Context: an optimization exercise on an open-source flow, tuned for small area and a short achievable clock period. The choices shown serve that exercise and are no tape-out recipe. At most, simulation tests tie the RTL to the original design; equivalence was not proved. Some runs may be left out. An edit can pass the tests and still lose a function that they never use. No functional check of the RTL was part of runs 1 to 5, 9 and 10. Power is estimated from default activity; no workload was simulated.

[flow/design.v]
module mac_16bit(out_rounded,md,mr,clk,rst);
output reg [26:0] out_rounded;
input [15:0] md,mr;
input clk,rst;
reg [15:0] MD;
reg [7:0] ONE, TWO, NEG;         
reg [84:0] P;                  
reg [39:0] A;                    
reg [5:0] CB;                 
reg [8:0] k;       
reg clr;           
reg z1;            
reg r1, z2;        
wire zero = !rst | clr;
wire [16:0] mrx = {mr, 1'b0};
wire [7:0] one_n, two_n, neg_n;
genvar g;
generate for (g = 0; g < 8; g = g + 1) begin : enc
  assign one_n[g] = mrx[2*g+1] ^ mrx[2*g];
  assign two_n[g] = (mrx[2*g+2] & ~mrx[2*g+1] & ~mrx[2*g]) | (~mrx[2*g+2] & mrx[2*g+1] & mrx[2*g]);
  assign neg_n[g] = mrx[2*g+2] & ~(mrx[2*g+1] & mrx[2*g]);
end endgenerate
wire [16:0] pp0 = (({17{ONE[0]}} & {MD[15], MD}) | ({17{TWO[0]}} & {MD, 1'b0})) ^ {17{NEG[0]}};
wire ns0 = ~pp0[16];
wire [16:0] pp1 = (({17{ONE[1]}} & {MD[15], MD}) | ({17{TWO[1]}} & {MD, 1'b0})) ^ {17{NEG[1]}};
wire ns1 = ~pp1[16];
wire [16:0] pp2 = (({17{ONE[2]}} & {MD[15], MD}) | ({17{TWO[2]}} & {MD, 1'b0})) ^ {17{NEG[2]}};
wire ns2 = ~pp2[16];
wire [16:0] pp3 = (({17{ONE[3]}} & {MD[15], MD}) | ({17{TWO[3]}} & {MD, 1'b0})) ^ {17{NEG[3]}};
wire ns3 = ~pp3[16];
wire [16:0] pp4 = (({17{ONE[4]}} & {MD[15], MD}) | ({17{TWO[4]}} & {MD, 1'b0})) ^ {17{NEG[4]}};
wire ns4 = ~pp4[16];
wire [16:0] pp5 = (({17{ONE[5]}} & {MD[15], MD}) | ({17{TWO[5]}} & {MD, 1'b0})) ^ {17{NEG[5]}};
wire ns5 = ~pp5[16];
wire [16:0] pp6 = (({17{ONE[6]}} & {MD[15], MD}) | ({17{TWO[6]}} & {MD, 1'b0})) ^ {17{NEG[6]}};
wire ns6 = ~pp6[16];
wire [16:0] pp7 = (({17{ONE[7]}} & {MD[15], MD}) | ({17{TWO[7]}} & {MD, 1'b0})) ^ {17{NEG[7]}};
wire ns7 = ~pp7[16];
wire as1, ac2; ha_cell u_as1 (.a(pp0[10]), .b(pp1[8]), .s(as1), .co(ac2));
wire as3, ac4; ha_cell u_as3 (.a(pp0[11]), .b(pp1[9]), .s(as3), .co(ac4));
wire as5, ac6; fa_cell u_as5 (.a(pp0[12]), .b(pp1[10]), .c(pp2[8]), .s(as5), .co(ac6));
wire as7, ac8; ha_cell u_as7 (.a(pp3[6]), .b(pp4[4]), .s(as7), .co(ac8));
wire as9, ac10; fa_cell u_as9 (.a(pp0[13]), .b(pp1[11]), .c(pp2[9]), .s(as9), .co(ac10));
wire as11, ac12; ha_cell u_as11 (.a(pp3[7]), .b(pp4[5]), .s(as11), .co(ac12));
wire as13, ac14; fa_cell u_as13 (.a(pp0[14]), .b(pp1[12]), .c(pp2[10]), .s(as13), .co(ac14));
wire as15, ac16; fa_cell u_as15 (.a(pp3[8]), .b(pp4[6]), .c(pp5[4]), .s(as15), .co(ac16));
wire as17, ac18; ha_cell u_as17 (.a(pp6[2]), .b(pp7[0]), .s(as17), .co(ac18));
wire as19, ac20; fa_cell u_as19 (.a(pp0[15]), .b(pp1[13]), .c(pp2[11]), .s(as19), .co(ac20));
wire as21, ac22; fa_cell u_as21 (.a(pp3[9]), .b(pp4[7]), .c(pp5[5]), .s(as21), .co(ac22));
wire as23, ac24; ha_cell u_as23 (.a(pp6[3]), .b(pp7[1]), .s(as23), .co(ac24));
wire as25 = ~(ns0 ^ pp1[14]); wire ac26 = ns0 | pp1[14];
wire as27, ac28; fa_cell u_as27 (.a(pp2[12]), .b(pp3[10]), .c(pp4[8]), .s(as27), .co(ac28));
wire as29, ac30; fa_cell u_as29 (.a(pp5[6]), .b(pp6[4]), .c(pp7[2]), .s(as29), .co(ac30));
wire as31 = ~(pp1[15] ^ pp2[13]); wire ac32 = pp1[15] | pp2[13];
wire as33, ac34; fa_cell u_as33 (.a(pp3[11]), .b(pp4[9]), .c(pp5[7]), .s(as33), .co(ac34));
wire as35, ac36; ha_cell u_as35 (.a(pp6[5]), .b(pp7[3]), .s(as35), .co(ac36));
wire as37, ac38; fa_cell u_as37 (.a(ns1), .b(pp2[14]), .c(pp3[12]), .s(as37), .co(ac38));
wire as39, ac40; fa_cell u_as39 (.a(pp4[10]), .b(pp5[8]), .c(pp6[6]), .s(as39), .co(ac40));
wire as41 = ~(pp2[15] ^ pp3[13]); wire ac42 = pp2[15] | pp3[13];
wire as43, ac44; ha_cell u_as43 (.a(pp4[11]), .b(pp5[9]), .s(as43), .co(ac44));
wire as45, ac46; fa_cell u_as45 (.a(ns2), .b(pp3[14]), .c(pp4[12]), .s(as45), .co(ac46));
wire as47 = ~pp3[15];
wire as48, ac49; ha_cell u_as48 (.a(pp0[6]), .b(pp1[4]), .s(as48), .co(ac49));
wire as50, ac51; ha_cell u_as50 (.a(pp0[7]), .b(pp1[5]), .s(as50), .co(ac51));
wire as52, ac53; fa_cell u_as52 (.a(pp0[8]), .b(pp1[6]), .c(pp2[4]), .s(as52), .co(ac53));
wire as54, ac55; ha_cell u_as54 (.a(pp3[2]), .b(pp4[0]), .s(as54), .co(ac55));
wire as56, ac57; fa_cell u_as56 (.a(pp0[9]), .b(pp1[7]), .c(pp2[5]), .s(as56), .co(ac57));
wire as58, ac59; ha_cell u_as58 (.a(pp3[3]), .b(pp4[1]), .s(as58), .co(ac59));
wire as60, ac61; fa_cell u_as60 (.a(as1), .b(pp2[6]), .c(pp3[4]), .s(as60), .co(ac61));
wire as62, ac63; fa_cell u_as62 (.a(pp4[2]), .b(pp5[0]), .c(NEG[5]), .s(as62), .co(ac63));
wire as64, ac65; fa_cell u_as64 (.a(as3), .b(pp2[7]), .c(pp3[5]), .s(as64), .co(ac65));
wire as66, ac67; fa_cell u_as66 (.a(pp4[3]), .b(pp5[1]), .c(ac2), .s(as66), .co(ac67));
wire as68, ac69; fa_cell u_as68 (.a(as5), .b(as7), .c(pp5[2]), .s(as68), .co(ac69));
wire as70, ac71; fa_cell u_as70 (.a(pp6[0]), .b(NEG[6]), .c(ac4), .s(as70), .co(ac71));
wire as72, ac73; fa_cell u_as72 (.a(as9), .b(as11), .c(pp5[3]), .s(as72), .co(ac73));
wire as74, ac75; fa_cell u_as74 (.a(pp6[1]), .b(ac6), .c(ac8), .s(as74), .co(ac75));
wire as76, ac77; fa_cell u_as76 (.a(as13), .b(as15), .c(as17), .s(as76), .co(ac77));
wire as78, ac79; fa_cell u_as78 (.a(NEG[7]), .b(ac10), .c(ac12), .s(as78), .co(ac79));
wire as80, ac81; fa_cell u_as80 (.a(as19), .b(as21), .c(as23), .s(as80), .co(ac81));
wire as82, ac83; fa_cell u_as82 (.a(ac14), .b(ac16), .c(ac18), .s(as82), .co(ac83));
wire as84, ac85; fa_cell u_as84 (.a(as25), .b(as27), .c(as29), .s(as84), .co(ac85));
wire as86, ac87; fa_cell u_as86 (.a(ac20), .b(ac22), .c(ac24), .s(as86), .co(ac87));
wire as88, ac89; fa_cell u_as88 (.a(as31), .b(as33), .c(as35), .s(as88), .co(ac89));
wire as90, ac91; fa_cell u_as90 (.a(ac26), .b(ac28), .c(ac30), .s(as90), .co(ac91));
wire as92, ac93; fa_cell u_as92 (.a(as37), .b(as39), .c(pp7[4]), .s(as92), .co(ac93));
wire as94, ac95; fa_cell u_as94 (.a(ac32), .b(ac34), .c(ac36), .s(as94), .co(ac95));
wire as96, ac97; fa_cell u_as96 (.a(as41), .b(as43), .c(pp6[7]), .s(as96), .co(ac97));
wire as98, ac99; fa_cell u_as98 (.a(pp7[5]), .b(ac38), .c(ac40), .s(as98), .co(ac99));
wire as100, ac101; fa_cell u_as100 (.a(as45), .b(pp5[10]), .c(pp6[8]), .s(as100), .co(ac101));
wire as102, ac103; fa_cell u_as102 (.a(pp7[6]), .b(ac42), .c(ac44), .s(as102), .co(ac103));
wire as104, ac105; fa_cell u_as104 (.a(as47), .b(pp4[13]), .c(pp5[11]), .s(as104), .co(ac105));
wire as106, ac107; fa_cell u_as106 (.a(pp6[9]), .b(pp7[7]), .c(ac46), .s(as106), .co(ac107));
wire as108, ac109; fa_cell u_as108 (.a(ns3), .b(pp4[14]), .c(pp5[12]), .s(as108), .co(ac109));
wire as110, ac111; fa_cell u_as110 (.a(pp6[10]), .b(pp7[8]), .c(pp3[15]), .s(as110), .co(ac111));
wire as112 = ~(pp4[15] ^ pp5[13]); wire ac113 = pp4[15] | pp5[13];
wire as114, ac115; ha_cell u_as114 (.a(pp6[11]), .b(pp7[9]), .s(as114), .co(ac115));
wire as116, ac117; fa_cell u_as116 (.a(ns4), .b(pp5[14]), .c(pp6[12]), .s(as116), .co(ac117));
wire as118 = ~pp5[15];
wire as119, ac120; ha_cell u_as119 (.a(pp0[4]), .b(pp1[2]), .s(as119), .co(ac120));
wire as121, ac122; ha_cell u_as121 (.a(pp0[5]), .b(pp1[3]), .s(as121), .co(ac122));
wire as123, ac124; fa_cell u_as123 (.a(as48), .b(pp2[2]), .c(pp3[0]), .s(as123), .co(ac124));
wire as125, ac126; fa_cell u_as125 (.a(as50), .b(pp2[3]), .c(pp3[1]), .s(as125), .co(ac126));
wire as127, ac128; fa_cell u_as127 (.a(as52), .b(as54), .c(NEG[4]), .s(as127), .co(ac128));
wire as129, ac130; fa_cell u_as129 (.a(as56), .b(as58), .c(ac53), .s(as129), .co(ac130));
wire as131, ac132; fa_cell u_as131 (.a(as60), .b(as62), .c(ac57), .s(as131), .co(ac132));
wire as133, ac134; fa_cell u_as133 (.a(as64), .b(as66), .c(ac61), .s(as133), .co(ac134));
wire as135, ac136; fa_cell u_as135 (.a(as68), .b(as70), .c(ac65), .s(as135), .co(ac136));
wire as137, ac138; fa_cell u_as137 (.a(as72), .b(as74), .c(ac69), .s(as137), .co(ac138));
wire as139, ac140; fa_cell u_as139 (.a(as76), .b(as78), .c(ac73), .s(as139), .co(ac140));
wire as141, ac142; fa_cell u_as141 (.a(as80), .b(as82), .c(ac77), .s(as141), .co(ac142));
wire as143, ac144; fa_cell u_as143 (.a(as84), .b(as86), .c(ac81), .s(as143), .co(ac144));
wire as145, ac146; fa_cell u_as145 (.a(as88), .b(as90), .c(ac85), .s(as145), .co(ac146));
wire as147, ac148; fa_cell u_as147 (.a(as92), .b(as94), .c(ac89), .s(as147), .co(ac148));
wire as149, ac150; fa_cell u_as149 (.a(as96), .b(as98), .c(ac93), .s(as149), .co(ac150));
wire as151, ac152; fa_cell u_as151 (.a(as100), .b(as102), .c(ac97), .s(as151), .co(ac152));
wire as153, ac154; fa_cell u_as153 (.a(as104), .b(as106), .c(ac101), .s(as153), .co(ac154));
wire as155, ac156; fa_cell u_as155 (.a(as108), .b(as110), .c(ac105), .s(as155), .co(ac156));
wire as157, ac158; fa_cell u_as157 (.a(as112), .b(as114), .c(ac109), .s(as157), .co(ac158));
wire as159, ac160; fa_cell u_as159 (.a(as116), .b(pp7[10]), .c(ac113), .s(as159), .co(ac160));
wire as161, ac162; fa_cell u_as161 (.a(as118), .b(pp6[13]), .c(pp7[11]), .s(as161), .co(ac162));
wire as163, ac164; fa_cell u_as163 (.a(ns5), .b(pp6[14]), .c(pp7[12]), .s(as163), .co(ac164));
wire as165 = ~pp6[15];
wire [84:0] pnext;
assign pnext[0] = pp0[0];
assign pnext[1] = NEG[0];
assign pnext[2] = pp0[1];
assign pnext[3] = pp0[2];
assign pnext[4] = pp1[0];
assign pnext[5] = NEG[1];
assign pnext[6] = pp0[3];
assign pnext[7] = pp1[1];
assign pnext[8] = as119;
assign pnext[9] = pp2[0];
assign pnext[10] = NEG[2];
assign pnext[11] = as121;
assign pnext[12] = pp2[1];
assign pnext[13] = ac120;
assign pnext[14] = as123;
assign pnext[15] = NEG[3];
assign pnext[16] = ac122;
assign pnext[17] = as125;
assign pnext[18] = ac49;
assign pnext[19] = ac124;
assign pnext[20] = as127;
assign pnext[21] = ac51;
assign pnext[22] = ac126;
assign pnext[23] = as129;
assign pnext[24] = ac55;
assign pnext[25] = ac128;
assign pnext[26] = as131;
assign pnext[27] = ac59;
assign pnext[28] = ac130;
assign pnext[29] = as133;
assign pnext[30] = ac63;
assign pnext[31] = ac132;
assign pnext[32] = as135;
assign pnext[33] = ac67;
assign pnext[34] = ac134;
assign pnext[35] = as137;
assign pnext[36] = ac71;
assign pnext[37] = ac136;
assign pnext[38] = as139;
assign pnext[39] = ac75;
assign pnext[40] = ac138;
assign pnext[41] = as141;
assign pnext[42] = ac79;
assign pnext[43] = ac140;
assign pnext[44] = as143;
assign pnext[45] = ac83;
assign pnext[46] = ac142;
assign pnext[47] = as145;
assign pnext[48] = ac87;
assign pnext[49] = ac144;
assign pnext[50] = as147;
assign pnext[51] = ac91;
assign pnext[52] = ac146;
assign pnext[53] = as149;
assign pnext[54] = ac95;
assign pnext[55] = ac148;
assign pnext[56] = as151;
assign pnext[57] = ac99;
assign pnext[58] = ac150;
assign pnext[59] = as153;
assign pnext[60] = ac103;
assign pnext[61] = ac152;
assign pnext[62] = as155;
assign pnext[63] = ac107;
assign pnext[64] = ac154;
assign pnext[65] = as157;
assign pnext[66] = ac111;
assign pnext[67] = ac156;
assign pnext[68] = as159;
assign pnext[69] = ac115;
assign pnext[70] = ac158;
assign pnext[71] = as161;
assign pnext[72] = ac117;
assign pnext[73] = ac160;
assign pnext[74] = as163;
assign pnext[75] = pp5[15];
assign pnext[76] = ac162;
assign pnext[77] = as165;
assign pnext[78] = pp7[13];
assign pnext[79] = ac164;
assign pnext[80] = ns6;
assign pnext[81] = pp7[14];
assign pnext[82] = pp6[15];
assign pnext[83] = pp7[15];
assign pnext[84] = ns7;
wire bs166, bc167; ha_cell u_bs166 (.a(P[3]), .b(P[4]), .s(bs166), .co(bc167));
wire bs168, bc169; ha_cell u_bs168 (.a(P[6]), .b(P[7]), .s(bs168), .co(bc169));
wire bs170, bc171; fa_cell u_bs170 (.a(P[8]), .b(P[9]), .c(P[10]), .s(bs170), .co(bc171));
wire bs172, bc173; fa_cell u_bs172 (.a(P[11]), .b(P[12]), .c(P[13]), .s(bs172), .co(bc173));
wire bs174, bc175; fa_cell u_bs174 (.a(P[14]), .b(P[15]), .c(P[16]), .s(bs174), .co(bc175));
wire bs176, bc177; fa_cell u_bs176 (.a(P[17]), .b(P[18]), .c(P[19]), .s(bs176), .co(bc177));
wire bs178, bc179; fa_cell u_bs178 (.a(P[20]), .b(P[21]), .c(P[22]), .s(bs178), .co(bc179));
wire bs180, bc181; fa_cell u_bs180 (.a(P[23]), .b(P[24]), .c(P[25]), .s(bs180), .co(bc181));
wire bs182, bc183; fa_cell u_bs182 (.a(P[26]), .b(P[27]), .c(P[28]), .s(bs182), .co(bc183));
wire bs184, bc185; fa_cell u_bs184 (.a(P[29]), .b(P[30]), .c(P[31]), .s(bs184), .co(bc185));
wire bs186, bc187; fa_cell u_bs186 (.a(P[32]), .b(P[33]), .c(P[34]), .s(bs186), .co(bc187));
wire bs188, bc189; fa_cell u_bs188 (.a(P[35]), .b(P[36]), .c(P[37]), .s(bs188), .co(bc189));
wire bs190, bc191; fa_cell u_bs190 (.a(P[38]), .b(P[39]), .c(P[40]), .s(bs190), .co(bc191));
wire bs192, bc193; fa_cell u_bs192 (.a(P[41]), .b(P[42]), .c(P[43]), .s(bs192), .co(bc193));
wire bs194, bc195; fa_cell u_bs194 (.a(P[44]), .b(P[45]), .c(P[46]), .s(bs194), .co(bc195));
wire bs196, bc197; fa_cell u_bs196 (.a(P[47]), .b(P[48]), .c(P[49]), .s(bs196), .co(bc197));
wire bs198, bc199; fa_cell u_bs198 (.a(P[50]), .b(P[51]), .c(P[52]), .s(bs198), .co(bc199));
wire bs200, bc201; fa_cell u_bs200 (.a(P[53]), .b(P[54]), .c(P[55]), .s(bs200), .co(bc201));
wire bs202, bc203; fa_cell u_bs202 (.a(P[56]), .b(P[57]), .c(P[58]), .s(bs202), .co(bc203));
wire bs204, bc205; fa_cell u_bs204 (.a(P[59]), .b(P[60]), .c(P[61]), .s(bs204), .co(bc205));
wire bs206, bc207; fa_cell u_bs206 (.a(P[62]), .b(P[63]), .c(P[64]), .s(bs206), .co(bc207));
wire bs208, bc209; fa_cell u_bs208 (.a(P[65]), .b(P[66]), .c(P[67]), .s(bs208), .co(bc209));
wire bs210, bc211; fa_cell u_bs210 (.a(P[68]), .b(P[69]), .c(P[70]), .s(bs210), .co(bc211));
wire bs212, bc213; fa_cell u_bs212 (.a(P[71]), .b(P[72]), .c(P[73]), .s(bs212), .co(bc213));
wire bs214, bc215; fa_cell u_bs214 (.a(P[74]), .b(P[75]), .c(P[76]), .s(bs214), .co(bc215));
wire bs216, bc217; fa_cell u_bs216 (.a(P[77]), .b(P[78]), .c(P[79]), .s(bs216), .co(bc217));
wire bs218, bc219; fa_cell u_bs218 (.a(P[80]), .b(P[81]), .c(P[82]), .s(bs218), .co(bc219));
wire bs220 = ~P[83];
wire bs221, bc222; ha_cell u_bs221 (.a(P[0]), .b(P[1]), .s(bs221), .co(bc222));
wire bs223, bc224; ha_cell u_bs223 (.a(P[2]), .b(A[1]), .s(bs223), .co(bc224));
wire bs225, bc226; fa_cell u_bs225 (.a(bs166), .b(P[5]), .c(A[2]), .s(bs225), .co(bc226));
wire bs227, bc228; fa_cell u_bs227 (.a(bs168), .b(A[3]), .c(bc167), .s(bs227), .co(bc228));
wire bs229, bc230; fa_cell u_bs229 (.a(bs170), .b(A[4]), .c(bc169), .s(bs229), .co(bc230));
wire bs231, bc232; fa_cell u_bs231 (.a(bs172), .b(A[5]), .c(bc171), .s(bs231), .co(bc232));
wire bs233, bc234; fa_cell u_bs233 (.a(bs174), .b(A[6]), .c(bc173), .s(bs233), .co(bc234));
wire bs235, bc236; fa_cell u_bs235 (.a(bs176), .b(A[7]), .c(bc175), .s(bs235), .co(bc236));
wire bs237, bc238; fa_cell u_bs237 (.a(bs178), .b(A[8]), .c(bc177), .s(bs237), .co(bc238));
wire bs239, bc240; fa_cell u_bs239 (.a(bs180), .b(A[9]), .c(bc179), .s(bs239), .co(bc240));
wire bs241, bc242; fa_cell u_bs241 (.a(bs182), .b(A[10]), .c(bc181), .s(bs241), .co(bc242));
wire bs243, bc244; fa_cell u_bs243 (.a(bs184), .b(A[11]), .c(bc183), .s(bs243), .co(bc244));
wire bs245, bc246; fa_cell u_bs245 (.a(bs186), .b(A[12]), .c(bc185), .s(bs245), .co(bc246));
wire bs247, bc248; fa_cell u_bs247 (.a(bs188), .b(A[13]), .c(bc187), .s(bs247), .co(bc248));
wire bs249, bc250; fa_cell u_bs249 (.a(bs190), .b(A[14]), .c(bc189), .s(bs249), .co(bc250));
wire bs251, bc252; fa_cell u_bs251 (.a(bs192), .b(A[15]), .c(bc191), .s(bs251), .co(bc252));
wire bs253, bc254; fa_cell u_bs253 (.a(bs194), .b(A[16]), .c(bc193), .s(bs253), .co(bc254));
wire bs255, bc256; fa_cell u_bs255 (.a(bs196), .b(A[17]), .c(bc195), .s(bs255), .co(bc256));
wire bs257, bc258; fa_cell u_bs257 (.a(bs198), .b(A[18]), .c(bc197), .s(bs257), .co(bc258));
wire bs259, bc260; fa_cell u_bs259 (.a(bs200), .b(A[19]), .c(bc199), .s(bs259), .co(bc260));
wire bs261, bc262; fa_cell u_bs261 (.a(bs202), .b(A[20]), .c(bc201), .s(bs261), .co(bc262));
wire bs263, bc264; fa_cell u_bs263 (.a(bs204), .b(A[21]), .c(bc203), .s(bs263), .co(bc264));
wire bs265, bc266; fa_cell u_bs265 (.a(bs206), .b(A[22]), .c(bc205), .s(bs265), .co(bc266));
wire bs267, bc268; fa_cell u_bs267 (.a(bs208), .b(A[23]), .c(bc207), .s(bs267), .co(bc268));
wire bs269, bc270; fa_cell u_bs269 (.a(bs210), .b(A[24]), .c(bc209), .s(bs269), .co(bc270));
wire bs271, bc272; fa_cell u_bs271 (.a(bs212), .b(A[25]), .c(bc211), .s(bs271), .co(bc272));
wire bs273, bc274; fa_cell u_bs273 (.a(bs214), .b(A[26]), .c(bc213), .s(bs273), .co(bc274));
wire bs275, bc276; fa_cell u_bs275 (.a(bs216), .b(A[27]), .c(bc215), .s(bs275), .co(bc276));
wire bs277, bc278; fa_cell u_bs277 (.a(bs218), .b(A[28]), .c(bc217), .s(bs277), .co(bc278));
wire bs279, bc280; fa_cell u_bs279 (.a(bs220), .b(A[29]), .c(bc219), .s(bs279), .co(bc280));
wire bs281, bc282; fa_cell u_bs281 (.a(P[84]), .b(A[30]), .c(P[83]), .s(bs281), .co(bc282));
wire bs283 = ~A[31];
wire [7:0] yhi = 8'd0 + {7'd0, A[31]} - 8'd1;
wire k0_g284, k0_p290; ha_cell u_k0_p290 (.a(bs221), .b(A[0]), .s(k0_p290), .co(k0_g284));
wire k0_g285, k0_p291; ha_cell u_k0_p291 (.a(bs223), .b(bc222), .s(k0_p291), .co(k0_g285));
wire k0_g286, k0_p292; ha_cell u_k0_p292 (.a(bs225), .b(bc224), .s(k0_p292), .co(k0_g286));
wire k0_g287, k0_p293; ha_cell u_k0_p293 (.a(bs227), .b(bc226), .s(k0_p293), .co(k0_g287));
wire k0_g288, k0_p294; ha_cell u_k0_p294 (.a(bs229), .b(bc228), .s(k0_p294), .co(k0_g288));
wire k0_g289, k0_p295; ha_cell u_k0_p295 (.a(bs231), .b(bc230), .s(k0_p295), .co(k0_g289));
wire k0_G296 = k0_g285 | (k0_p291 & k0_g284);
wire k0_P297 = k0_p291 & k0_p290;
wire k0_G298 = k0_g286 | (k0_p292 & k0_g285);
wire k0_P299 = k0_p292 & k0_p291;
wire k0_G300 = k0_g287 | (k0_p293 & k0_g286);
wire k0_P301 = k0_p293 & k0_p292;
wire k0_G302 = k0_g288 | (k0_p294 & k0_g287);
wire k0_P303 = k0_p294 & k0_p293;
wire k0_G304 = k0_g289 | (k0_p295 & k0_g288);
wire k0_P305 = k0_p295 & k0_p294;
wire k0_G306 = k0_G298 | (k0_P299 & k0_g284);
wire k0_P307 = k0_P299 & k0_p290;
wire k0_G308 = k0_G300 | (k0_P301 & k0_G296);
wire k0_P309 = k0_P301 & k0_P297;
wire k0_G310 = k0_G302 | (k0_P303 & k0_G298);
wire k0_P311 = k0_P303 & k0_P299;
wire k0_G312 = k0_G304 | (k0_P305 & k0_G300);
wire k0_P313 = k0_P305 & k0_P301;
wire k0_G314 = k0_G310 | (k0_P311 & k0_g284);
wire k0_P315 = k0_P311 & k0_p290;
wire k0_G316 = k0_G312 | (k0_P313 & k0_G296);
wire k0_P317 = k0_P313 & k0_P297;
wire k0_s318 = k0_p290;
wire k0_s319 = k0_p291 ^ k0_g284;
wire k0_s320 = k0_p292 ^ k0_G296;
wire k0_s321 = k0_p293 ^ k0_G306;
wire k0_s322 = k0_p294 ^ k0_G308;
wire k0_s323 = k0_p295 ^ k0_G314;
wire k1_g324, k1_p330; ha_cell u_k1_p330 (.a(bs233), .b(bc232), .s(k1_p330), .co(k1_g324));
wire k1_g325, k1_p331; ha_cell u_k1_p331 (.a(bs235), .b(bc234), .s(k1_p331), .co(k1_g325));
wire k1_g326, k1_p332; ha_cell u_k1_p332 (.a(bs237), .b(bc236), .s(k1_p332), .co(k1_g326));
wire k1_g327, k1_p333; ha_cell u_k1_p333 (.a(bs239), .b(bc238), .s(k1_p333), .co(k1_g327));
wire k1_g328, k1_p334; ha_cell u_k1_p334 (.a(bs241), .b(bc240), .s(k1_p334), .co(k1_g328));
wire k1_g329, k1_p335; ha_cell u_k1_p335 (.a(bs243), .b(bc242), .s(k1_p335), .co(k1_g329));
wire k1_G336 = k1_g325 | (k1_p331 & k1_g324);
wire k1_P337 = k1_p331 & k1_p330;
wire k1_G338 = k1_g326 | (k1_p332 & k1_g325);
wire k1_P339 = k1_p332 & k1_p331;
wire k1_G340 = k1_g327 | (k1_p333 & k1_g326);
wire k1_P341 = k1_p333 & k1_p332;
wire k1_G342 = k1_g328 | (k1_p334 & k1_g327);
wire k1_P343 = k1_p334 & k1_p333;
wire k1_G344 = k1_g329 | (k1_p335 & k1_g328);
wire k1_P345 = k1_p335 & k1_p334;
wire k1_G346 = k1_G338 | (k1_P339 & k1_g324);
wire k1_P347 = k1_P339 & k1_p330;
wire k1_G348 = k1_G340 | (k1_P341 & k1_G336);
wire k1_P349 = k1_P341 & k1_P337;
wire k1_G350 = k1_G342 | (k1_P343 & k1_G338);
wire k1_P351 = k1_P343 & k1_P339;
wire k1_G352 = k1_G344 | (k1_P345 & k1_G340);
wire k1_P353 = k1_P345 & k1_P341;
wire k1_G354 = k1_G350 | (k1_P351 & k1_g324);
wire k1_P355 = k1_P351 & k1_p330;
wire k1_G356 = k1_G352 | (k1_P353 & k1_G336);
wire k1_P357 = k1_P353 & k1_P337;
wire k1_s358 = k1_p330 ^ CB[0];
wire k1_c359 = k1_g324 | (k1_p330 & CB[0]);
wire k1_s360 = k1_p331 ^ k1_c359;
wire k1_c361 = k1_G336 | (k1_P337 & CB[0]);
wire k1_s362 = k1_p332 ^ k1_c361;
wire k1_c363 = k1_G346 | (k1_P347 & CB[0]);
wire k1_s364 = k1_p333 ^ k1_c363;
wire k1_c365 = k1_G348 | (k1_P349 & CB[0]);
wire k1_s366 = k1_p334 ^ k1_c365;
wire k1_c367 = k1_G354 | (k1_P355 & CB[0]);
wire k1_s368 = k1_p335 ^ k1_c367;
wire k1_co369 = k1_G356 | (k1_P357 & CB[0]);
wire k2_g370, k2_p376; ha_cell u_k2_p376 (.a(bs245), .b(bc244), .s(k2_p376), .co(k2_g370));
wire k2_g371, k2_p377; ha_cell u_k2_p377 (.a(bs247), .b(bc246), .s(k2_p377), .co(k2_g371));
wire k2_g372, k2_p378; ha_cell u_k2_p378 (.a(bs249), .b(bc248), .s(k2_p378), .co(k2_g372));
wire k2_g373, k2_p379; ha_cell u_k2_p379 (.a(bs251), .b(bc250), .s(k2_p379), .co(k2_g373));
wire k2_g374, k2_p380; ha_cell u_k2_p380 (.a(bs253), .b(bc252), .s(k2_p380), .co(k2_g374));
wire k2_g375, k2_p381; ha_cell u_k2_p381 (.a(bs255), .b(bc254), .s(k2_p381), .co(k2_g375));
wire k2_G382 = k2_g371 | (k2_p377 & k2_g370);
wire k2_P383 = k2_p377 & k2_p376;
wire k2_G384 = k2_g372 | (k2_p378 & k2_g371);
wire k2_P385 = k2_p378 & k2_p377;
wire k2_G386 = k2_g373 | (k2_p379 & k2_g372);
wire k2_P387 = k2_p379 & k2_p378;
wire k2_G388 = k2_g374 | (k2_p380 & k2_g373);
wire k2_P389 = k2_p380 & k2_p379;
wire k2_G390 = k2_g375 | (k2_p381 & k2_g374);
wire k2_P391 = k2_p381 & k2_p380;
wire k2_G392 = k2_G384 | (k2_P385 & k2_g370);
wire k2_P393 = k2_P385 & k2_p376;
wire k2_G394 = k2_G386 | (k2_P387 & k2_G382);
wire k2_P395 = k2_P387 & k2_P383;
wire k2_G396 = k2_G388 | (k2_P389 & k2_G384);
wire k2_P397 = k2_P389 & k2_P385;
wire k2_G398 = k2_G390 | (k2_P391 & k2_G386);
wire k2_P399 = k2_P391 & k2_P387;
wire k2_G400 = k2_G396 | (k2_P397 & k2_g370);
wire k2_P401 = k2_P397 & k2_p376;
wire k2_G402 = k2_G398 | (k2_P399 & k2_G382);
wire k2_P403 = k2_P399 & k2_P383;
wire k2_s404 = k2_p376 ^ CB[1];
wire k2_c405 = k2_g370 | (k2_p376 & CB[1]);
wire k2_s406 = k2_p377 ^ k2_c405;
wire k2_c407 = k2_G382 | (k2_P383 & CB[1]);
wire k2_s408 = k2_p378 ^ k2_c407;
wire k2_c409 = k2_G392 | (k2_P393 & CB[1]);
wire k2_s410 = k2_p379 ^ k2_c409;
wire k2_c411 = k2_G394 | (k2_P395 & CB[1]);
wire k2_s412 = k2_p380 ^ k2_c411;
wire k2_c413 = k2_G400 | (k2_P401 & CB[1]);
wire k2_s414 = k2_p381 ^ k2_c413;
wire k2_co415 = k2_G402 | (k2_P403 & CB[1]);
wire k3_g416, k3_p422; ha_cell u_k3_p422 (.a(bs257), .b(bc256), .s(k3_p422), .co(k3_g416));
wire k3_g417, k3_p423; ha_cell u_k3_p423 (.a(bs259), .b(bc258), .s(k3_p423), .co(k3_g417));
wire k3_g418, k3_p424; ha_cell u_k3_p424 (.a(bs261), .b(bc260), .s(k3_p424), .co(k3_g418));
wire k3_g419, k3_p425; ha_cell u_k3_p425 (.a(bs263), .b(bc262), .s(k3_p425), .co(k3_g419));
wire k3_g420, k3_p426; ha_cell u_k3_p426 (.a(bs265), .b(bc264), .s(k3_p426), .co(k3_g420));
wire k3_g421, k3_p427; ha_cell u_k3_p427 (.a(bs267), .b(bc266), .s(k3_p427), .co(k3_g421));
wire k3_G428 = k3_g417 | (k3_p423 & k3_g416);
wire k3_P429 = k3_p423 & k3_p422;
wire k3_G430 = k3_g418 | (k3_p424 & k3_g417);
wire k3_P431 = k3_p424 & k3_p423;
wire k3_G432 = k3_g419 | (k3_p425 & k3_g418);
wire k3_P433 = k3_p425 & k3_p424;
wire k3_G434 = k3_g420 | (k3_p426 & k3_g419);
wire k3_P435 = k3_p426 & k3_p425;
wire k3_G436 = k3_g421 | (k3_p427 & k3_g420);
wire k3_P437 = k3_p427 & k3_p426;
wire k3_G438 = k3_G430 | (k3_P431 & k3_g416);
wire k3_P439 = k3_P431 & k3_p422;
wire k3_G440 = k3_G432 | (k3_P433 & k3_G428);
wire k3_P441 = k3_P433 & k3_P429;
wire k3_G442 = k3_G434 | (k3_P435 & k3_G430);
wire k3_P443 = k3_P435 & k3_P431;
wire k3_G444 = k3_G436 | (k3_P437 & k3_G432);
wire k3_P445 = k3_P437 & k3_P433;
wire k3_G446 = k3_G442 | (k3_P443 & k3_g416);
wire k3_P447 = k3_P443 & k3_p422;
wire k3_G448 = k3_G444 | (k3_P445 & k3_G428);
wire k3_P449 = k3_P445 & k3_P429;
wire k3_s450 = k3_p422 ^ CB[2];
wire k3_c451 = k3_g416 | (k3_p422 & CB[2]);
wire k3_s452 = k3_p423 ^ k3_c451;
wire k3_c453 = k3_G428 | (k3_P429 & CB[2]);
wire k3_s454 = k3_p424 ^ k3_c453;
wire k3_c455 = k3_G438 | (k3_P439 & CB[2]);
wire k3_s456 = k3_p425 ^ k3_c455;
wire k3_c457 = k3_G440 | (k3_P441 & CB[2]);
wire k3_s458 = k3_p426 ^ k3_c457;
wire k3_c459 = k3_G446 | (k3_P447 & CB[2]);
wire k3_s460 = k3_p427 ^ k3_c459;
wire k3_co461 = k3_G448 | (k3_P449 & CB[2]);
wire k4_g462, k4_p468; ha_cell u_k4_p468 (.a(bs269), .b(bc268), .s(k4_p468), .co(k4_g462));
wire k4_g463, k4_p469; ha_cell u_k4_p469 (.a(bs271), .b(bc270), .s(k4_p469), .co(k4_g463));
wire k4_g464, k4_p470; ha_cell u_k4_p470 (.a(bs273), .b(bc272), .s(k4_p470), .co(k4_g464));
wire k4_g465, k4_p471; ha_cell u_k4_p471 (.a(bs275), .b(bc274), .s(k4_p471), .co(k4_g465));
wire k4_g466, k4_p472; ha_cell u_k4_p472 (.a(bs277), .b(bc276), .s(k4_p472), .co(k4_g466));
wire k4_g467, k4_p473; ha_cell u_k4_p473 (.a(bs279), .b(bc278), .s(k4_p473), .co(k4_g467));
wire k4_G474 = k4_g463 | (k4_p469 & k4_g462);
wire k4_P475 = k4_p469 & k4_p468;
wire k4_G476 = k4_g464 | (k4_p470 & k4_g463);
wire k4_P477 = k4_p470 & k4_p469;
wire k4_G478 = k4_g465 | (k4_p471 & k4_g464);
wire k4_P479 = k4_p471 & k4_p470;
wire k4_G480 = k4_g466 | (k4_p472 & k4_g465);
wire k4_P481 = k4_p472 & k4_p471;
wire k4_G482 = k4_g467 | (k4_p473 & k4_g466);
wire k4_P483 = k4_p473 & k4_p472;
wire k4_G484 = k4_G476 | (k4_P477 & k4_g462);
wire k4_P485 = k4_P477 & k4_p468;
wire k4_G486 = k4_G478 | (k4_P479 & k4_G474);
wire k4_P487 = k4_P479 & k4_P475;
wire k4_G488 = k4_G480 | (k4_P481 & k4_G476);
wire k4_P489 = k4_P481 & k4_P477;
wire k4_G490 = k4_G482 | (k4_P483 & k4_G478);
wire k4_P491 = k4_P483 & k4_P479;
wire k4_G492 = k4_G488 | (k4_P489 & k4_g462);
wire k4_P493 = k4_P489 & k4_p468;
wire k4_G494 = k4_G490 | (k4_P491 & k4_G474);
wire k4_P495 = k4_P491 & k4_P475;
wire k4_s496 = k4_p468 ^ CB[3];
wire k4_c497 = k4_g462 | (k4_p468 & CB[3]);
wire k4_s498 = k4_p469 ^ k4_c497;
wire k4_c499 = k4_G474 | (k4_P475 & CB[3]);
wire k4_s500 = k4_p470 ^ k4_c499;
wire k4_c501 = k4_G484 | (k4_P485 & CB[3]);
wire k4_s502 = k4_p471 ^ k4_c501;
wire k4_c503 = k4_G486 | (k4_P487 & CB[3]);
wire k4_s504 = k4_p472 ^ k4_c503;
wire k4_c505 = k4_G492 | (k4_P493 & CB[3]);
wire k4_s506 = k4_p473 ^ k4_c505;
wire k4_co507 = k4_G494 | (k4_P495 & CB[3]);
wire k5_g508, k5_p514; ha_cell u_k5_p514 (.a(bs281), .b(bc280), .s(k5_p514), .co(k5_g508));
wire k5_g509, k5_p515; ha_cell u_k5_p515 (.a(bs283), .b(bc282), .s(k5_p515), .co(k5_g509));
wire k5_g510, k5_p516; ha_cell u_k5_p516 (.a(A[32]), .b(yhi[0]), .s(k5_p516), .co(k5_g510));
wire k5_g511, k5_p517; ha_cell u_k5_p517 (.a(A[33]), .b(yhi[1]), .s(k5_p517), .co(k5_g511));
wire k5_g512, k5_p518; ha_cell u_k5_p518 (.a(A[34]), .b(yhi[2]), .s(k5_p518), .co(k5_g512));
wire k5_g513, k5_p519; ha_cell u_k5_p519 (.a(A[35]), .b(yhi[3]), .s(k5_p519), .co(k5_g513));
wire k5_G520 = k5_g509 | (k5_p515 & k5_g508);
wire k5_P521 = k5_p515 & k5_p514;
wire k5_G522 = k5_g510 | (k5_p516 & k5_g509);
wire k5_P523 = k5_p516 & k5_p515;
wire k5_G524 = k5_g511 | (k5_p517 & k5_g510);
wire k5_P525 = k5_p517 & k5_p516;
wire k5_G526 = k5_g512 | (k5_p518 & k5_g511);
wire k5_P527 = k5_p518 & k5_p517;
wire k5_G528 = k5_g513 | (k5_p519 & k5_g512);
wire k5_P529 = k5_p519 & k5_p518;
wire k5_G530 = k5_G522 | (k5_P523 & k5_g508);
wire k5_P531 = k5_P523 & k5_p514;
wire k5_G532 = k5_G524 | (k5_P525 & k5_G520);
wire k5_P533 = k5_P525 & k5_P521;
wire k5_G534 = k5_G526 | (k5_P527 & k5_G522);
wire k5_P535 = k5_P527 & k5_P523;
wire k5_G536 = k5_G528 | (k5_P529 & k5_G524);
wire k5_P537 = k5_P529 & k5_P525;
wire k5_G538 = k5_G534 | (k5_P535 & k5_g508);
wire k5_P539 = k5_P535 & k5_p514;
wire k5_G540 = k5_G536 | (k5_P537 & k5_G520);
wire k5_P541 = k5_P537 & k5_P521;
wire k5_s542 = k5_p514 ^ CB[4];
wire k5_c543 = k5_g508 | (k5_p514 & CB[4]);
wire k5_s544 = k5_p515 ^ k5_c543;
wire k5_c545 = k5_G520 | (k5_P521 & CB[4]);
wire k5_s546 = k5_p516 ^ k5_c545;
wire k5_c547 = k5_G530 | (k5_P531 & CB[4]);
wire k5_s548 = k5_p517 ^ k5_c547;
wire k5_c549 = k5_G532 | (k5_P533 & CB[4]);
wire k5_s550 = k5_p518 ^ k5_c549;
wire k5_c551 = k5_G538 | (k5_P539 & CB[4]);
wire k5_s552 = k5_p519 ^ k5_c551;
wire k5_co553 = k5_G540 | (k5_P541 & CB[4]);
wire k6_g554, k6_p558; ha_cell u_k6_p558 (.a(A[36]), .b(yhi[4]), .s(k6_p558), .co(k6_g554));
wire k6_g555, k6_p559; ha_cell u_k6_p559 (.a(A[37]), .b(yhi[5]), .s(k6_p559), .co(k6_g555));
wire k6_g556, k6_p560; ha_cell u_k6_p560 (.a(A[38]), .b(yhi[6]), .s(k6_p560), .co(k6_g556));
wire k6_g557, k6_p561; ha_cell u_k6_p561 (.a(A[39]), .b(yhi[7]), .s(k6_p561), .co(k6_g557));
wire k6_G562 = k6_g555 | (k6_p559 & k6_g554);
wire k6_P563 = k6_p559 & k6_p558;
wire k6_G564 = k6_g556 | (k6_p560 & k6_g555);
wire k6_P565 = k6_p560 & k6_p559;
wire k6_G566 = k6_g557 | (k6_p561 & k6_g556);
wire k6_P567 = k6_p561 & k6_p560;
wire k6_G568 = k6_G564 | (k6_P565 & k6_g554);
wire k6_P569 = k6_P565 & k6_p558;
wire k6_G570 = k6_G566 | (k6_P567 & k6_G562);
wire k6_P571 = k6_P567 & k6_P563;
wire k6_s572 = k6_p558 ^ CB[5];
wire k6_c573 = k6_g554 | (k6_p558 & CB[5]);
wire k6_s574 = k6_p559 ^ k6_c573;
wire k6_c575 = k6_G562 | (k6_P563 & CB[5]);
wire k6_s576 = k6_p560 ^ k6_c575;
wire k6_c577 = k6_G568 | (k6_P569 & CB[5]);
wire k6_s578 = k6_p561 ^ k6_c577;
wire k6_co579 = k6_G570 | (k6_P571 & CB[5]);
wire [39:0] sum = {k6_s578, k6_s576, k6_s574, k6_s572, k5_s552, k5_s550, k5_s548, k5_s546, k5_s544, k5_s542, k4_s506, k4_s504, k4_s502, k4_s500, k4_s498, k4_s496, k3_s460, k3_s458, k3_s456, k3_s454, k3_s452, k3_s450, k2_s414, k2_s412, k2_s410, k2_s408, k2_s406, k2_s404, k1_s368, k1_s366, k1_s364, k1_s362, k1_s360, k1_s358, k0_s323, k0_s322, k0_s321, k0_s320, k0_s319, k0_s318};
wire [5:0] cbnext = {k5_co553, k4_co507, k3_co461, k2_co415, k1_co369, k0_G316};
wire [13:0] L = {1'b0, A[12:0]} + {7'd0, CB[0], 6'd0} + {1'd0, CB[1], 12'd0};
wire c13 = L[13];
wire up = L[12] & ((A[13] ^ c13) | (|L[11:0]));
wire rg580, rp607; ha_cell u_rp607 (.a(A[13]), .b(c13), .s(rp607), .co(rg580));
wire rg581 = 1'b0; wire rp608 = A[14];
wire rg582 = 1'b0; wire rp609 = A[15];
wire rg583 = 1'b0; wire rp610 = A[16];
wire rg584 = 1'b0; wire rp611 = A[17];
wire rg585, rp612; ha_cell u_rp612 (.a(A[18]), .b(CB[2]), .s(rp612), .co(rg585));
wire rg586 = 1'b0; wire rp613 = A[19];
wire rg587 = 1'b0; wire rp614 = A[20];
wire rg588 = 1'b0; wire rp615 = A[21];
wire rg589 = 1'b0; wire rp616 = A[22];
wire rg590 = 1'b0; wire rp617 = A[23];
wire rg591, rp618; ha_cell u_rp618 (.a(A[24]), .b(CB[3]), .s(rp618), .co(rg591));
wire rg592 = 1'b0; wire rp619 = A[25];
wire rg593 = 1'b0; wire rp620 = A[26];
wire rg594 = 1'b0; wire rp621 = A[27];
wire rg595 = 1'b0; wire rp622 = A[28];
wire rg596 = 1'b0; wire rp623 = A[29];
wire rg597, rp624; ha_cell u_rp624 (.a(A[30]), .b(CB[4]), .s(rp624), .co(rg597));
wire rg598 = 1'b0; wire rp625 = A[31];
wire rg599 = 1'b0; wire rp626 = A[32];
wire rg600 = 1'b0; wire rp627 = A[33];
wire rg601 = 1'b0; wire rp628 = A[34];
wire rg602 = 1'b0; wire rp629 = A[35];
wire rg603, rp630; ha_cell u_rp630 (.a(A[36]), .b(CB[5]), .s(rp630), .co(rg603));
wire rg604 = 1'b0; wire rp631 = A[37];
wire rg605 = 1'b0; wire rp632 = A[38];
wire rg606 = 1'b0; wire rp633 = A[39];
wire rG634 = rg581 | (rp608 & rg580);
wire rP635 = rp608 & rp607;
wire rG636 = rg583 | (rp610 & rg582);
wire rP637 = rp610 & rp609;
wire rG638 = rg585 | (rp612 & rg584);
wire rP639 = rp612 & rp611;
wire rG640 = rg587 | (rp614 & rg586);
wire rP641 = rp614 & rp613;
wire rG642 = rg589 | (rp616 & rg588);
wire rP643 = rp616 & rp615;
wire rG644 = rg591 | (rp618 & rg590);
wire rP645 = rp618 & rp617;
wire rG646 = rg593 | (rp620 & rg592);
wire rP647 = rp620 & rp619;
wire rG648 = rg595 | (rp622 & rg594);
wire rP649 = rp622 & rp621;
wire rG650 = rg597 | (rp624 & rg596);
wire rP651 = rp624 & rp623;
wire rG652 = rg599 | (rp626 & rg598);
wire rP653 = rp626 & rp625;
wire rG654 = rg601 | (rp628 & rg600);
wire rP655 = rp628 & rp627;
wire rG656 = rg603 | (rp630 & rg602);
wire rP657 = rp630 & rp629;
wire rG658 = rg605 | (rp632 & rg604);
wire rP659 = rp632 & rp631;
wire rG660 = rg582 | (rp609 & rG634);
wire rP661 = rp609 & rP635;
wire rG662 = rG636 | (rP637 & rG634);
wire rP663 = rP637 & rP635;
wire rG664 = rg586 | (rp613 & rG638);
wire rP665 = rp613 & rP639;
wire rG666 = rG640 | (rP641 & rG638);
wire rP667 = rP641 & rP639;
wire rG668 = rg590 | (rp617 & rG642);
wire rP669 = rp617 & rP643;
wire rG670 = rG644 | (rP645 & rG642);
wire rP671 = rP645 & rP643;
wire rG672 = rg594 | (rp621 & rG646);
wire rP673 = rp621 & rP647;
wire rG674 = rG648 | (rP649 & rG646);
wire rP675 = rP649 & rP647;
wire rG676 = rg598 | (rp625 & rG650);
wire rP677 = rp625 & rP651;
wire rG678 = rG652 | (rP653 & rG650);
wire rP679 = rP653 & rP651;
wire rG680 = rg602 | (rp629 & rG654);
wire rP681 = rp629 & rP655;
wire rG682 = rG656 | (rP657 & rG654);
wire rP683 = rP657 & rP655;
wire rG684 = rg606 | (rp633 & rG658);
wire rP685 = rp633 & rP659;
wire rG686 = rg584 | (rp611 & rG662);
wire rP687 = rp611 & rP663;
wire rG688 = rG638 | (rP639 & rG662);
wire rP689 = rP639 & rP663;
wire rG690 = rG664 | (rP665 & rG662);
wire rP691 = rP665 & rP663;
wire rG692 = rG666 | (rP667 & rG662);
wire rP693 = rP667 & rP663;
wire rG694 = rg592 | (rp619 & rG670);
wire rP695 = rp619 & rP671;
wire rG696 = rG646 | (rP647 & rG670);
wire rP697 = rP647 & rP671;
wire rG698 = rG672 | (rP673 & rG670);
wire rP699 = rP673 & rP671;
wire rG700 = rG674 | (rP675 & rG670);
wire rP701 = rP675 & rP671;
wire rG702 = rg600 | (rp627 & rG678);
wire rP703 = rp627 & rP679;
wire rG704 = rG654 | (rP655 & rG678);
wire rP705 = rP655 & rP679;
wire rG706 = rG680 | (rP681 & rG678);
wire rP707 = rP681 & rP679;
wire rG708 = rG682 | (rP683 & rG678);
wire rP709 = rP683 & rP679;
wire rG710 = rg588 | (rp615 & rG692);
wire rP711 = rp615 & rP693;
wire rG712 = rG642 | (rP643 & rG692);
wire rP713 = rP643 & rP693;
wire rG714 = rG668 | (rP669 & rG692);
wire rP715 = rP669 & rP693;
wire rG716 = rG670 | (rP671 & rG692);
wire rP717 = rP671 & rP693;
wire rG718 = rG694 | (rP695 & rG692);
wire rP719 = rP695 & rP693;
wire rG720 = rG696 | (rP697 & rG692);
wire rP721 = rP697 & rP693;
wire rG722 = rG698 | (rP699 & rG692);
wire rP723 = rP699 & rP693;
wire rG724 = rG700 | (rP701 & rG692);
wire rP725 = rP701 & rP693;
wire rG726 = rg604 | (rp631 & rG708);
wire rP727 = rp631 & rP709;
wire rG728 = rG658 | (rP659 & rG708);
wire rP729 = rP659 & rP709;
wire rG730 = rG684 | (rP685 & rG708);
wire rP731 = rP685 & rP709;
wire rG732 = rg596 | (rp623 & rG724);
wire rP733 = rp623 & rP725;
wire rG734 = rG650 | (rP651 & rG724);
wire rP735 = rP651 & rP725;
wire rG736 = rG676 | (rP677 & rG724);
wire rP737 = rP677 & rP725;
wire rG738 = rG678 | (rP679 & rG724);
wire rP739 = rP679 & rP725;
wire rG740 = rG702 | (rP703 & rG724);
wire rP741 = rP703 & rP725;
wire rG742 = rG704 | (rP705 & rG724);
wire rP743 = rP705 & rP725;
wire rG744 = rG706 | (rP707 & rG724);
wire rP745 = rP707 & rP725;
wire rG746 = rG708 | (rP709 & rG724);
wire rP747 = rP709 & rP725;
wire rG748 = rG726 | (rP727 & rG724);
wire rP749 = rP727 & rP725;
wire rG750 = rG728 | (rP729 & rG724);
wire rP751 = rP729 & rP725;
wire rG752 = rG730 | (rP731 & rG724);
wire rP753 = rP731 & rP725;
wire rs754 = rp607 ^ up;
wire rc755 = rg580 | (rp607 & up);
wire rs756 = rp608 ^ rc755;
wire rc757 = rG634 | (rP635 & up);
wire rs758 = rp609 ^ rc757;
wire rc759 = rG660 | (rP661 & up);
wire rs760 = rp610 ^ rc759;
wire rc761 = rG662 | (rP663 & up);
wire rs762 = rp611 ^ rc761;
wire rc763 = rG686 | (rP687 & up);
wire rs764 = rp612 ^ rc763;
wire rc765 = rG688 | (rP689 & up);
wire rs766 = rp613 ^ rc765;
wire rc767 = rG690 | (rP691 & up);
wire rs768 = rp614 ^ rc767;
wire rc769 = rG692 | (rP693 & up);
wire rs770 = rp615 ^ rc769;
wire rc771 = rG710 | (rP711 & up);
wire rs772 = rp616 ^ rc771;
wire rc773 = rG712 | (rP713 & up);
wire rs774 = rp617 ^ rc773;
wire rc775 = rG714 | (rP715 & up);
wire rs776 = rp618 ^ rc775;
wire rc777 = rG716 | (rP717 & up);
wire rs778 = rp619 ^ rc777;
wire rc779 = rG718 | (rP719 & up);
wire rs780 = rp620 ^ rc779;
wire rc781 = rG720 | (rP721 & up);
wire rs782 = rp621 ^ rc781;
wire rc783 = rG722 | (rP723 & up);
wire rs784 = rp622 ^ rc783;
wire rc785 = rG724 | (rP725 & up);
wire rs786 = rp623 ^ rc785;
wire rc787 = rG732 | (rP733 & up);
wire rs788 = rp624 ^ rc787;
wire rc789 = rG734 | (rP735 & up);
wire rs790 = rp625 ^ rc789;
wire rc791 = rG736 | (rP737 & up);
wire rs792 = rp626 ^ rc791;
wire rc793 = rG738 | (rP739 & up);
wire rs794 = rp627 ^ rc793;
wire rc795 = rG740 | (rP741 & up);
wire rs796 = rp628 ^ rc795;
wire rc797 = rG742 | (rP743 & up);
wire rs798 = rp629 ^ rc797;
wire rc799 = rG744 | (rP745 & up);
wire rs800 = rp630 ^ rc799;
wire rc801 = rG746 | (rP747 & up);
wire rs802 = rp631 ^ rc801;
wire rc803 = rG748 | (rP749 & up);
wire rs804 = rp632 ^ rc803;
wire rc805 = rG750 | (rP751 & up);
wire rs806 = rp633 ^ rc805;
wire rco807 = rG752 | (rP753 & up);
wire [26:0] rnd = {rs806, rs804, rs802, rs800, rs798, rs796, rs794, rs792, rs790, rs788, rs786, rs784, rs782, rs780, rs778, rs776, rs774, rs772, rs770, rs768, rs766, rs764, rs762, rs760, rs758, rs756, rs754};
always @(posedge clk) begin
  MD <= md;
  ONE <= one_n;
  TWO <= two_n;
  NEG <= neg_n;
  P <= pnext;
  z1 <= zero;
  r1 <= !rst;
  z2 <= r1;
  if (z1 | z2) A <= 40'd0;
  else A <= sum;
  if (z1 | z2) CB <= 6'd0;
  else CB <= cbnext;
  out_rounded <= (zero | z1) ? 27'd0 : rnd;
  if (zero) k <= {8'd0, clr};
  else k <= k + 9'd1;
  clr <= rst & !clr & (k == 9'd258);
end
endmodule
module fa_cell(input a, input b, input c, output s, output co);
assign {co, s} = {1'b0, a} + {1'b0, b} + {1'b0, c};
endmodule
module ha_cell(input a, input b, output s, output co);
assign {co, s} = {1'b0, a} + {1'b0, b};
endmodule
[flow/flow/run.sh]
#!/bin/bash
# The standard layout (standard.sh), except that the port buffers are
# sky130_fd_sc_hd__buf_2 cells instead of the default delay buffers.
set -euo pipefail
export BUFFER_PORTS_ARGS="-buffer_cell sky130_fd_sc_hd__buf_2"
bash standard.sh > standard.log 2>&1
[flow/standard.sh]
#!/bin/bash
# synth_recipe.tcl (not shown) runs the flow's synth.tcl, then flattens the netlist and writes it again
# the make line also repeats each setting of config.mk as NAME=value (left out here)
make -C /OpenROAD-flow-scripts/flow DESIGN_CONFIG=/design/flow/config.mk WORK_HOME=/design/flow/orfs CLKGATE_MAP_FILE= SYNTH_SCRIPT=/design/flow/synth_recipe.tcl "${@:-finish}"
[flow/config.mk]
export PLATFORM = sky130hd
export DESIGN_NAME = mac_16bit
export DESIGN_NICKNAME = mac_16bit
export VERILOG_FILES = /design/flow/design.v
export SDC_FILE = /design/flow/constraint.sdc
export NUM_CORES = 4
export LEC_CHECK = 0
export CAP_MARGIN = 20
export CORE_MARGIN = 2
export CORE_UTILIZATION = 60
export CTS_CLUSTER_DIAMETER = 100
export CTS_CLUSTER_SIZE = 20
export SETUP_SLACK_MARGIN = 4.15
export SLEW_MARGIN = 20
export SYNTH_HIERARCHICAL = 1
export SYNTH_MINIMUM_KEEP_SIZE = 0
[flow/constraint.sdc]
create_clock -name core_clock -period 6.9 [get_ports {clk}]
set_input_delay 1.3800 -clock core_clock [delete_from_list [all_inputs] [get_ports {clk}]]
set_output_delay 1.3800 -clock core_clock [all_outputs]
set_load 0.01 [all_outputs]
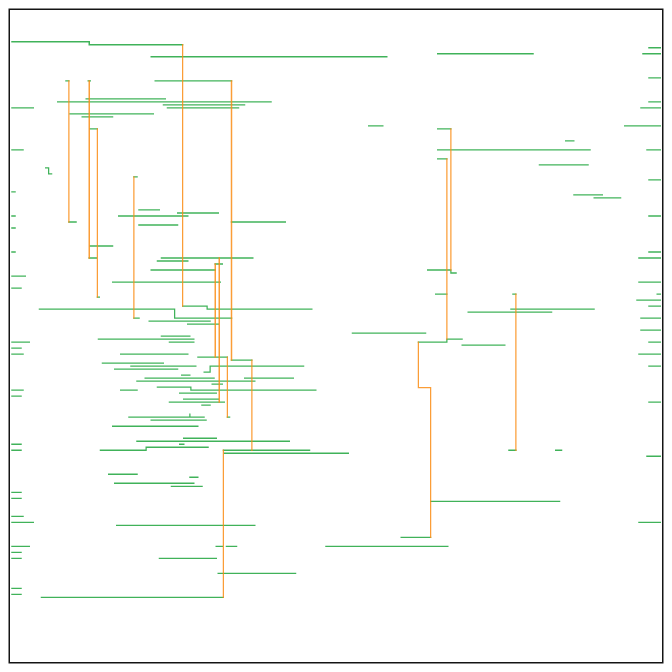
(run_1/metal_stack.png)
Only two layers are drawn.
met4: in orange, wire length 541 um. met3: in green, wire length 1410 um.

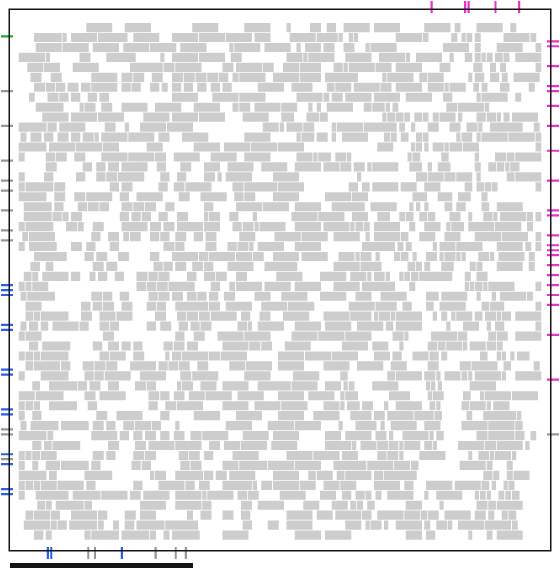
(run_1/pins.png)
Bar = 50 um. Pins as bars across the die edge, other pins in gray.
out_rounded: in magenta, pins 27, direction output, edge 22 right, 5 top. clk: in green, pins 1, direction input, edge left. mr: in blue, pins 16, direction input, edge 13 left, 3 bottom.

==> key figures, run 1 <==
Floorplan
  – Initial Util: 0.612
  – Die Span Y: 148 um
  – Total core area: 20200 sq um
  – Die Width: 148 um
  – Num ports: 61
  – Rows: 52
  – DIE AREA: 21800 sq um

Route
  – Drt wl/cell: 18.1 um
  – Routed Antenna Nets: 0
  – Final WL: 25.9 mm
  – DRC: 0
  – First-pass iteration count of the detailed router: 5
  – Vias per cell: 5.72
  – Routed via count: 8163
  – Iteration-0 DRC Markers: 587

Hold path
  – Worst Hold Depth: 0
  – Hold Crit Class: flip-flop to flip-flop
  – Hold Path Sink: z2
  – Hold path startpoint: r1

Logic synthesis
  – Yosys top cell by area: dfxtp_1
  – Commonest cells post-synth: dfxtp_1 (211), xnor2_1 (143), a22oi_1 (121), fa_1 (116), ha_1 (88)
  – Multiplexer area fraction after synthesis: 0.00485
  – Post-synthesis adder-cell area fraction: 0.277
  – Post-Synthesis Net Count: 1391
  – Synth Area in XOR/XNOR: 0.119
  – Area contributors post-synth: dfxtp_1 (34%), fa_1 (19%), xnor2_1 (10%)
  – Synth unique cells: 51
  – Ys async rst share: 0
  – Simple-gate share of the synthesized area: 0.0807
  – Largest family of logic cells by synthesized area: adder cells
  – Main synth FF type: dfxtp_1
  – Yosys top cell area share: 0.341
  – Register bit count reported by yosys: 211
  – Post-synth EDFFs: 0
  – Syn Area/Cell: 10.7 sq um
  – Mapped cell area: 12400 sq um
  – Synth Instances: 1153
  – Seq/Total Area, Yosys: 0.341
  – Most instantiated library cell after synthesis: dfxtp_1
  – Post-synthesis compound-gate area fraction: 0.140
  – Ys Warns: 7

Clock network
  – Root Driver: clkbuf_16
  – Max Buffers Root-to-Sink: 3
  – Total CTS buffers: 14
  – CTS tree: yes
  – Clock sink total: 211
  – H-tree depth: 1
  – Clk slew on worst S/H paths: 0.08 ns
  – CTS Hold Bufs: 0
  – Skew-Pair Late Insertion Delay: 0.48 ns

STA
  – Period utilisation layout: 0.393
  – Maximum clock rate: 0.369 GHz
  – Final Hold Vio Count: 0
  – Post-route minimum period: 2.71 ns
  – Worst Clk Skew: 0.0174 ns
  – Worst-Margin Slew: 0.683 ns
  – Sum of negative setup slack: 0 ns
  – Final setup vio count: 0
  – Rel. slew slack: 0.544
  – Max-slew violation count: 0
  – RSZ-0062 raised after global routing: yes

Setup path
  – Crit path buffers/inverters: 0
  – Worst path max stage delay: 0.61 ns
  – Critical Path End Type: flip-flop
  – Reg2Reg Depth: 9
  – Worst r2r src: P[70]
  – Crit path DAT: 3.08 ns
  – Register-to-register setup slack: 4.19 ns
  – CP most frequent cell: o21ba_4
  – Crit-path cells: fa_2 > fa_1 > ha_4 > a21o_1 > a21oi_2 > o21ba_4 > o21ba_4 > o21ba_4 > mux2i_1
  – Startpoint types: flip-flop
  – Worst path depth: 9
  – Cell family with most CP delay: adder cells
  – Worst R2R End: A[29]
  – Data required, critical path: 7.27 ns
  – Setup CP Type: flip-flop to flip-flop
  – CP max FO: 2
  – Slowest CP cell: fa_2

Global route
  – First-pass GRT wire length: 42.5 mm
  – Pin count of the biggest net entering global routing: 29
  – Total global-route track usage: 0.244
  – Initial antenna violation count: 0
  – Grt ovf: 0
  – Vias in the first global route: 8094

Power and ir drop
  – Tot Pwr: 6110 uW
  – Highest ir drop seen on vdd: 0.000272 V
  – P_leak: 0.00542 uW
  – Power density over the cells: 457 nW/um^2

Outcome
  – Status: timing/DRC/antenna clean

Placed design
  – Number of port buffers: 60
  – Gp weighted congestion: 0.848
  – Inst Count DP: 1408
  – Detailed Place HPWL: 18.5 mm

Final layout
  – ANT cells: 0
  – Fin cells: 1427
  – Final nets: 1395
  – Fill cells: 1565
  – Synthesis-to-finish area growth: 7.98%
  – Layout cell share with drive strength beyond 1: 0.139
  – Register area: 4270 sq um
  – Multi-input gate area: 7840 sq um

Flow run
  – Max cap viols: 0
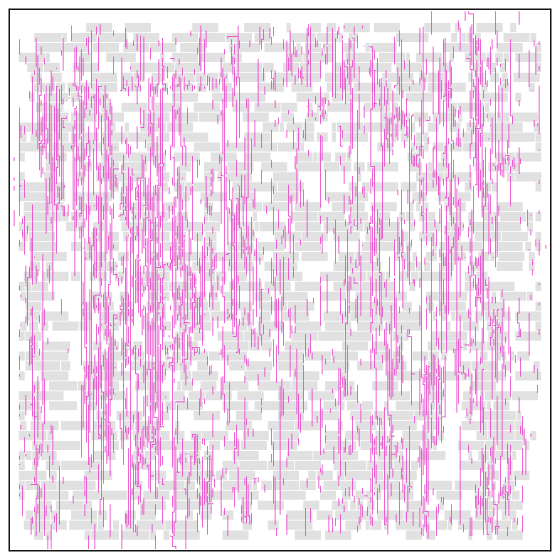
(run_1/met2.png)
The longest straight run is 79.6 um. The layer carries 11300 um of wire.

-- run 1: modules after synthesis, one instance, submodules excluded --
module,cells,times used,flip-flops and latches
mac_16bit,973,1,211
fa_cell,1,116,0
ha_cell,1,64,0
-- run 1: state kept, by name (all words and copies together), names as in the netlist --
signal / flops
NEG: 8
TWO: 8
MD: 16
clr: 1
A: 40
ONE: 8
P: 85
k: 9
z1: 1
z2: 1
out_rounded: 27
r1: 1
CB: 6
-- run 1: stage by stage --
step	utilization	hold slack, ns	setup slack (ns)	cell area (sq um)
finish	0.660	0.346	4.19	13400
global route	0.660	0.363	3.97	13400
CTS	0.653	0.356	4.11	13200
detailed placement	0.630	0.323	3.96	12800
global placement	0.630	0.321	3.98	12800
floorplan	-	0.310	4.17	12400
-- run 1: layer usage --
layer / global-route usage / share of wire / up-vias
li1: - / - / 3944
met1: 0.365 / 0.49 / 3954
met2: 0.374 / 0.44 / 230
met3: 0.0340 / 0.054 / 35
met4: 0.0649 / 0.021 / 0
met5: 0 / 0 / -
-- run 1: power by group --
part	internal [uW]	total (uW)	switching, uW	leakage, uW
clock	391	786	396	0.000191
sequential	1540	1810	276	0.00176
combinational	1800	3510	1710	0.00347
total	3730	6110	2380	0.00542
-- run 1: layout make-up --
| class | instances | area share |
|---|---|---|
| clock inverters | 1 | 0.000843 |
| inverters | 42 | 0.0118 |
| repair buffers | 70 | 0.0281 |
| well taps | 270 | 0.0253 |
| multi-input cells | 818 | 0.587 |
| flip-flops and latches | 211 | 0.319 |
| clock buffers | 15 | 0.0281 |
-- run 1: layout by cell type (no fill, tap or decap), types with 4 or more instances in the layout --
cell type,instances
xor2_1,25
o21ba_2,7
and3_1,5
mux2i_1,6
xnor2_1,142
o21ai_0,35
buf_2,60
o21ba_4,8
or4_1,5
buf_4,10
fa_1,113
nor2_1,55
nand3_1,12
a21oi_1,24
nand3b_1,7
nor2b_1,10
inv_1,42
o21a_1,5
nand2b_1,10
a21oi_2,4
a22oi_1,121
a21o_1,9
or3_1,20
nor3_1,7
nand4_1,7
ha_1,85
clkbuf_16,15
dfxtp_1,177
dfxtp_2,34
and2_1,10
nand2_1,39
-- run 1: logic make-up (layout without fill, tap and decap cells) --
group / Yosys count / after routing
compound gates: 243 / 243
flops: 211 / 211
fa+ha+maj: 204 / 204
simple gates: 197 / 197
xor+xnor: 168 / 168
buf+inv: 124 / 128
mux: 6 / 6
-- run 1: worst max path at each step --
stage | startpoint | to | slack, ns
2_1_floorplan | NEG[0] | P[38] | 4.17
3_3_place_gp | rst | out_rounded[19] | 3.98
3_5_place_dp | NEG[4] | P[50] | 3.96
4_1_cts | TWO[6] | P[50] | 4.11
5_1_grt | A[6] | out_rounded[4] | 3.97
6_report | P[70] | A[29] | 4.19
-- run 1: repair_timing --
item	CTS	global route
gates resized for setup	32	32
pin swaps	1	20
buffers inserted	0	3
endpoints found under the setup margin	30	39
==> run_1/final_congestion.png <==
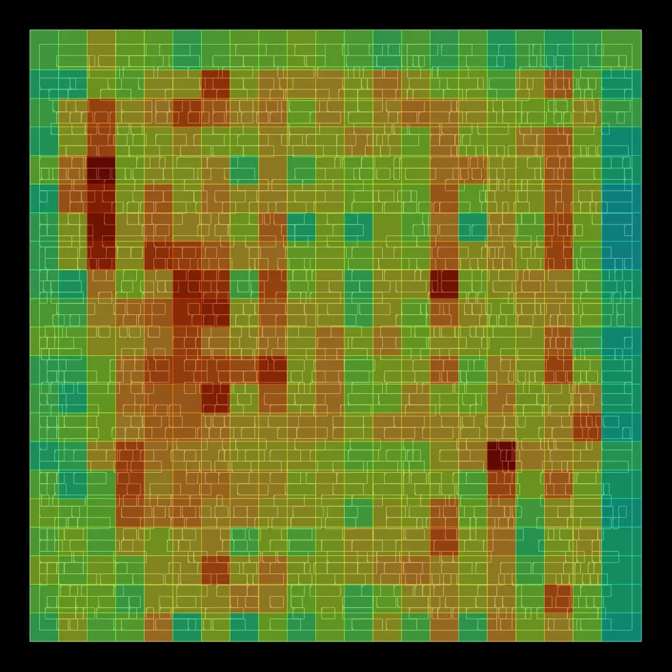

==> inputs of run 2 (changes only) <==
--- a/flow/design.v
+++ b/flow/design.v
@@ -4,6 +4,7 @@
 input clk,rst;
 reg [15:0] MD;
 reg [7:0] ONE, TWO, NEG;         
+reg [7:0] NEGN;                 
 reg [84:0] P;                  
 reg [39:0] A;                    
 reg [5:0] CB;                 
@@ -20,21 +21,29 @@
   assign two_n[g] = (mrx[2*g+2] & ~mrx[2*g+1] & ~mrx[2*g]) | (~mrx[2*g+2] & mrx[2*g+1] & mrx[2*g]);
   assign neg_n[g] = mrx[2*g+2] & ~(mrx[2*g+1] & mrx[2*g]);
 end endgenerate
-wire [16:0] pp0 = (({17{ONE[0]}} & {MD[15], MD}) | ({17{TWO[0]}} & {MD, 1'b0})) ^ {17{NEG[0]}};
+wire [16:0] sel0 = ({17{ONE[0]}} & {MD[15], MD}) | ({17{TWO[0]}} & {MD, 1'b0});
+wire [16:0] pp0 = {~(sel0[16:9] ^ {8{NEGN[0]}}), sel0[8:0] ^ {9{NEG[0]}}};
 wire ns0 = ~pp0[16];
-wire [16:0] pp1 = (({17{ONE[1]}} & {MD[15], MD}) | ({17{TWO[1]}} & {MD, 1'b0})) ^ {17{NEG[1]}};
+wire [16:0] sel1 = ({17{ONE[1]}} & {MD[15], MD}) | ({17{TWO[1]}} & {MD, 1'b0});
+wire [16:0] pp1 = {~(sel1[16:9] ^ {8{NEGN[1]}}), sel1[8:0] ^ {9{NEG[1]}}};
 wire ns1 = ~pp1[16];
-wire [16:0] pp2 = (({17{ONE[2]}} & {MD[15], MD}) | ({17{TWO[2]}} & {MD, 1'b0})) ^ {17{NEG[2]}};
+wire [16:0] sel2 = ({17{ONE[2]}} & {MD[15], MD}) | ({17{TWO[2]}} & {MD, 1'b0});
+wire [16:0] pp2 = {~(sel2[16:9] ^ {8{NEGN[2]}}), sel2[8:0] ^ {9{NEG[2]}}};
 wire ns2 = ~pp2[16];
-wire [16:0] pp3 = (({17{ONE[3]}} & {MD[15], MD}) | ({17{TWO[3]}} & {MD, 1'b0})) ^ {17{NEG[3]}};
+wire [16:0] sel3 = ({17{ONE[3]}} & {MD[15], MD}) | ({17{TWO[3]}} & {MD, 1'b0});
+wire [16:0] pp3 = {~(sel3[16:9] ^ {8{NEGN[3]}}), sel3[8:0] ^ {9{NEG[3]}}};
 wire ns3 = ~pp3[16];
-wire [16:0] pp4 = (({17{ONE[4]}} & {MD[15], MD}) | ({17{TWO[4]}} & {MD, 1'b0})) ^ {17{NEG[4]}};
+wire [16:0] sel4 = ({17{ONE[4]}} & {MD[15], MD}) | ({17{TWO[4]}} & {MD, 1'b0});
+wire [16:0] pp4 = {~(sel4[16:9] ^ {8{NEGN[4]}}), sel4[8:0] ^ {9{NEG[4]}}};
 wire ns4 = ~pp4[16];
-wire [16:0] pp5 = (({17{ONE[5]}} & {MD[15], MD}) | ({17{TWO[5]}} & {MD, 1'b0})) ^ {17{NEG[5]}};
+wire [16:0] sel5 = ({17{ONE[5]}} & {MD[15], MD}) | ({17{TWO[5]}} & {MD, 1'b0});
+wire [16:0] pp5 = {~(sel5[16:9] ^ {8{NEGN[5]}}), sel5[8:0] ^ {9{NEG[5]}}};
 wire ns5 = ~pp5[16];
-wire [16:0] pp6 = (({17{ONE[6]}} & {MD[15], MD}) | ({17{TWO[6]}} & {MD, 1'b0})) ^ {17{NEG[6]}};
+wire [16:0] sel6 = ({17{ONE[6]}} & {MD[15], MD}) | ({17{TWO[6]}} & {MD, 1'b0});
+wire [16:0] pp6 = {~(sel6[16:9] ^ {8{NEGN[6]}}), sel6[8:0] ^ {9{NEG[6]}}};
 wire ns6 = ~pp6[16];
-wire [16:0] pp7 = (({17{ONE[7]}} & {MD[15], MD}) | ({17{TWO[7]}} & {MD, 1'b0})) ^ {17{NEG[7]}};
+wire [16:0] sel7 = ({17{ONE[7]}} & {MD[15], MD}) | ({17{TWO[7]}} & {MD, 1'b0});
+wire [16:0] pp7 = {~(sel7[16:9] ^ {8{NEGN[7]}}), sel7[8:0] ^ {9{NEG[7]}}};
 wire ns7 = ~pp7[16];
 wire as1, ac2; ha_cell u_as1 (.a(pp0[10]), .b(pp1[8]), .s(as1), .co(ac2));
 wire as3, ac4; ha_cell u_as3 (.a(pp0[11]), .b(pp1[9]), .s(as3), .co(ac4));
@@ -735,6 +744,7 @@
   ONE <= one_n;
   TWO <= two_n;
   NEG <= neg_n;
+  NEGN <= ~neg_n;
   P <= pnext;
   z1 <= zero;
   r1 <= !rst;
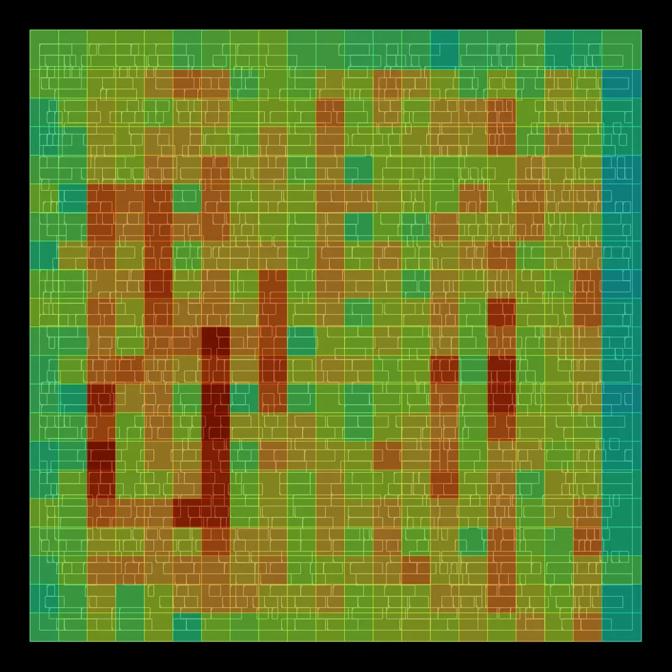
(run_2/final_congestion.png)
met3 GRT Util: 0.0330
met1 GRT Util: 0.355
drt wl/cell: 17.6 um
fin util: 0.668
gr busiest metal: met1

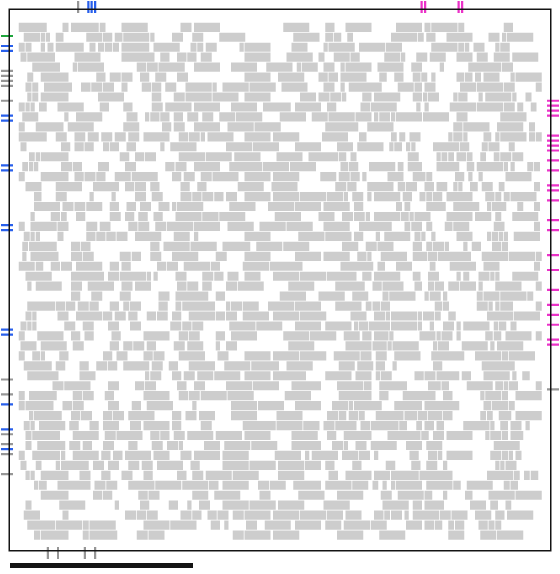
(run_2/pins.png)
Bar = 50 um. Pins as bars across the die edge, other pins in gray.
mr: in blue, pins 16, direction input, edge 13 left, 3 top. clk: in green, pins 1, direction input, edge left. out_rounded: in magenta, pins 27, direction output, edge 23 right, 4 top.
All pins by edge: 25 left, 24 right, 8 top, 4 bottom.

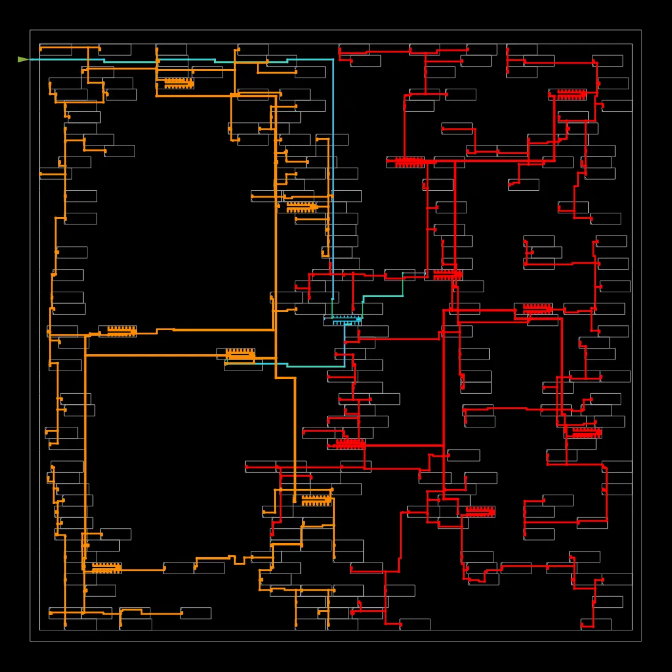
(run_2/cts_layout.png)
total CTS buffers: 14
H-tree depth: 1
Root Driver: clkbuf_16

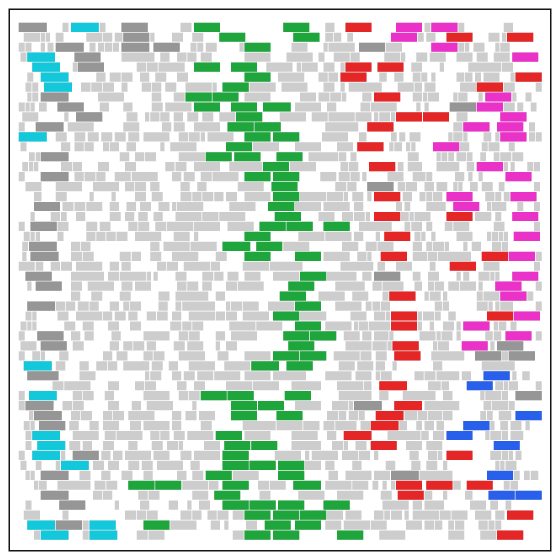
(run_2/registers.png)
Other sequential cells in the stronger gray, the rest of the logic in the fainter gray.
P: in green, placed flops 85, where a vertical strip down the middle. MD: in cyan, placed flops 16. k: in blue, placed flops 9, where bottom right. A: in red, placed flops 40, where a vertical strip on the right. out_rounded: in magenta, placed flops 27.
Another 42 sequential cells are not colored.

==> run 2 against run 1 <==
Effect of this change:
- still clean on timing, DRC and antenna
- power grew 4.4%
- worst hold slack lost 0.0077 ns
- via count shrank 2.8%
- critical path type unchanged
==> key figures, run 2 <==
Power and ir drop
  – Combinational share of power: 0.580 (+0.005)
  – Sw frac: 0.378 (-0.0109)
  – Tot Pwr: 6380 uW (+4.4%)
  – Sw Pwr: 2410 uW (+1.5%)
  – Internal Pwr Total: 3970 uW (+6.3%)
  – Seq pwr share: 0.296 (about the same)

Global route
  – Total global-route track usage: 0.230 (-0.0134)
  – Initial antenna violation count: 0 (unchanged)
  – Pin count of the biggest net entering global routing: 34 (+17%)
  – Vias in the first global route: 7600 (-6.1%)
  – First-pass GRT wire length: 40.3 mm (-5.4%)

Outcome
  – Status: timing/DRC/antenna clean

Route
  – Vias per cell: 5.56 (-2.8%)
  – Routed via count: 7937 (-2.8%)
  – Final WL: 25.1 mm (-3.2%)
  – First-pass iteration count of the detailed router: 5 (unchanged)
  – Routed Antenna Nets: 0 (unchanged)
  – Iteration-0 DRC Markers: 582 (-0.85%)
  – DRC: 0 (unchanged)

Placed design
  – Detailed Place HPWL: 18.2 mm (-1.6%)
  – Number of port buffers: 60 (unchanged)

STA
  – Post-route minimum period: 2.74 ns (+0.0256 ns)
  – Worst-Margin Slew: 0.708 ns (+0.0249 ns)
  – Final setup vio count: 0 (unchanged)
  – Sum of negative setup slack: 0 ns (unchanged)
  – Worst Clk Skew: 0.0111 ns (-0.00631 ns)
  – Maximum clock rate: 0.365 GHz (-0.93%)
  – Final Hold Vio Count: 0 (unchanged)

Final layout
  – Largest registers: P: 85 flops, A: 40 flops, out_rounded: 27 flops
  – Leading cell type in the layout, fill and taps excluded: dfxtp_1
  – Most frequent cells in the layout: dfxtp_1 (178), a22oi_1 (120), fa_1 (111)
  – Layout cell share with drive strength beyond 1: 0.160 (+0.0207)
  – Max FFs per register: 85 (unchanged)
  – Largest Register: P

Logic synthesis
  – Yosys top cell by area: dfxtp_1
  – Ys async rst share: 0 (unchanged)
  – Register bit count reported by yosys: 219 (+3.8%)
  – Post-Synthesis Net Count: 1373 (-1.3%)
  – Main synth FF type: dfxtp_1
  – Seq/Total Area, Yosys: 0.355 (+0.0133)
  – Ys Warns: 7 (unchanged)
  – Synth unique cells: 46 (-9.8%)
  – Commonest cells post-synth: dfxtp_1 (219), a22oi_1 (120), fa_1 (116), xnor2_1 (113), ha_1 (88)

Clock network
  – CTS tree: yes
  – Max Buffers Root-to-Sink: 3 (unchanged)
  – CTS Hold Bufs: 0 (unchanged)

Setup path
  – Worst r2r src: P[16]
  – Setup CP Type: flip-flop to flip-flop
  – Worst R2R End: A[11]
  – Crit path DAT: 3.07 ns (about the same)
  – Data required, critical path: 7.23 ns (-0.04 ns)
  – Reg2Reg Depth: 10 (+1)
  – Critical Path End Type: flip-flop
  – Startpoint types: flip-flop

Hold path
  – Hold path startpoint: r1
  – Worst Hold Depth: 0 (unchanged)
  – Hold Crit Class: flip-flop to flip-flop

Floorplan
  – Total core area: 20200 sq um (unchanged)
  – Num ports: 61 (unchanged)
  – Initial Util: 0.611 (-0.000680)
  – Die Span Y: 148 um (about the same)
  – DIE AREA: 21800 sq um (-0.11%)
run 2: cell count changes in the layout (fill, tap and decap cells not counted), moves of 11 or more:
cell,delta
a21oi_1,-11
buf_4,+14
nor2_1,+16
or3_1,-11
xnor2_1,-32
xor2_1,+41
run 2: how the worst max path moves through the flow:
stage	slack, ns	from	endpoint	cells past startpoint
2_1_floorplan	4.16	P[14]	CB[1]	10
3_3_place_gp	4.00	A[6]	out_rounded[25]	11
5_1_grt	4.02	P[16]	A[11]	10
3_5_place_dp	3.94	A[6]	out_rounded[25]	11
4_1_cts	4.12	P[16]	A[11]	10
6_report	4.16	P[16]	A[11]	10
run 2: final cells by class:
type	instances	area, sq um
clock buffers	16	379
fillers	1642	6710
inverters	34	128
multi-input cells	802	7740
flip-flops and latches	219	4440
well taps	270	338
repair buffers	86	503
run 2: kinds of logic after synthesis:
| kind of cell | count (synthesis) | synth area share |
|---|---|---|
| XOR/XNOR | 179 | 0.127 |
| multiplexers | 1 | 0.000810 |
| AND/OR/NAND/NOR | 198 | 0.0793 |
| flip-flops | 219 | 0.355 |
| adder cells (fa/ha/maj) | 204 | 0.277 |
| buffers and inverters | 114 | 0.0346 |
| AO/OA/AOI/OAI | 220 | 0.127 |
run 2: routing by layer:
metal / track usage / share of wire / up-vias
met3: 0.0330 / 0.061 / 35
li1: - / - / 3887
met4: 0.0486 / 0.019 / 0
met2: 0.348 / 0.43 / 255
met1: 0.355 / 0.49 / 3760
met5: 0 / 0 / -
run 2: power groups by stage:
stage	clock network, uW	logic (uW)	registers, uW
floorplan	0	2510	1780
global placement	0	2970	1900
detailed placement	0	3030	1910
CTS	818	3370	1880
global route	861	4200	1930
finish	792	3700	1890
run 2: what timing repair did:
action                     4_1_cts  5_1_grt
setup endpoints to repair       39       38
gates resized for setup         43       37
setup buffers                   20        5
pin swaps                       33       24
run 2: critical path, stage by stage (launching register included):
cell and delay [ns]:
dfxtp_2 0.33, fa_1 0.51, fa_1 0.58, ha_4 0.21, a21o_1 0.15, a21o_1 0.17, a21oi_2 0.17, o21bai_1 0.13
a21oi_2 0.16, nor2b_2 0.15, nor3_1 0.05
run 2: Yosys stat by module (local to each module, per instance):
module / flip-flops and latches / cells / copies in the design
mac_16bit: 219 / 955 / 1
fa_cell: 0 / 1 / 116
ha_cell: 0 / 1 / 64
run 2: through the flow:
| stage | instances | setup slack [ns] | utilization | instance area [sq um] | hold slack, ns |
|---|---|---|---|---|---|
| final | 1427 | 4.16 | 0.668 | 13500 | 0.338 |
| after floorplan | 1135 | 4.16 | - | 12400 | 0.310 |
| after global routing | 1427 | 4.02 | 0.668 | 13500 | 0.355 |
| after CTS | 1422 | 4.12 | 0.659 | 13300 | 0.347 |
| after detailed placement | 1386 | 3.94 | 0.628 | 12700 | 0.321 |
| after global placement | 1386 | 4.00 | 0.628 | 12700 | 0.316 |
==> run_2/metal_stack.png <==
Only two layers are drawn.
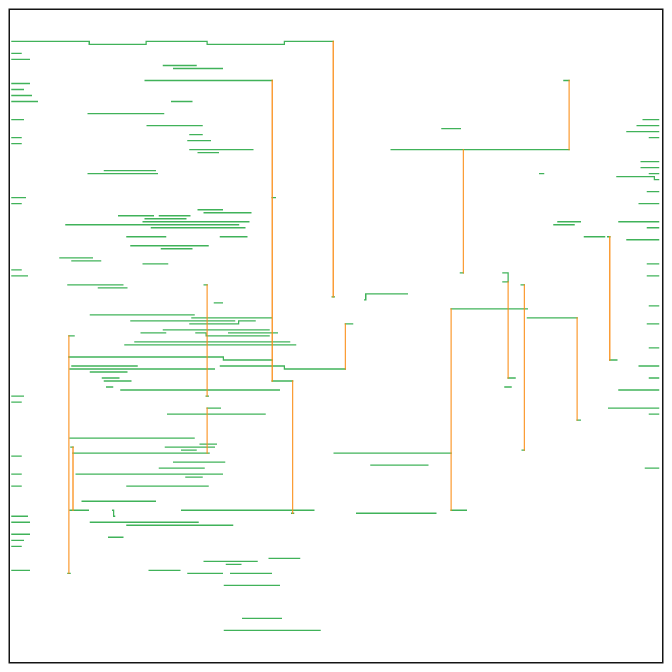

## Run 3: files that changed since run 2, shown whole
==> flow/design.v <==
module mac_16bit(out_rounded,md,mr,clk,rst);
output reg [26:0] out_rounded;
input [15:0] md,mr;
input clk,rst;
reg [15:0] MD;
reg [7:0] ONE, TWO, NEG;         
reg [78:0] P;                  
reg [39:0] A;                    
reg [5:0] CB;                 
reg [8:0] k;       
reg clr;           
reg z1;            
reg r1, z2;        
wire zero = !rst | clr;
wire [16:0] mrx = {mr, 1'b0};
wire [7:0] one_n, two_n, neg_n;
genvar g;
generate for (g = 0; g < 8; g = g + 1) begin : enc
  assign one_n[g] = mrx[2*g+1] ^ mrx[2*g];
  assign two_n[g] = (mrx[2*g+2] & ~mrx[2*g+1] & ~mrx[2*g]) | (~mrx[2*g+2] & mrx[2*g+1] & mrx[2*g]);
  assign neg_n[g] = mrx[2*g+2] & ~(mrx[2*g+1] & mrx[2*g]);
end endgenerate
wire [16:0] pp0 = (({17{ONE[0]}} & {MD[15], MD}) | ({17{TWO[0]}} & {MD, 1'b0})) ^ {17{NEG[0]}};
wire ns0 = ~pp0[16];
wire [16:0] pp1 = (({17{ONE[1]}} & {MD[15], MD}) | ({17{TWO[1]}} & {MD, 1'b0})) ^ {17{NEG[1]}};
wire ns1 = ~pp1[16];
wire [16:0] pp2 = (({17{ONE[2]}} & {MD[15], MD}) | ({17{TWO[2]}} & {MD, 1'b0})) ^ {17{NEG[2]}};
wire ns2 = ~pp2[16];
wire [16:0] pp3 = (({17{ONE[3]}} & {MD[15], MD}) | ({17{TWO[3]}} & {MD, 1'b0})) ^ {17{NEG[3]}};
wire ns3 = ~pp3[16];
wire [16:0] pp4 = (({17{ONE[4]}} & {MD[15], MD}) | ({17{TWO[4]}} & {MD, 1'b0})) ^ {17{NEG[4]}};
wire ns4 = ~pp4[16];
wire [16:0] pp5 = (({17{ONE[5]}} & {MD[15], MD}) | ({17{TWO[5]}} & {MD, 1'b0})) ^ {17{NEG[5]}};
wire ns5 = ~pp5[16];
wire [16:0] pp6 = (({17{ONE[6]}} & {MD[15], MD}) | ({17{TWO[6]}} & {MD, 1'b0})) ^ {17{NEG[6]}};
wire ns6 = ~pp6[16];
wire [16:0] pp7 = (({17{ONE[7]}} & {MD[15], MD}) | ({17{TWO[7]}} & {MD, 1'b0})) ^ {17{NEG[7]}};
wire ns7 = ~pp7[16];
wire as1, ac2; assign {ac2, as1} = {1'b0, pp0[10]} + {1'b0, pp1[8]};
wire as3, ac4; assign {ac4, as3} = {1'b0, pp0[11]} + {1'b0, pp1[9]};
wire as5, ac6; assign {ac6, as5} = {1'b0, pp0[12]} + {1'b0, pp1[10]} + {1'b0, pp2[8]};
wire as7, ac8; assign {ac8, as7} = {1'b0, pp3[6]} + {1'b0, pp4[4]};
wire as9, ac10; assign {ac10, as9} = {1'b0, pp0[13]} + {1'b0, pp1[11]} + {1'b0, pp2[9]};
wire as11, ac12; assign {ac12, as11} = {1'b0, pp3[7]} + {1'b0, pp4[5]};
wire as13, ac14; assign {ac14, as13} = {1'b0, pp0[14]} + {1'b0, pp1[12]} + {1'b0, pp2[10]};
wire as15, ac16; assign {ac16, as15} = {1'b0, pp3[8]} + {1'b0, pp4[6]} + {1'b0, pp5[4]};
wire as17, ac18; assign {ac18, as17} = {1'b0, pp6[2]} + {1'b0, pp7[0]};
wire as19, ac20; assign {ac20, as19} = {1'b0, pp0[15]} + {1'b0, pp1[13]} + {1'b0, pp2[11]};
wire as21, ac22; assign {ac22, as21} = {1'b0, pp3[9]} + {1'b0, pp4[7]} + {1'b0, pp5[5]};
wire as23, ac24; assign {ac24, as23} = {1'b0, pp6[3]} + {1'b0, pp7[1]};
wire as25 = ~(ns0 ^ pp1[14]); wire ac26 = ns0 | pp1[14];
wire as27, ac28; assign {ac28, as27} = {1'b0, pp2[12]} + {1'b0, pp3[10]} + {1'b0, pp4[8]};
wire as29, ac30; assign {ac30, as29} = {1'b0, pp5[6]} + {1'b0, pp6[4]} + {1'b0, pp7[2]};
wire as31 = ~(pp1[15] ^ pp2[13]); wire ac32 = pp1[15] | pp2[13];
wire as33, ac34; assign {ac34, as33} = {1'b0, pp3[11]} + {1'b0, pp4[9]} + {1'b0, pp5[7]};
wire as35, ac36; assign {ac36, as35} = {1'b0, pp6[5]} + {1'b0, pp7[3]};
wire as37, ac38; assign {ac38, as37} = {1'b0, ns1} + {1'b0, pp2[14]} + {1'b0, pp3[12]};
wire as39, ac40; assign {ac40, as39} = {1'b0, pp4[10]} + {1'b0, pp5[8]} + {1'b0, pp6[6]};
wire as41 = ~(pp2[15] ^ pp3[13]); wire ac42 = pp2[15] | pp3[13];
wire as43, ac44; assign {ac44, as43} = {1'b0, pp4[11]} + {1'b0, pp5[9]};
wire as45, ac46; assign {ac46, as45} = {1'b0, ns2} + {1'b0, pp3[14]} + {1'b0, pp4[12]};
wire as47 = ~pp3[15];
wire as48, ac49; assign {ac49, as48} = {1'b0, pp0[6]} + {1'b0, pp1[4]};
wire as50, ac51; assign {ac51, as50} = {1'b0, pp0[7]} + {1'b0, pp1[5]};
wire as52, ac53; assign {ac53, as52} = {1'b0, pp0[8]} + {1'b0, pp1[6]} + {1'b0, pp2[4]};
wire as54, ac55; assign {ac55, as54} = {1'b0, pp3[2]} + {1'b0, pp4[0]};
wire as56, ac57; assign {ac57, as56} = {1'b0, pp0[9]} + {1'b0, pp1[7]} + {1'b0, pp2[5]};
wire as58, ac59; assign {ac59, as58} = {1'b0, pp3[3]} + {1'b0, pp4[1]};
wire as60, ac61; assign {ac61, as60} = {1'b0, as1} + {1'b0, pp2[6]} + {1'b0, pp3[4]};
wire as62, ac63; assign {ac63, as62} = {1'b0, pp4[2]} + {1'b0, pp5[0]} + {1'b0, NEG[5]};
wire as64, ac65; assign {ac65, as64} = {1'b0, as3} + {1'b0, pp2[7]} + {1'b0, pp3[5]};
wire as66, ac67; assign {ac67, as66} = {1'b0, pp4[3]} + {1'b0, pp5[1]} + {1'b0, ac2};
wire as68, ac69; assign {ac69, as68} = {1'b0, as5} + {1'b0, as7} + {1'b0, pp5[2]};
wire as70, ac71; assign {ac71, as70} = {1'b0, pp6[0]} + {1'b0, NEG[6]} + {1'b0, ac4};
wire as72, ac73; assign {ac73, as72} = {1'b0, as9} + {1'b0, as11} + {1'b0, pp5[3]};
wire as74, ac75; assign {ac75, as74} = {1'b0, pp6[1]} + {1'b0, ac6} + {1'b0, ac8};
wire as76, ac77; assign {ac77, as76} = {1'b0, as13} + {1'b0, as15} + {1'b0, as17};
wire as78, ac79; assign {ac79, as78} = {1'b0, NEG[7]} + {1'b0, ac10} + {1'b0, ac12};
wire as80, ac81; assign {ac81, as80} = {1'b0, as19} + {1'b0, as21} + {1'b0, as23};
wire as82, ac83; assign {ac83, as82} = {1'b0, ac14} + {1'b0, ac16} + {1'b0, ac18};
wire as84, ac85; assign {ac85, as84} = {1'b0, as25} + {1'b0, as27} + {1'b0, as29};
wire as86, ac87; assign {ac87, as86} = {1'b0, ac20} + {1'b0, ac22} + {1'b0, ac24};
wire as88, ac89; assign {ac89, as88} = {1'b0, as31} + {1'b0, as33} + {1'b0, as35};
wire as90, ac91; assign {ac91, as90} = {1'b0, ac26} + {1'b0, ac28} + {1'b0, ac30};
wire as92, ac93; assign {ac93, as92} = {1'b0, as37} + {1'b0, as39} + {1'b0, pp7[4]};
wire as94, ac95; assign {ac95, as94} = {1'b0, ac32} + {1'b0, ac34} + {1'b0, ac36};
wire as96, ac97; assign {ac97, as96} = {1'b0, as41} + {1'b0, as43} + {1'b0, pp6[7]};
wire as98, ac99; assign {ac99, as98} = {1'b0, pp7[5]} + {1'b0, ac38} + {1'b0, ac40};
wire as100, ac101; assign {ac101, as100} = {1'b0, as45} + {1'b0, pp5[10]} + {1'b0, pp6[8]};
wire as102, ac103; assign {ac103, as102} = {1'b0, pp7[6]} + {1'b0, ac42} + {1'b0, ac44};
wire as104, ac105; assign {ac105, as104} = {1'b0, as47} + {1'b0, pp4[13]} + {1'b0, pp5[11]};
wire as106, ac107; assign {ac107, as106} = {1'b0, pp6[9]} + {1'b0, pp7[7]} + {1'b0, ac46};
wire as108, ac109; assign {ac109, as108} = {1'b0, ns3} + {1'b0, pp4[14]} + {1'b0, pp5[12]};
wire as110, ac111; assign {ac111, as110} = {1'b0, pp6[10]} + {1'b0, pp7[8]} + {1'b0, pp3[15]};
wire as112 = ~(pp4[15] ^ pp5[13]); wire ac113 = pp4[15] | pp5[13];
wire as114, ac115; assign {ac115, as114} = {1'b0, pp6[11]} + {1'b0, pp7[9]};
wire as116, ac117; assign {ac117, as116} = {1'b0, ns4} + {1'b0, pp5[14]} + {1'b0, pp6[12]};
wire as118 = ~pp5[15];
wire as119, ac120; assign {ac120, as119} = {1'b0, pp0[4]} + {1'b0, pp1[2]};
wire as121, ac122; assign {ac122, as121} = {1'b0, pp0[5]} + {1'b0, pp1[3]};
wire as123, ac124; assign {ac124, as123} = {1'b0, as48} + {1'b0, pp2[2]} + {1'b0, pp3[0]};
wire as125, ac126; assign {ac126, as125} = {1'b0, as50} + {1'b0, pp2[3]} + {1'b0, pp3[1]};
wire as127, ac128; assign {ac128, as127} = {1'b0, as52} + {1'b0, as54} + {1'b0, NEG[4]};
wire as129, ac130; assign {ac130, as129} = {1'b0, as56} + {1'b0, as58} + {1'b0, ac53};
wire as131, ac132; assign {ac132, as131} = {1'b0, as60} + {1'b0, as62} + {1'b0, ac57};
wire as133, ac134; assign {ac134, as133} = {1'b0, as64} + {1'b0, as66} + {1'b0, ac61};
wire as135, ac136; assign {ac136, as135} = {1'b0, as68} + {1'b0, as70} + {1'b0, ac65};
wire as137, ac138; assign {ac138, as137} = {1'b0, as72} + {1'b0, as74} + {1'b0, ac69};
wire as139, ac140; assign {ac140, as139} = {1'b0, as76} + {1'b0, as78} + {1'b0, ac73};
wire as141, ac142; assign {ac142, as141} = {1'b0, as80} + {1'b0, as82} + {1'b0, ac77};
wire as143, ac144; assign {ac144, as143} = {1'b0, as84} + {1'b0, as86} + {1'b0, ac81};
wire as145, ac146; assign {ac146, as145} = {1'b0, as88} + {1'b0, as90} + {1'b0, ac85};
wire as147, ac148; assign {ac148, as147} = {1'b0, as92} + {1'b0, as94} + {1'b0, ac89};
wire as149, ac150; assign {ac150, as149} = {1'b0, as96} + {1'b0, as98} + {1'b0, ac93};
wire as151, ac152; assign {ac152, as151} = {1'b0, as100} + {1'b0, as102} + {1'b0, ac97};
wire as153, ac154; assign {ac154, as153} = {1'b0, as104} + {1'b0, as106} + {1'b0, ac101};
wire as155, ac156; assign {ac156, as155} = {1'b0, as108} + {1'b0, as110} + {1'b0, ac105};
wire as157, ac158; assign {ac158, as157} = {1'b0, as112} + {1'b0, as114} + {1'b0, ac109};
wire as159, ac160; assign {ac160, as159} = {1'b0, as116} + {1'b0, pp7[10]} + {1'b0, ac113};
wire as161, ac162; assign {ac162, as161} = {1'b0, as118} + {1'b0, pp6[13]} + {1'b0, pp7[11]};
wire as163, ac164; assign {ac164, as163} = {1'b0, ns5} + {1'b0, pp6[14]} + {1'b0, pp7[12]};
wire as165 = ~pp6[15];
wire as7226, ac7227; assign {ac7227, as7226} = {1'b0, pp0[2]} + {1'b0, pp1[0]} + {1'b0, NEG[1]};
wire as7228, ac7229; assign {ac7229, as7228} = {1'b0, ac115} + {1'b0, as159} + {1'b0, ac158};
wire as7230, ac7231; assign {ac7231, as7230} = {1'b0, ac117} + {1'b0, as161} + {1'b0, ac160};
wire as7232, ac7233; assign {ac7233, as7232} = {1'b0, pp5[15]} + {1'b0, as163} + {1'b0, ac162};
wire as7234, ac7235; assign {ac7235, as7234} = {1'b0, pp7[13]} + {1'b0, as165} + {1'b0, ac164};
wire as7236, ac7237; assign {ac7237, as7236} = {1'b0, ns6} + {1'b0, pp7[14]} + {1'b0, pp6[15]};
wire as7238 = ~(pp7[15] ^ ac7237); wire ac7239 = pp7[15] | ac7237;
wire [78:0] pnext;
assign pnext[0] = pp0[0];
assign pnext[1] = NEG[0];
assign pnext[2] = pp0[1];
assign pnext[3] = as7226;
assign pnext[4] = pp0[3];
assign pnext[5] = pp1[1];
assign pnext[6] = ac7227;
assign pnext[7] = as119;
assign pnext[8] = pp2[0];
assign pnext[9] = NEG[2];
assign pnext[10] = as121;
assign pnext[11] = pp2[1];
assign pnext[12] = ac120;
assign pnext[13] = as123;
assign pnext[14] = NEG[3];
assign pnext[15] = ac122;
assign pnext[16] = as125;
assign pnext[17] = ac49;
assign pnext[18] = ac124;
assign pnext[19] = as127;
assign pnext[20] = ac51;
assign pnext[21] = ac126;
assign pnext[22] = as129;
assign pnext[23] = ac55;
assign pnext[24] = ac128;
assign pnext[25] = ac59;
assign pnext[26] = ac130;
assign pnext[27] = as131;
assign pnext[28] = ac63;
assign pnext[29] = as133;
assign pnext[30] = ac132;
assign pnext[31] = ac67;
assign pnext[32] = as135;
assign pnext[33] = ac134;
assign pnext[34] = ac71;
assign pnext[35] = as137;
assign pnext[36] = ac136;
assign pnext[37] = ac75;
assign pnext[38] = as139;
assign pnext[39] = ac138;
assign pnext[40] = ac79;
assign pnext[41] = as141;
assign pnext[42] = ac140;
assign pnext[43] = ac83;
assign pnext[44] = as143;
assign pnext[45] = ac142;
assign pnext[46] = ac87;
assign pnext[47] = as145;
assign pnext[48] = ac144;
assign pnext[49] = ac91;
assign pnext[50] = as147;
assign pnext[51] = ac146;
assign pnext[52] = ac95;
assign pnext[53] = as149;
assign pnext[54] = ac148;
assign pnext[55] = ac99;
assign pnext[56] = as151;
assign pnext[57] = ac150;
assign pnext[58] = ac103;
assign pnext[59] = as153;
assign pnext[60] = ac152;
assign pnext[61] = ac107;
assign pnext[62] = as155;
assign pnext[63] = ac154;
assign pnext[64] = ac111;
assign pnext[65] = as157;
assign pnext[66] = ac156;
assign pnext[67] = as7228;
assign pnext[68] = ac7229;
assign pnext[69] = as7230;
assign pnext[70] = ac7231;
assign pnext[71] = as7232;
assign pnext[72] = ac7233;
assign pnext[73] = as7234;
assign pnext[74] = ac7235;
assign pnext[75] = as7236;
assign pnext[76] = as7238;
assign pnext[77] = ns7;
assign pnext[78] = ac7239;
wire bs7240, bc7241; assign {bc7241, bs7240} = {1'b0, P[4]} + {1'b0, P[5]};
wire [1:0] bt7244 = {1'b0, ~P[7]} + {1'b0, ~P[8]} + {1'b0, ~P[9]}; wire bs7242 = ~bt7244[0]; wire bc7243 = ~bt7244[1];
wire [1:0] bt7247 = {1'b0, ~P[10]} + {1'b0, ~P[11]} + {1'b0, ~P[12]}; wire bs7245 = ~bt7247[0]; wire bc7246 = ~bt7247[1];
wire [1:0] bt7250 = {1'b0, ~P[13]} + {1'b0, ~P[14]} + {1'b0, ~P[15]}; wire bs7248 = ~bt7250[0]; wire bc7249 = ~bt7250[1];
wire [1:0] bt7253 = {1'b0, ~P[16]} + {1'b0, ~P[17]} + {1'b0, ~P[18]}; wire bs7251 = ~bt7253[0]; wire bc7252 = ~bt7253[1];
wire [1:0] bt7256 = {1'b0, ~P[19]} + {1'b0, ~P[20]} + {1'b0, ~P[21]}; wire bs7254 = ~bt7256[0]; wire bc7255 = ~bt7256[1];
wire [1:0] bt7259 = {1'b0, ~P[22]} + {1'b0, ~P[23]} + {1'b0, ~P[24]}; wire bs7257 = ~bt7259[0]; wire bc7258 = ~bt7259[1];
wire [1:0] bt7262 = {1'b0, ~P[25]} + {1'b0, ~P[26]} + {1'b0, ~P[27]}; wire bs7260 = ~bt7262[0]; wire bc7261 = ~bt7262[1];
wire [1:0] bt7265 = {1'b0, ~P[28]} + {1'b0, ~P[29]} + {1'b0, ~P[30]}; wire bs7263 = ~bt7265[0]; wire bc7264 = ~bt7265[1];
wire [1:0] bt7268 = {1'b0, ~P[31]} + {1'b0, ~P[32]} + {1'b0, ~P[33]}; wire bs7266 = ~bt7268[0]; wire bc7267 = ~bt7268[1];
wire [1:0] bt7271 = {1'b0, ~P[34]} + {1'b0, ~P[35]} + {1'b0, ~P[36]}; wire bs7269 = ~bt7271[0]; wire bc7270 = ~bt7271[1];
wire [1:0] bt7274 = {1'b0, ~P[37]} + {1'b0, ~P[38]} + {1'b0, ~P[39]}; wire bs7272 = ~bt7274[0]; wire bc7273 = ~bt7274[1];
wire [1:0] bt7277 = {1'b0, ~P[40]} + {1'b0, ~P[41]} + {1'b0, ~P[42]}; wire bs7275 = ~bt7277[0]; wire bc7276 = ~bt7277[1];
wire [1:0] bt7280 = {1'b0, ~P[43]} + {1'b0, ~P[44]} + {1'b0, ~P[45]}; wire bs7278 = ~bt7280[0]; wire bc7279 = ~bt7280[1];
wire [1:0] bt7283 = {1'b0, ~P[46]} + {1'b0, ~P[47]} + {1'b0, ~P[48]}; wire bs7281 = ~bt7283[0]; wire bc7282 = ~bt7283[1];
wire [1:0] bt7286 = {1'b0, ~P[49]} + {1'b0, ~P[50]} + {1'b0, ~P[51]}; wire bs7284 = ~bt7286[0]; wire bc7285 = ~bt7286[1];
wire [1:0] bt7289 = {1'b0, ~P[52]} + {1'b0, ~P[53]} + {1'b0, ~P[54]}; wire bs7287 = ~bt7289[0]; wire bc7288 = ~bt7289[1];
wire [1:0] bt7292 = {1'b0, ~P[55]} + {1'b0, ~P[56]} + {1'b0, ~P[57]}; wire bs7290 = ~bt7292[0]; wire bc7291 = ~bt7292[1];
wire [1:0] bt7295 = {1'b0, ~P[58]} + {1'b0, ~P[59]} + {1'b0, ~P[60]}; wire bs7293 = ~bt7295[0]; wire bc7294 = ~bt7295[1];
wire [1:0] bt7298 = {1'b0, ~P[61]} + {1'b0, ~P[62]} + {1'b0, ~P[63]}; wire bs7296 = ~bt7298[0]; wire bc7297 = ~bt7298[1];
wire [1:0] bt7301 = {1'b0, ~P[64]} + {1'b0, ~P[65]} + {1'b0, ~P[66]}; wire bs7299 = ~bt7301[0]; wire bc7300 = ~bt7301[1];
wire bs7302, bc7303; assign {bc7303, bs7302} = {1'b0, P[0]} + {1'b0, P[1]};
wire bs7304, bc7305; assign {bc7305, bs7304} = {1'b0, P[2]} + {1'b0, A[1]};
wire bs7306, bc7307; assign {bc7307, bs7306} = {1'b0, P[3]} + {1'b0, A[2]};
wire [1:0] bt7310 = {1'b0, ~bs7240} + {1'b0, ~P[6]} + {1'b0, ~A[3]}; wire bs7308 = ~bt7310[0]; wire bc7309 = ~bt7310[1];
wire [1:0] bt7313 = {1'b0, ~bs7242} + {1'b0, ~A[4]} + {1'b0, ~bc7241}; wire bs7311 = ~bt7313[0]; wire bc7312 = ~bt7313[1];
wire [1:0] bt7316 = {1'b0, ~bs7245} + {1'b0, ~A[5]} + {1'b0, ~bc7243}; wire bs7314 = ~bt7316[0]; wire bc7315 = ~bt7316[1];
wire [1:0] bt7319 = {1'b0, ~bs7248} + {1'b0, ~A[6]} + {1'b0, ~bc7246}; wire bs7317 = ~bt7319[0]; wire bc7318 = ~bt7319[1];
wire [1:0] bt7322 = {1'b0, ~bs7251} + {1'b0, ~A[7]} + {1'b0, ~bc7249}; wire bs7320 = ~bt7322[0]; wire bc7321 = ~bt7322[1];
wire [1:0] bt7325 = {1'b0, ~bs7254} + {1'b0, ~A[8]} + {1'b0, ~bc7252}; wire bs7323 = ~bt7325[0]; wire bc7324 = ~bt7325[1];
wire [1:0] bt7328 = {1'b0, ~bs7257} + {1'b0, ~A[9]} + {1'b0, ~bc7255}; wire bs7326 = ~bt7328[0]; wire bc7327 = ~bt7328[1];
wire [1:0] bt7331 = {1'b0, ~bs7260} + {1'b0, ~A[10]} + {1'b0, ~bc7258}; wire bs7329 = ~bt7331[0]; wire bc7330 = ~bt7331[1];
wire [1:0] bt7334 = {1'b0, ~bs7263} + {1'b0, ~A[11]} + {1'b0, ~bc7261}; wire bs7332 = ~bt7334[0]; wire bc7333 = ~bt7334[1];
wire [1:0] bt7337 = {1'b0, ~bs7266} + {1'b0, ~A[12]} + {1'b0, ~bc7264}; wire bs7335 = ~bt7337[0]; wire bc7336 = ~bt7337[1];
wire [1:0] bt7340 = {1'b0, ~bs7269} + {1'b0, ~A[13]} + {1'b0, ~bc7267}; wire bs7338 = ~bt7340[0]; wire bc7339 = ~bt7340[1];
wire [1:0] bt7343 = {1'b0, ~bs7272} + {1'b0, ~A[14]} + {1'b0, ~bc7270}; wire bs7341 = ~bt7343[0]; wire bc7342 = ~bt7343[1];
wire [1:0] bt7346 = {1'b0, ~bs7275} + {1'b0, ~A[15]} + {1'b0, ~bc7273}; wire bs7344 = ~bt7346[0]; wire bc7345 = ~bt7346[1];
wire [1:0] bt7349 = {1'b0, ~bs7278} + {1'b0, ~A[16]} + {1'b0, ~bc7276}; wire bs7347 = ~bt7349[0]; wire bc7348 = ~bt7349[1];
wire [1:0] bt7352 = {1'b0, ~bs7281} + {1'b0, ~A[17]} + {1'b0, ~bc7279}; wire bs7350 = ~bt7352[0]; wire bc7351 = ~bt7352[1];
wire [1:0] bt7355 = {1'b0, ~bs7284} + {1'b0, ~A[18]} + {1'b0, ~bc7282}; wire bs7353 = ~bt7355[0]; wire bc7354 = ~bt7355[1];
wire [1:0] bt7358 = {1'b0, ~bs7287} + {1'b0, ~A[19]} + {1'b0, ~bc7285}; wire bs7356 = ~bt7358[0]; wire bc7357 = ~bt7358[1];
wire [1:0] bt7361 = {1'b0, ~bs7290} + {1'b0, ~A[20]} + {1'b0, ~bc7288}; wire bs7359 = ~bt7361[0]; wire bc7360 = ~bt7361[1];
wire [1:0] bt7364 = {1'b0, ~bs7293} + {1'b0, ~A[21]} + {1'b0, ~bc7291}; wire bs7362 = ~bt7364[0]; wire bc7363 = ~bt7364[1];
wire [1:0] bt7367 = {1'b0, ~bs7296} + {1'b0, ~A[22]} + {1'b0, ~bc7294}; wire bs7365 = ~bt7367[0]; wire bc7366 = ~bt7367[1];
wire [1:0] bt7370 = {1'b0, ~bs7299} + {1'b0, ~A[23]} + {1'b0, ~bc7297}; wire bs7368 = ~bt7370[0]; wire bc7369 = ~bt7370[1];
wire [1:0] bt7373 = {1'b0, ~P[67]} + {1'b0, ~A[24]} + {1'b0, ~bc7300}; wire bs7371 = ~bt7373[0]; wire bc7372 = ~bt7373[1];
wire [1:0] bt7376 = {1'b0, ~P[68]} + {1'b0, ~P[69]} + {1'b0, ~A[25]}; wire bs7374 = ~bt7376[0]; wire bc7375 = ~bt7376[1];
wire [1:0] bt7379 = {1'b0, ~P[70]} + {1'b0, ~P[71]} + {1'b0, ~A[26]}; wire bs7377 = ~bt7379[0]; wire bc7378 = ~bt7379[1];
wire [1:0] bt7382 = {1'b0, ~P[72]} + {1'b0, ~P[73]} + {1'b0, ~A[27]}; wire bs7380 = ~bt7382[0]; wire bc7381 = ~bt7382[1];
wire [1:0] bt7385 = {1'b0, ~P[74]} + {1'b0, ~P[75]} + {1'b0, ~A[28]}; wire bs7383 = ~bt7385[0]; wire bc7384 = ~bt7385[1];
wire bs7386, bc7387; assign {bc7387, bs7386} = {1'b0, P[76]} + {1'b0, A[29]};
wire [1:0] bt7390 = {1'b0, ~P[77]} + {1'b0, ~P[78]} + {1'b0, ~A[30]}; wire bs7388 = ~bt7390[0]; wire bc7389 = ~bt7390[1];
wire bs7391 = ~A[31];
wire [7:0] yhi = 8'd0 + {7'd0, A[31]} - 8'd1;
wire k0_g7392, k0_p7398; assign {k0_g7392, k0_p7398} = {1'b0, bs7302} + {1'b0, A[0]};
wire k0_g7393, k0_p7399; assign {k0_g7393, k0_p7399} = {1'b0, bs7304} + {1'b0, bc7303};
wire k0_g7394, k0_p7400; assign {k0_g7394, k0_p7400} = {1'b0, bs7306} + {1'b0, bc7305};
wire k0_g7395, k0_p7401; assign {k0_g7395, k0_p7401} = {1'b0, bs7308} + {1'b0, bc7307};
wire k0_g7396, k0_p7402; assign {k0_g7396, k0_p7402} = {1'b0, bs7311} + {1'b0, bc7309};
wire k0_g7397, k0_p7403; assign {k0_g7397, k0_p7403} = {1'b0, bs7314} + {1'b0, bc7312};
wire k0_G7404 = k0_g7393 | (k0_p7399 & k0_g7392);
wire k0_P7405 = k0_p7399 & k0_p7398;
wire k0_G7406 = k0_g7394 | (k0_p7400 & k0_g7393);
wire k0_P7407 = k0_p7400 & k0_p7399;
wire k0_G7408 = k0_g7395 | (k0_p7401 & k0_g7394);
wire k0_P7409 = k0_p7401 & k0_p7400;
wire k0_G7410 = k0_g7396 | (k0_p7402 & k0_g7395);
wire k0_P7411 = k0_p7402 & k0_p7401;
wire k0_G7412 = k0_g7397 | (k0_p7403 & k0_g7396);
wire k0_P7413 = k0_p7403 & k0_p7402;
wire k0_G7414 = k0_G7406 | (k0_P7407 & k0_g7392);
wire k0_P7415 = k0_P7407 & k0_p7398;
wire k0_G7416 = k0_G7408 | (k0_P7409 & k0_G7404);
wire k0_P7417 = k0_P7409 & k0_P7405;
wire k0_G7418 = k0_G7410 | (k0_P7411 & k0_G7406);
wire k0_P7419 = k0_P7411 & k0_P7407;
wire k0_G7420 = k0_G7412 | (k0_P7413 & k0_G7408);
wire k0_P7421 = k0_P7413 & k0_P7409;
wire k0_G7422 = k0_G7418 | (k0_P7419 & k0_g7392);
wire k0_P7423 = k0_P7419 & k0_p7398;
wire k0_G7424 = k0_G7420 | (k0_P7421 & k0_G7404);
wire k0_P7425 = k0_P7421 & k0_P7405;
wire k0_s7426 = k0_p7398;
wire k0_s7427 = k0_p7399 ^ k0_g7392;
wire k0_s7428 = k0_p7400 ^ k0_G7404;
wire k0_s7429 = k0_p7401 ^ k0_G7414;
wire k0_s7430 = k0_p7402 ^ k0_G7416;
wire k0_s7431 = k0_p7403 ^ k0_G7422;
wire k1_g7432, k1_p7438; assign {k1_g7432, k1_p7438} = {1'b0, bs7317} + {1'b0, bc7315};
wire k1_g7433, k1_p7439; assign {k1_g7433, k1_p7439} = {1'b0, bs7320} + {1'b0, bc7318};
wire k1_g7434, k1_p7440; assign {k1_g7434, k1_p7440} = {1'b0, bs7323} + {1'b0, bc7321};
wire k1_g7435, k1_p7441; assign {k1_g7435, k1_p7441} = {1'b0, bs7326} + {1'b0, bc7324};
wire k1_g7436, k1_p7442; assign {k1_g7436, k1_p7442} = {1'b0, bs7329} + {1'b0, bc7327};
wire k1_g7437, k1_p7443; assign {k1_g7437, k1_p7443} = {1'b0, bs7332} + {1'b0, bc7330};
wire k1_G7444 = k1_g7433 | (k1_p7439 & k1_g7432);
wire k1_P7445 = k1_p7439 & k1_p7438;
wire k1_G7446 = k1_g7434 | (k1_p7440 & k1_g7433);
wire k1_P7447 = k1_p7440 & k1_p7439;
wire k1_G7448 = k1_g7435 | (k1_p7441 & k1_g7434);
wire k1_P7449 = k1_p7441 & k1_p7440;
wire k1_G7450 = k1_g7436 | (k1_p7442 & k1_g7435);
wire k1_P7451 = k1_p7442 & k1_p7441;
wire k1_G7452 = k1_g7437 | (k1_p7443 & k1_g7436);
wire k1_P7453 = k1_p7443 & k1_p7442;
wire k1_G7454 = k1_G7446 | (k1_P7447 & k1_g7432);
wire k1_P7455 = k1_P7447 & k1_p7438;
wire k1_G7456 = k1_G7448 | (k1_P7449 & k1_G7444);
wire k1_P7457 = k1_P7449 & k1_P7445;
wire k1_G7458 = k1_G7450 | (k1_P7451 & k1_G7446);
wire k1_P7459 = k1_P7451 & k1_P7447;
wire k1_G7460 = k1_G7452 | (k1_P7453 & k1_G7448);
wire k1_P7461 = k1_P7453 & k1_P7449;
wire k1_G7462 = k1_G7458 | (k1_P7459 & k1_g7432);
wire k1_P7463 = k1_P7459 & k1_p7438;
wire k1_G7464 = k1_G7460 | (k1_P7461 & k1_G7444);
wire k1_P7465 = k1_P7461 & k1_P7445;
wire k1_s7466 = k1_p7438 ^ CB[0];
wire k1_c7467 = k1_g7432 | (k1_p7438 & CB[0]);
wire k1_s7468 = k1_p7439 ^ k1_c7467;
wire k1_c7469 = k1_G7444 | (k1_P7445 & CB[0]);
wire k1_s7470 = k1_p7440 ^ k1_c7469;
wire k1_c7471 = k1_G7454 | (k1_P7455 & CB[0]);
wire k1_s7472 = k1_p7441 ^ k1_c7471;
wire k1_c7473 = k1_G7456 | (k1_P7457 & CB[0]);
wire k1_s7474 = k1_p7442 ^ k1_c7473;
wire k1_c7475 = k1_G7462 | (k1_P7463 & CB[0]);
wire k1_s7476 = k1_p7443 ^ k1_c7475;
wire k1_co7477 = k1_G7464 | (k1_P7465 & CB[0]);
wire k2_g7478, k2_p7484; assign {k2_g7478, k2_p7484} = {1'b0, bs7335} + {1'b0, bc7333};
wire k2_g7479, k2_p7485; assign {k2_g7479, k2_p7485} = {1'b0, bs7338} + {1'b0, bc7336};
wire k2_g7480, k2_p7486; assign {k2_g7480, k2_p7486} = {1'b0, bs7341} + {1'b0, bc7339};
wire k2_g7481, k2_p7487; assign {k2_g7481, k2_p7487} = {1'b0, bs7344} + {1'b0, bc7342};
wire k2_g7482, k2_p7488; assign {k2_g7482, k2_p7488} = {1'b0, bs7347} + {1'b0, bc7345};
wire k2_g7483, k2_p7489; assign {k2_g7483, k2_p7489} = {1'b0, bs7350} + {1'b0, bc7348};
wire k2_G7490 = k2_g7479 | (k2_p7485 & k2_g7478);
wire k2_P7491 = k2_p7485 & k2_p7484;
wire k2_G7492 = k2_g7480 | (k2_p7486 & k2_g7479);
wire k2_P7493 = k2_p7486 & k2_p7485;
wire k2_G7494 = k2_g7481 | (k2_p7487 & k2_g7480);
wire k2_P7495 = k2_p7487 & k2_p7486;
wire k2_G7496 = k2_g7482 | (k2_p7488 & k2_g7481);
wire k2_P7497 = k2_p7488 & k2_p7487;
wire k2_G7498 = k2_g7483 | (k2_p7489 & k2_g7482);
wire k2_P7499 = k2_p7489 & k2_p7488;
wire k2_G7500 = k2_G7492 | (k2_P7493 & k2_g7478);
wire k2_P7501 = k2_P7493 & k2_p7484;
wire k2_G7502 = k2_G7494 | (k2_P7495 & k2_G7490);
wire k2_P7503 = k2_P7495 & k2_P7491;
wire k2_G7504 = k2_G7496 | (k2_P7497 & k2_G7492);
wire k2_P7505 = k2_P7497 & k2_P7493;
wire k2_G7506 = k2_G7498 | (k2_P7499 & k2_G7494);
wire k2_P7507 = k2_P7499 & k2_P7495;
wire k2_G7508 = k2_G7504 | (k2_P7505 & k2_g7478);
wire k2_P7509 = k2_P7505 & k2_p7484;
wire k2_G7510 = k2_G7506 | (k2_P7507 & k2_G7490);
wire k2_P7511 = k2_P7507 & k2_P7491;
wire k2_s7512 = k2_p7484 ^ CB[1];
wire k2_c7513 = k2_g7478 | (k2_p7484 & CB[1]);
wire k2_s7514 = k2_p7485 ^ k2_c7513;
wire k2_c7515 = k2_G7490 | (k2_P7491 & CB[1]);
wire k2_s7516 = k2_p7486 ^ k2_c7515;
wire k2_c7517 = k2_G7500 | (k2_P7501 & CB[1]);
wire k2_s7518 = k2_p7487 ^ k2_c7517;
wire k2_c7519 = k2_G7502 | (k2_P7503 & CB[1]);
wire k2_s7520 = k2_p7488 ^ k2_c7519;
wire k2_c7521 = k2_G7508 | (k2_P7509 & CB[1]);
wire k2_s7522 = k2_p7489 ^ k2_c7521;
wire k2_co7523 = k2_G7510 | (k2_P7511 & CB[1]);
wire k3_g7524, k3_p7530; assign {k3_g7524, k3_p7530} = {1'b0, bs7353} + {1'b0, bc7351};
wire k3_g7525, k3_p7531; assign {k3_g7525, k3_p7531} = {1'b0, bs7356} + {1'b0, bc7354};
wire k3_g7526, k3_p7532; assign {k3_g7526, k3_p7532} = {1'b0, bs7359} + {1'b0, bc7357};
wire k3_g7527, k3_p7533; assign {k3_g7527, k3_p7533} = {1'b0, bs7362} + {1'b0, bc7360};
wire k3_g7528, k3_p7534; assign {k3_g7528, k3_p7534} = {1'b0, bs7365} + {1'b0, bc7363};
wire k3_g7529, k3_p7535; assign {k3_g7529, k3_p7535} = {1'b0, bs7368} + {1'b0, bc7366};
wire k3_G7536 = k3_g7525 | (k3_p7531 & k3_g7524);
wire k3_P7537 = k3_p7531 & k3_p7530;
wire k3_G7538 = k3_g7526 | (k3_p7532 & k3_g7525);
wire k3_P7539 = k3_p7532 & k3_p7531;
wire k3_G7540 = k3_g7527 | (k3_p7533 & k3_g7526);
wire k3_P7541 = k3_p7533 & k3_p7532;
wire k3_G7542 = k3_g7528 | (k3_p7534 & k3_g7527);
wire k3_P7543 = k3_p7534 & k3_p7533;
wire k3_G7544 = k3_g7529 | (k3_p7535 & k3_g7528);
wire k3_P7545 = k3_p7535 & k3_p7534;
wire k3_G7546 = k3_G7538 | (k3_P7539 & k3_g7524);
wire k3_P7547 = k3_P7539 & k3_p7530;
wire k3_G7548 = k3_G7540 | (k3_P7541 & k3_G7536);
wire k3_P7549 = k3_P7541 & k3_P7537;
wire k3_G7550 = k3_G7542 | (k3_P7543 & k3_G7538);
wire k3_P7551 = k3_P7543 & k3_P7539;
wire k3_G7552 = k3_G7544 | (k3_P7545 & k3_G7540);
wire k3_P7553 = k3_P7545 & k3_P7541;
wire k3_G7554 = k3_G7550 | (k3_P7551 & k3_g7524);
wire k3_P7555 = k3_P7551 & k3_p7530;
wire k3_G7556 = k3_G7552 | (k3_P7553 & k3_G7536);
wire k3_P7557 = k3_P7553 & k3_P7537;
wire k3_s7558 = k3_p7530 ^ CB[2];
wire k3_c7559 = k3_g7524 | (k3_p7530 & CB[2]);
wire k3_s7560 = k3_p7531 ^ k3_c7559;
wire k3_c7561 = k3_G7536 | (k3_P7537 & CB[2]);
wire k3_s7562 = k3_p7532 ^ k3_c7561;
wire k3_c7563 = k3_G7546 | (k3_P7547 & CB[2]);
wire k3_s7564 = k3_p7533 ^ k3_c7563;
wire k3_c7565 = k3_G7548 | (k3_P7549 & CB[2]);
wire k3_s7566 = k3_p7534 ^ k3_c7565;
wire k3_c7567 = k3_G7554 | (k3_P7555 & CB[2]);
wire k3_s7568 = k3_p7535 ^ k3_c7567;
wire k3_co7569 = k3_G7556 | (k3_P7557 & CB[2]);
wire k4_g7570, k4_p7576; assign {k4_g7570, k4_p7576} = {1'b0, bs7371} + {1'b0, bc7369};
wire k4_g7571, k4_p7577; assign {k4_g7571, k4_p7577} = {1'b0, bs7374} + {1'b0, bc7372};
wire k4_g7572, k4_p7578; assign {k4_g7572, k4_p7578} = {1'b0, bs7377} + {1'b0, bc7375};
wire k4_g7573, k4_p7579; assign {k4_g7573, k4_p7579} = {1'b0, bs7380} + {1'b0, bc7378};
wire k4_g7574, k4_p7580; assign {k4_g7574, k4_p7580} = {1'b0, bs7383} + {1'b0, bc7381};
wire k4_g7575, k4_p7581; assign {k4_g7575, k4_p7581} = {1'b0, bs7386} + {1'b0, bc7384};
wire k4_G7582 = k4_g7571 | (k4_p7577 & k4_g7570);
wire k4_P7583 = k4_p7577 & k4_p7576;
wire k4_G7584 = k4_g7572 | (k4_p7578 & k4_g7571);
wire k4_P7585 = k4_p7578 & k4_p7577;
wire k4_G7586 = k4_g7573 | (k4_p7579 & k4_g7572);
wire k4_P7587 = k4_p7579 & k4_p7578;
wire k4_G7588 = k4_g7574 | (k4_p7580 & k4_g7573);
wire k4_P7589 = k4_p7580 & k4_p7579;
wire k4_G7590 = k4_g7575 | (k4_p7581 & k4_g7574);
wire k4_P7591 = k4_p7581 & k4_p7580;
wire k4_G7592 = k4_G7584 | (k4_P7585 & k4_g7570);
wire k4_P7593 = k4_P7585 & k4_p7576;
wire k4_G7594 = k4_G7586 | (k4_P7587 & k4_G7582);
wire k4_P7595 = k4_P7587 & k4_P7583;
wire k4_G7596 = k4_G7588 | (k4_P7589 & k4_G7584);
wire k4_P7597 = k4_P7589 & k4_P7585;
wire k4_G7598 = k4_G7590 | (k4_P7591 & k4_G7586);
wire k4_P7599 = k4_P7591 & k4_P7587;
wire k4_G7600 = k4_G7596 | (k4_P7597 & k4_g7570);
wire k4_P7601 = k4_P7597 & k4_p7576;
wire k4_G7602 = k4_G7598 | (k4_P7599 & k4_G7582);
wire k4_P7603 = k4_P7599 & k4_P7583;
wire k4_s7604 = k4_p7576 ^ CB[3];
wire k4_c7605 = k4_g7570 | (k4_p7576 & CB[3]);
wire k4_s7606 = k4_p7577 ^ k4_c7605;
wire k4_c7607 = k4_G7582 | (k4_P7583 & CB[3]);
wire k4_s7608 = k4_p7578 ^ k4_c7607;
wire k4_c7609 = k4_G7592 | (k4_P7593 & CB[3]);
wire k4_s7610 = k4_p7579 ^ k4_c7609;
wire k4_c7611 = k4_G7594 | (k4_P7595 & CB[3]);
wire k4_s7612 = k4_p7580 ^ k4_c7611;
wire k4_c7613 = k4_G7600 | (k4_P7601 & CB[3]);
wire k4_s7614 = k4_p7581 ^ k4_c7613;
wire k4_co7615 = k4_G7602 | (k4_P7603 & CB[3]);
wire k5_g7616, k5_p7622; assign {k5_g7616, k5_p7622} = {1'b0, bs7388} + {1'b0, bc7387};
wire k5_g7617, k5_p7623; assign {k5_g7617, k5_p7623} = {1'b0, bs7391} + {1'b0, bc7389};
wire k5_g7618, k5_p7624; assign {k5_g7618, k5_p7624} = {1'b0, A[32]} + {1'b0, yhi[0]};
wire k5_g7619, k5_p7625; assign {k5_g7619, k5_p7625} = {1'b0, A[33]} + {1'b0, yhi[1]};
wire k5_g7620, k5_p7626; assign {k5_g7620, k5_p7626} = {1'b0, A[34]} + {1'b0, yhi[2]};
wire k5_g7621, k5_p7627; assign {k5_g7621, k5_p7627} = {1'b0, A[35]} + {1'b0, yhi[3]};
wire k5_G7628 = k5_g7617 | (k5_p7623 & k5_g7616);
wire k5_P7629 = k5_p7623 & k5_p7622;
wire k5_G7630 = k5_g7618 | (k5_p7624 & k5_g7617);
wire k5_P7631 = k5_p7624 & k5_p7623;
wire k5_G7632 = k5_g7619 | (k5_p7625 & k5_g7618);
wire k5_P7633 = k5_p7625 & k5_p7624;
wire k5_G7634 = k5_g7620 | (k5_p7626 & k5_g7619);
wire k5_P7635 = k5_p7626 & k5_p7625;
wire k5_G7636 = k5_g7621 | (k5_p7627 & k5_g7620);
wire k5_P7637 = k5_p7627 & k5_p7626;
wire k5_G7638 = k5_G7630 | (k5_P7631 & k5_g7616);
wire k5_P7639 = k5_P7631 & k5_p7622;
wire k5_G7640 = k5_G7632 | (k5_P7633 & k5_G7628);
wire k5_P7641 = k5_P7633 & k5_P7629;
wire k5_G7642 = k5_G7634 | (k5_P7635 & k5_G7630);
wire k5_P7643 = k5_P7635 & k5_P7631;
wire k5_G7644 = k5_G7636 | (k5_P7637 & k5_G7632);
wire k5_P7645 = k5_P7637 & k5_P7633;
wire k5_G7646 = k5_G7642 | (k5_P7643 & k5_g7616);
wire k5_P7647 = k5_P7643 & k5_p7622;
wire k5_G7648 = k5_G7644 | (k5_P7645 & k5_G7628);
wire k5_P7649 = k5_P7645 & k5_P7629;
wire k5_s7650 = k5_p7622 ^ CB[4];
wire k5_c7651 = k5_g7616 | (k5_p7622 & CB[4]);
wire k5_s7652 = k5_p7623 ^ k5_c7651;
wire k5_c7653 = k5_G7628 | (k5_P7629 & CB[4]);
wire k5_s7654 = k5_p7624 ^ k5_c7653;
wire k5_c7655 = k5_G7638 | (k5_P7639 & CB[4]);
wire k5_s7656 = k5_p7625 ^ k5_c7655;
wire k5_c7657 = k5_G7640 | (k5_P7641 & CB[4]);
wire k5_s7658 = k5_p7626 ^ k5_c7657;
wire k5_c7659 = k5_G7646 | (k5_P7647 & CB[4]);
wire k5_s7660 = k5_p7627 ^ k5_c7659;
wire k5_co7661 = k5_G7648 | (k5_P7649 & CB[4]);
wire k6_g7662, k6_p7666; assign {k6_g7662, k6_p7666} = {1'b0, A[36]} + {1'b0, yhi[4]};
wire k6_g7663, k6_p7667; assign {k6_g7663, k6_p7667} = {1'b0, A[37]} + {1'b0, yhi[5]};
wire k6_g7664, k6_p7668; assign {k6_g7664, k6_p7668} = {1'b0, A[38]} + {1'b0, yhi[6]};
wire k6_g7665, k6_p7669; assign {k6_g7665, k6_p7669} = {1'b0, A[39]} + {1'b0, yhi[7]};
wire k6_G7670 = k6_g7663 | (k6_p7667 & k6_g7662);
wire k6_P7671 = k6_p7667 & k6_p7666;
wire k6_G7672 = k6_g7664 | (k6_p7668 & k6_g7663);
wire k6_P7673 = k6_p7668 & k6_p7667;
wire k6_G7674 = k6_g7665 | (k6_p7669 & k6_g7664);
wire k6_P7675 = k6_p7669 & k6_p7668;
wire k6_G7676 = k6_G7672 | (k6_P7673 & k6_g7662);
wire k6_P7677 = k6_P7673 & k6_p7666;
wire k6_G7678 = k6_G7674 | (k6_P7675 & k6_G7670);
wire k6_P7679 = k6_P7675 & k6_P7671;
wire k6_s7680 = k6_p7666 ^ CB[5];
wire k6_c7681 = k6_g7662 | (k6_p7666 & CB[5]);
wire k6_s7682 = k6_p7667 ^ k6_c7681;
wire k6_c7683 = k6_G7670 | (k6_P7671 & CB[5]);
wire k6_s7684 = k6_p7668 ^ k6_c7683;
wire k6_c7685 = k6_G7676 | (k6_P7677 & CB[5]);
wire k6_s7686 = k6_p7669 ^ k6_c7685;
wire k6_co7687 = k6_G7678 | (k6_P7679 & CB[5]);
wire [39:0] sum = {k6_s7686, k6_s7684, k6_s7682, k6_s7680, k5_s7660, k5_s7658, k5_s7656, k5_s7654, k5_s7652, k5_s7650, k4_s7614, k4_s7612, k4_s7610, k4_s7608, k4_s7606, k4_s7604, k3_s7568, k3_s7566, k3_s7564, k3_s7562, k3_s7560, k3_s7558, k2_s7522, k2_s7520, k2_s7518, k2_s7516, k2_s7514, k2_s7512, k1_s7476, k1_s7474, k1_s7472, k1_s7470, k1_s7468, k1_s7466, k0_s7431, k0_s7430, k0_s7429, k0_s7428, k0_s7427, k0_s7426};
wire [5:0] cbnext = {k5_co7661, k4_co7615, k3_co7569, k2_co7523, k1_co7477, k0_G7424};
wire [13:0] L = {1'b0, A[12:0]} + {7'd0, CB[0], 6'd0} + {1'd0, CB[1], 12'd0};
wire c13 = L[13];
wire up = L[12] & ((A[13] ^ c13) | (|L[11:0]));
wire rg7688, rp7715; assign {rg7688, rp7715} = {1'b0, A[13]} + {1'b0, c13};
wire rg7689 = 1'b0; wire rp7716 = A[14];
wire rg7690 = 1'b0; wire rp7717 = A[15];
wire rg7691 = 1'b0; wire rp7718 = A[16];
wire rg7692 = 1'b0; wire rp7719 = A[17];
wire rg7693, rp7720; assign {rg7693, rp7720} = {1'b0, A[18]} + {1'b0, CB[2]};
wire rg7694 = 1'b0; wire rp7721 = A[19];
wire rg7695 = 1'b0; wire rp7722 = A[20];
wire rg7696 = 1'b0; wire rp7723 = A[21];
wire rg7697 = 1'b0; wire rp7724 = A[22];
wire rg7698 = 1'b0; wire rp7725 = A[23];
wire rg7699, rp7726; assign {rg7699, rp7726} = {1'b0, A[24]} + {1'b0, CB[3]};
wire rg7700 = 1'b0; wire rp7727 = A[25];
wire rg7701 = 1'b0; wire rp7728 = A[26];
wire rg7702 = 1'b0; wire rp7729 = A[27];
wire rg7703 = 1'b0; wire rp7730 = A[28];
wire rg7704 = 1'b0; wire rp7731 = A[29];
wire rg7705, rp7732; assign {rg7705, rp7732} = {1'b0, A[30]} + {1'b0, CB[4]};
wire rg7706 = 1'b0; wire rp7733 = A[31];
wire rg7707 = 1'b0; wire rp7734 = A[32];
wire rg7708 = 1'b0; wire rp7735 = A[33];
wire rg7709 = 1'b0; wire rp7736 = A[34];
wire rg7710 = 1'b0; wire rp7737 = A[35];
wire rg7711, rp7738; assign {rg7711, rp7738} = {1'b0, A[36]} + {1'b0, CB[5]};
wire rg7712 = 1'b0; wire rp7739 = A[37];
wire rg7713 = 1'b0; wire rp7740 = A[38];
wire rg7714 = 1'b0; wire rp7741 = A[39];
wire rG7742 = rg7689 | (rp7716 & rg7688);
wire rP7743 = rp7716 & rp7715;
wire rG7744 = rg7691 | (rp7718 & rg7690);
wire rP7745 = rp7718 & rp7717;
wire rG7746 = rg7693 | (rp7720 & rg7692);
wire rP7747 = rp7720 & rp7719;
wire rG7748 = rg7695 | (rp7722 & rg7694);
wire rP7749 = rp7722 & rp7721;
wire rG7750 = rg7697 | (rp7724 & rg7696);
wire rP7751 = rp7724 & rp7723;
wire rG7752 = rg7699 | (rp7726 & rg7698);
wire rP7753 = rp7726 & rp7725;
wire rG7754 = rg7701 | (rp7728 & rg7700);
wire rP7755 = rp7728 & rp7727;
wire rG7756 = rg7703 | (rp7730 & rg7702);
wire rP7757 = rp7730 & rp7729;
wire rG7758 = rg7705 | (rp7732 & rg7704);
wire rP7759 = rp7732 & rp7731;
wire rG7760 = rg7707 | (rp7734 & rg7706);
wire rP7761 = rp7734 & rp7733;
wire rG7762 = rg7709 | (rp7736 & rg7708);
wire rP7763 = rp7736 & rp7735;
wire rG7764 = rg7711 | (rp7738 & rg7710);
wire rP7765 = rp7738 & rp7737;
wire rG7766 = rg7713 | (rp7740 & rg7712);
wire rP7767 = rp7740 & rp7739;
wire rG7768 = rg7690 | (rp7717 & rG7742);
wire rP7769 = rp7717 & rP7743;
wire rG7770 = rG7744 | (rP7745 & rG7742);
wire rP7771 = rP7745 & rP7743;
wire rG7772 = rg7694 | (rp7721 & rG7746);
wire rP7773 = rp7721 & rP7747;
wire rG7774 = rG7748 | (rP7749 & rG7746);
wire rP7775 = rP7749 & rP7747;
wire rG7776 = rg7698 | (rp7725 & rG7750);
wire rP7777 = rp7725 & rP7751;
wire rG7778 = rG7752 | (rP7753 & rG7750);
wire rP7779 = rP7753 & rP7751;
wire rG7780 = rg7702 | (rp7729 & rG7754);
wire rP7781 = rp7729 & rP7755;
wire rG7782 = rG7756 | (rP7757 & rG7754);
wire rP7783 = rP7757 & rP7755;
wire rG7784 = rg7706 | (rp7733 & rG7758);
wire rP7785 = rp7733 & rP7759;
wire rG7786 = rG7760 | (rP7761 & rG7758);
wire rP7787 = rP7761 & rP7759;
wire rG7788 = rg7710 | (rp7737 & rG7762);
wire rP7789 = rp7737 & rP7763;
wire rG7790 = rG7764 | (rP7765 & rG7762);
wire rP7791 = rP7765 & rP7763;
wire rG7792 = rg7714 | (rp7741 & rG7766);
wire rP7793 = rp7741 & rP7767;
wire rG7794 = rg7692 | (rp7719 & rG7770);
wire rP7795 = rp7719 & rP7771;
wire rG7796 = rG7746 | (rP7747 & rG7770);
wire rP7797 = rP7747 & rP7771;
wire rG7798 = rG7772 | (rP7773 & rG7770);
wire rP7799 = rP7773 & rP7771;
wire rG7800 = rG7774 | (rP7775 & rG7770);
wire rP7801 = rP7775 & rP7771;
wire rG7802 = rg7700 | (rp7727 & rG7778);
wire rP7803 = rp7727 & rP7779;
wire rG7804 = rG7754 | (rP7755 & rG7778);
wire rP7805 = rP7755 & rP7779;
wire rG7806 = rG7780 | (rP7781 & rG7778);
wire rP7807 = rP7781 & rP7779;
wire rG7808 = rG7782 | (rP7783 & rG7778);
wire rP7809 = rP7783 & rP7779;
wire rG7810 = rg7708 | (rp7735 & rG7786);
wire rP7811 = rp7735 & rP7787;
wire rG7812 = rG7762 | (rP7763 & rG7786);
wire rP7813 = rP7763 & rP7787;
wire rG7814 = rG7788 | (rP7789 & rG7786);
wire rP7815 = rP7789 & rP7787;
wire rG7816 = rG7790 | (rP7791 & rG7786);
wire rP7817 = rP7791 & rP7787;
wire rG7818 = rg7696 | (rp7723 & rG7800);
wire rP7819 = rp7723 & rP7801;
wire rG7820 = rG7750 | (rP7751 & rG7800);
wire rP7821 = rP7751 & rP7801;
wire rG7822 = rG7776 | (rP7777 & rG7800);
wire rP7823 = rP7777 & rP7801;
wire rG7824 = rG7778 | (rP7779 & rG7800);
wire rP7825 = rP7779 & rP7801;
wire rG7826 = rG7802 | (rP7803 & rG7800);
wire rP7827 = rP7803 & rP7801;
wire rG7828 = rG7804 | (rP7805 & rG7800);
wire rP7829 = rP7805 & rP7801;
wire rG7830 = rG7806 | (rP7807 & rG7800);
wire rP7831 = rP7807 & rP7801;
wire rG7832 = rG7808 | (rP7809 & rG7800);
wire rP7833 = rP7809 & rP7801;
wire rG7834 = rg7712 | (rp7739 & rG7816);
wire rP7835 = rp7739 & rP7817;
wire rG7836 = rG7766 | (rP7767 & rG7816);
wire rP7837 = rP7767 & rP7817;
wire rG7838 = rG7792 | (rP7793 & rG7816);
wire rP7839 = rP7793 & rP7817;
wire rG7840 = rg7704 | (rp7731 & rG7832);
wire rP7841 = rp7731 & rP7833;
wire rG7842 = rG7758 | (rP7759 & rG7832);
wire rP7843 = rP7759 & rP7833;
wire rG7844 = rG7784 | (rP7785 & rG7832);
wire rP7845 = rP7785 & rP7833;
wire rG7846 = rG7786 | (rP7787 & rG7832);
wire rP7847 = rP7787 & rP7833;
wire rG7848 = rG7810 | (rP7811 & rG7832);
wire rP7849 = rP7811 & rP7833;
wire rG7850 = rG7812 | (rP7813 & rG7832);
wire rP7851 = rP7813 & rP7833;
wire rG7852 = rG7814 | (rP7815 & rG7832);
wire rP7853 = rP7815 & rP7833;
wire rG7854 = rG7816 | (rP7817 & rG7832);
wire rP7855 = rP7817 & rP7833;
wire rG7856 = rG7834 | (rP7835 & rG7832);
wire rP7857 = rP7835 & rP7833;
wire rG7858 = rG7836 | (rP7837 & rG7832);
wire rP7859 = rP7837 & rP7833;
wire rG7860 = rG7838 | (rP7839 & rG7832);
wire rP7861 = rP7839 & rP7833;
wire rs7862 = rp7715 ^ up;
wire rc7863 = rg7688 | (rp7715 & up);
wire rs7864 = rp7716 ^ rc7863;
wire rc7865 = rG7742 | (rP7743 & up);
wire rs7866 = rp7717 ^ rc7865;
wire rc7867 = rG7768 | (rP7769 & up);
wire rs7868 = rp7718 ^ rc7867;
wire rc7869 = rG7770 | (rP7771 & up);
wire rs7870 = rp7719 ^ rc7869;
wire rc7871 = rG7794 | (rP7795 & up);
wire rs7872 = rp7720 ^ rc7871;
wire rc7873 = rG7796 | (rP7797 & up);
wire rs7874 = rp7721 ^ rc7873;
wire rc7875 = rG7798 | (rP7799 & up);
wire rs7876 = rp7722 ^ rc7875;
wire rc7877 = rG7800 | (rP7801 & up);
wire rs7878 = rp7723 ^ rc7877;
wire rc7879 = rG7818 | (rP7819 & up);
wire rs7880 = rp7724 ^ rc7879;
wire rc7881 = rG7820 | (rP7821 & up);
wire rs7882 = rp7725 ^ rc7881;
wire rc7883 = rG7822 | (rP7823 & up);
wire rs7884 = rp7726 ^ rc7883;
wire rc7885 = rG7824 | (rP7825 & up);
wire rs7886 = rp7727 ^ rc7885;
wire rc7887 = rG7826 | (rP7827 & up);
wire rs7888 = rp7728 ^ rc7887;
wire rc7889 = rG7828 | (rP7829 & up);
wire rs7890 = rp7729 ^ rc7889;
wire rc7891 = rG7830 | (rP7831 & up);
wire rs7892 = rp7730 ^ rc7891;
wire rc7893 = rG7832 | (rP7833 & up);
wire rs7894 = rp7731 ^ rc7893;
wire rc7895 = rG7840 | (rP7841 & up);
wire rs7896 = rp7732 ^ rc7895;
wire rc7897 = rG7842 | (rP7843 & up);
wire rs7898 = rp7733 ^ rc7897;
wire rc7899 = rG7844 | (rP7845 & up);
wire rs7900 = rp7734 ^ rc7899;
wire rc7901 = rG7846 | (rP7847 & up);
wire rs7902 = rp7735 ^ rc7901;
wire rc7903 = rG7848 | (rP7849 & up);
wire rs7904 = rp7736 ^ rc7903;
wire rc7905 = rG7850 | (rP7851 & up);
wire rs7906 = rp7737 ^ rc7905;
wire rc7907 = rG7852 | (rP7853 & up);
wire rs7908 = rp7738 ^ rc7907;
wire rc7909 = rG7854 | (rP7855 & up);
wire rs7910 = rp7739 ^ rc7909;
wire rc7911 = rG7856 | (rP7857 & up);
wire rs7912 = rp7740 ^ rc7911;
wire rc7913 = rG7858 | (rP7859 & up);
wire rs7914 = rp7741 ^ rc7913;
wire rco7915 = rG7860 | (rP7861 & up);
wire [26:0] rnd = {rs7914, rs7912, rs7910, rs7908, rs7906, rs7904, rs7902, rs7900, rs7898, rs7896, rs7894, rs7892, rs7890, rs7888, rs7886, rs7884, rs7882, rs7880, rs7878, rs7876, rs7874, rs7872, rs7870, rs7868, rs7866, rs7864, rs7862};
always @(posedge clk) begin
  MD <= md;
  ONE <= one_n;
  TWO <= two_n;
  NEG <= neg_n;
  P <= pnext;
  z1 <= zero;
  r1 <= !rst;
  z2 <= r1;
  if (z1 | z2) A <= 40'd0;
  else A <= sum;
  if (z1 | z2) CB <= 6'd0;
  else CB <= cbnext;
  out_rounded <= (zero | z1) ? 27'd0 : rnd;
  if (zero) k <= {8'd0, clr};
  else k <= k + 9'd1;
  clr <= rst & !clr & (k == 9'd258);
end
endmodule
==> flow/config.mk <==
export PLATFORM = sky130hd
export DESIGN_NAME = mac_16bit
export DESIGN_NICKNAME = mac_16bit
export VERILOG_FILES = /design/flow/design.v
export SDC_FILE = /design/flow/constraint.sdc
export NUM_CORES = 4
export LEC_CHECK = 0
export CAP_MARGIN = 20
export CORE_MARGIN = 2
export CORE_UTILIZATION = 60
export CTS_CLUSTER_DIAMETER = 100
export CTS_CLUSTER_SIZE = 20
export SETUP_SLACK_MARGIN = 4.15
export SLEW_MARGIN = 20
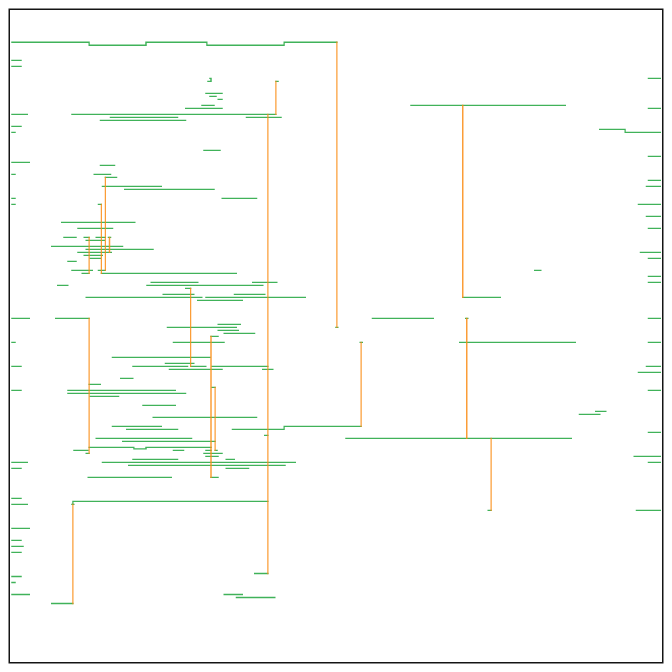
(run_3/metal_stack.png)
Only two layers are drawn.
met3: in green, wire length 1300 um. met4: in orange, wire length 447 um.

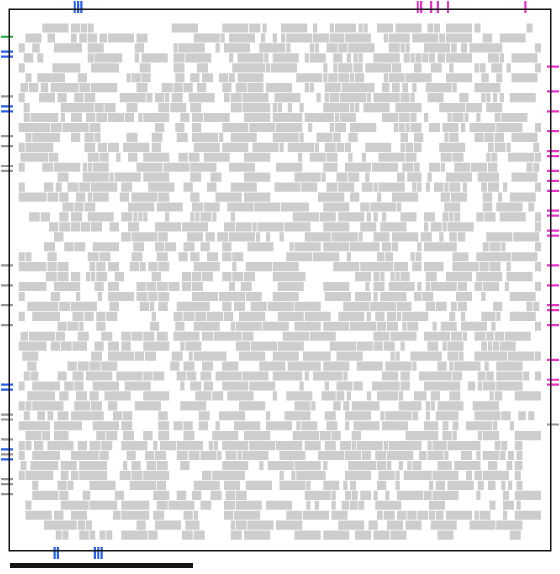
(run_3/pins.png)
Bar = 50 um. Pins as bars across the die edge, other pins in gray.
out_rounded: in magenta, pins 27, direction output, edge 21 right, 6 top. mr: in blue, pins 16, direction input, edge 8 left, 5 bottom, 3 top. clk: in green, pins 1, direction input, edge left.
All pins by edge: 25 left, 22 right, 9 top, 5 bottom.

==> run 3 against run 2 <==
Effect of this change:
- critical path depth did not move
- critical endpoint is now CB[1]
- combinational power fell by 5.9%
- critical path type unchanged
- via count rose by 2.3%
- cell area rose by 0.57%
- global-route usage rose by 0.39 points
- maximum frequency fell by 1.4%
- highest routed layer unchanged
- clock power rose by 0.9%
- cell count rose by 4.8%
==> key figures, run 3 <==
Global route
  – First-pass GRT wire length: 41.2 mm (+2.3%)
  – Vias in the first global route: 7982 (+5.0%)
  – Initial antenna violation count: 0 (unchanged)
  – Pin count of the biggest net entering global routing: 39 (+15%)

Setup path
  – Worst r2r src: P[14]
  – Setup CP Type: flip-flop to flip-flop
  – Data required, critical path: 7.26 ns (+0.03 ns)
  – Slowest CP cell: fa_1
  – Crit path buffers/inverters: 0 (unchanged)
  – Reg2Reg Depth: 10 (unchanged)
  – Worst R2R End: CB[1]
  – Critical Path End Type: flip-flop
  – Worst path max stage delay: 0.57 ns (about the same)
  – Crit path DAT: 3.14 ns (+0.07 ns)
  – Startpoint types: flip-flop
  – Crit-path cells: fa_1 > fa_1 > ha_1 > a21o_1 > a21o_1 > a21oi_2 > o21bai_2 > a21oi_2 > nor2b_1 > o21a_1

STA
  – Sum of negative setup slack: 0 ns (unchanged)
  – Worst Clk Skew: 0.0218 ns (+0.0107 ns)
  – RSZ-0062 raised after global routing: yes
  – Post-route minimum period: 2.78 ns (+0.0402 ns)
  – Worst-Margin Slew: 0.813 ns (+0.105 ns)
  – Final setup vio count: 0 (unchanged)
  – Final Hold Vio Count: 0 (unchanged)

Logic synthesis
  – Ys async rst share: 0 (unchanged)
  – Synth unique cells: 48 (+4.3%)
  – Main synth FF type: dfxtp_1
  – Yosys top cell by area: dfxtp_1
  – Synth Instances: 1196
  – Synth Area in XOR/XNOR: 0.131 (+0.00459)
  – Post-synthesis adder-cell area fraction: 0.277 (-0.000379)
  – Most instantiated library cell after synthesis: dfxtp_1
  – Post-Synthesis Net Count: 1432 (+4.3%)
  – Commonest cells post-synth: dfxtp_1 (205), inv_1 (138), a22oi_1 (120), fa_1 (120), xnor2_1 (115)
  – Ys Warns: 1 (-6)
  – Simple-gate share of the synthesized area: 0.0694 (-0.00981)
  – Post-synthesis compound-gate area fraction: 0.122 (-0.00460)
  – Largest family of logic cells by synthesized area: adder cells
  – Seq/Total Area, Yosys: 0.331 (-0.0236)
  – Multiplexer area fraction after synthesis: 0.00353 (+0.00272)
  – Register bit count reported by yosys: 205 (-6.4%)

Floorplan
  – DIE AREA: 21800 sq um (+0.28%)
  – Initial Util: 0.613 (+0.00173)
  – Total core area: 20200 sq um (unchanged)
  – Die Span Y: 148 um (+0.14%)
  – Num ports: 61 (unchanged)

Clock network
  – Max Buffers Root-to-Sink: 3 (unchanged)
  – CTS Hold Bufs: 0 (unchanged)
  – H-tree depth: 1 (unchanged)
  – CTS tree: yes
  – Root Driver: clkbuf_16

Power and ir drop
  – Internal Pwr Total: 3660 uW (-7.8%)
  – Combinational share of power: 0.578 (-0.002)
  – Sw Pwr: 2370 uW (-1.6%)
  – Seq pwr share: 0.290 (-0.006)
  – Sw frac: 0.394 (+0.0153)

Final layout
  – Most frequent cells in the layout: dfxtp_1 (164), inv_1 (136), a22oi_1 (120)
  – Largest registers: P: 79 flops, A: 40 flops, out_rounded: 27 flops
  – Final nets: 1459
  – Leading cell type in the layout, fill and taps excluded: dfxtp_1
  – Largest Register: P
  – Max FFs per register: 79 (-7.1%)
  – Layout cell share with drive strength beyond 1: 0.158 (-0.00153)

Hold path
  – Hold Crit Class: flip-flop to flip-flop
  – Hold path startpoint: r1
  – Worst Hold Depth: 0 (unchanged)

Route
  – DRC: 0 (unchanged)
  – First-pass iteration count of the detailed router: 5 (unchanged)
  – Routed via count: 8119 (+2.3%)
  – Routed Antenna Nets: 0 (unchanged)
  – Iteration-0 DRC Markers: 488 (-16%)
  – Vias per cell: 5.43 (-2.4%)
  – Final WL: 25.1 mm (+0.28%)

Placed design
  – Detailed Place HPWL: 17.5 mm (-3.8%)
  – Inst Count DP: 1455 (+5.0%)
  – Number of port buffers: 60 (unchanged)

Outcome
  – Status: timing/DRC/antenna clean
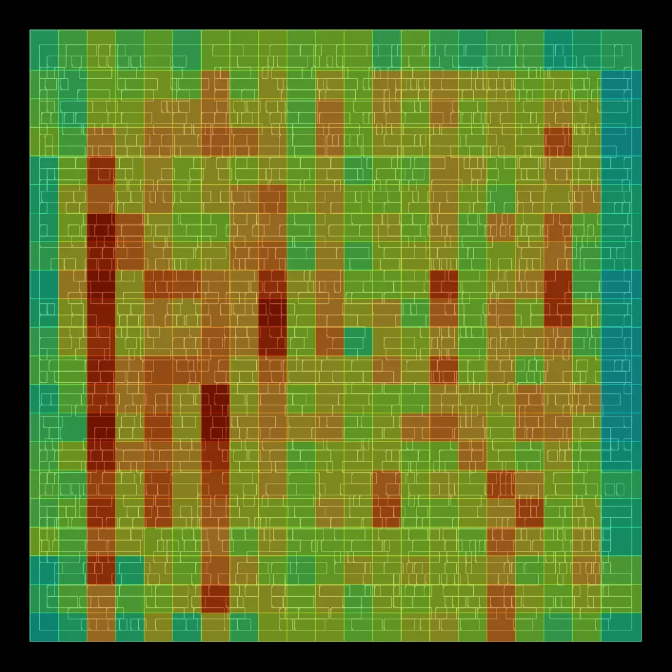
(run_3/final_congestion.png)
drt wl/cell: 16.8 um
fin util: 0.672
met3 GRT Util: 0.0293
grt met2 use: 0.370
total global-route track usage: 0.234

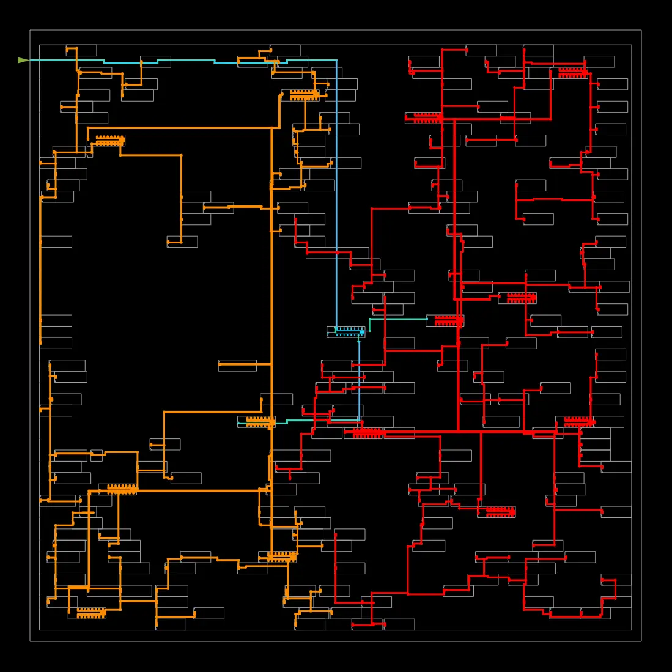
(run_3/cts_layout.png)
clock sink total: 205
sequential cells: 205

## run 3: kinds of logic after synthesis
kind of cell,count (synthesis)
and+or+nand+nor,172
DFF,205
adders and majority gates,202
muxes,4
xor gates and xnor gates,186
buffers and inverters,217
AOI/OAI and AO/OA,210
## run 3: routing by layer
layer | global-route usage | vias to the layer above | routed length [um]
met5 | 0 | - | 0
met4 | 0.0524 | 0 | 447
met3 | 0.0293 | 41 | 1300
met2 | 0.370 | 237 | 11100
met1 | 0.348 | 3908 | 12300
li1 | - | 3933 | -
## run 3: how the worst max path moves through the flow
stage,cells past startpoint,endpoint,start,slack [ns]
after floorplan,12,CB[4],P[64],4.16
after global placement,5,out_rounded[26],rst,3.85
final,10,CB[1],P[14],4.12
after global routing,10,CB[1],P[14],4.02
after detailed placement,5,out_rounded[26],rst,3.82
after CTS,12,out_rounded[26],CB[0],4.07
## run 3: power by group through the flow
stage	registers [uW]	clock network [uW]	logic [uW]
after floorplan	1660	0	2500
after global placement	1760	0	2940
after detailed placement	1770	0	3040
after CTS	1750	826	3270
after global routing	1780	865	4040
final	1750	799	3480
## run 3: what timing repair did
item                       CTS  global route
setup endpoints to repair   36            36
resized for setup           56            28
pin swaps                   25            22
setup buffers               19             3
## run 3: layout make-up
type | count | area (sq um)
Inverter | 138 | 518
Clock inverter | 2 | 18.8
Sequential cell | 205 | 4170
Timing Repair Buffer | 90 | 537
Tap cell | 270 | 338
Fill cell | 1604 | 6630
Multi-Input combinational cell | 774 | 7640
Clock buffer | 16 | 379
## run 3: stage by stage
step           hold slack [ns]  power [uW]  utilization  setup WS [ns]  cell area, sq um
2_1_floorplan            0.310        4170            -           4.16             12400
3_3_place_gp             0.321        4700        0.633           3.85             12800
3_5_place_dp             0.328        4810        0.633           3.82             12800
4_1_cts                  0.353        5840        0.666           4.07             13500
5_1_grt                  0.358        6690        0.672           4.02             13600
6_report                 0.346        6030        0.672           4.12             13600
## run 3: worst register-to-register path, stage by stage, from the launching register on
cell	delay [ns]
dfxtp_1	0.32
fa_1	0.51
fa_1	0.57
ha_1	0.23
a21o_1	0.18
a21o_1	0.18
a21oi_2	0.18
o21bai_2	0.10
a21oi_2	0.16
nor2b_1	0.07
o21a_1	0.16
==> run_3/registers.png <==
Other sequential cells in the stronger gray, the rest of the logic in the fainter gray.
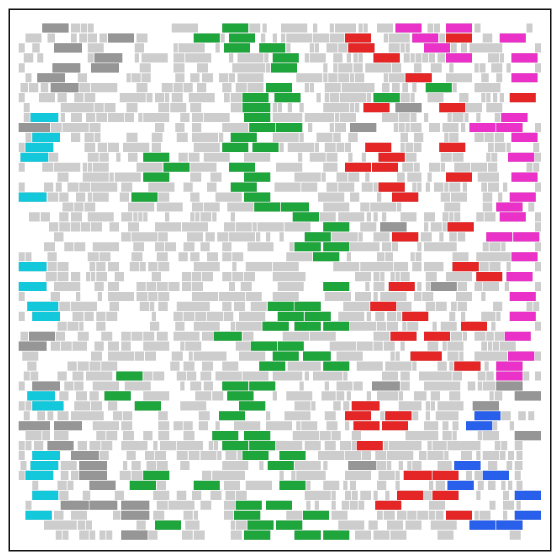

==> inputs of run 4 (changes only) <==
--- a/flow/config.mk
+++ b/flow/config.mk
@@ -10,5 +10,5 @@
 export CORE_UTILIZATION = 60
 export CTS_CLUSTER_DIAMETER = 100
 export CTS_CLUSTER_SIZE = 20
-export SETUP_SLACK_MARGIN = 4.15
+export SETUP_SLACK_MARGIN = 4.25
 export SLEW_MARGIN = 20
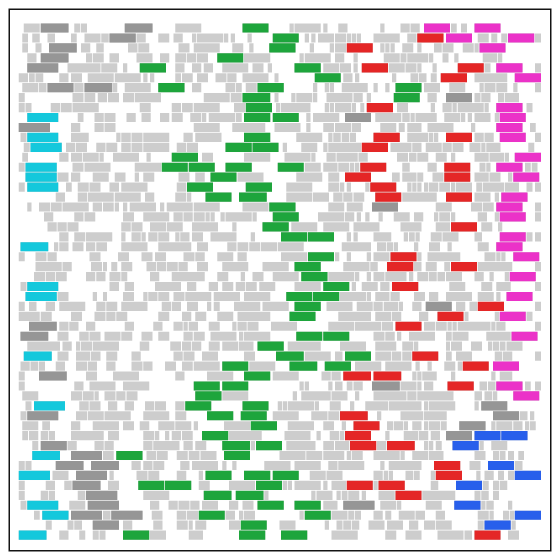
(run_4/registers.png)
Other sequential cells in the stronger gray, the rest of the logic in the fainter gray.
MD: in cyan, placed flops 16. k: in blue, placed flops 9, where bottom right. A: in red, placed flops 40, where a vertical strip on the right. out_rounded: in magenta, placed flops 27. P: in green, placed flops 79, where a vertical strip down the middle.
Another 34 sequential cells are not colored.

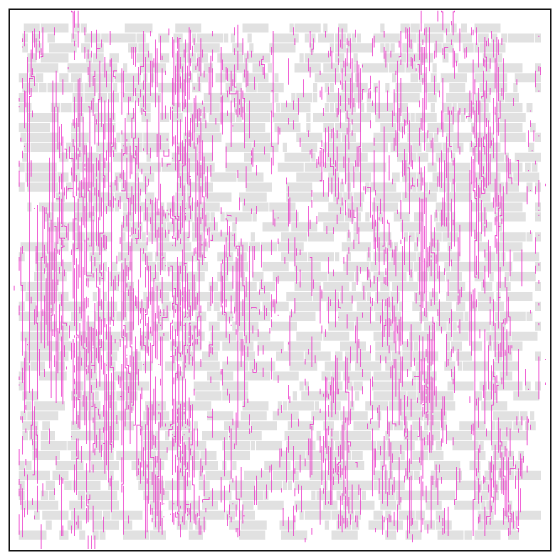
(run_4/met2.png)
The layer carries 11000 um of wire. The longest straight run is 72.9 um. The layer holds 44% of the routed length. The wires run mostly vertical. 1160 nets have wire on it.

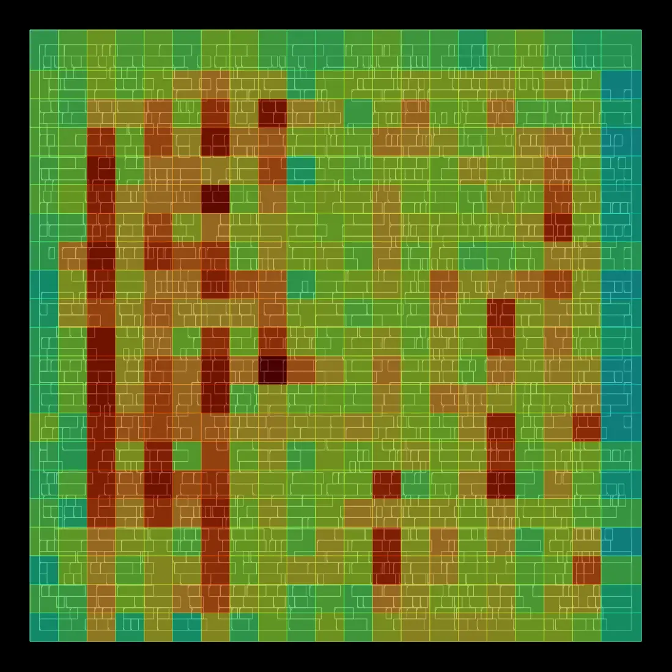
(run_4/final_congestion.png)
met1 GRT Util: 0.351
total global-route track usage: 0.236
drt wl/cell: 16.8 um

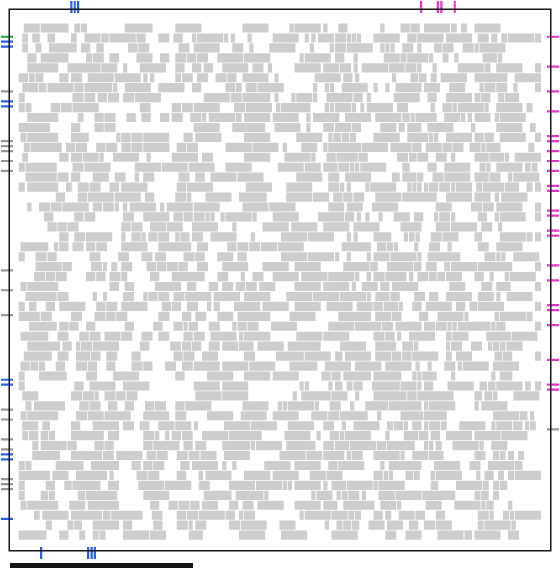
(run_4/pins.png)
Bar = 50 um. Pins as bars across the die edge, other pins in gray.
out_rounded: in magenta, pins 27, direction output, edge 23 right, 4 top. mr: in blue, pins 16, direction input, edge 9 left, 4 bottom, 3 top. clk: in green, pins 1, direction input, edge left.
All pins by edge: 26 left, 24 right, 7 top, 4 bottom.

==> run 4 against run 3 <==
Effect of this change:
- die area unchanged
- synthesized area is the same
- global-route usage grew 0.18 points
- sequential cell count did not move
- synthesized cell count unchanged
- non-clock buffer count grew 8
- sequential power about the same
- maximum frequency decreased by 1.4%
- cell count grew 0.47%
- cell area is 1.9% higher
- combinational power is 7.2% higher
- via count rose by 0.84%
==> key figures, run 4 <==
Clock network
  – Max Buffers Root-to-Sink: 3 (unchanged)
  – CTS Hold Bufs: 0 (unchanged)
  – CTS tree: yes
  – Clock sink total: 205 (unchanged)

STA
  – Period utilisation layout: 0.408
  – Maximum clock rate: 0.355 GHz
  – Hold_ws: 0.335 ns (-0.0114 ns)
  – Post-route minimum period: 2.82 ns (+0.0389 ns)
  – Worst Clk Skew: 0.0182 ns (-0.00357 ns)
  – RSZ-0062 raised after global routing: yes
  – Final Hold Vio Count: 0 (unchanged)
  – Worst-Margin Slew: 0.865 ns (+0.0516 ns)
  – Sum of negative setup slack: 0 ns (unchanged)

Hold path
  – Hold path startpoint: r1
  – Worst Hold Depth: 0 (unchanged)

Power and ir drop
  – Clock Power Share: 0.128
  – Combinational share of power: 0.593 (+0.015)
  – Internal Pwr Total: 3840 uW (+5.0%)
  – Seq pwr share: 0.280 (-0.010)
  – Sw frac: 0.390 (-0.00364)
  – Sw Pwr: 2450 uW (+3.4%)

Logic synthesis
  – Seq/Total Area, Yosys: 0.331 (unchanged)
  – Ys async rst share: 0 (unchanged)
  – Ys Warns: 1 (unchanged)
  – Most instantiated library cell after synthesis: dfxtp_1
  – Post-Synthesis Net Count: 1432 (unchanged)
  – Synth Instances: 1196 (unchanged)
  – Synth unique cells: 48 (unchanged)
  – Yosys top cell by area: dfxtp_1
  – Main synth FF type: dfxtp_1
  – Register bit count reported by yosys: 205 (unchanged)

Final layout
  – Most frequent cells in the layout: dfxtp_1 (157), inv_1 (135), a22oi_1 (120)
  – Final nets: 1467 (+0.55%)
  – Max FFs per register: 79 (unchanged)
  – Leading cell type in the layout, fill and taps excluded: dfxtp_1
  – Fin util: 0.685 (+0.0129)
  – Fill cells: 1551 (-3.3%)
  – Layout cell share with drive strength beyond 1: 0.182 (+0.0235)
  – Largest registers: P: 79 flops, A: 40 flops, out_rounded: 27 flops
  – Largest Register: P

Route
  – DRC: 0 (unchanged)
  – Routed via count: 8187 (+0.84%)
  – Routed Antenna Nets: 0 (unchanged)
  – First-pass iteration count of the detailed router: 5 (unchanged)
  – Final WL: 25.3 mm (+0.48%)
  – Iteration-0 DRC Markers: 545 (+12%)
  – Vias per cell: 5.45 (+0.37%)

Setup path
  – Data required, critical path: 7.27 ns (about the same)
  – Setup CP Type: flip-flop to flip-flop
  – Worst R2R End: CB[1]
  – Worst r2r src: P[13]
  – Crit path DAT: 3.19 ns (+0.05 ns)
  – Critical Path End Type: flip-flop
  – Startpoint types: flip-flop

Global route
  – First-pass GRT wire length: 41.4 mm (+0.45%)
  – Initial antenna violation count: 0 (unchanged)
  – Pin count of the biggest net entering global routing: 39 (unchanged)
  – Vias in the first global route: 8215 (+2.9%)

Floorplan
  – Initial Util: 0.613 (unchanged)
  – Total core area: 20200 sq um (unchanged)
  – DIE AREA: 21800 sq um (unchanged)
  – Die Span Y: 148 um (unchanged)

Outcome
  – Status: timing/DRC/antenna clean

Placed design
  – Detailed Place HPWL: 17.8 mm (+1.5%)
  – Inst Count DP: 1452 (-0.21%)
  – Number of port buffers: 60 (unchanged)
run 4: cells by family (layout without fill, tap and decap cells):
logic type | after synthesis | in the layout | synth area share
DFF | 205 | 205 | 0.331
xor gates and xnor gates | 186 | 186 | 0.131
and+or+nand+nor | 172 | 172 | 0.0694
adders and majority gates | 202 | 202 | 0.277
buffers and inverters | 217 | 253 | 0.0657
muxes | 4 | 4 | 0.00353
AOI/OAI and AO/OA | 210 | 210 | 0.122
run 4: per-layer routing:
layer,wire (um),up-vias,global-route usage
met5,0,-,0
met4,572,0,0.0692
met3,1370,50,0.0346
met2,11000,229,0.361
met1,12300,3958,0.351
li1,-,3950,-
run 4: worst max-delay path by stage:
stage,end,cells after the start,from,slack (ns)
finish,CB[1],10,P[13],4.08
floorplan,P[67],8,ONE[6],4.25
detailed placement,out_rounded[26],5,rst,3.84
CTS,out_rounded[26],12,CB[0],4.02
global route,CB[1],10,P[13],4.01
global placement,out_rounded[26],5,rst,3.88
run 4: power groups by stage:
stage | logic [uW] | clock network, uW | registers (uW)
after detailed placement | 3100 | 0 | 1780
after global placement | 2970 | 0 | 1770
after floorplan | 2550 | 0 | 1660
after CTS | 3410 | 824 | 1760
after global routing | 4250 | 862 | 1800
final | 3730 | 804 | 1760
run 4: area by class of cell:
| cell class | count | area [sq um] | area share |
|---|---|---|---|
| clock buffers | 16 | 389 | 0.0281 |
| clock inverters | 1 | 16.3 | 0.00117 |
| inverters | 138 | 518 | 0.0374 |
| multi-input cells | 774 | 7760 | 0.560 |
| flip-flops and latches | 205 | 4220 | 0.304 |
| well taps | 270 | 338 | 0.0244 |
| repair buffers | 98 | 623 | 0.0450 |
run 4: worst max-delay path: stages, from the launching register on:
cell and delay [ns]:
dfxtp_2 0.33, fa_1 0.56, fa_1 0.45, ha_1 0.29
a21o_1 0.16, a21o_1 0.20, a21oi_2 0.21, o21bai_2 0.11
a21oi_2 0.15, nor2b_1 0.08, o21a_1 0.17
run 4: through the flow:
stage	power (uW)	setup slack [ns]	area [sq um]
final	6290	4.08	13900
after global routing	6920	4.01	13900
after CTS	5990	4.02	13600
after detailed placement	4880	3.84	12800
after global placement	4740	3.88	12800
after floorplan	4220	4.25	12500
run 4: repair_timing:
| item | 4_1_cts | 5_1_grt |
|---|---|---|
| resized for setup | 63 | 69 |
| endpoints found under the hold margin | 0 | 0 |
| setup buffers | 27 | 6 |
| setup endpoints to repair | 46 | 50 |
| pin swaps | 41 | 39 |
==> run_4/metal_stack.png <==
Only two layers are drawn.
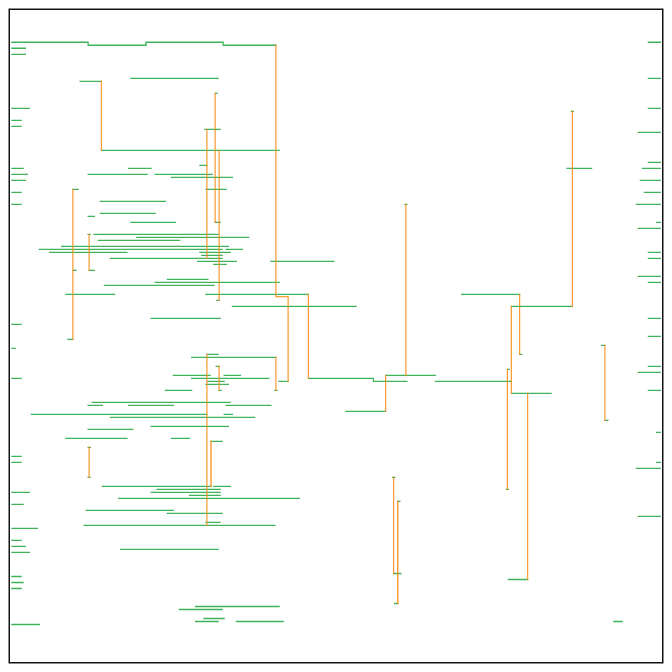

--- run 5: outline of the changes from run 4 ---
flow/design.v: 745 -> 724 lines; modules unchanged: 0
  mac_16bit: edited, 745 -> 724 lines
==> flow/run.sh (new file) <==
#!/bin/bash
# synth_recipe.tcl (not shown) runs the flow's synth.tcl, then flattens the netlist and writes it again
# the make line also repeats each setting of config.mk as NAME=value (left out here)
make -C /OpenROAD-flow-scripts/flow DESIGN_CONFIG=/design/flow/config.mk WORK_HOME=/design/flow/orfs CLKGATE_MAP_FILE= SYNTH_SCRIPT=/design/flow/synth_recipe.tcl finish
--- a/flow/config.mk
+++ b/flow/config.mk
@@ -8,7 +8,5 @@
 export CAP_MARGIN = 20
 export CORE_MARGIN = 2
-export CORE_UTILIZATION = 60
-export CTS_CLUSTER_DIAMETER = 100
-export CTS_CLUSTER_SIZE = 20
-export SETUP_SLACK_MARGIN = 4.25
+export CORE_UTILIZATION = 40
+export SETUP_SLACK_MARGIN = 3.6
 export SLEW_MARGIN = 20
removed: flow/flow/run.sh
removed: flow/standard.sh
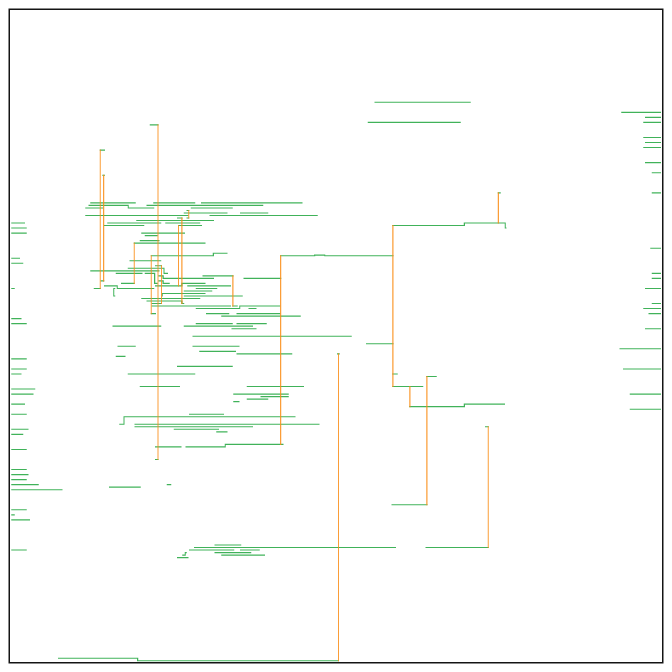
(run_5/metal_stack.png)
Only two layers are drawn.
drt wl/cell: 16.3 um
final WL: 25.5 mm
routed via count: 7946
total global-route track usage: 0.173

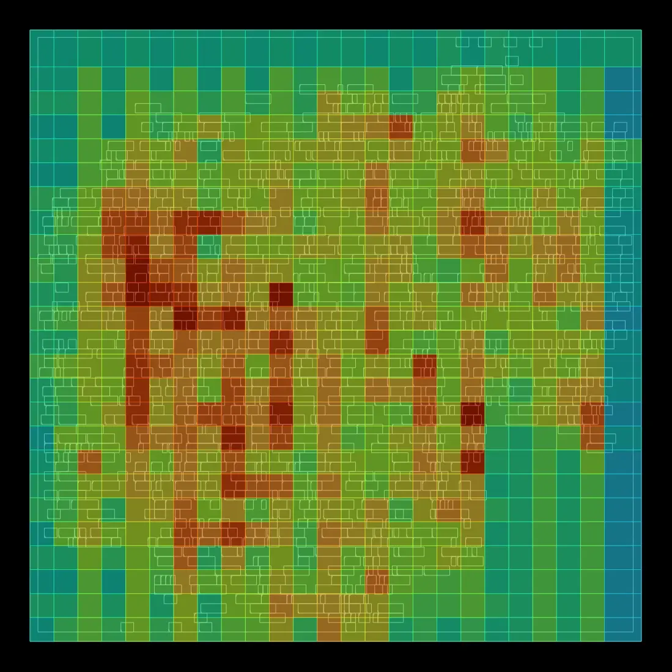
(run_5/final_congestion.png)
fin util: 0.454
gr busiest metal: met2
grt met2 use: 0.270

==> run 5 against run 4 <==
Effect of this change:
- cell area decreased by 3.7%
- clock-buffer cell count increased by 1
- highest routed layer unchanged
- maximum frequency decreased by 12%
- worst hold slack got worse by 0.0019 ns
- critical endpoint is now P[42]
- synthesized cell count decreased by 3.1%
- still clean
- clock power increased by 27%
- register-to-register slack got worse by 0.37 ns
- sequential share of layout area decreased by 2.3 points
- global-route usage decreased by 6.3 points
- sequential power decreased by 6%
==> key figures, run 5 <==
Outcome
  – Status: timing/DRC/antenna clean

Final layout
  – Leading cell type in the layout, fill and taps excluded: dfxtp_1
  – Largest Register: P
  – Most frequent cells in the layout: dfxtp_1 (148), xnor2_1 (147), fa_1 (123)
  – Register area: 3750 sq um (-11%)
  – Multi-input gate area: 7520 sq um (-3.1%)
  – ANT cells: 0
  – Largest registers: P: 61 flops, A: 40 flops, out_rounded: 27 flops
  – Layout cell share with drive strength beyond 1: 0.0725 (-0.109)
  – Synthesis-to-finish area growth: 12.4%
  – Fill cells: 2730 (+76%)
  – Max FFs per register: 61 (-23%)
  – Final nets: 1390 (-5.2%)

Setup path
  – Worst R2R End: P[42]
  – Setup CP Type: flip-flop to flip-flop
  – Critical Path End Type: flip-flop
  – Startpoint types: flip-flop
  – Reg2Reg Depth: 6
  – CP max FO: 16
  – Worst r2r src: TWO[2]
  – Data required, critical path: 7.21 ns (-0.06 ns)
  – Crit path DAT: 3.50 ns (+0.31 ns)
  – Register-to-register setup slack: 3.71 ns

Logic synthesis
  – Largest family of logic cells by synthesized area: adder cells
  – Mapped cell area: 11900 sq um
  – Syn Area/Cell: 10.2 sq um
  – Seq/Total Area, Yosys: 0.312 (-0.0190)
  – Synth Area in XOR/XNOR: 0.136 (+0.00437)
  – Register bit count reported by yosys: 185 (-9.8%)
  – Synth Instances: 1159 (-3.1%)
  – Post-Synthesis Net Count: 1389 (-3.0%)
  – Multiplexer area fraction after synthesis: 0.00285 (-0.000686)
  – Ys Warns: 1 (unchanged)
  – Commonest cells post-synth: dfxtp_1 (185), xnor2_1 (147), fa_1 (123), a22oi_1 (120), inv_1 (88)
  – Yosys top cell area share: 0.312
  – Synth unique cells: 47 (-2.1%)
  – Post-synth EDFFs: 0
  – Post-synthesis adder-cell area fraction: 0.284 (+0.00788)
  – Ys async rst share: 0 (unchanged)
  – Post-synthesis compound-gate area fraction: 0.124 (+0.00196)
  – Simple-gate share of the synthesized area: 0.0867 (+0.0172)
  – Area contributors post-synth: dfxtp_1 (31%), fa_1 (21%), xnor2_1 (11%)
  – Most instantiated library cell after synthesis: dfxtp_1
  – Yosys top cell by area: dfxtp_1
  – Main synth FF type: dfxtp_1

STA
  – Final Hold Vio Count: 0 (unchanged)
  – Rel. slew slack: 0.463
  – Worst-Margin Slew: 0.805 ns (-0.0597 ns)
  – Sum of negative setup slack: 0 ns (unchanged)
  – Post-route minimum period: 3.19 ns (+0.372 ns)
  – Maximum clock rate: 0.313 GHz (-12%)
  – Hold_ws: 0.333 ns (-0.00192 ns)
  – Final setup vio count: 0
  – RSZ-0062 raised after global routing: no
  – Worst Clk Skew: 0.0157 ns (-0.00243 ns)
  – Max-slew violation count: 0
  – Period utilisation layout: 0.462 (+0.0539)

Floorplan
  – Die Span Y: 176 um (+19%)
  – DIE AREA: 31100 sq um (+42%)
  – Die Width: 176 um
  – Total core area: 29400 sq um (+45%)
  – Rows: 63
  – Num ports: 61
  – Initial Util: 0.404 (-0.209)

Hold path
  – Worst Hold Depth: 0 (unchanged)
  – Hold Crit Class: flip-flop to flip-flop
  – Hold path startpoint: r1
  – Hold Path Sink: z2

Power and ir drop
  – P_leak: 0.00532 uW
  – Seq pwr share: 0.294 (+0.014)
  – Sw Pwr: 2290 uW (-6.9%)
  – Internal Pwr Total: 3340 uW (-13%)
  – Combinational share of power: 0.524 (-0.069)
  – Highest ir drop seen on vdd: 0.000199 V
  – Clock Power Share: 0.182 (+0.054)
  – Power density over the cells: 422 nW/um^2
  – Tot Pwr: 5630 uW (-11%)
  – Sw frac: 0.406 (+0.0162)

Flow run
  – Max cap viols: 0

Route
  – First-pass iteration count of the detailed router: 6 (+1)
  – Iteration-0 DRC Markers: 571 (+4.8%)
  – DRC: 0 (unchanged)
  – Routed Antenna Nets: 0 (unchanged)
  – Vias per cell: 5.08 (-6.7%)

Clock network
  – Skew-Pair Late Insertion Delay: 0.44 ns
  – Clk slew on worst S/H paths: 0.08 ns
  – CTS tree: yes
  – Root Driver: clkbuf_16
  – Max Buffers Root-to-Sink: 2 (-1)
  – Clock sink total: 185 (-9.8%)

Global route
  – Pin count of the biggest net entering global routing: 39 (unchanged)
  – First-pass GRT wire length: 42.3 mm (+2.2%)
  – Vias in the first global route: 8123 (-1.1%)
  – Grt ovf: 0
  – Initial antenna violation count: 0 (unchanged)

Placed design
  – Number of port buffers: 60 (unchanged)
  – Gp weighted congestion: 0.833
  – Detailed Place HPWL: 18.7 mm (+5.4%)
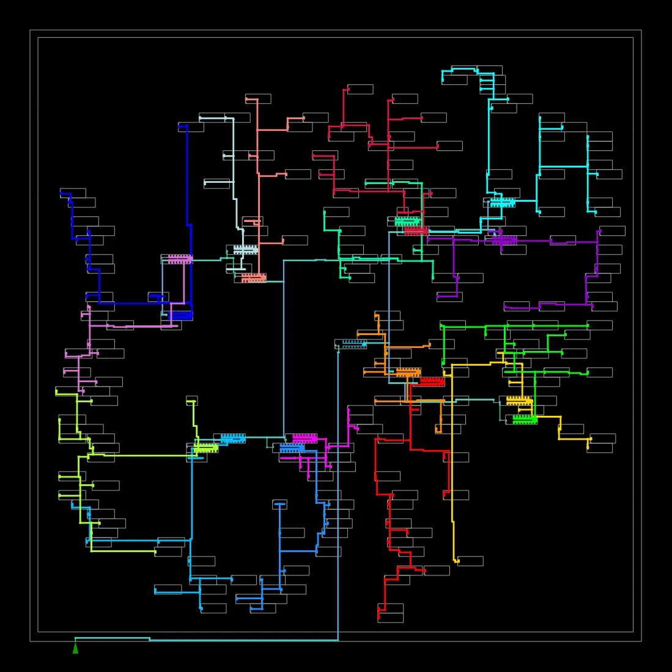
(run_5/cts_layout.png)
total CTS buffers: 17
H-tree depth: 4
sequential cells: 185

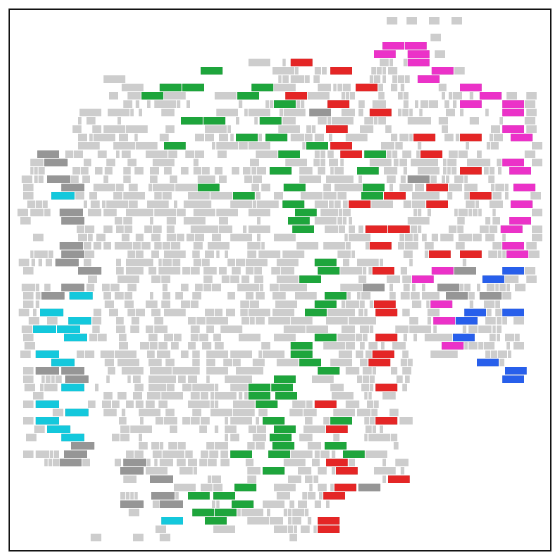
(run_5/registers.png)
Other sequential cells in the stronger gray, the rest of the logic in the fainter gray.
out_rounded: in magenta, placed flops 27. k: in blue, placed flops 9, where right middle. A: in red, placed flops 40. MD: in cyan, placed flops 16. P: in green, placed flops 61, where a vertical strip down the middle.

## run 5: cell count changes in the layout (fill, tap and decap cells not counted), sizes merged, moves of 32 or more
| cell | previous run | this run |
|---|---|---|
| clkdlybuf4s50 | 0 | 60 |
| xor2 | 71 | 37 |
| inv | 138 | 97 |
| buf | 98 | 2 |
| xnor2 | 115 | 147 |
## run 5: per-layer routing
metal / GRT usage / up-vias / share of wire
met2: 0.270 / 262 / 0.44
met1: 0.241 / 3810 / 0.47
met4: 0.0513 / 0 / 0.020
met5: 0 / - / 0
li1: - / 3836 / -
met3: 0.0388 / 38 / 0.063
## run 5: cell type report
class	instances	area share
inverter	89	0.0250
clock inverter	15	0.0156
timing repair buffer	62	0.0461
sequential	185	0.281
multi-input combinational	805	0.564
clock buffer	17	0.0319
tap	390	0.0366
## run 5: how the worst max path moves through the flow
stage / start / endpoint / slack, ns / cells past startpoint
final: TWO[2] / P[42] / 3.71 / 6
after global routing: TWO[2] / P[39] / 3.61 / 6
after CTS: MD[4] / P[29] / 3.60 / 6
after detailed placement: NEG[4] / P[47] / 3.44 / 7
after global placement: NEG[7] / P[31] / 3.51 / 5
after floorplan: NEG[4] / P[31] / 3.66 / 7
## run 5: worst max-delay path: stages, from the launching register on
cell     delay (ns)
dfxtp_2        0.58
o21ai_0        0.20
xor2_1         0.30
fa_1           0.48
fa_1           0.59
fa_1           0.44
fa_1           0.44
## run 5: metrics by stage
step / worst slack (ns) / area [sq um] / utilization / cells
final: 3.71 / 13300 / 0.454 / 1563
after floorplan: 3.66 / 11900 / - / 1159
after global routing: 3.61 / 13300 / 0.454 / 1563
after global placement: 3.51 / 12700 / 0.431 / 1531
after CTS: 3.60 / 13300 / 0.453 / 1563
after detailed placement: 3.44 / 12700 / 0.431 / 1531
## run 5: what timing repair did
action,CTS,global route
resized for setup,19,18
cloned,0,0
buffers inserted,0,0
hold buffers,0,0
pin swaps,0,0
setup endpoints to repair,25,22
## run 5: cells by family (layout without fill, tap and decap cells)
group                    after synthesis  in the layout
AO/OA/AOI/OAI                        209            209
XOR/XNOR                             184            184
adder cells (fa/ha/maj)              196            196
buffers and inverters                169            183
flip-flops                           185            185
multiplexers                           3              3
AND/OR/NAND/NOR                      213            213
## run 5: power groups by stage
stage                     Sequential, uW  Combinational, uW  Clock [uW]
after floorplan                     1550               2400           0
after global placement              1680               2870           0
after detailed placement            1680               2970           0
after CTS                           1660               2990        1050
after global routing                1700               3470        1090
final                               1650               2950        1020
==> run_5/met2.png <==
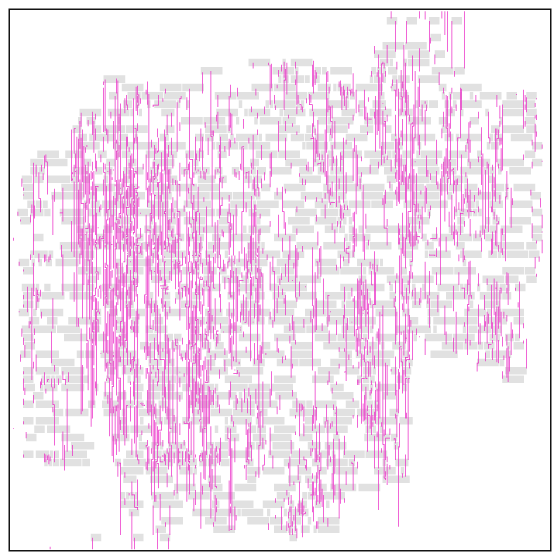

--- run 6: outline of the changes from run 5 ---
flow/design.v: 724 -> 753 lines; modules unchanged: 0
  mac_16bit: edited, 724 -> 753 lines
--- a/flow/config.mk
+++ b/flow/config.mk
@@ -9,4 +9,4 @@
 export CORE_MARGIN = 2
 export CORE_UTILIZATION = 40
-export SETUP_SLACK_MARGIN = 3.6
+export SETUP_SLACK_MARGIN = 4.0
 export SLEW_MARGIN = 20
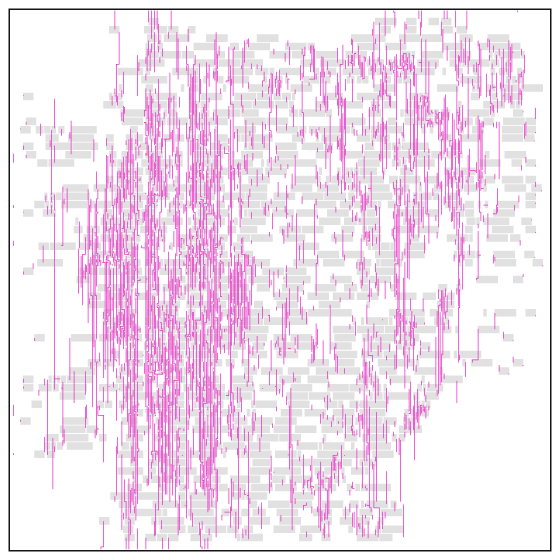
(run_6/met2.png)
routed via count: 8450
final WL: 27.2 mm
grt met2 use: 0.269

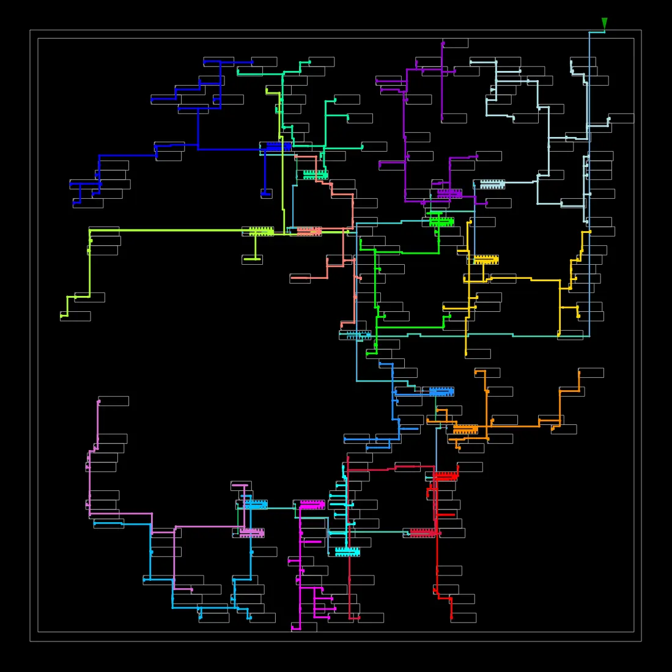
(run_6/cts_layout.png)
clock sink total: 185

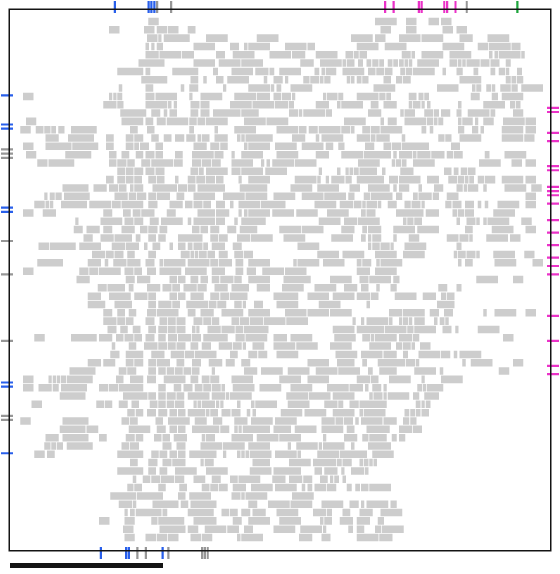
(run_6/pins.png)
Bar = 50 um. Pins as bars across the die edge, other pins in gray.
clk: in green, pins 1, direction input, edge top. mr: in blue, pins 16, direction input, edge 8 left, 4 bottom, 4 top. out_rounded: in magenta, pins 27, direction output, edge 20 right, 7 top.

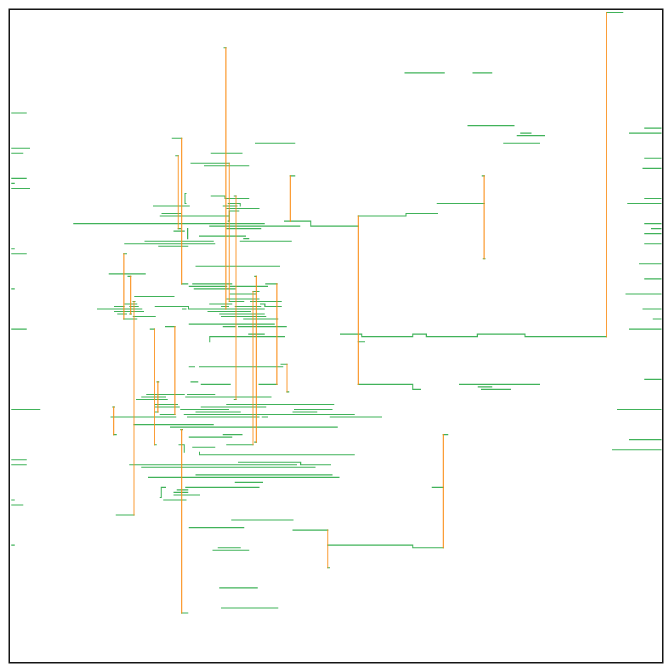
(run_6/metal_stack.png)
Only two layers are drawn.
drt wl/cell: 16.6 um
total global-route track usage: 0.181

==> run 6 against run 5 <==
Effect of this change:
- sequential cell count unchanged
- worst hold slack improved by 0.0075 ns
- setup slack improved by 0.25 ns
- sequential share of layout area decreased by 1.5 points
- clock power about the same
- critical endpoint is now P[35]
- synthesized cell count about the same
- global-route usage increased by 0.81 points
- synthesized area increased by 0.26%
- critical path depth unchanged
- non-clock buffer count increased by 86
- cell count increased by 5.3%
==> key figures, run 6 <==
STA
  – Period utilisation layout: 0.426 (-0.0365)
  – Rel. slew slack: 0.622 (+0.159)
  – Max-slew violation count: 0 (unchanged)
  – Worst-Margin Slew: 0.567 ns (-0.238 ns)
  – Final setup vio count: 0 (unchanged)
  – Final Hold Vio Count: 0 (unchanged)
  – Worst Clk Skew: 0.0166 ns (+0.000868 ns)
  – Post-route minimum period: 2.94 ns (-0.252 ns)
  – RSZ-0062 raised after global routing: yes
  – Maximum clock rate: 0.340 GHz (+8.6%)
  – Sum of negative setup slack: 0 ns (unchanged)

Route
  – Iteration-0 DRC Markers: 706 (+24%)
  – Vias per cell: 5.13 (+0.98%)
  – Routed Antenna Nets: 0 (unchanged)
  – First-pass iteration count of the detailed router: 7 (+1)
  – DRC: 0 (unchanged)

Setup path
  – Reg2Reg Depth: 6 (unchanged)
  – Register-to-register setup slack: 3.96 ns (+0.25 ns)
  – Crit path DAT: 3.25 ns (-0.25 ns)
  – Worst R2R End: P[35]
  – CP max FO: 10 (-6)
  – Worst r2r src: TWO[2]
  – Startpoint types: flip-flop
  – Setup CP Type: flip-flop to flip-flop
  – Data required, critical path: 7.22 ns (about the same)
  – Critical Path End Type: flip-flop

Final layout
  – Max FFs per register: 61 (unchanged)
  – Fill cells: 2676 (-2.0%)
  – Fin cells: 1646 (+5.3%)
  – Final nets: 1473 (+6.0%)
  – Leading cell type in the layout, fill and taps excluded: dfxtp_1
  – Synthesis-to-finish area growth: 21.3%
  – Most frequent cells in the layout: dfxtp_1 (146), xnor2_1 (141), fa_1 (110)
  – Largest Register: P
  – Register area: 3840 sq um (+2.5%)
  – ANT cells: 0 (unchanged)
  – Layout cell share with drive strength beyond 1: 0.182 (+0.110)
  – Multi-input gate area: 7860 sq um (+4.5%)
  – Largest registers: P: 61 flops, A: 40 flops, out_rounded: 27 flops

Logic synthesis
  – Post-Synthesis Net Count: 1388 (-0.072%)
  – Yosys top cell area share: 0.311 (-0.000820)
  – Most instantiated library cell after synthesis: dfxtp_1
  – Register bit count reported by yosys: 185 (unchanged)
  – Main synth FF type: dfxtp_1
  – Mapped cell area: 11900 sq um (+0.26%)
  – Synth unique cells: 50 (+6.4%)
  – Synth Instances: 1158 (-0.086%)
  – Yosys top cell by area: dfxtp_1
  – Ys async rst share: 0 (unchanged)
  – Syn Area/Cell: 10.3 sq um (+0.35%)
  – Ys Warns: 1 (unchanged)
  – Seq/Total Area, Yosys: 0.311 (-0.000820)
  – Area contributors post-synth: dfxtp_1 (31%), fa_1 (20%), xnor2_1 (11%)
  – Commonest cells post-synth: dfxtp_1 (185), xnor2_1 (148), a22oi_1 (120), fa_1 (119), inv_1 (80)
  – Post-synth EDFFs: 0 (unchanged)

Global route
  – Vias in the first global route: 8408 (+3.5%)
  – Pin count of the biggest net entering global routing: 28 (-28%)
  – Initial antenna violation count: 0 (unchanged)
  – Grt ovf: 0 (unchanged)
  – First-pass GRT wire length: 44.7 mm (+5.8%)

Hold path
  – Hold Crit Class: flip-flop to flip-flop
  – Hold Path Sink: z2
  – Worst Hold Depth: 0 (unchanged)
  – Hold path startpoint: r1

Power and ir drop
  – Highest ir drop seen on vdd: 0.000212 V (+6.2%)
  – Sw Pwr: 2270 uW (-0.76%)
  – Tot Pwr: 5620 uW (-0.19%)
  – Seq pwr share: 0.291 (-0.003)
  – Power density over the cells: 389 nW/um^2 (-7.8%)
  – P_leak: 0.00589 uW (+11%)
  – Sw frac: 0.404 (-0.00234)
  – Clock Power Share: 0.185 (+0.003)
  – Internal Pwr Total: 3350 uW (+0.21%)
  – Combinational share of power: 0.525 (about the same)

Clock network
  – CTS tree: yes
  – CTS Hold Bufs: 0 (unchanged)
  – Clk slew on worst S/H paths: 0.09 ns (about the same)
  – H-tree depth: 4 (unchanged)
  – Max Buffers Root-to-Sink: 2 (unchanged)
  – Skew-Pair Late Insertion Delay: 0.44 ns (about the same)
  – Total CTS buffers: 17 (unchanged)
  – Root Driver: clkbuf_16

Floorplan
  – Initial Util: 0.404 (about the same)
  – Die Span Y: 176 um (+0.13%)
  – Num ports: 61 (unchanged)
  – Rows: 63 (unchanged)
  – DIE AREA: 31100 sq um (+0.26%)
  – Die Width: 176 um (+0.13%)
  – Total core area: 29500 sq um (+0.27%)

Flow run
  – Max cap viols: 0 (unchanged)

Placed design
  – Number of port buffers: 60 (unchanged)
  – Gp weighted congestion: 0.890 (+6.8%)
  – Detailed Place HPWL: 18.9 mm (+0.92%)
  – Inst Count DP: 1529 (-0.13%)

Outcome
  – Status: timing/DRC/antenna clean
-- run 6: cell types whose count changed after synthesis, sizes merged, moves of 5 or more --
cell and change:
inv -8, nor2 -30, xor2 -8, mux2i +13, nor3 -6, nand2 +17, or3 +8, nor2b -15
a21o +6, a21oi +8, nand3 +5, and3 +6
-- run 6: layout make-up --
cell class | instances | share of cell area
inverters | 81 | 0.0211
clock inverters | 15 | 0.0153
well taps | 390 | 0.0338
clock buffers | 17 | 0.0295
flip-flops and latches | 185 | 0.266
multi-input cells | 810 | 0.545
repair buffers | 148 | 0.0897
-- run 6: stage by stage --
| step | setup slack, ns | utilization | area [sq um] | hold slack [ns] |
|---|---|---|---|---|
| final | 3.96 | 0.490 | 14400 | 0.340 |
| after global routing | 3.88 | 0.490 | 14400 | 0.359 |
| after floorplan | 3.97 | - | 12300 | 0.310 |
| after global placement | 3.43 | 0.435 | 12800 | 0.318 |
| after detailed placement | 3.39 | 0.435 | 12800 | 0.314 |
| after CTS | 3.97 | 0.475 | 14000 | 0.342 |
-- run 6: power groups by stage --
| stage | Sequential [uW] | Combinational (uW) | Clock, uW |
|---|---|---|---|
| 2_1_floorplan | 1550 | 2330 | 0 |
| 3_3_place_gp | 1680 | 2750 | 0 |
| 3_5_place_dp | 1680 | 2850 | 0 |
| 4_1_cts | 1640 | 2920 | 1060 |
| 5_1_grt | 1680 | 3430 | 1110 |
| 6_report | 1630 | 2950 | 1040 |
-- run 6: worst max-delay path: stages, from the launching register on --
cell,delay (ns)
dfxtp_4,0.42
a22oi_2,0.21
xnor2_1,0.12
fa_1,0.64
fa_2,0.48
fa_1,0.54
fa_1,0.41
-- run 6: worst max path at each step --
stage,start,end,slack [ns],cells past startpoint
detailed placement,ONE[2],P[39],3.39,6
finish,TWO[2],P[35],3.96,6
CTS,ONE[2],P[23],3.97,7
global route,TWO[1],P[27],3.88,7
global placement,ONE[2],P[39],3.43,6
floorplan,MD[11],P[27],3.97,8
-- run 6: cell families (layout without fill, tap and decap cells) --
family / Yosys count / after routing / synth area share
compound gates: 223 / 224 / 0.129
buf+inv: 164 / 261 / 0.0523
mux: 16 / 16 / 0.0138
xor+xnor: 177 / 177 / 0.130
simple gates: 197 / 197 / 0.0821
fa+ha+maj: 196 / 196 / 0.281
flops: 185 / 185 / 0.311
-- run 6: metal layers --
layer,GRT usage,vias up,share of wire
met3,0.0381,53,0.068
met5,0,-,0
li1,-,4070,-
met1,0.261,4014,0.47
met4,0.0640,0,0.028
met2,0.269,313,0.43
-- run 6: repair_timing --
action	in CTS	in global routing
setup buffers	46	38
gates resized for setup	79	33
pin swaps	3	13
cloned	0	1
endpoints found under the setup margin	37	32
==> run_6/registers.png <==
Other sequential cells in the stronger gray, the rest of the logic in the fainter gray.
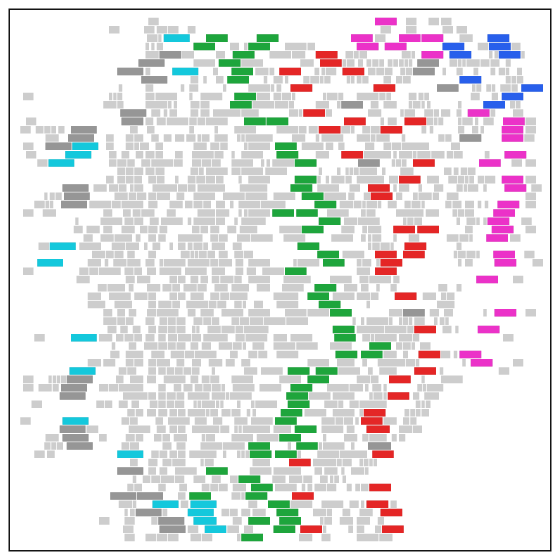

==> inputs of run 7 (changes only) <==
--- a/flow/config.mk
+++ b/flow/config.mk
@@ -8,5 +8,5 @@
 export CAP_MARGIN = 20
 export CORE_MARGIN = 2
 export CORE_UTILIZATION = 40
-export SETUP_SLACK_MARGIN = 4.0
+export SETUP_SLACK_MARGIN = 3.8
 export SLEW_MARGIN = 20
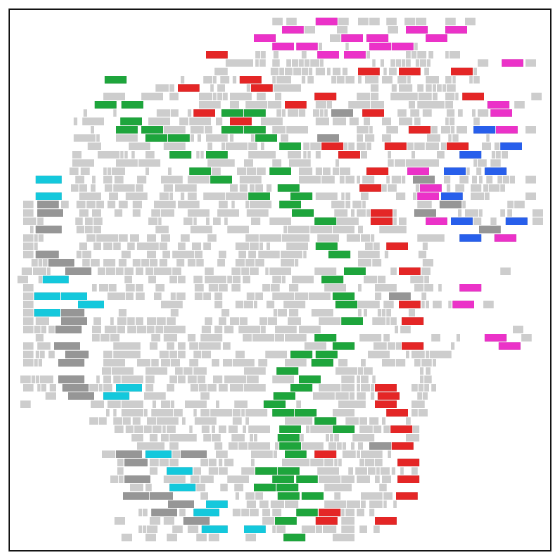
(run_7/registers.png)
Other sequential cells in the stronger gray, the rest of the logic in the fainter gray.
sequential share of cell area: 0.286
sequential group power: 1650 uW
register area: 3830 sq um

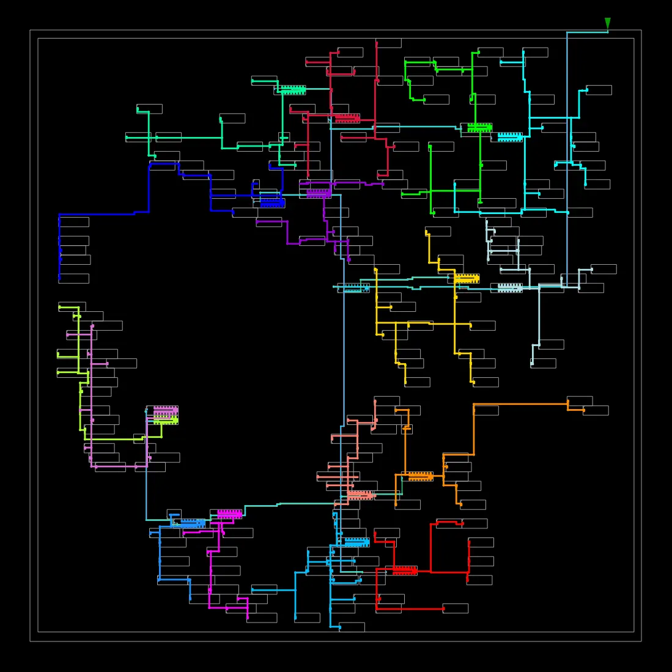
(run_7/cts_layout.png)

==> run 7 against run 6 <==
Effect of this change:
- setup slack worse by 0.076 ns
- synthesized area unchanged
- largest cell class unchanged
- highest routed layer unchanged
- via count down 5.5%
- still clean
==> key figures, run 7 <==
Outcome
  – Status: timing/DRC/antenna clean

Route
  – First-pass iteration count of the detailed router: 7 (unchanged)
  – Drt wl/cell: 16.3 um (-1.8%)
  – DRC: 0 (unchanged)
  – Routed Antenna Nets: 0 (unchanged)
  – Routed via count: 7986 (-5.5%)
  – Iteration-0 DRC Markers: 514 (-27%)
  – Final WL: 25.3 mm (-7.0%)
  – Vias per cell: 5.13 (-0.15%)

Clock network
  – Total CTS buffers: 17 (unchanged)
  – H-tree depth: 4 (unchanged)
  – CTS tree: yes
  – Clock sink total: 185 (unchanged)
  – Skew-Pair Late Insertion Delay: 0.44 ns (about the same)
  – Clk slew on worst S/H paths: 0.06 ns (-0.03 ns)
  – CTS Hold Bufs: 0 (unchanged)
  – Root Driver: clkbuf_16
  – Max Buffers Root-to-Sink: 2 (unchanged)

Floorplan
  – Rows: 63 (unchanged)
  – Total core area: 29500 sq um (unchanged)
  – Die Width: 176 um (unchanged)
  – Die Span Y: 176 um (unchanged)
  – Initial Util: 0.404 (unchanged)
  – Num ports: 61 (unchanged)

Logic synthesis
  – Yosys top cell area share: 0.311 (unchanged)
  – Mapped cell area: 11900 sq um (unchanged)
  – Most instantiated library cell after synthesis: dfxtp_1
  – Main synth FF type: dfxtp_1
  – Post-synthesis compound-gate area fraction: 0.129 (unchanged)
  – Yosys top cell by area: dfxtp_1
  – Synth Area in XOR/XNOR: 0.130 (unchanged)
  – Commonest cells post-synth: dfxtp_1 (185), xnor2_1 (148), a22oi_1 (120), fa_1 (119), inv_1 (80)
  – Post-Synthesis Net Count: 1388 (unchanged)
  – Ys Warns: 1 (unchanged)
  – Seq/Total Area, Yosys: 0.311 (unchanged)
  – Post-synth EDFFs: 0 (unchanged)
  – Simple-gate share of the synthesized area: 0.0821 (unchanged)
  – Register bit count reported by yosys: 185 (unchanged)
  – Syn Area/Cell: 10.3 sq um (unchanged)
  – Post-synthesis adder-cell area fraction: 0.281 (unchanged)
  – Ys async rst share: 0 (unchanged)
  – Multiplexer area fraction after synthesis: 0.0138 (unchanged)

STA
  – Max-slew violation count: 0 (unchanged)
  – Maximum clock rate: 0.332 GHz (-2.5%)
  – RSZ-0062 raised after global routing: yes
  – Sum of negative setup slack: 0 ns (unchanged)
  – Final setup vio count: 0 (unchanged)
  – Final Hold Vio Count: 0 (unchanged)
  – Post-route minimum period: 3.01 ns (+0.0762 ns)
  – Rel. slew slack: 0.428 (-0.195)

Power and ir drop
  – Power density over the cells: 405 nW/um^2 (+4.2%)
  – Highest ir drop seen on vdd: 0.000251 V (+19%)

Final layout
  – Largest Register: P
  – Largest registers: P: 61 flops, A: 40 flops, out_rounded: 27 flops
  – Fill cells: 2759 (+3.1%)
  – Layout cell share with drive strength beyond 1: 0.0753 (-0.107)
  – Max FFs per register: 61 (unchanged)
  – Leading cell type in the layout, fill and taps excluded: dfxtp_1
  – Synthesis-to-finish area growth: 12.7%
  – ANT cells: 0 (unchanged)
  – Fin util: 0.455 (-0.0350)

Hold path
  – Worst Hold Depth: 0 (unchanged)
  – Hold Crit Class: flip-flop to flip-flop

Global route
  – Initial antenna violation count: 0 (unchanged)
  – Pin count of the biggest net entering global routing: 28 (unchanged)
  – Grt ovf: 0 (unchanged)
  – First-pass GRT wire length: 42.0 mm (-6.0%)

Setup path
  – Setup CP Type: flip-flop to flip-flop
  – Reg2Reg Depth: 5 (-1)
  – Crit path DAT: 3.33 ns (+0.08 ns)
  – Startpoint types: flip-flop
  – Data required, critical path: 7.22 ns (about the same)
  – Critical Path End Type: flip-flop

Flow run
  – Max cap viols: 0 (unchanged)

Placed design
  – Detailed Place HPWL: 18.8 mm (-0.56%)
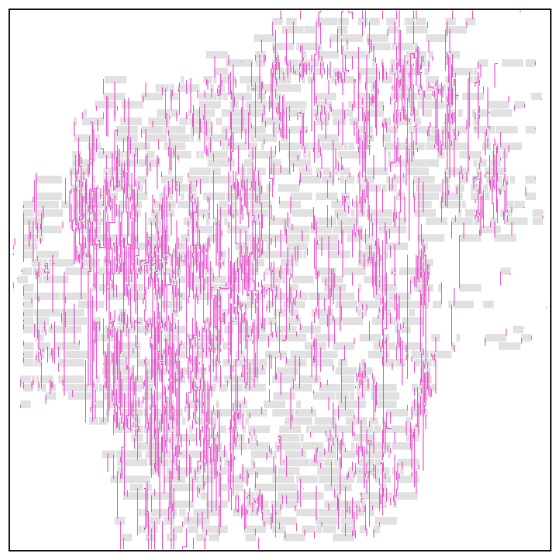
(run_7/met2.png)
1110 nets have wire on it. The wires run mostly vertical. The layer holds 44% of the routed length.

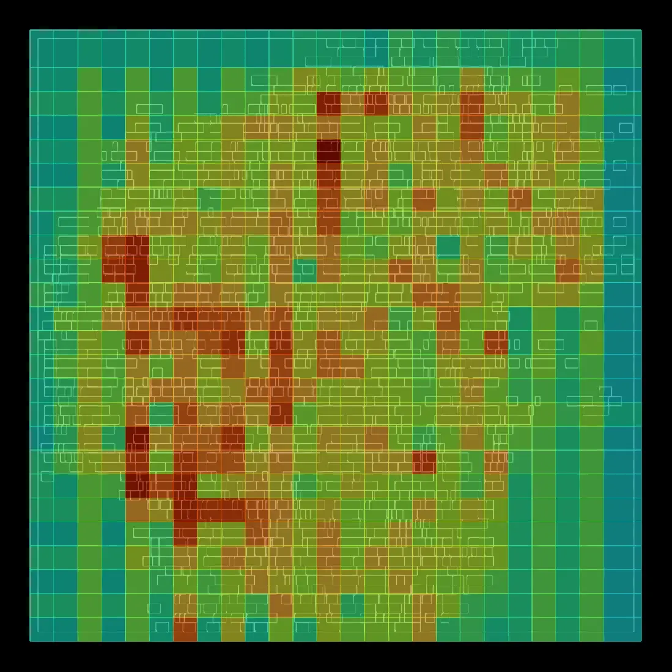
(run_7/final_congestion.png)
met1 GRT Util: 0.245
grt met2 use: 0.263
met3 GRT Util: 0.0388

## run 7: cell counts after synthesis
Identical to the previous run, type by type.
## run 7: worst max-delay path, cell delays in order (launching register included)
cell and delay (ns):
dfxtp_2 0.66, xor2_1 0.29, fa_1 0.47, fa_1 0.58
fa_1 0.44, fa_1 0.45
## run 7: cell type report
| cell class | count | area [sq um] | area share |
|---|---|---|---|
| flip-flops and latches | 185 | 3830 | 0.286 |
| repair buffers | 63 | 631 | 0.0470 |
| well taps | 390 | 488 | 0.0364 |
| clock buffers | 19 | 453 | 0.0338 |
| clock inverters | 11 | 111 | 0.00831 |
| inverters | 81 | 304 | 0.0227 |
| multi-input cells | 809 | 7590 | 0.566 |
## run 7: final timing paths
check	to	slack [ns]	from
min	z2	0.34	r1
max	P[39]	3.89	NEG[2]
max reg2reg	P[39]	3.89	NEG[2]
min reg2reg	z2	0.34	r1
## run 7: what timing repair did
action,4_1_cts,5_1_grt
endpoints found under the setup margin,31,21
hold endpoints to repair,0,0
setup buffers,0,0
resized for setup,38,35
## run 7: metrics by stage
stage               instance area [sq um]  worst slack [ns]  hold slack [ns]  total power, uW  instances
floorplan                           11900              3.80            0.310             3850       1158
global placement                    12700              3.51            0.315             4420       1528
detailed placement                  12700              3.49            0.314             4530       1528
CTS                                 13300              3.80            0.350             5510       1558
global route                        13400              3.79            0.360             6020       1558
finish                              13400              3.89            0.342             5430       1558
## run 7: where the power goes
group / internal [uW] / switching [uW] / leakage [uW]
sequential: 1370 / 274 / 0.00155
combinational: 1400 / 1440 / 0.00357
clock: 519 / 428 / 0.000278
## run 7: cell families after synthesis
logic type | after synthesis
multiplexers | 16
AND/OR/NAND/NOR | 197
adder cells (fa/ha/maj) | 196
flip-flops | 185
AO/OA/AOI/OAI | 223
buffers and inverters | 164
XOR/XNOR | 177
## run 7: metal layers
metal	vias to the layer above	global-route usage	part of all wire
li1	3895	-	-
met1	3843	0.245	0.48
met2	222	0.263	0.44
met3	26	0.0388	0.063
met4	0	0.0475	0.015
met5	-	0	0
==> run_7/metal_stack.png <==
Only two layers are drawn.
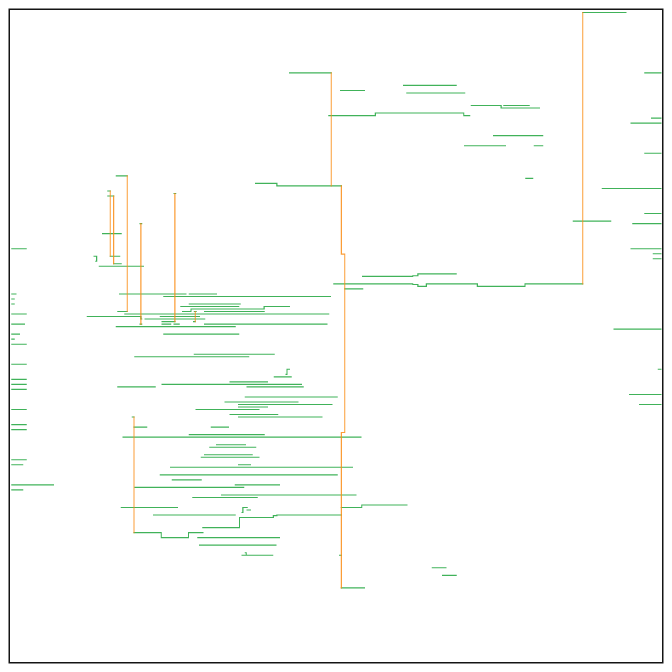

==> inputs of run 8 (changes only) <==
==> flow/flow/run.sh (new file) <==
#!/bin/bash
# The standard layout (standard.sh), except that the port buffers are
# sky130_fd_sc_hd__buf_2 cells instead of the default delay buffers.
set -euo pipefail
export BUFFER_PORTS_ARGS="-buffer_cell sky130_fd_sc_hd__buf_2"
bash standard.sh > standard.log 2>&1
==> flow/standard.sh (new file) <==
#!/bin/bash
# synth_recipe.tcl (not shown) runs the flow's synth.tcl, then flattens the netlist and writes it again
# the make line also repeats each setting of config.mk as NAME=value (left out here)
make -C /OpenROAD-flow-scripts/flow DESIGN_CONFIG=/design/flow/config.mk WORK_HOME=/design/flow/orfs CLKGATE_MAP_FILE= SYNTH_SCRIPT=/design/flow/synth_recipe.tcl "${@:-finish}"
--- a/flow/config.mk
+++ b/flow/config.mk
@@ -7,6 +7,8 @@
 export LEC_CHECK = 0
 export CAP_MARGIN = 20
 export CORE_MARGIN = 2
-export CORE_UTILIZATION = 40
-export SETUP_SLACK_MARGIN = 3.8
+export CORE_UTILIZATION = 60
+export CTS_CLUSTER_DIAMETER = 100
+export CTS_CLUSTER_SIZE = 20
+export SETUP_SLACK_MARGIN = 3.9
 export SLEW_MARGIN = 20
removed: flow/run.sh
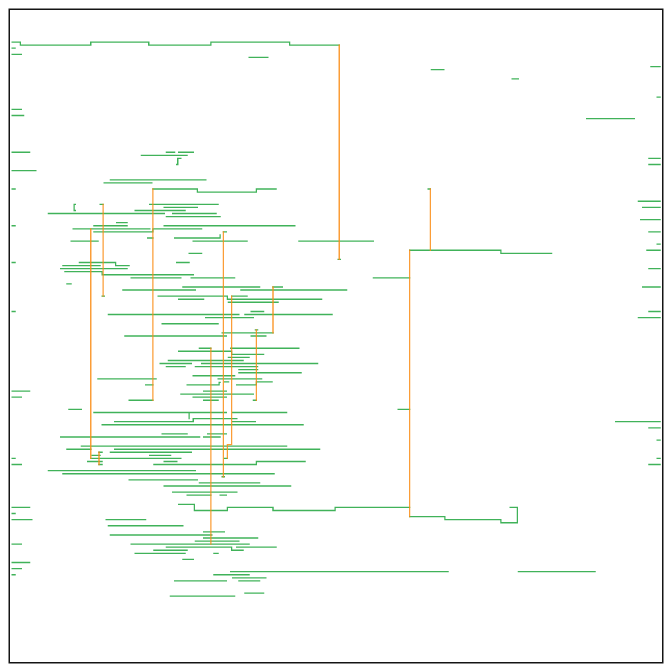
(run_8/metal_stack.png)
Only two layers are drawn.
total global-route track usage: 0.251
drt wl/cell: 17.6 um
final WL: 26.0 mm

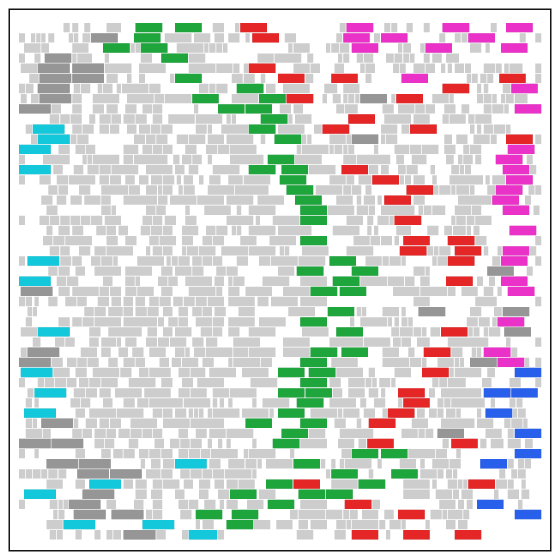
(run_8/registers.png)
Other sequential cells in the stronger gray, the rest of the logic in the fainter gray.
A: in red, placed flops 40. out_rounded: in magenta, placed flops 27. MD: in cyan, placed flops 16. k: in blue, placed flops 9, where bottom right. P: in green, placed flops 61.
Another 32 sequential cells are not colored.

==> run 8 against run 7 <==
Effect of this change:
- still clean on timing, DRC and antenna
- worst hold slack lost 0.0049 ns
- core utilization grew 23 points
- global-route usage is 7.9 points higher
- clock skew rose by 0.0038 ns
- critical path depth rose by 1
- critical path type unchanged
- critical endpoint is now P[25]
==> key figures, run 8 <==
Outcome
  – Status: timing/DRC/antenna clean

Route
  – Routed via count: 8258 (+3.4%)
  – Vias per cell: 5.58 (+8.9%)
  – DRC: 0 (unchanged)
  – Routed Antenna Nets: 0 (unchanged)
  – Iteration-0 DRC Markers: 727 (+41%)
  – First-pass iteration count of the detailed router: 5 (-2)

Clock network
  – Root Driver: clkbuf_16
  – Clk slew on worst S/H paths: 0.08 ns (+0.02 ns)
  – Max Buffers Root-to-Sink: 2 (unchanged)
  – Skew-Pair Late Insertion Delay: 0.44 ns (about the same)
  – CTS tree: yes
  – CTS Hold Bufs: 0 (unchanged)
  – Clock sink total: 185 (unchanged)
  – H-tree depth: 4 (unchanged)
  – Total CTS buffers: 17 (unchanged)

Final layout
  – Synthesis-to-finish area growth: 12.5%
  – Fin cells: 1480 (-5.0%)
  – Largest Register: P
  – Largest registers: P: 61 flops, A: 40 flops, out_rounded: 27 flops
  – Layout cell share with drive strength beyond 1: 0.166 (+0.0909)
  – ANT cells: 0 (unchanged)
  – Max FFs per register: 61 (unchanged)
  – Leading cell type in the layout, fill and taps excluded: xnor2_1

Flow run
  – Max cap viols: 0 (unchanged)

Logic synthesis
  – Ys async rst share: 0 (unchanged)
  – Yosys top cell by area: dfxtp_1
  – Seq/Total Area, Yosys: 0.311 (unchanged)
  – Most instantiated library cell after synthesis: dfxtp_1
  – Post-synth EDFFs: 0 (unchanged)
  – Commonest cells post-synth: dfxtp_1 (185), xnor2_1 (148), a22oi_1 (120), fa_1 (119), inv_1 (80)
  – Main synth FF type: dfxtp_1
  – Mapped cell area: 11900 sq um (unchanged)
  – Syn Area/Cell: 10.3 sq um (unchanged)
  – Ys Warns: 1 (unchanged)
  – Register bit count reported by yosys: 185 (unchanged)
  – Yosys top cell area share: 0.311 (unchanged)
  – Post-Synthesis Net Count: 1388 (unchanged)

Setup path
  – Crit path DAT: 3.28 ns (-0.05 ns)
  – Reg2Reg Depth: 6 (+1)
  – Data required, critical path: 7.20 ns (-0.02 ns)
  – Worst r2r src: MD[8]
  – Worst path max stage delay: 0.58 ns (-0.08 ns)
  – Critical Path End Type: flip-flop
  – Worst R2R End: P[25]
  – CP max FO: 12
  – Slowest CP cell: fa_1
  – Setup CP Type: flip-flop to flip-flop
  – Register-to-register setup slack: 3.92 ns (+0.04 ns)
  – CP most frequent cell: fa_1
  – Crit-path cells: a22oi_2 > xnor2_1 > fa_1 > fa_1 > fa_1 > fa_1
  – Startpoint types: flip-flop

STA
  – Hold_ws: 0.337 ns (-0.00486 ns)
  – Final Hold Vio Count: 0 (unchanged)
  – Max-slew violation count: 0 (unchanged)
  – Post-route minimum period: 2.98 ns (-0.0384 ns)
  – Sum of negative setup slack: 0 ns (unchanged)
  – Final setup vio count: 0 (unchanged)
  – Rel. slew slack: 0.579 (+0.151)
  – Maximum clock rate: 0.336 GHz (+1.3%)
  – RSZ-0062 raised after global routing: yes

Floorplan
  – Die Width: 145 um (-18%)
  – Num ports: 61 (unchanged)
  – Rows: 51 (-19%)
  – Die Span Y: 145 um (-18%)
  – Initial Util: 0.611 (+0.208)
  – Total core area: 19500 sq um (-34%)

Hold path
  – Worst Hold Depth: 0 (unchanged)
  – Hold path startpoint: r1
  – Hold Path Sink: z2
  – Hold Crit Class: flip-flop to flip-flop

Global route
  – Initial antenna violation count: 1 (+1)
  – First-pass GRT wire length: 40.5 mm (-3.6%)
  – Grt ovf: 0 (unchanged)
  – Vias in the first global route: 7855
  – Pin count of the biggest net entering global routing: 28 (unchanged)

Power and ir drop
  – Highest ir drop seen on vdd: 0.000225 V (-10%)
  – Power density over the cells: 412 nW/um^2 (+1.8%)

Placed design
  – Detailed Place HPWL: 18.0 mm (-4.3%)
  – Inst Count DP: 1403 (-8.2%)
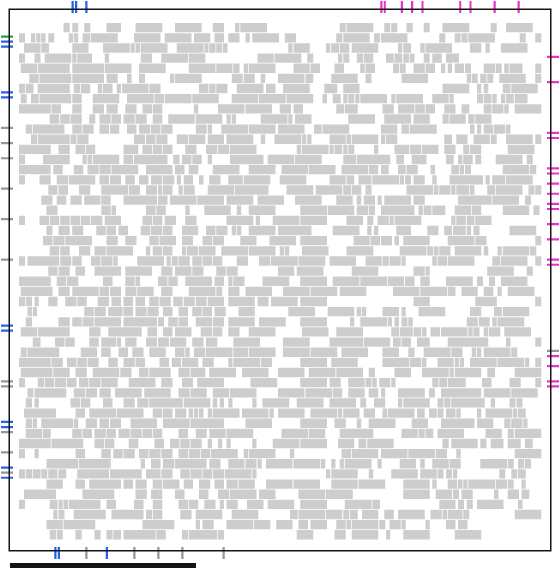
(run_8/pins.png)
Bar = 50 um. Pins as bars across the die edge, other pins in gray.
clk: in green, pins 1, direction input, edge left. mr: in blue, pins 16, direction input, edge 10 left, 3 bottom, 3 top. out_rounded: in magenta, pins 27, direction output, edge 18 right, 9 top.
All pins by edge: 22 left, 19 right, 12 top, 8 bottom.

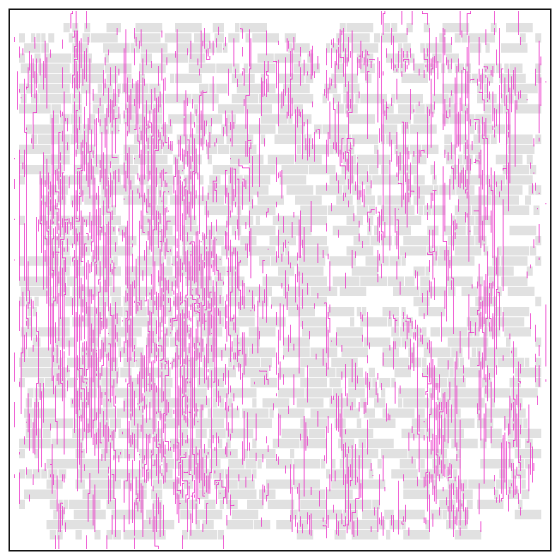
(run_8/met2.png)
The layer holds 44% of the routed length. 1112 nets have wire on it. The wires run mostly vertical. The longest straight run is 61.9 um.

==> run 8: cell counts after synthesis <==
Identical to the previous run, type by type.
==> run 8: layer usage <==
| layer | share of wire | up-vias | track usage |
|---|---|---|---|
| li1 | - | 3978 | - |
| met1 | 0.48 | 3929 | 0.373 |
| met2 | 0.44 | 320 | 0.373 |
| met3 | 0.074 | 31 | 0.0536 |
| met4 | 0.015 | 0 | 0.0695 |
| met5 | 0 | - | 0 |
==> run 8: layout make-up <==
type,count,area (sq um)
clock buffers,18,429
repair buffers,108,666
clock inverters,14,180
flip-flops and latches,185,3840
well taps,265,332
fillers,1506,6080
multi-input cells,809,7630
inverters,81,304
==> run 8: logic make-up after synthesis <==
group | after synthesis | synth area share
buffers and inverters | 164 | 0.0523
muxes | 16 | 0.0138
DFF | 185 | 0.311
AOI/OAI and AO/OA | 223 | 0.129
and+or+nand+nor | 197 | 0.0821
xor gates and xnor gates | 177 | 0.130
adders and majority gates | 196 | 0.281
==> run 8: repair_timing <==
action / CTS / global route
setup buffers: 0 / 45
pin swaps: 0 / 5
gates resized for setup: 67 / 23
setup endpoints to repair: 31 / 24
==> run 8: per-stage QoR <==
step | setup slack, ns | total power [uW] | utilization | cell area, sq um
global placement | 3.53 | 4390 | 0.629 | 12200
finish | 3.92 | 5520 | 0.688 | 13400
global route | 3.88 | 6080 | 0.688 | 13400
floorplan | 3.89 | 3860 | - | 12000
detailed placement | 3.49 | 4480 | 0.629 | 12200
CTS | 3.89 | 5520 | 0.666 | 13000
==> run 8: worst max-delay path: cells and delay by family, from the launching register on <==
family | cells | cell delay [ns]
AO/OA/AOI/OAI | 1 | 0.12
flip-flops | 1 | 0.46
adder cells (fa/ha/maj) | 4 | 1.95
XOR/XNOR | 1 | 0.30
==> run 8: worst max-delay path by stage <==
stage	end	start	depth (start not counted)	slack, ns
after floorplan	P[25]	MD[8]	8	3.89
after global placement	P[35]	NEG[1]	5	3.53
after detailed placement	P[35]	NEG[1]	5	3.49
after CTS	P[35]	TWO[3]	6	3.89
after global routing	P[29]	ONE[1]	6	3.88
final	P[25]	MD[8]	6	3.92
==> run 8: power by group <==
| part | total [uW] | internal [uW] | switching [uW] | leakage (uW) |
|---|---|---|---|---|
| clock | 1020 | 551 | 473 | 0.000292 |
| sequential | 1640 | 1370 | 263 | 0.00155 |
| combinational | 2860 | 1400 | 1460 | 0.00384 |
| total | 5520 | 3320 | 2200 | 0.00568 |
==> run_8/final_congestion.png <==
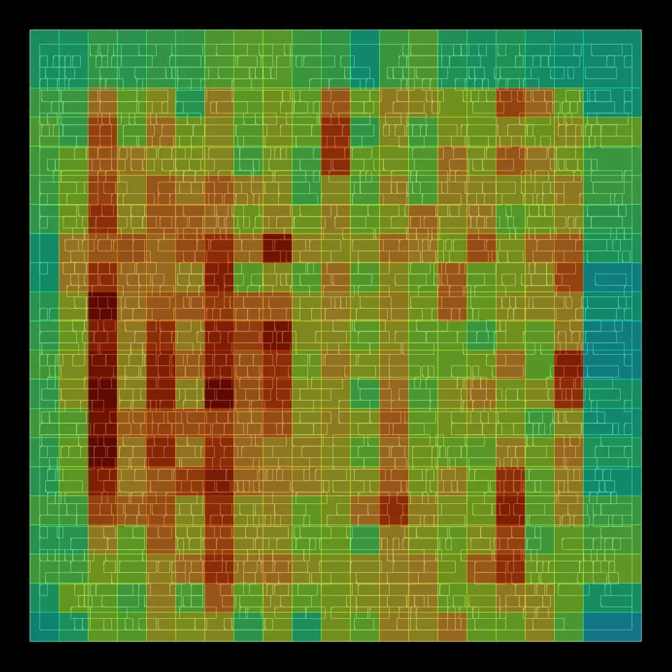

## Run 9: large edit since run 8, in outline
flow/design.v: 753 -> 770 lines; modules unchanged: 0
  mac_16bit: edited, 753 -> 770 lines
==> flow/run.sh (new file) <==
#!/bin/bash
# synth_recipe.tcl (not shown) runs the flow's synth.tcl, then flattens the netlist and writes it again
# the make line also repeats each setting of config.mk as NAME=value (left out here)
make -C /OpenROAD-flow-scripts/flow DESIGN_CONFIG=/design/flow/config.mk WORK_HOME=/design/flow/orfs CLKGATE_MAP_FILE= SYNTH_SCRIPT=/design/flow/synth_recipe.tcl finish
--- a/flow/config.mk
+++ b/flow/config.mk
@@ -8,7 +8,5 @@
 export CAP_MARGIN = 20
 export CORE_MARGIN = 2
-export CORE_UTILIZATION = 60
-export CTS_CLUSTER_DIAMETER = 100
-export CTS_CLUSTER_SIZE = 20
+export CORE_UTILIZATION = 40
 export SETUP_SLACK_MARGIN = 3.9
 export SLEW_MARGIN = 20
removed: flow/flow/run.sh
removed: flow/standard.sh
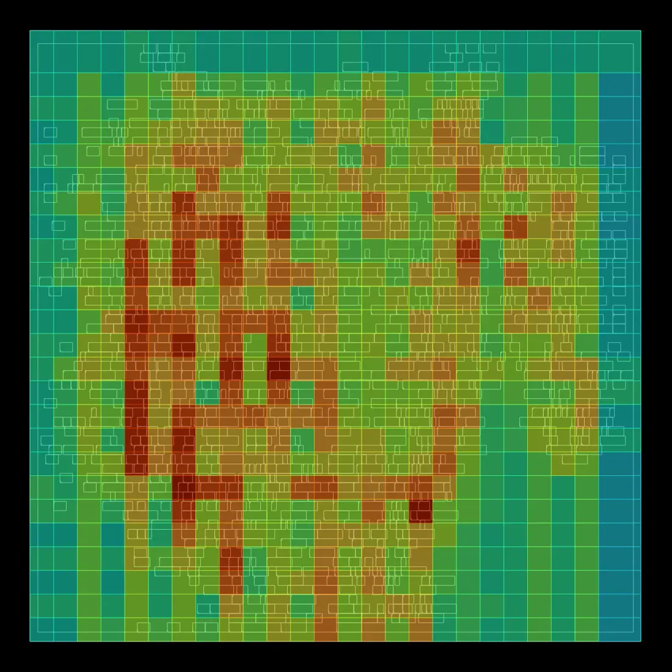
(run_9/final_congestion.png)
met3 GRT Util: 0.0351
total global-route track usage: 0.163

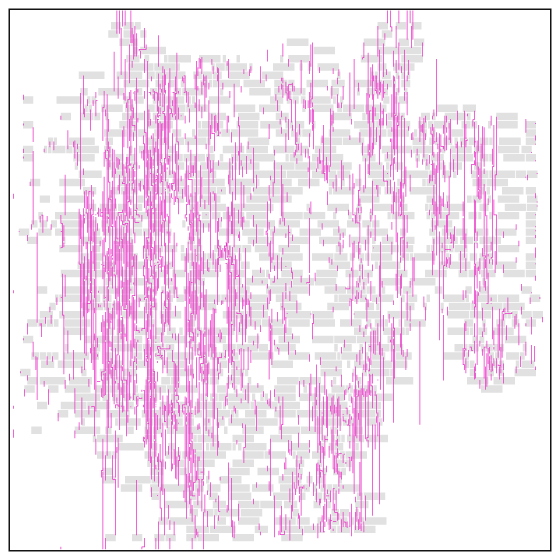
(run_9/met2.png)
The layer carries 11200 um of wire. The longest straight run is 63.9 um. The wires run mostly vertical. 1106 nets have wire on it.

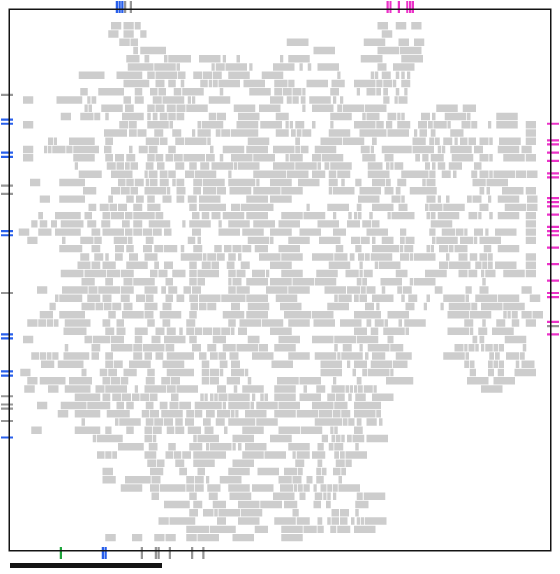
(run_9/pins.png)
Bar = 50 um. Pins as bars across the die edge, other pins in gray.
clk: in green, pins 1, direction input, edge bottom. mr: in blue, pins 16, direction input, edge 11 left, 3 top, 2 bottom. out_rounded: in magenta, pins 27, direction output, edge 21 right, 6 top.

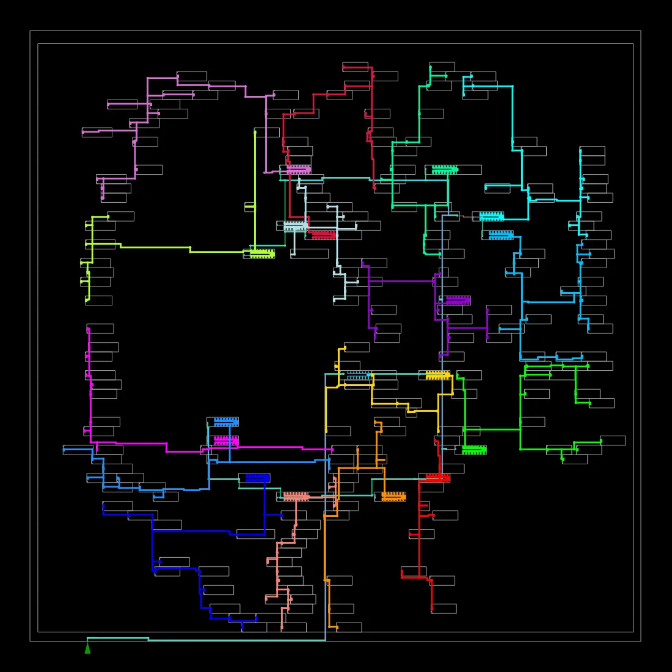
(run_9/cts_layout.png)
clock sink total: 193
sequential cells: 193

==> run 9 against run 8 <==
Effect of this change:
- routed wire length fell by 3.9%
- power rose by 4.7%
- via count fell by 1.9%
- die area rose by 51%
- worst hold slack improved by 0.010 ns
- synthesized area rose by 1.7%
- sequential cell count rose by 8
- core utilization fell by 22 points
- critical endpoint is now P[27]
==> key figures, run 9 <==
Final layout
  – Largest Register: P
  – Largest registers: P: 61 flops, A: 40 flops, out_rounded: 27 flops
  – Leading cell type in the layout, fill and taps excluded: dfxtp_1
  – Most frequent cells in the layout: dfxtp_1 (150), fa_1 (118), xnor2_1 (111)
  – Fill cells: 2748 (+82%)
  – Final nets: 1441
  – Fin cells: 1612 (+8.9%)
  – Multi-input gate area: 7660 sq um (+0.43%)
  – Max FFs per register: 61 (unchanged)
  – Register area: 4000 sq um (+3.9%)
  – ANT cells: 0 (unchanged)
  – Fin util: 0.471 (-0.217)

Route
  – Routed via count: 8102 (-1.9%)
  – Iteration-0 DRC Markers: 615 (-15%)
  – DRC: 0 (unchanged)
  – First-pass iteration count of the detailed router: 8 (+3)
  – Drt wl/cell: 15.5 um (-12%)
  – Vias per cell: 5.03 (-9.9%)
  – Final WL: 25.0 mm (-3.9%)
  – Routed Antenna Nets: 0 (unchanged)

Clock network
  – CTS Hold Bufs: 0 (unchanged)
  – Root Driver: clkbuf_16
  – Skew-Pair Late Insertion Delay: 0.43 ns (about the same)
  – CTS tree: yes
  – H-tree depth: 4 (unchanged)
  – Total CTS buffers: 17 (unchanged)
  – Max Buffers Root-to-Sink: 2 (unchanged)
  – Clk slew on worst S/H paths: 0.07 ns (about the same)

Logic synthesis
  – Commonest cells post-synth: dfxtp_1 (193), a22oi_1 (120), fa_1 (119), xnor2_1 (111), inv_1 (92)
  – Main synth FF type: dfxtp_1
  – Post-synthesis adder-cell area fraction: 0.276 (-0.00563)
  – Seq/Total Area, Yosys: 0.319 (+0.00815)
  – Largest family of logic cells by synthesized area: adder cells
  – Synth Area in XOR/XNOR: 0.138 (+0.00728)
  – Ys Warns: 1 (unchanged)
  – Syn Area/Cell: 10.3 sq um (about the same)
  – Synth Instances: 1178
  – Simple-gate share of the synthesized area: 0.0824 (+0.000313)
  – Multiplexer area fraction after synthesis: 0.00362 (-0.0102)
  – Ys async rst share: 0 (unchanged)
  – Yosys top cell area share: 0.319 (+0.00815)
  – Post-synthesis compound-gate area fraction: 0.127 (-0.00252)
  – Most instantiated library cell after synthesis: dfxtp_1
  – Mapped cell area: 12100 sq um (+1.7%)
  – Post-Synthesis Net Count: 1407 (+1.4%)
  – Post-synth EDFFs: 0 (unchanged)
  – Yosys top cell by area: dfxtp_1

Hold path
  – Hold Path Sink: z2
  – Worst Hold Depth: 0 (unchanged)
  – Hold path startpoint: r1
  – Hold Crit Class: flip-flop to flip-flop

Flow run
  – Max cap viols: 0 (unchanged)

Global route
  – First-pass GRT wire length: 40.6 mm (+0.26%)
  – Grt ovf: 0 (unchanged)
  – Pin count of the biggest net entering global routing: 33 (+18%)
  – Initial antenna violation count: 0 (-1)
  – Vias in the first global route: 7933 (+0.99%)

STA
  – Final Hold Vio Count: 0 (unchanged)
  – Sum of negative setup slack: 0 ns (unchanged)
  – RSZ-0062 raised after global routing: yes
  – Maximum clock rate: 0.335 GHz (-0.19%)
  – Max-slew violation count: 0 (unchanged)
  – Rel. slew slack: 0.527 (-0.0517)
  – Final setup vio count: 0 (unchanged)

Setup path
  – CP max FO: 10 (-2)
  – Worst R2R End: P[27]
  – Slowest CP cell: fa_2
  – Critical Path End Type: flip-flop
  – Crit-path cells: a22oi_1 > xor2_1 > fa_1 > fa_2 > fa_1 > fa_1
  – Worst path max stage delay: 0.60 ns (+0.02 ns)
  – Worst r2r src: MD[10]
  – Crit path buffers/inverters: 0 (unchanged)
  – Register-to-register setup slack: 3.92 ns (about the same)
  – Setup CP Type: flip-flop to flip-flop
  – Startpoint types: flip-flop
  – Reg2Reg Depth: 6 (unchanged)
  – Crit path DAT: 3.28 ns (about the same)
  – Data required, critical path: 7.19 ns (about the same)
  – CP most frequent cell: fa_1

Placed design
  – Inst Count DP: 1545 (+10%)
  – Detailed Place HPWL: 18.3 mm (+1.7%)

Outcome
  – Status: timing/DRC/antenna clean

Power and ir drop
  – Power density over the cells: 413 nW/um^2 (+0.17%)
  – Highest ir drop seen on vdd: 0.000246 V (+9.1%)

Floorplan
  – Die Span Y: 178 um (+23%)
  – Num ports: 61 (unchanged)
  – Total core area: 29700 sq um (+53%)
  – Die Width: 178 um (+23%)
  – Rows: 63 (+24%)
  – Initial Util: 0.407 (-0.204)
run 9: cell types whose count changed in the layout (fill, tap and decap cells not counted), moves of 16 or more:
cell and change:
nand2_1 -16, nor2_1 +25, xor2_1 +49, buf_2 -59, clkdlybuf4s50_1 +60, xnor2_1 -37
run 9: kinds of logic after synthesis:
family | count (synthesis)
XOR/XNOR | 190
flip-flops | 193
buffers and inverters | 176
adder cells (fa/ha/maj) | 195
multiplexers | 4
AO/OA/AOI/OAI | 216
AND/OR/NAND/NOR | 204
run 9: metrics by stage:
| stage | total power [uW] | hold WS [ns] | setup WS, ns | cell area, sq um |
|---|---|---|---|---|
| finish | 5780 | 0.347 | 3.92 | 14000 |
| global route | 6420 | 0.364 | 3.86 | 14000 |
| CTS | 5820 | 0.346 | 3.90 | 13600 |
| detailed placement | 4770 | 0.312 | 3.44 | 12900 |
| global placement | 4680 | 0.315 | 3.46 | 12900 |
| floorplan | 4090 | 0.310 | 3.89 | 12200 |
run 9: how the worst max path moves through the flow:
stage               startpoint              end  slack, ns  cells after the start
floorplan               ONE[0]            P[23]       3.89                      8
global placement           rst  out_rounded[26]       3.46                      5
detailed placement         rst  out_rounded[26]       3.44                      5
CTS                        rst  out_rounded[26]       3.90                      5
global route            MD[10]            P[27]       3.86                      6
finish                  MD[10]            P[27]       3.92                      6
run 9: timing repair:
action | CTS | global route
resized for setup | 60 | 31
endpoints found under the hold margin | 0 | 0
setup buffers | 0 | 38
cloned | 0 | 0
endpoints found under the setup margin | 26 | 20
pin swaps | 0 | 8
run 9: cell type report:
cell class,instances,area share
clock buffers,19,0.0324
clock inverters,10,0.0107
inverters,92,0.0247
multi-input cells,809,0.548
flip-flops and latches,193,0.285
well taps,390,0.0349
repair buffers,99,0.0644
run 9: power by group:
group	internal (uW)	leakage, uW	switching [uW]
sequential	1430	0.00162	259
combinational	1470	0.00386	1610
clock	590	0.000292	427
run 9: layer usage:
metal  share of wire  up-vias  GRT usage
li1                -     3982          -
met1            0.48     3847      0.228
met2            0.45      247      0.252
met3           0.059       26     0.0351
met4           0.013        0     0.0471
met5               0        -          0
==> run_9/metal_stack.png <==
Only two layers are drawn.
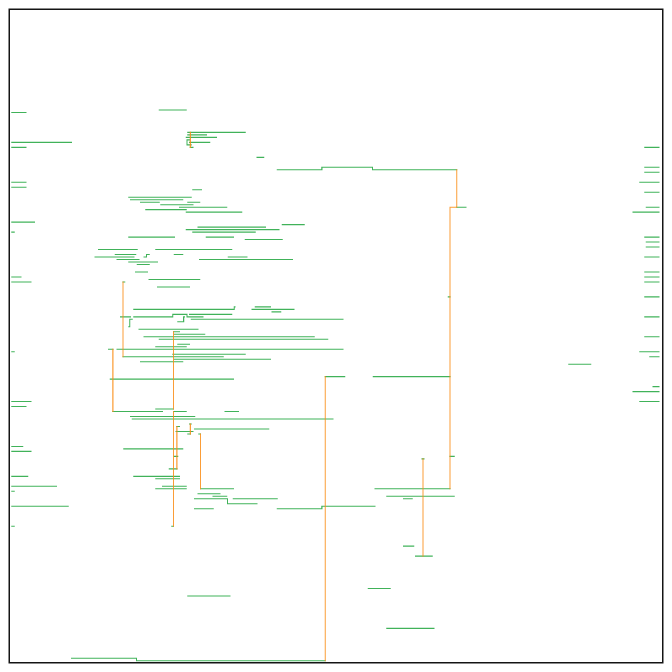

==> run 10: too many edits to list; what changed since run 9 <==
flow/design.v: 770 -> 748 lines; modules unchanged: 0
  mac_16bit: edited, 770 -> 748 lines
--- a/flow/config.mk
+++ b/flow/config.mk
@@ -9,4 +9,4 @@
 export CORE_MARGIN = 2
 export CORE_UTILIZATION = 40
-export SETUP_SLACK_MARGIN = 3.9
+export SETUP_SLACK_MARGIN = 4.3
 export SLEW_MARGIN = 20
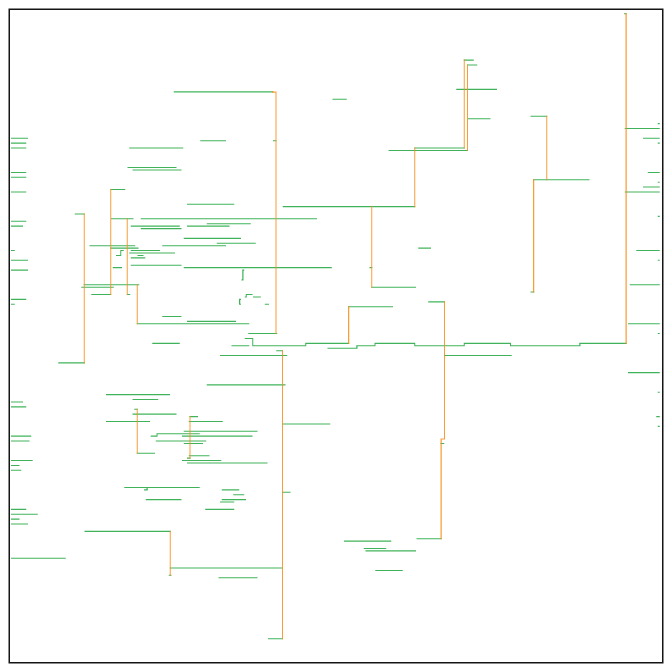
(run_10/metal_stack.png)
Only two layers are drawn.
met3: in green, wire length 1330 um. met4: in orange, wire length 592 um.

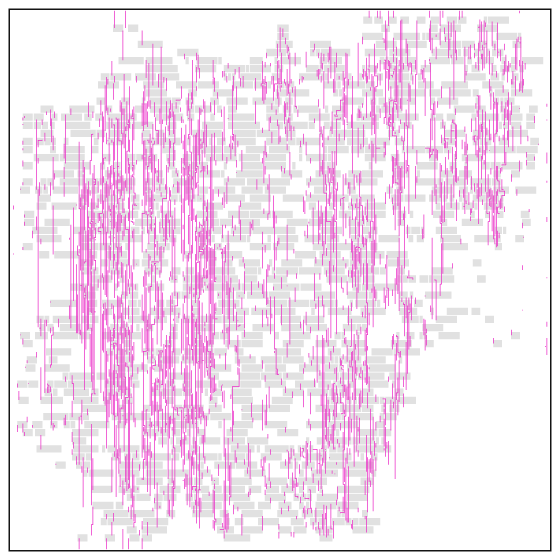
(run_10/met2.png)
The layer holds 44% of the routed length. 1172 nets have wire on it. The layer carries 12100 um of wire.

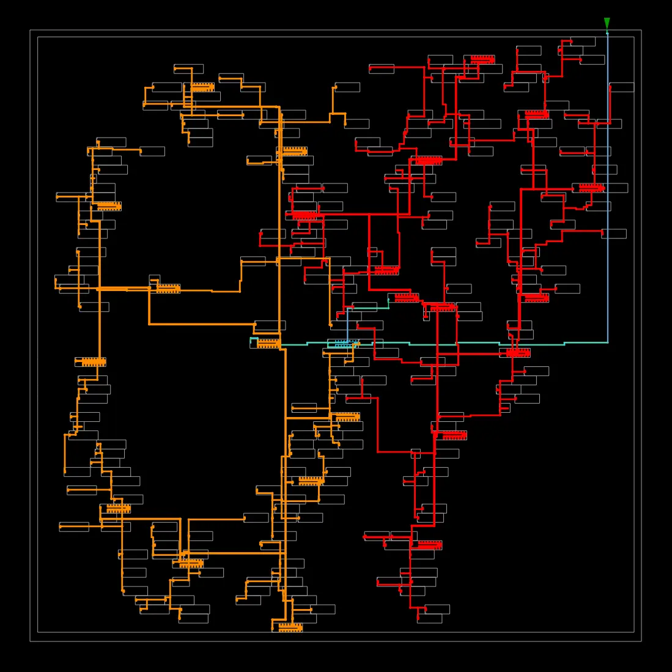
(run_10/cts_layout.png)
H-tree depth: 1
clock sink total: 209
total CTS buffers: 24
sequential cells: 209

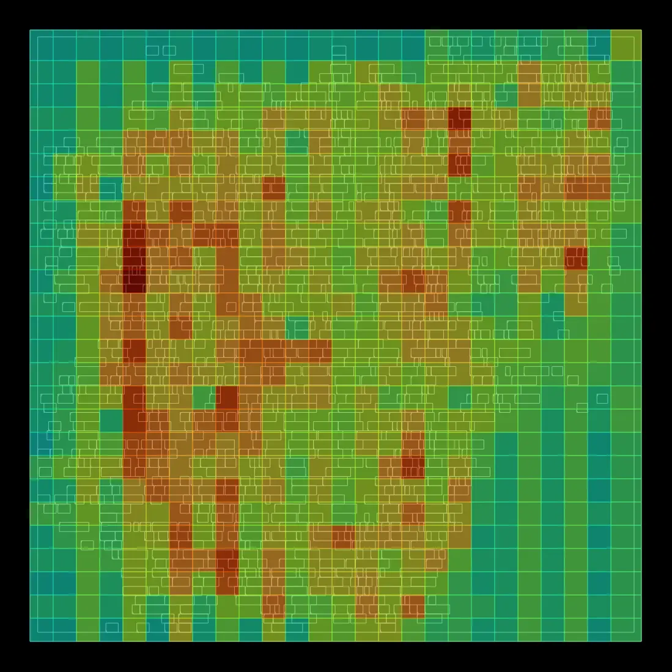
(run_10/final_congestion.png)
met3 GRT Util: 0.0243
fin util: 0.477
total global-route track usage: 0.169
grt met2 use: 0.271
drt wl/cell: 16.5 um

==> run 10 against run 9 <==
Effect of this change:
- register-to-register slack gained 0.05 ns
- setup slack better by 0.048 ns
- cell count increased by 2.9%
- cell area is 6.7% higher
- sequential share of layout area is 0.37 points higher
- combinational power increased by 33%
- via count increased by 5.5%
- clock skew increased by 0.0085 ns
- critical path type unchanged
- synthesized cell count rose by 2.7%
- global-route usage rose by 0.58 points
- non-clock buffer count fell by 6
==> key figures, run 10 <==
Flow run
  – Max cap viols: 0 (unchanged)

Setup path
  – Worst path max stage delay: 0.56 ns (-0.04 ns)
  – CP max FO: 2 (-8)
  – Slowest CP cell: fa_1
  – Crit path DAT: 3.37 ns (+0.09 ns)
  – Crit path buffers/inverters: 2 (+2)
  – Cell family with most CP delay: adder cells
  – Setup CP Type: flip-flop to flip-flop
  – Critical Path End Type: flip-flop
  – Data required, critical path: 7.34 ns (+0.15 ns)
  – Startpoint types: flip-flop
  – Crit-path cells: fa_1 > fa_1 > inv_1 > fa_2 > inv_2 > fa_2 > a21o_1 > a21oi_2 > nor2b_2 > o21a_1 > o21ai_2 > nor3b_2

Logic synthesis
  – Area contributors post-synth: dfxtp_1 (33%), fa_1 (20%), ha_1 (7.2%)
  – Post-synth EDFFs: 0 (unchanged)
  – Register bit count reported by yosys: 209
  – Mapped cell area: 12600 sq um (+4.3%)
  – Most instantiated library cell after synthesis: dfxtp_1
  – Post-Synthesis Net Count: 1441 (+2.4%)
  – Yosys top cell by area: dfxtp_1
  – Commonest cells post-synth: dfxtp_1 (209), fa_1 (124), a22oi_1 (120), xnor2_1 (102), inv_1 (89)
  – Ys Warns: 1 (unchanged)
  – Synth unique cells: 49
  – Synth Instances: 1210 (+2.7%)
  – Syn Area/Cell: 10.4 sq um (+1.5%)
  – Main synth FF type: dfxtp_1
  – Seq/Total Area, Yosys: 0.332 (+0.0123)
  – Ys async rst share: 0 (unchanged)
  – Yosys top cell area share: 0.332 (+0.0123)

Clock network
  – Max Buffers Root-to-Sink: 3 (+1)
  – Root Driver: clkbuf_16
  – Clk slew on worst S/H paths: 0.06 ns (about the same)
  – CTS tree: yes
  – Skew-Pair Late Insertion Delay: 0.53 ns (+0.10 ns)
  – CTS Hold Bufs: 0 (unchanged)

Global route
  – Vias in the first global route: 8613 (+8.6%)
  – Initial antenna violation count: 0 (unchanged)
  – Pin count of the biggest net entering global routing: 31 (-6.1%)
  – First-pass GRT wire length: 45.2 mm (+11%)
  – Grt ovf: 0 (unchanged)

Power and ir drop
  – P_leak: 0.00613 uW
  – Highest ir drop seen on vdd: 0.000252 V (+2.7%)
  – Clock Power Share: 0.194 (+0.018)
  – Sw Pwr: 2800 uW (+22%)
  – Power density over the cells: 488 nW/um^2 (+18%)
  – Internal Pwr Total: 4490 uW (+29%)
  – Sw frac: 0.384 (-0.0126)
  – Combinational share of power: 0.559 (+0.027)
  – Seq pwr share: 0.247 (-0.046)

Final layout
  – Leading cell type in the layout, fill and taps excluded: dfxtp_1
  – Largest registers: P: 85 flops, A: 40 flops, out_rounded: 27 flops
  – Final nets: 1469 (+1.9%)
  – Multi-input gate area: 8050 sq um (+5.0%)
  – Max FFs per register: 85 (+39%)
  – Register area: 4320 sq um (+8.1%)
  – Fill cells: 2849 (+3.7%)
  – Synthesis-to-finish area growth: 18.4%
  – ANT cells: 0 (unchanged)
  – Layout cell share with drive strength beyond 1: 0.156
  – Largest Register: P
  – Most frequent cells in the layout: dfxtp_1 (167), fa_1 (114), a22oi_1 (112)

Placed design
  – Pre-CTS setup slack: 3.48 ns (+0.0326 ns)
  – Detailed Place HPWL: 19.3 mm (+5.6%)
  – Number of port buffers: 60
  – Gp weighted congestion: 0.856

STA
  – Final Hold Vio Count: 0 (unchanged)
  – RSZ-0062 raised after global routing: yes
  – Fin worst setup slack: 3.97 ns (+0.0481 ns)
  – Rel. slew slack: 0.316 (-0.211)
  – Maximum clock rate: 0.341 GHz (+1.6%)
  – Worst-Margin Slew: 1.02 ns
  – Max-slew violation count: 0 (unchanged)
  – Worst Clk Skew: 0.0204 ns
  – Final setup vio count: 0 (unchanged)
  – Period utilisation layout: 0.425
  – Sum of negative setup slack: 0 ns (unchanged)
  – Post-route minimum period: 2.93 ns

Hold path
  – Hold Crit Class: flip-flop to flip-flop

Floorplan
  – Die Span Y: 182 um (+2.1%)
  – Initial Util: 0.403 (-0.00422)
  – Die Width: 182 um (+2.1%)
  – Rows: 65 (+3.2%)
  – DIE AREA: 33000 sq um
  – Total core area: 31300 sq um (+5.4%)
  – Num ports: 61 (unchanged)

Route
  – DRC: 0 (unchanged)
  – Routed Antenna Nets: 0 (unchanged)
  – Vias per cell: 5.15 (+2.5%)
  – Iteration-0 DRC Markers: 573 (-6.8%)
  – First-pass iteration count of the detailed router: 6 (-2)
  – Final WL: 27.4 mm (+9.5%)
  – Routed via count: 8545 (+5.5%)

Outcome
  – Status: timing/DRC/antenna clean
run 10: changes by cell type after synthesis, moves of 8 or more:
cell and delta:
o21a_1 +8, xor2_1 -19, nor2b_1 +14, mux2i_1 +10
dfxtp_1 +16, nor2_1 -29, a21boi_0 +8, nor3_1 +12
or3_1 +9, xnor2_1 -9
run 10: power by group through the flow:
stage	logic [uW]	clock network (uW)	registers (uW)
final	4080	1410	1800
after detailed placement	3480	0	1820
after global placement	3390	0	1820
after global routing	4670	1500	1840
after floorplan	2870	0	1700
after CTS	3830	1450	1800
run 10: final timing paths:
path              depth (start not counted)    end  slack (ns)  startpoint
setup / recovery                         12  A[22]        3.97       P[44]
hold / removal                            0     z2        0.33          r1
setup reg to reg                         12  A[22]        3.97       P[44]
hold reg to reg                           0     z2        0.33          r1
run 10: cells by family after synthesis:
group / after synthesis / share of synthesized area
flops: 209 / 0.332
mux: 14 / 0.0116
simple gates: 210 / 0.0863
compound gates: 238 / 0.134
buf+inv: 180 / 0.0552
fa+ha+maj: 197 / 0.269
xor+xnor: 162 / 0.112
run 10: final cells by class:
| cell class | instances | area share |
|---|---|---|
| clock inverters | 15 | 0.0145 |
| inverters | 89 | 0.0224 |
| multi-input cells | 821 | 0.539 |
| clock buffers | 29 | 0.0456 |
| repair buffers | 93 | 0.0560 |
| well taps | 402 | 0.0337 |
| flip-flops and latches | 209 | 0.289 |
run 10: layer usage:
layer | GRT usage | vias up | routed length (um)
met4 | 0.0403 | 0 | 592
met5 | 0 | - | 0
met2 | 0.271 | 228 | 12100
li1 | - | 4135 | -
met1 | 0.240 | 4136 | 13400
met3 | 0.0243 | 46 | 1330
run 10: per-stage QoR:
| stage | power, uW | cell area, sq um | hold WS, ns | utilization | cells |
|---|---|---|---|---|---|
| after floorplan | 4570 | 12700 | 0.310 | - | 1210 |
| after global placement | 5220 | 13500 | 0.312 | 0.430 | 1587 |
| after detailed placement | 5310 | 13500 | 0.318 | 0.430 | 1587 |
| after CTS | 7080 | 14600 | 0.328 | 0.467 | 1645 |
| after global routing | 8010 | 14900 | 0.339 | 0.477 | 1658 |
| final | 7290 | 14900 | 0.328 | 0.477 | 1658 |
run 10: timing repair:
item,in CTS,in global routing
setup buffers,14,13
gates resized for setup,113,63
setup endpoints to repair,84,44
cloned,0,0
pin swaps,21,24
run 10: worst reg2reg max path, stage by stage (launching register included):
cell,delay (ns)
dfxtp_2,0.32
fa_1,0.56
fa_1,0.41
inv_1,0.08
fa_2,0.22
inv_2,0.04
fa_2,0.33
a21o_1,0.19
a21oi_2,0.16
nor2b_2,0.06
o21a_1,0.19
o21ai_2,0.13
nor3b_2,0.16

==> screenshots <==
Pin map.
Bar = 50 um. Pins as bars across the die edge, other pins in gray.
Plate I
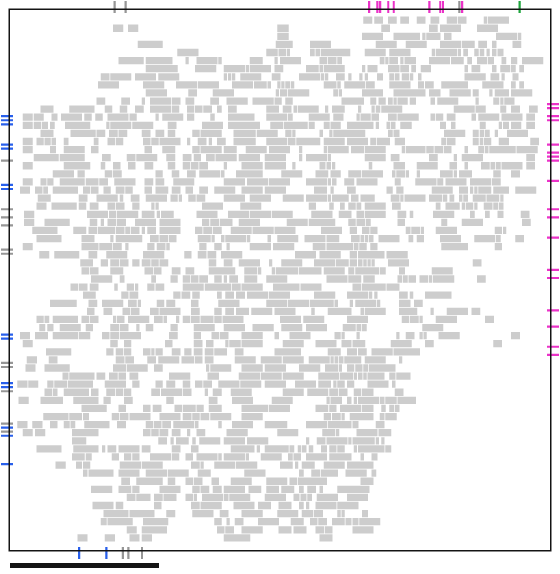
Plate II
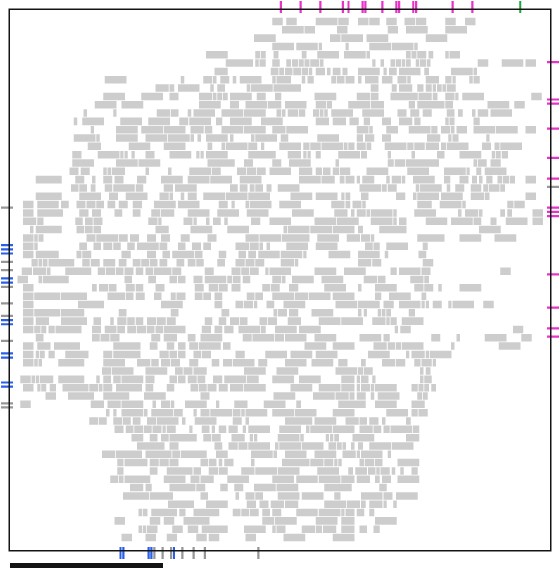
Plate II: run 7
Plate I: run 10

Key to Plate II:
out_rounded: in magenta, pins 27, direction output, edge 14 top, 13 right. clk: in green, pins 1, direction input, edge top. mr: in blue, pins 16, direction input, edge 11 left, 5 bottom.
All pins by edge: 20 left, 15 top, 14 right, 12 bottom.

-- separate check: timing with driven ports --
The flow's constraints put no driver on any port. The routed layouts listed below were extracted and timed again, unchanged, in two steps. Step 1, drivers: a clkbuf_16 drives clk and a buf_2 each remaining input, both assumed. Step 2 times the ports against the registers' clock, not the clock port: input delays grow and output delays shrink by t, the midpoint of the rising clock arrivals with the driver on. a / b / c = ideal / step 1 / step 2; a / b = the first two.
| run | t (ns) | setup slack, ns | worst hold slack (ns) | slew at the worst register clock pin (ns) | pins driven straight from the clock port |
|---|---|---|---|---|---|
| run 1 | 0.520 | 4.186 / 4.186 / 3.967 | 0.346 / 0.346 / 0.346 | 0.08 / 0.08 | 1 |
| run 2 | 0.520 | 4.161 / 4.161 / 4.022 | 0.338 / 0.338 / 0.338 | 0.08 / 0.08 | 1 |
| run 3 | 0.520 | 4.121 / 4.121 / 3.838 | 0.346 / 0.346 / 0.346 | 0.09 / 0.09 | 1 |
| run 4 | 0.524 | 4.082 / 4.082 / 3.853 | 0.335 / 0.335 / 0.335 | 0.08 / 0.08 | 1 |
| run 5 | 0.477 | 3.710 / 3.710 / 3.710 | 0.333 / 0.333 / 0.333 | 0.09 / 0.09 | 1 |
| run 6 | 0.482 | 3.962 / 3.962 / 3.702 | 0.340 / 0.340 / 0.340 | 0.09 / 0.09 | 1 |
| run 7 | 0.482 | 3.886 / 3.886 / 3.641 | 0.342 / 0.342 / 0.342 | 0.07 / 0.07 | 1 |
| run 8 | 0.476 | 3.924 / 3.924 / 3.924 | 0.337 / 0.337 / 0.337 | 0.08 / 0.08 | 1 |
| run 9 | 0.465 | 3.918 / 3.918 / 3.612 | 0.347 / 0.347 / 0.347 | 0.07 / 0.07 | 1 |
| run 10 | 0.567 | 3.966 / 3.966 / 3.919 | 0.328 / 0.328 / 0.328 | 0.07 / 0.07 | 1 |
After both steps every run listed still meets setup and hold. The setup slack of run 9, which loses most, moves by 0.000 ns with the drivers and by -0.306 ns with both steps.
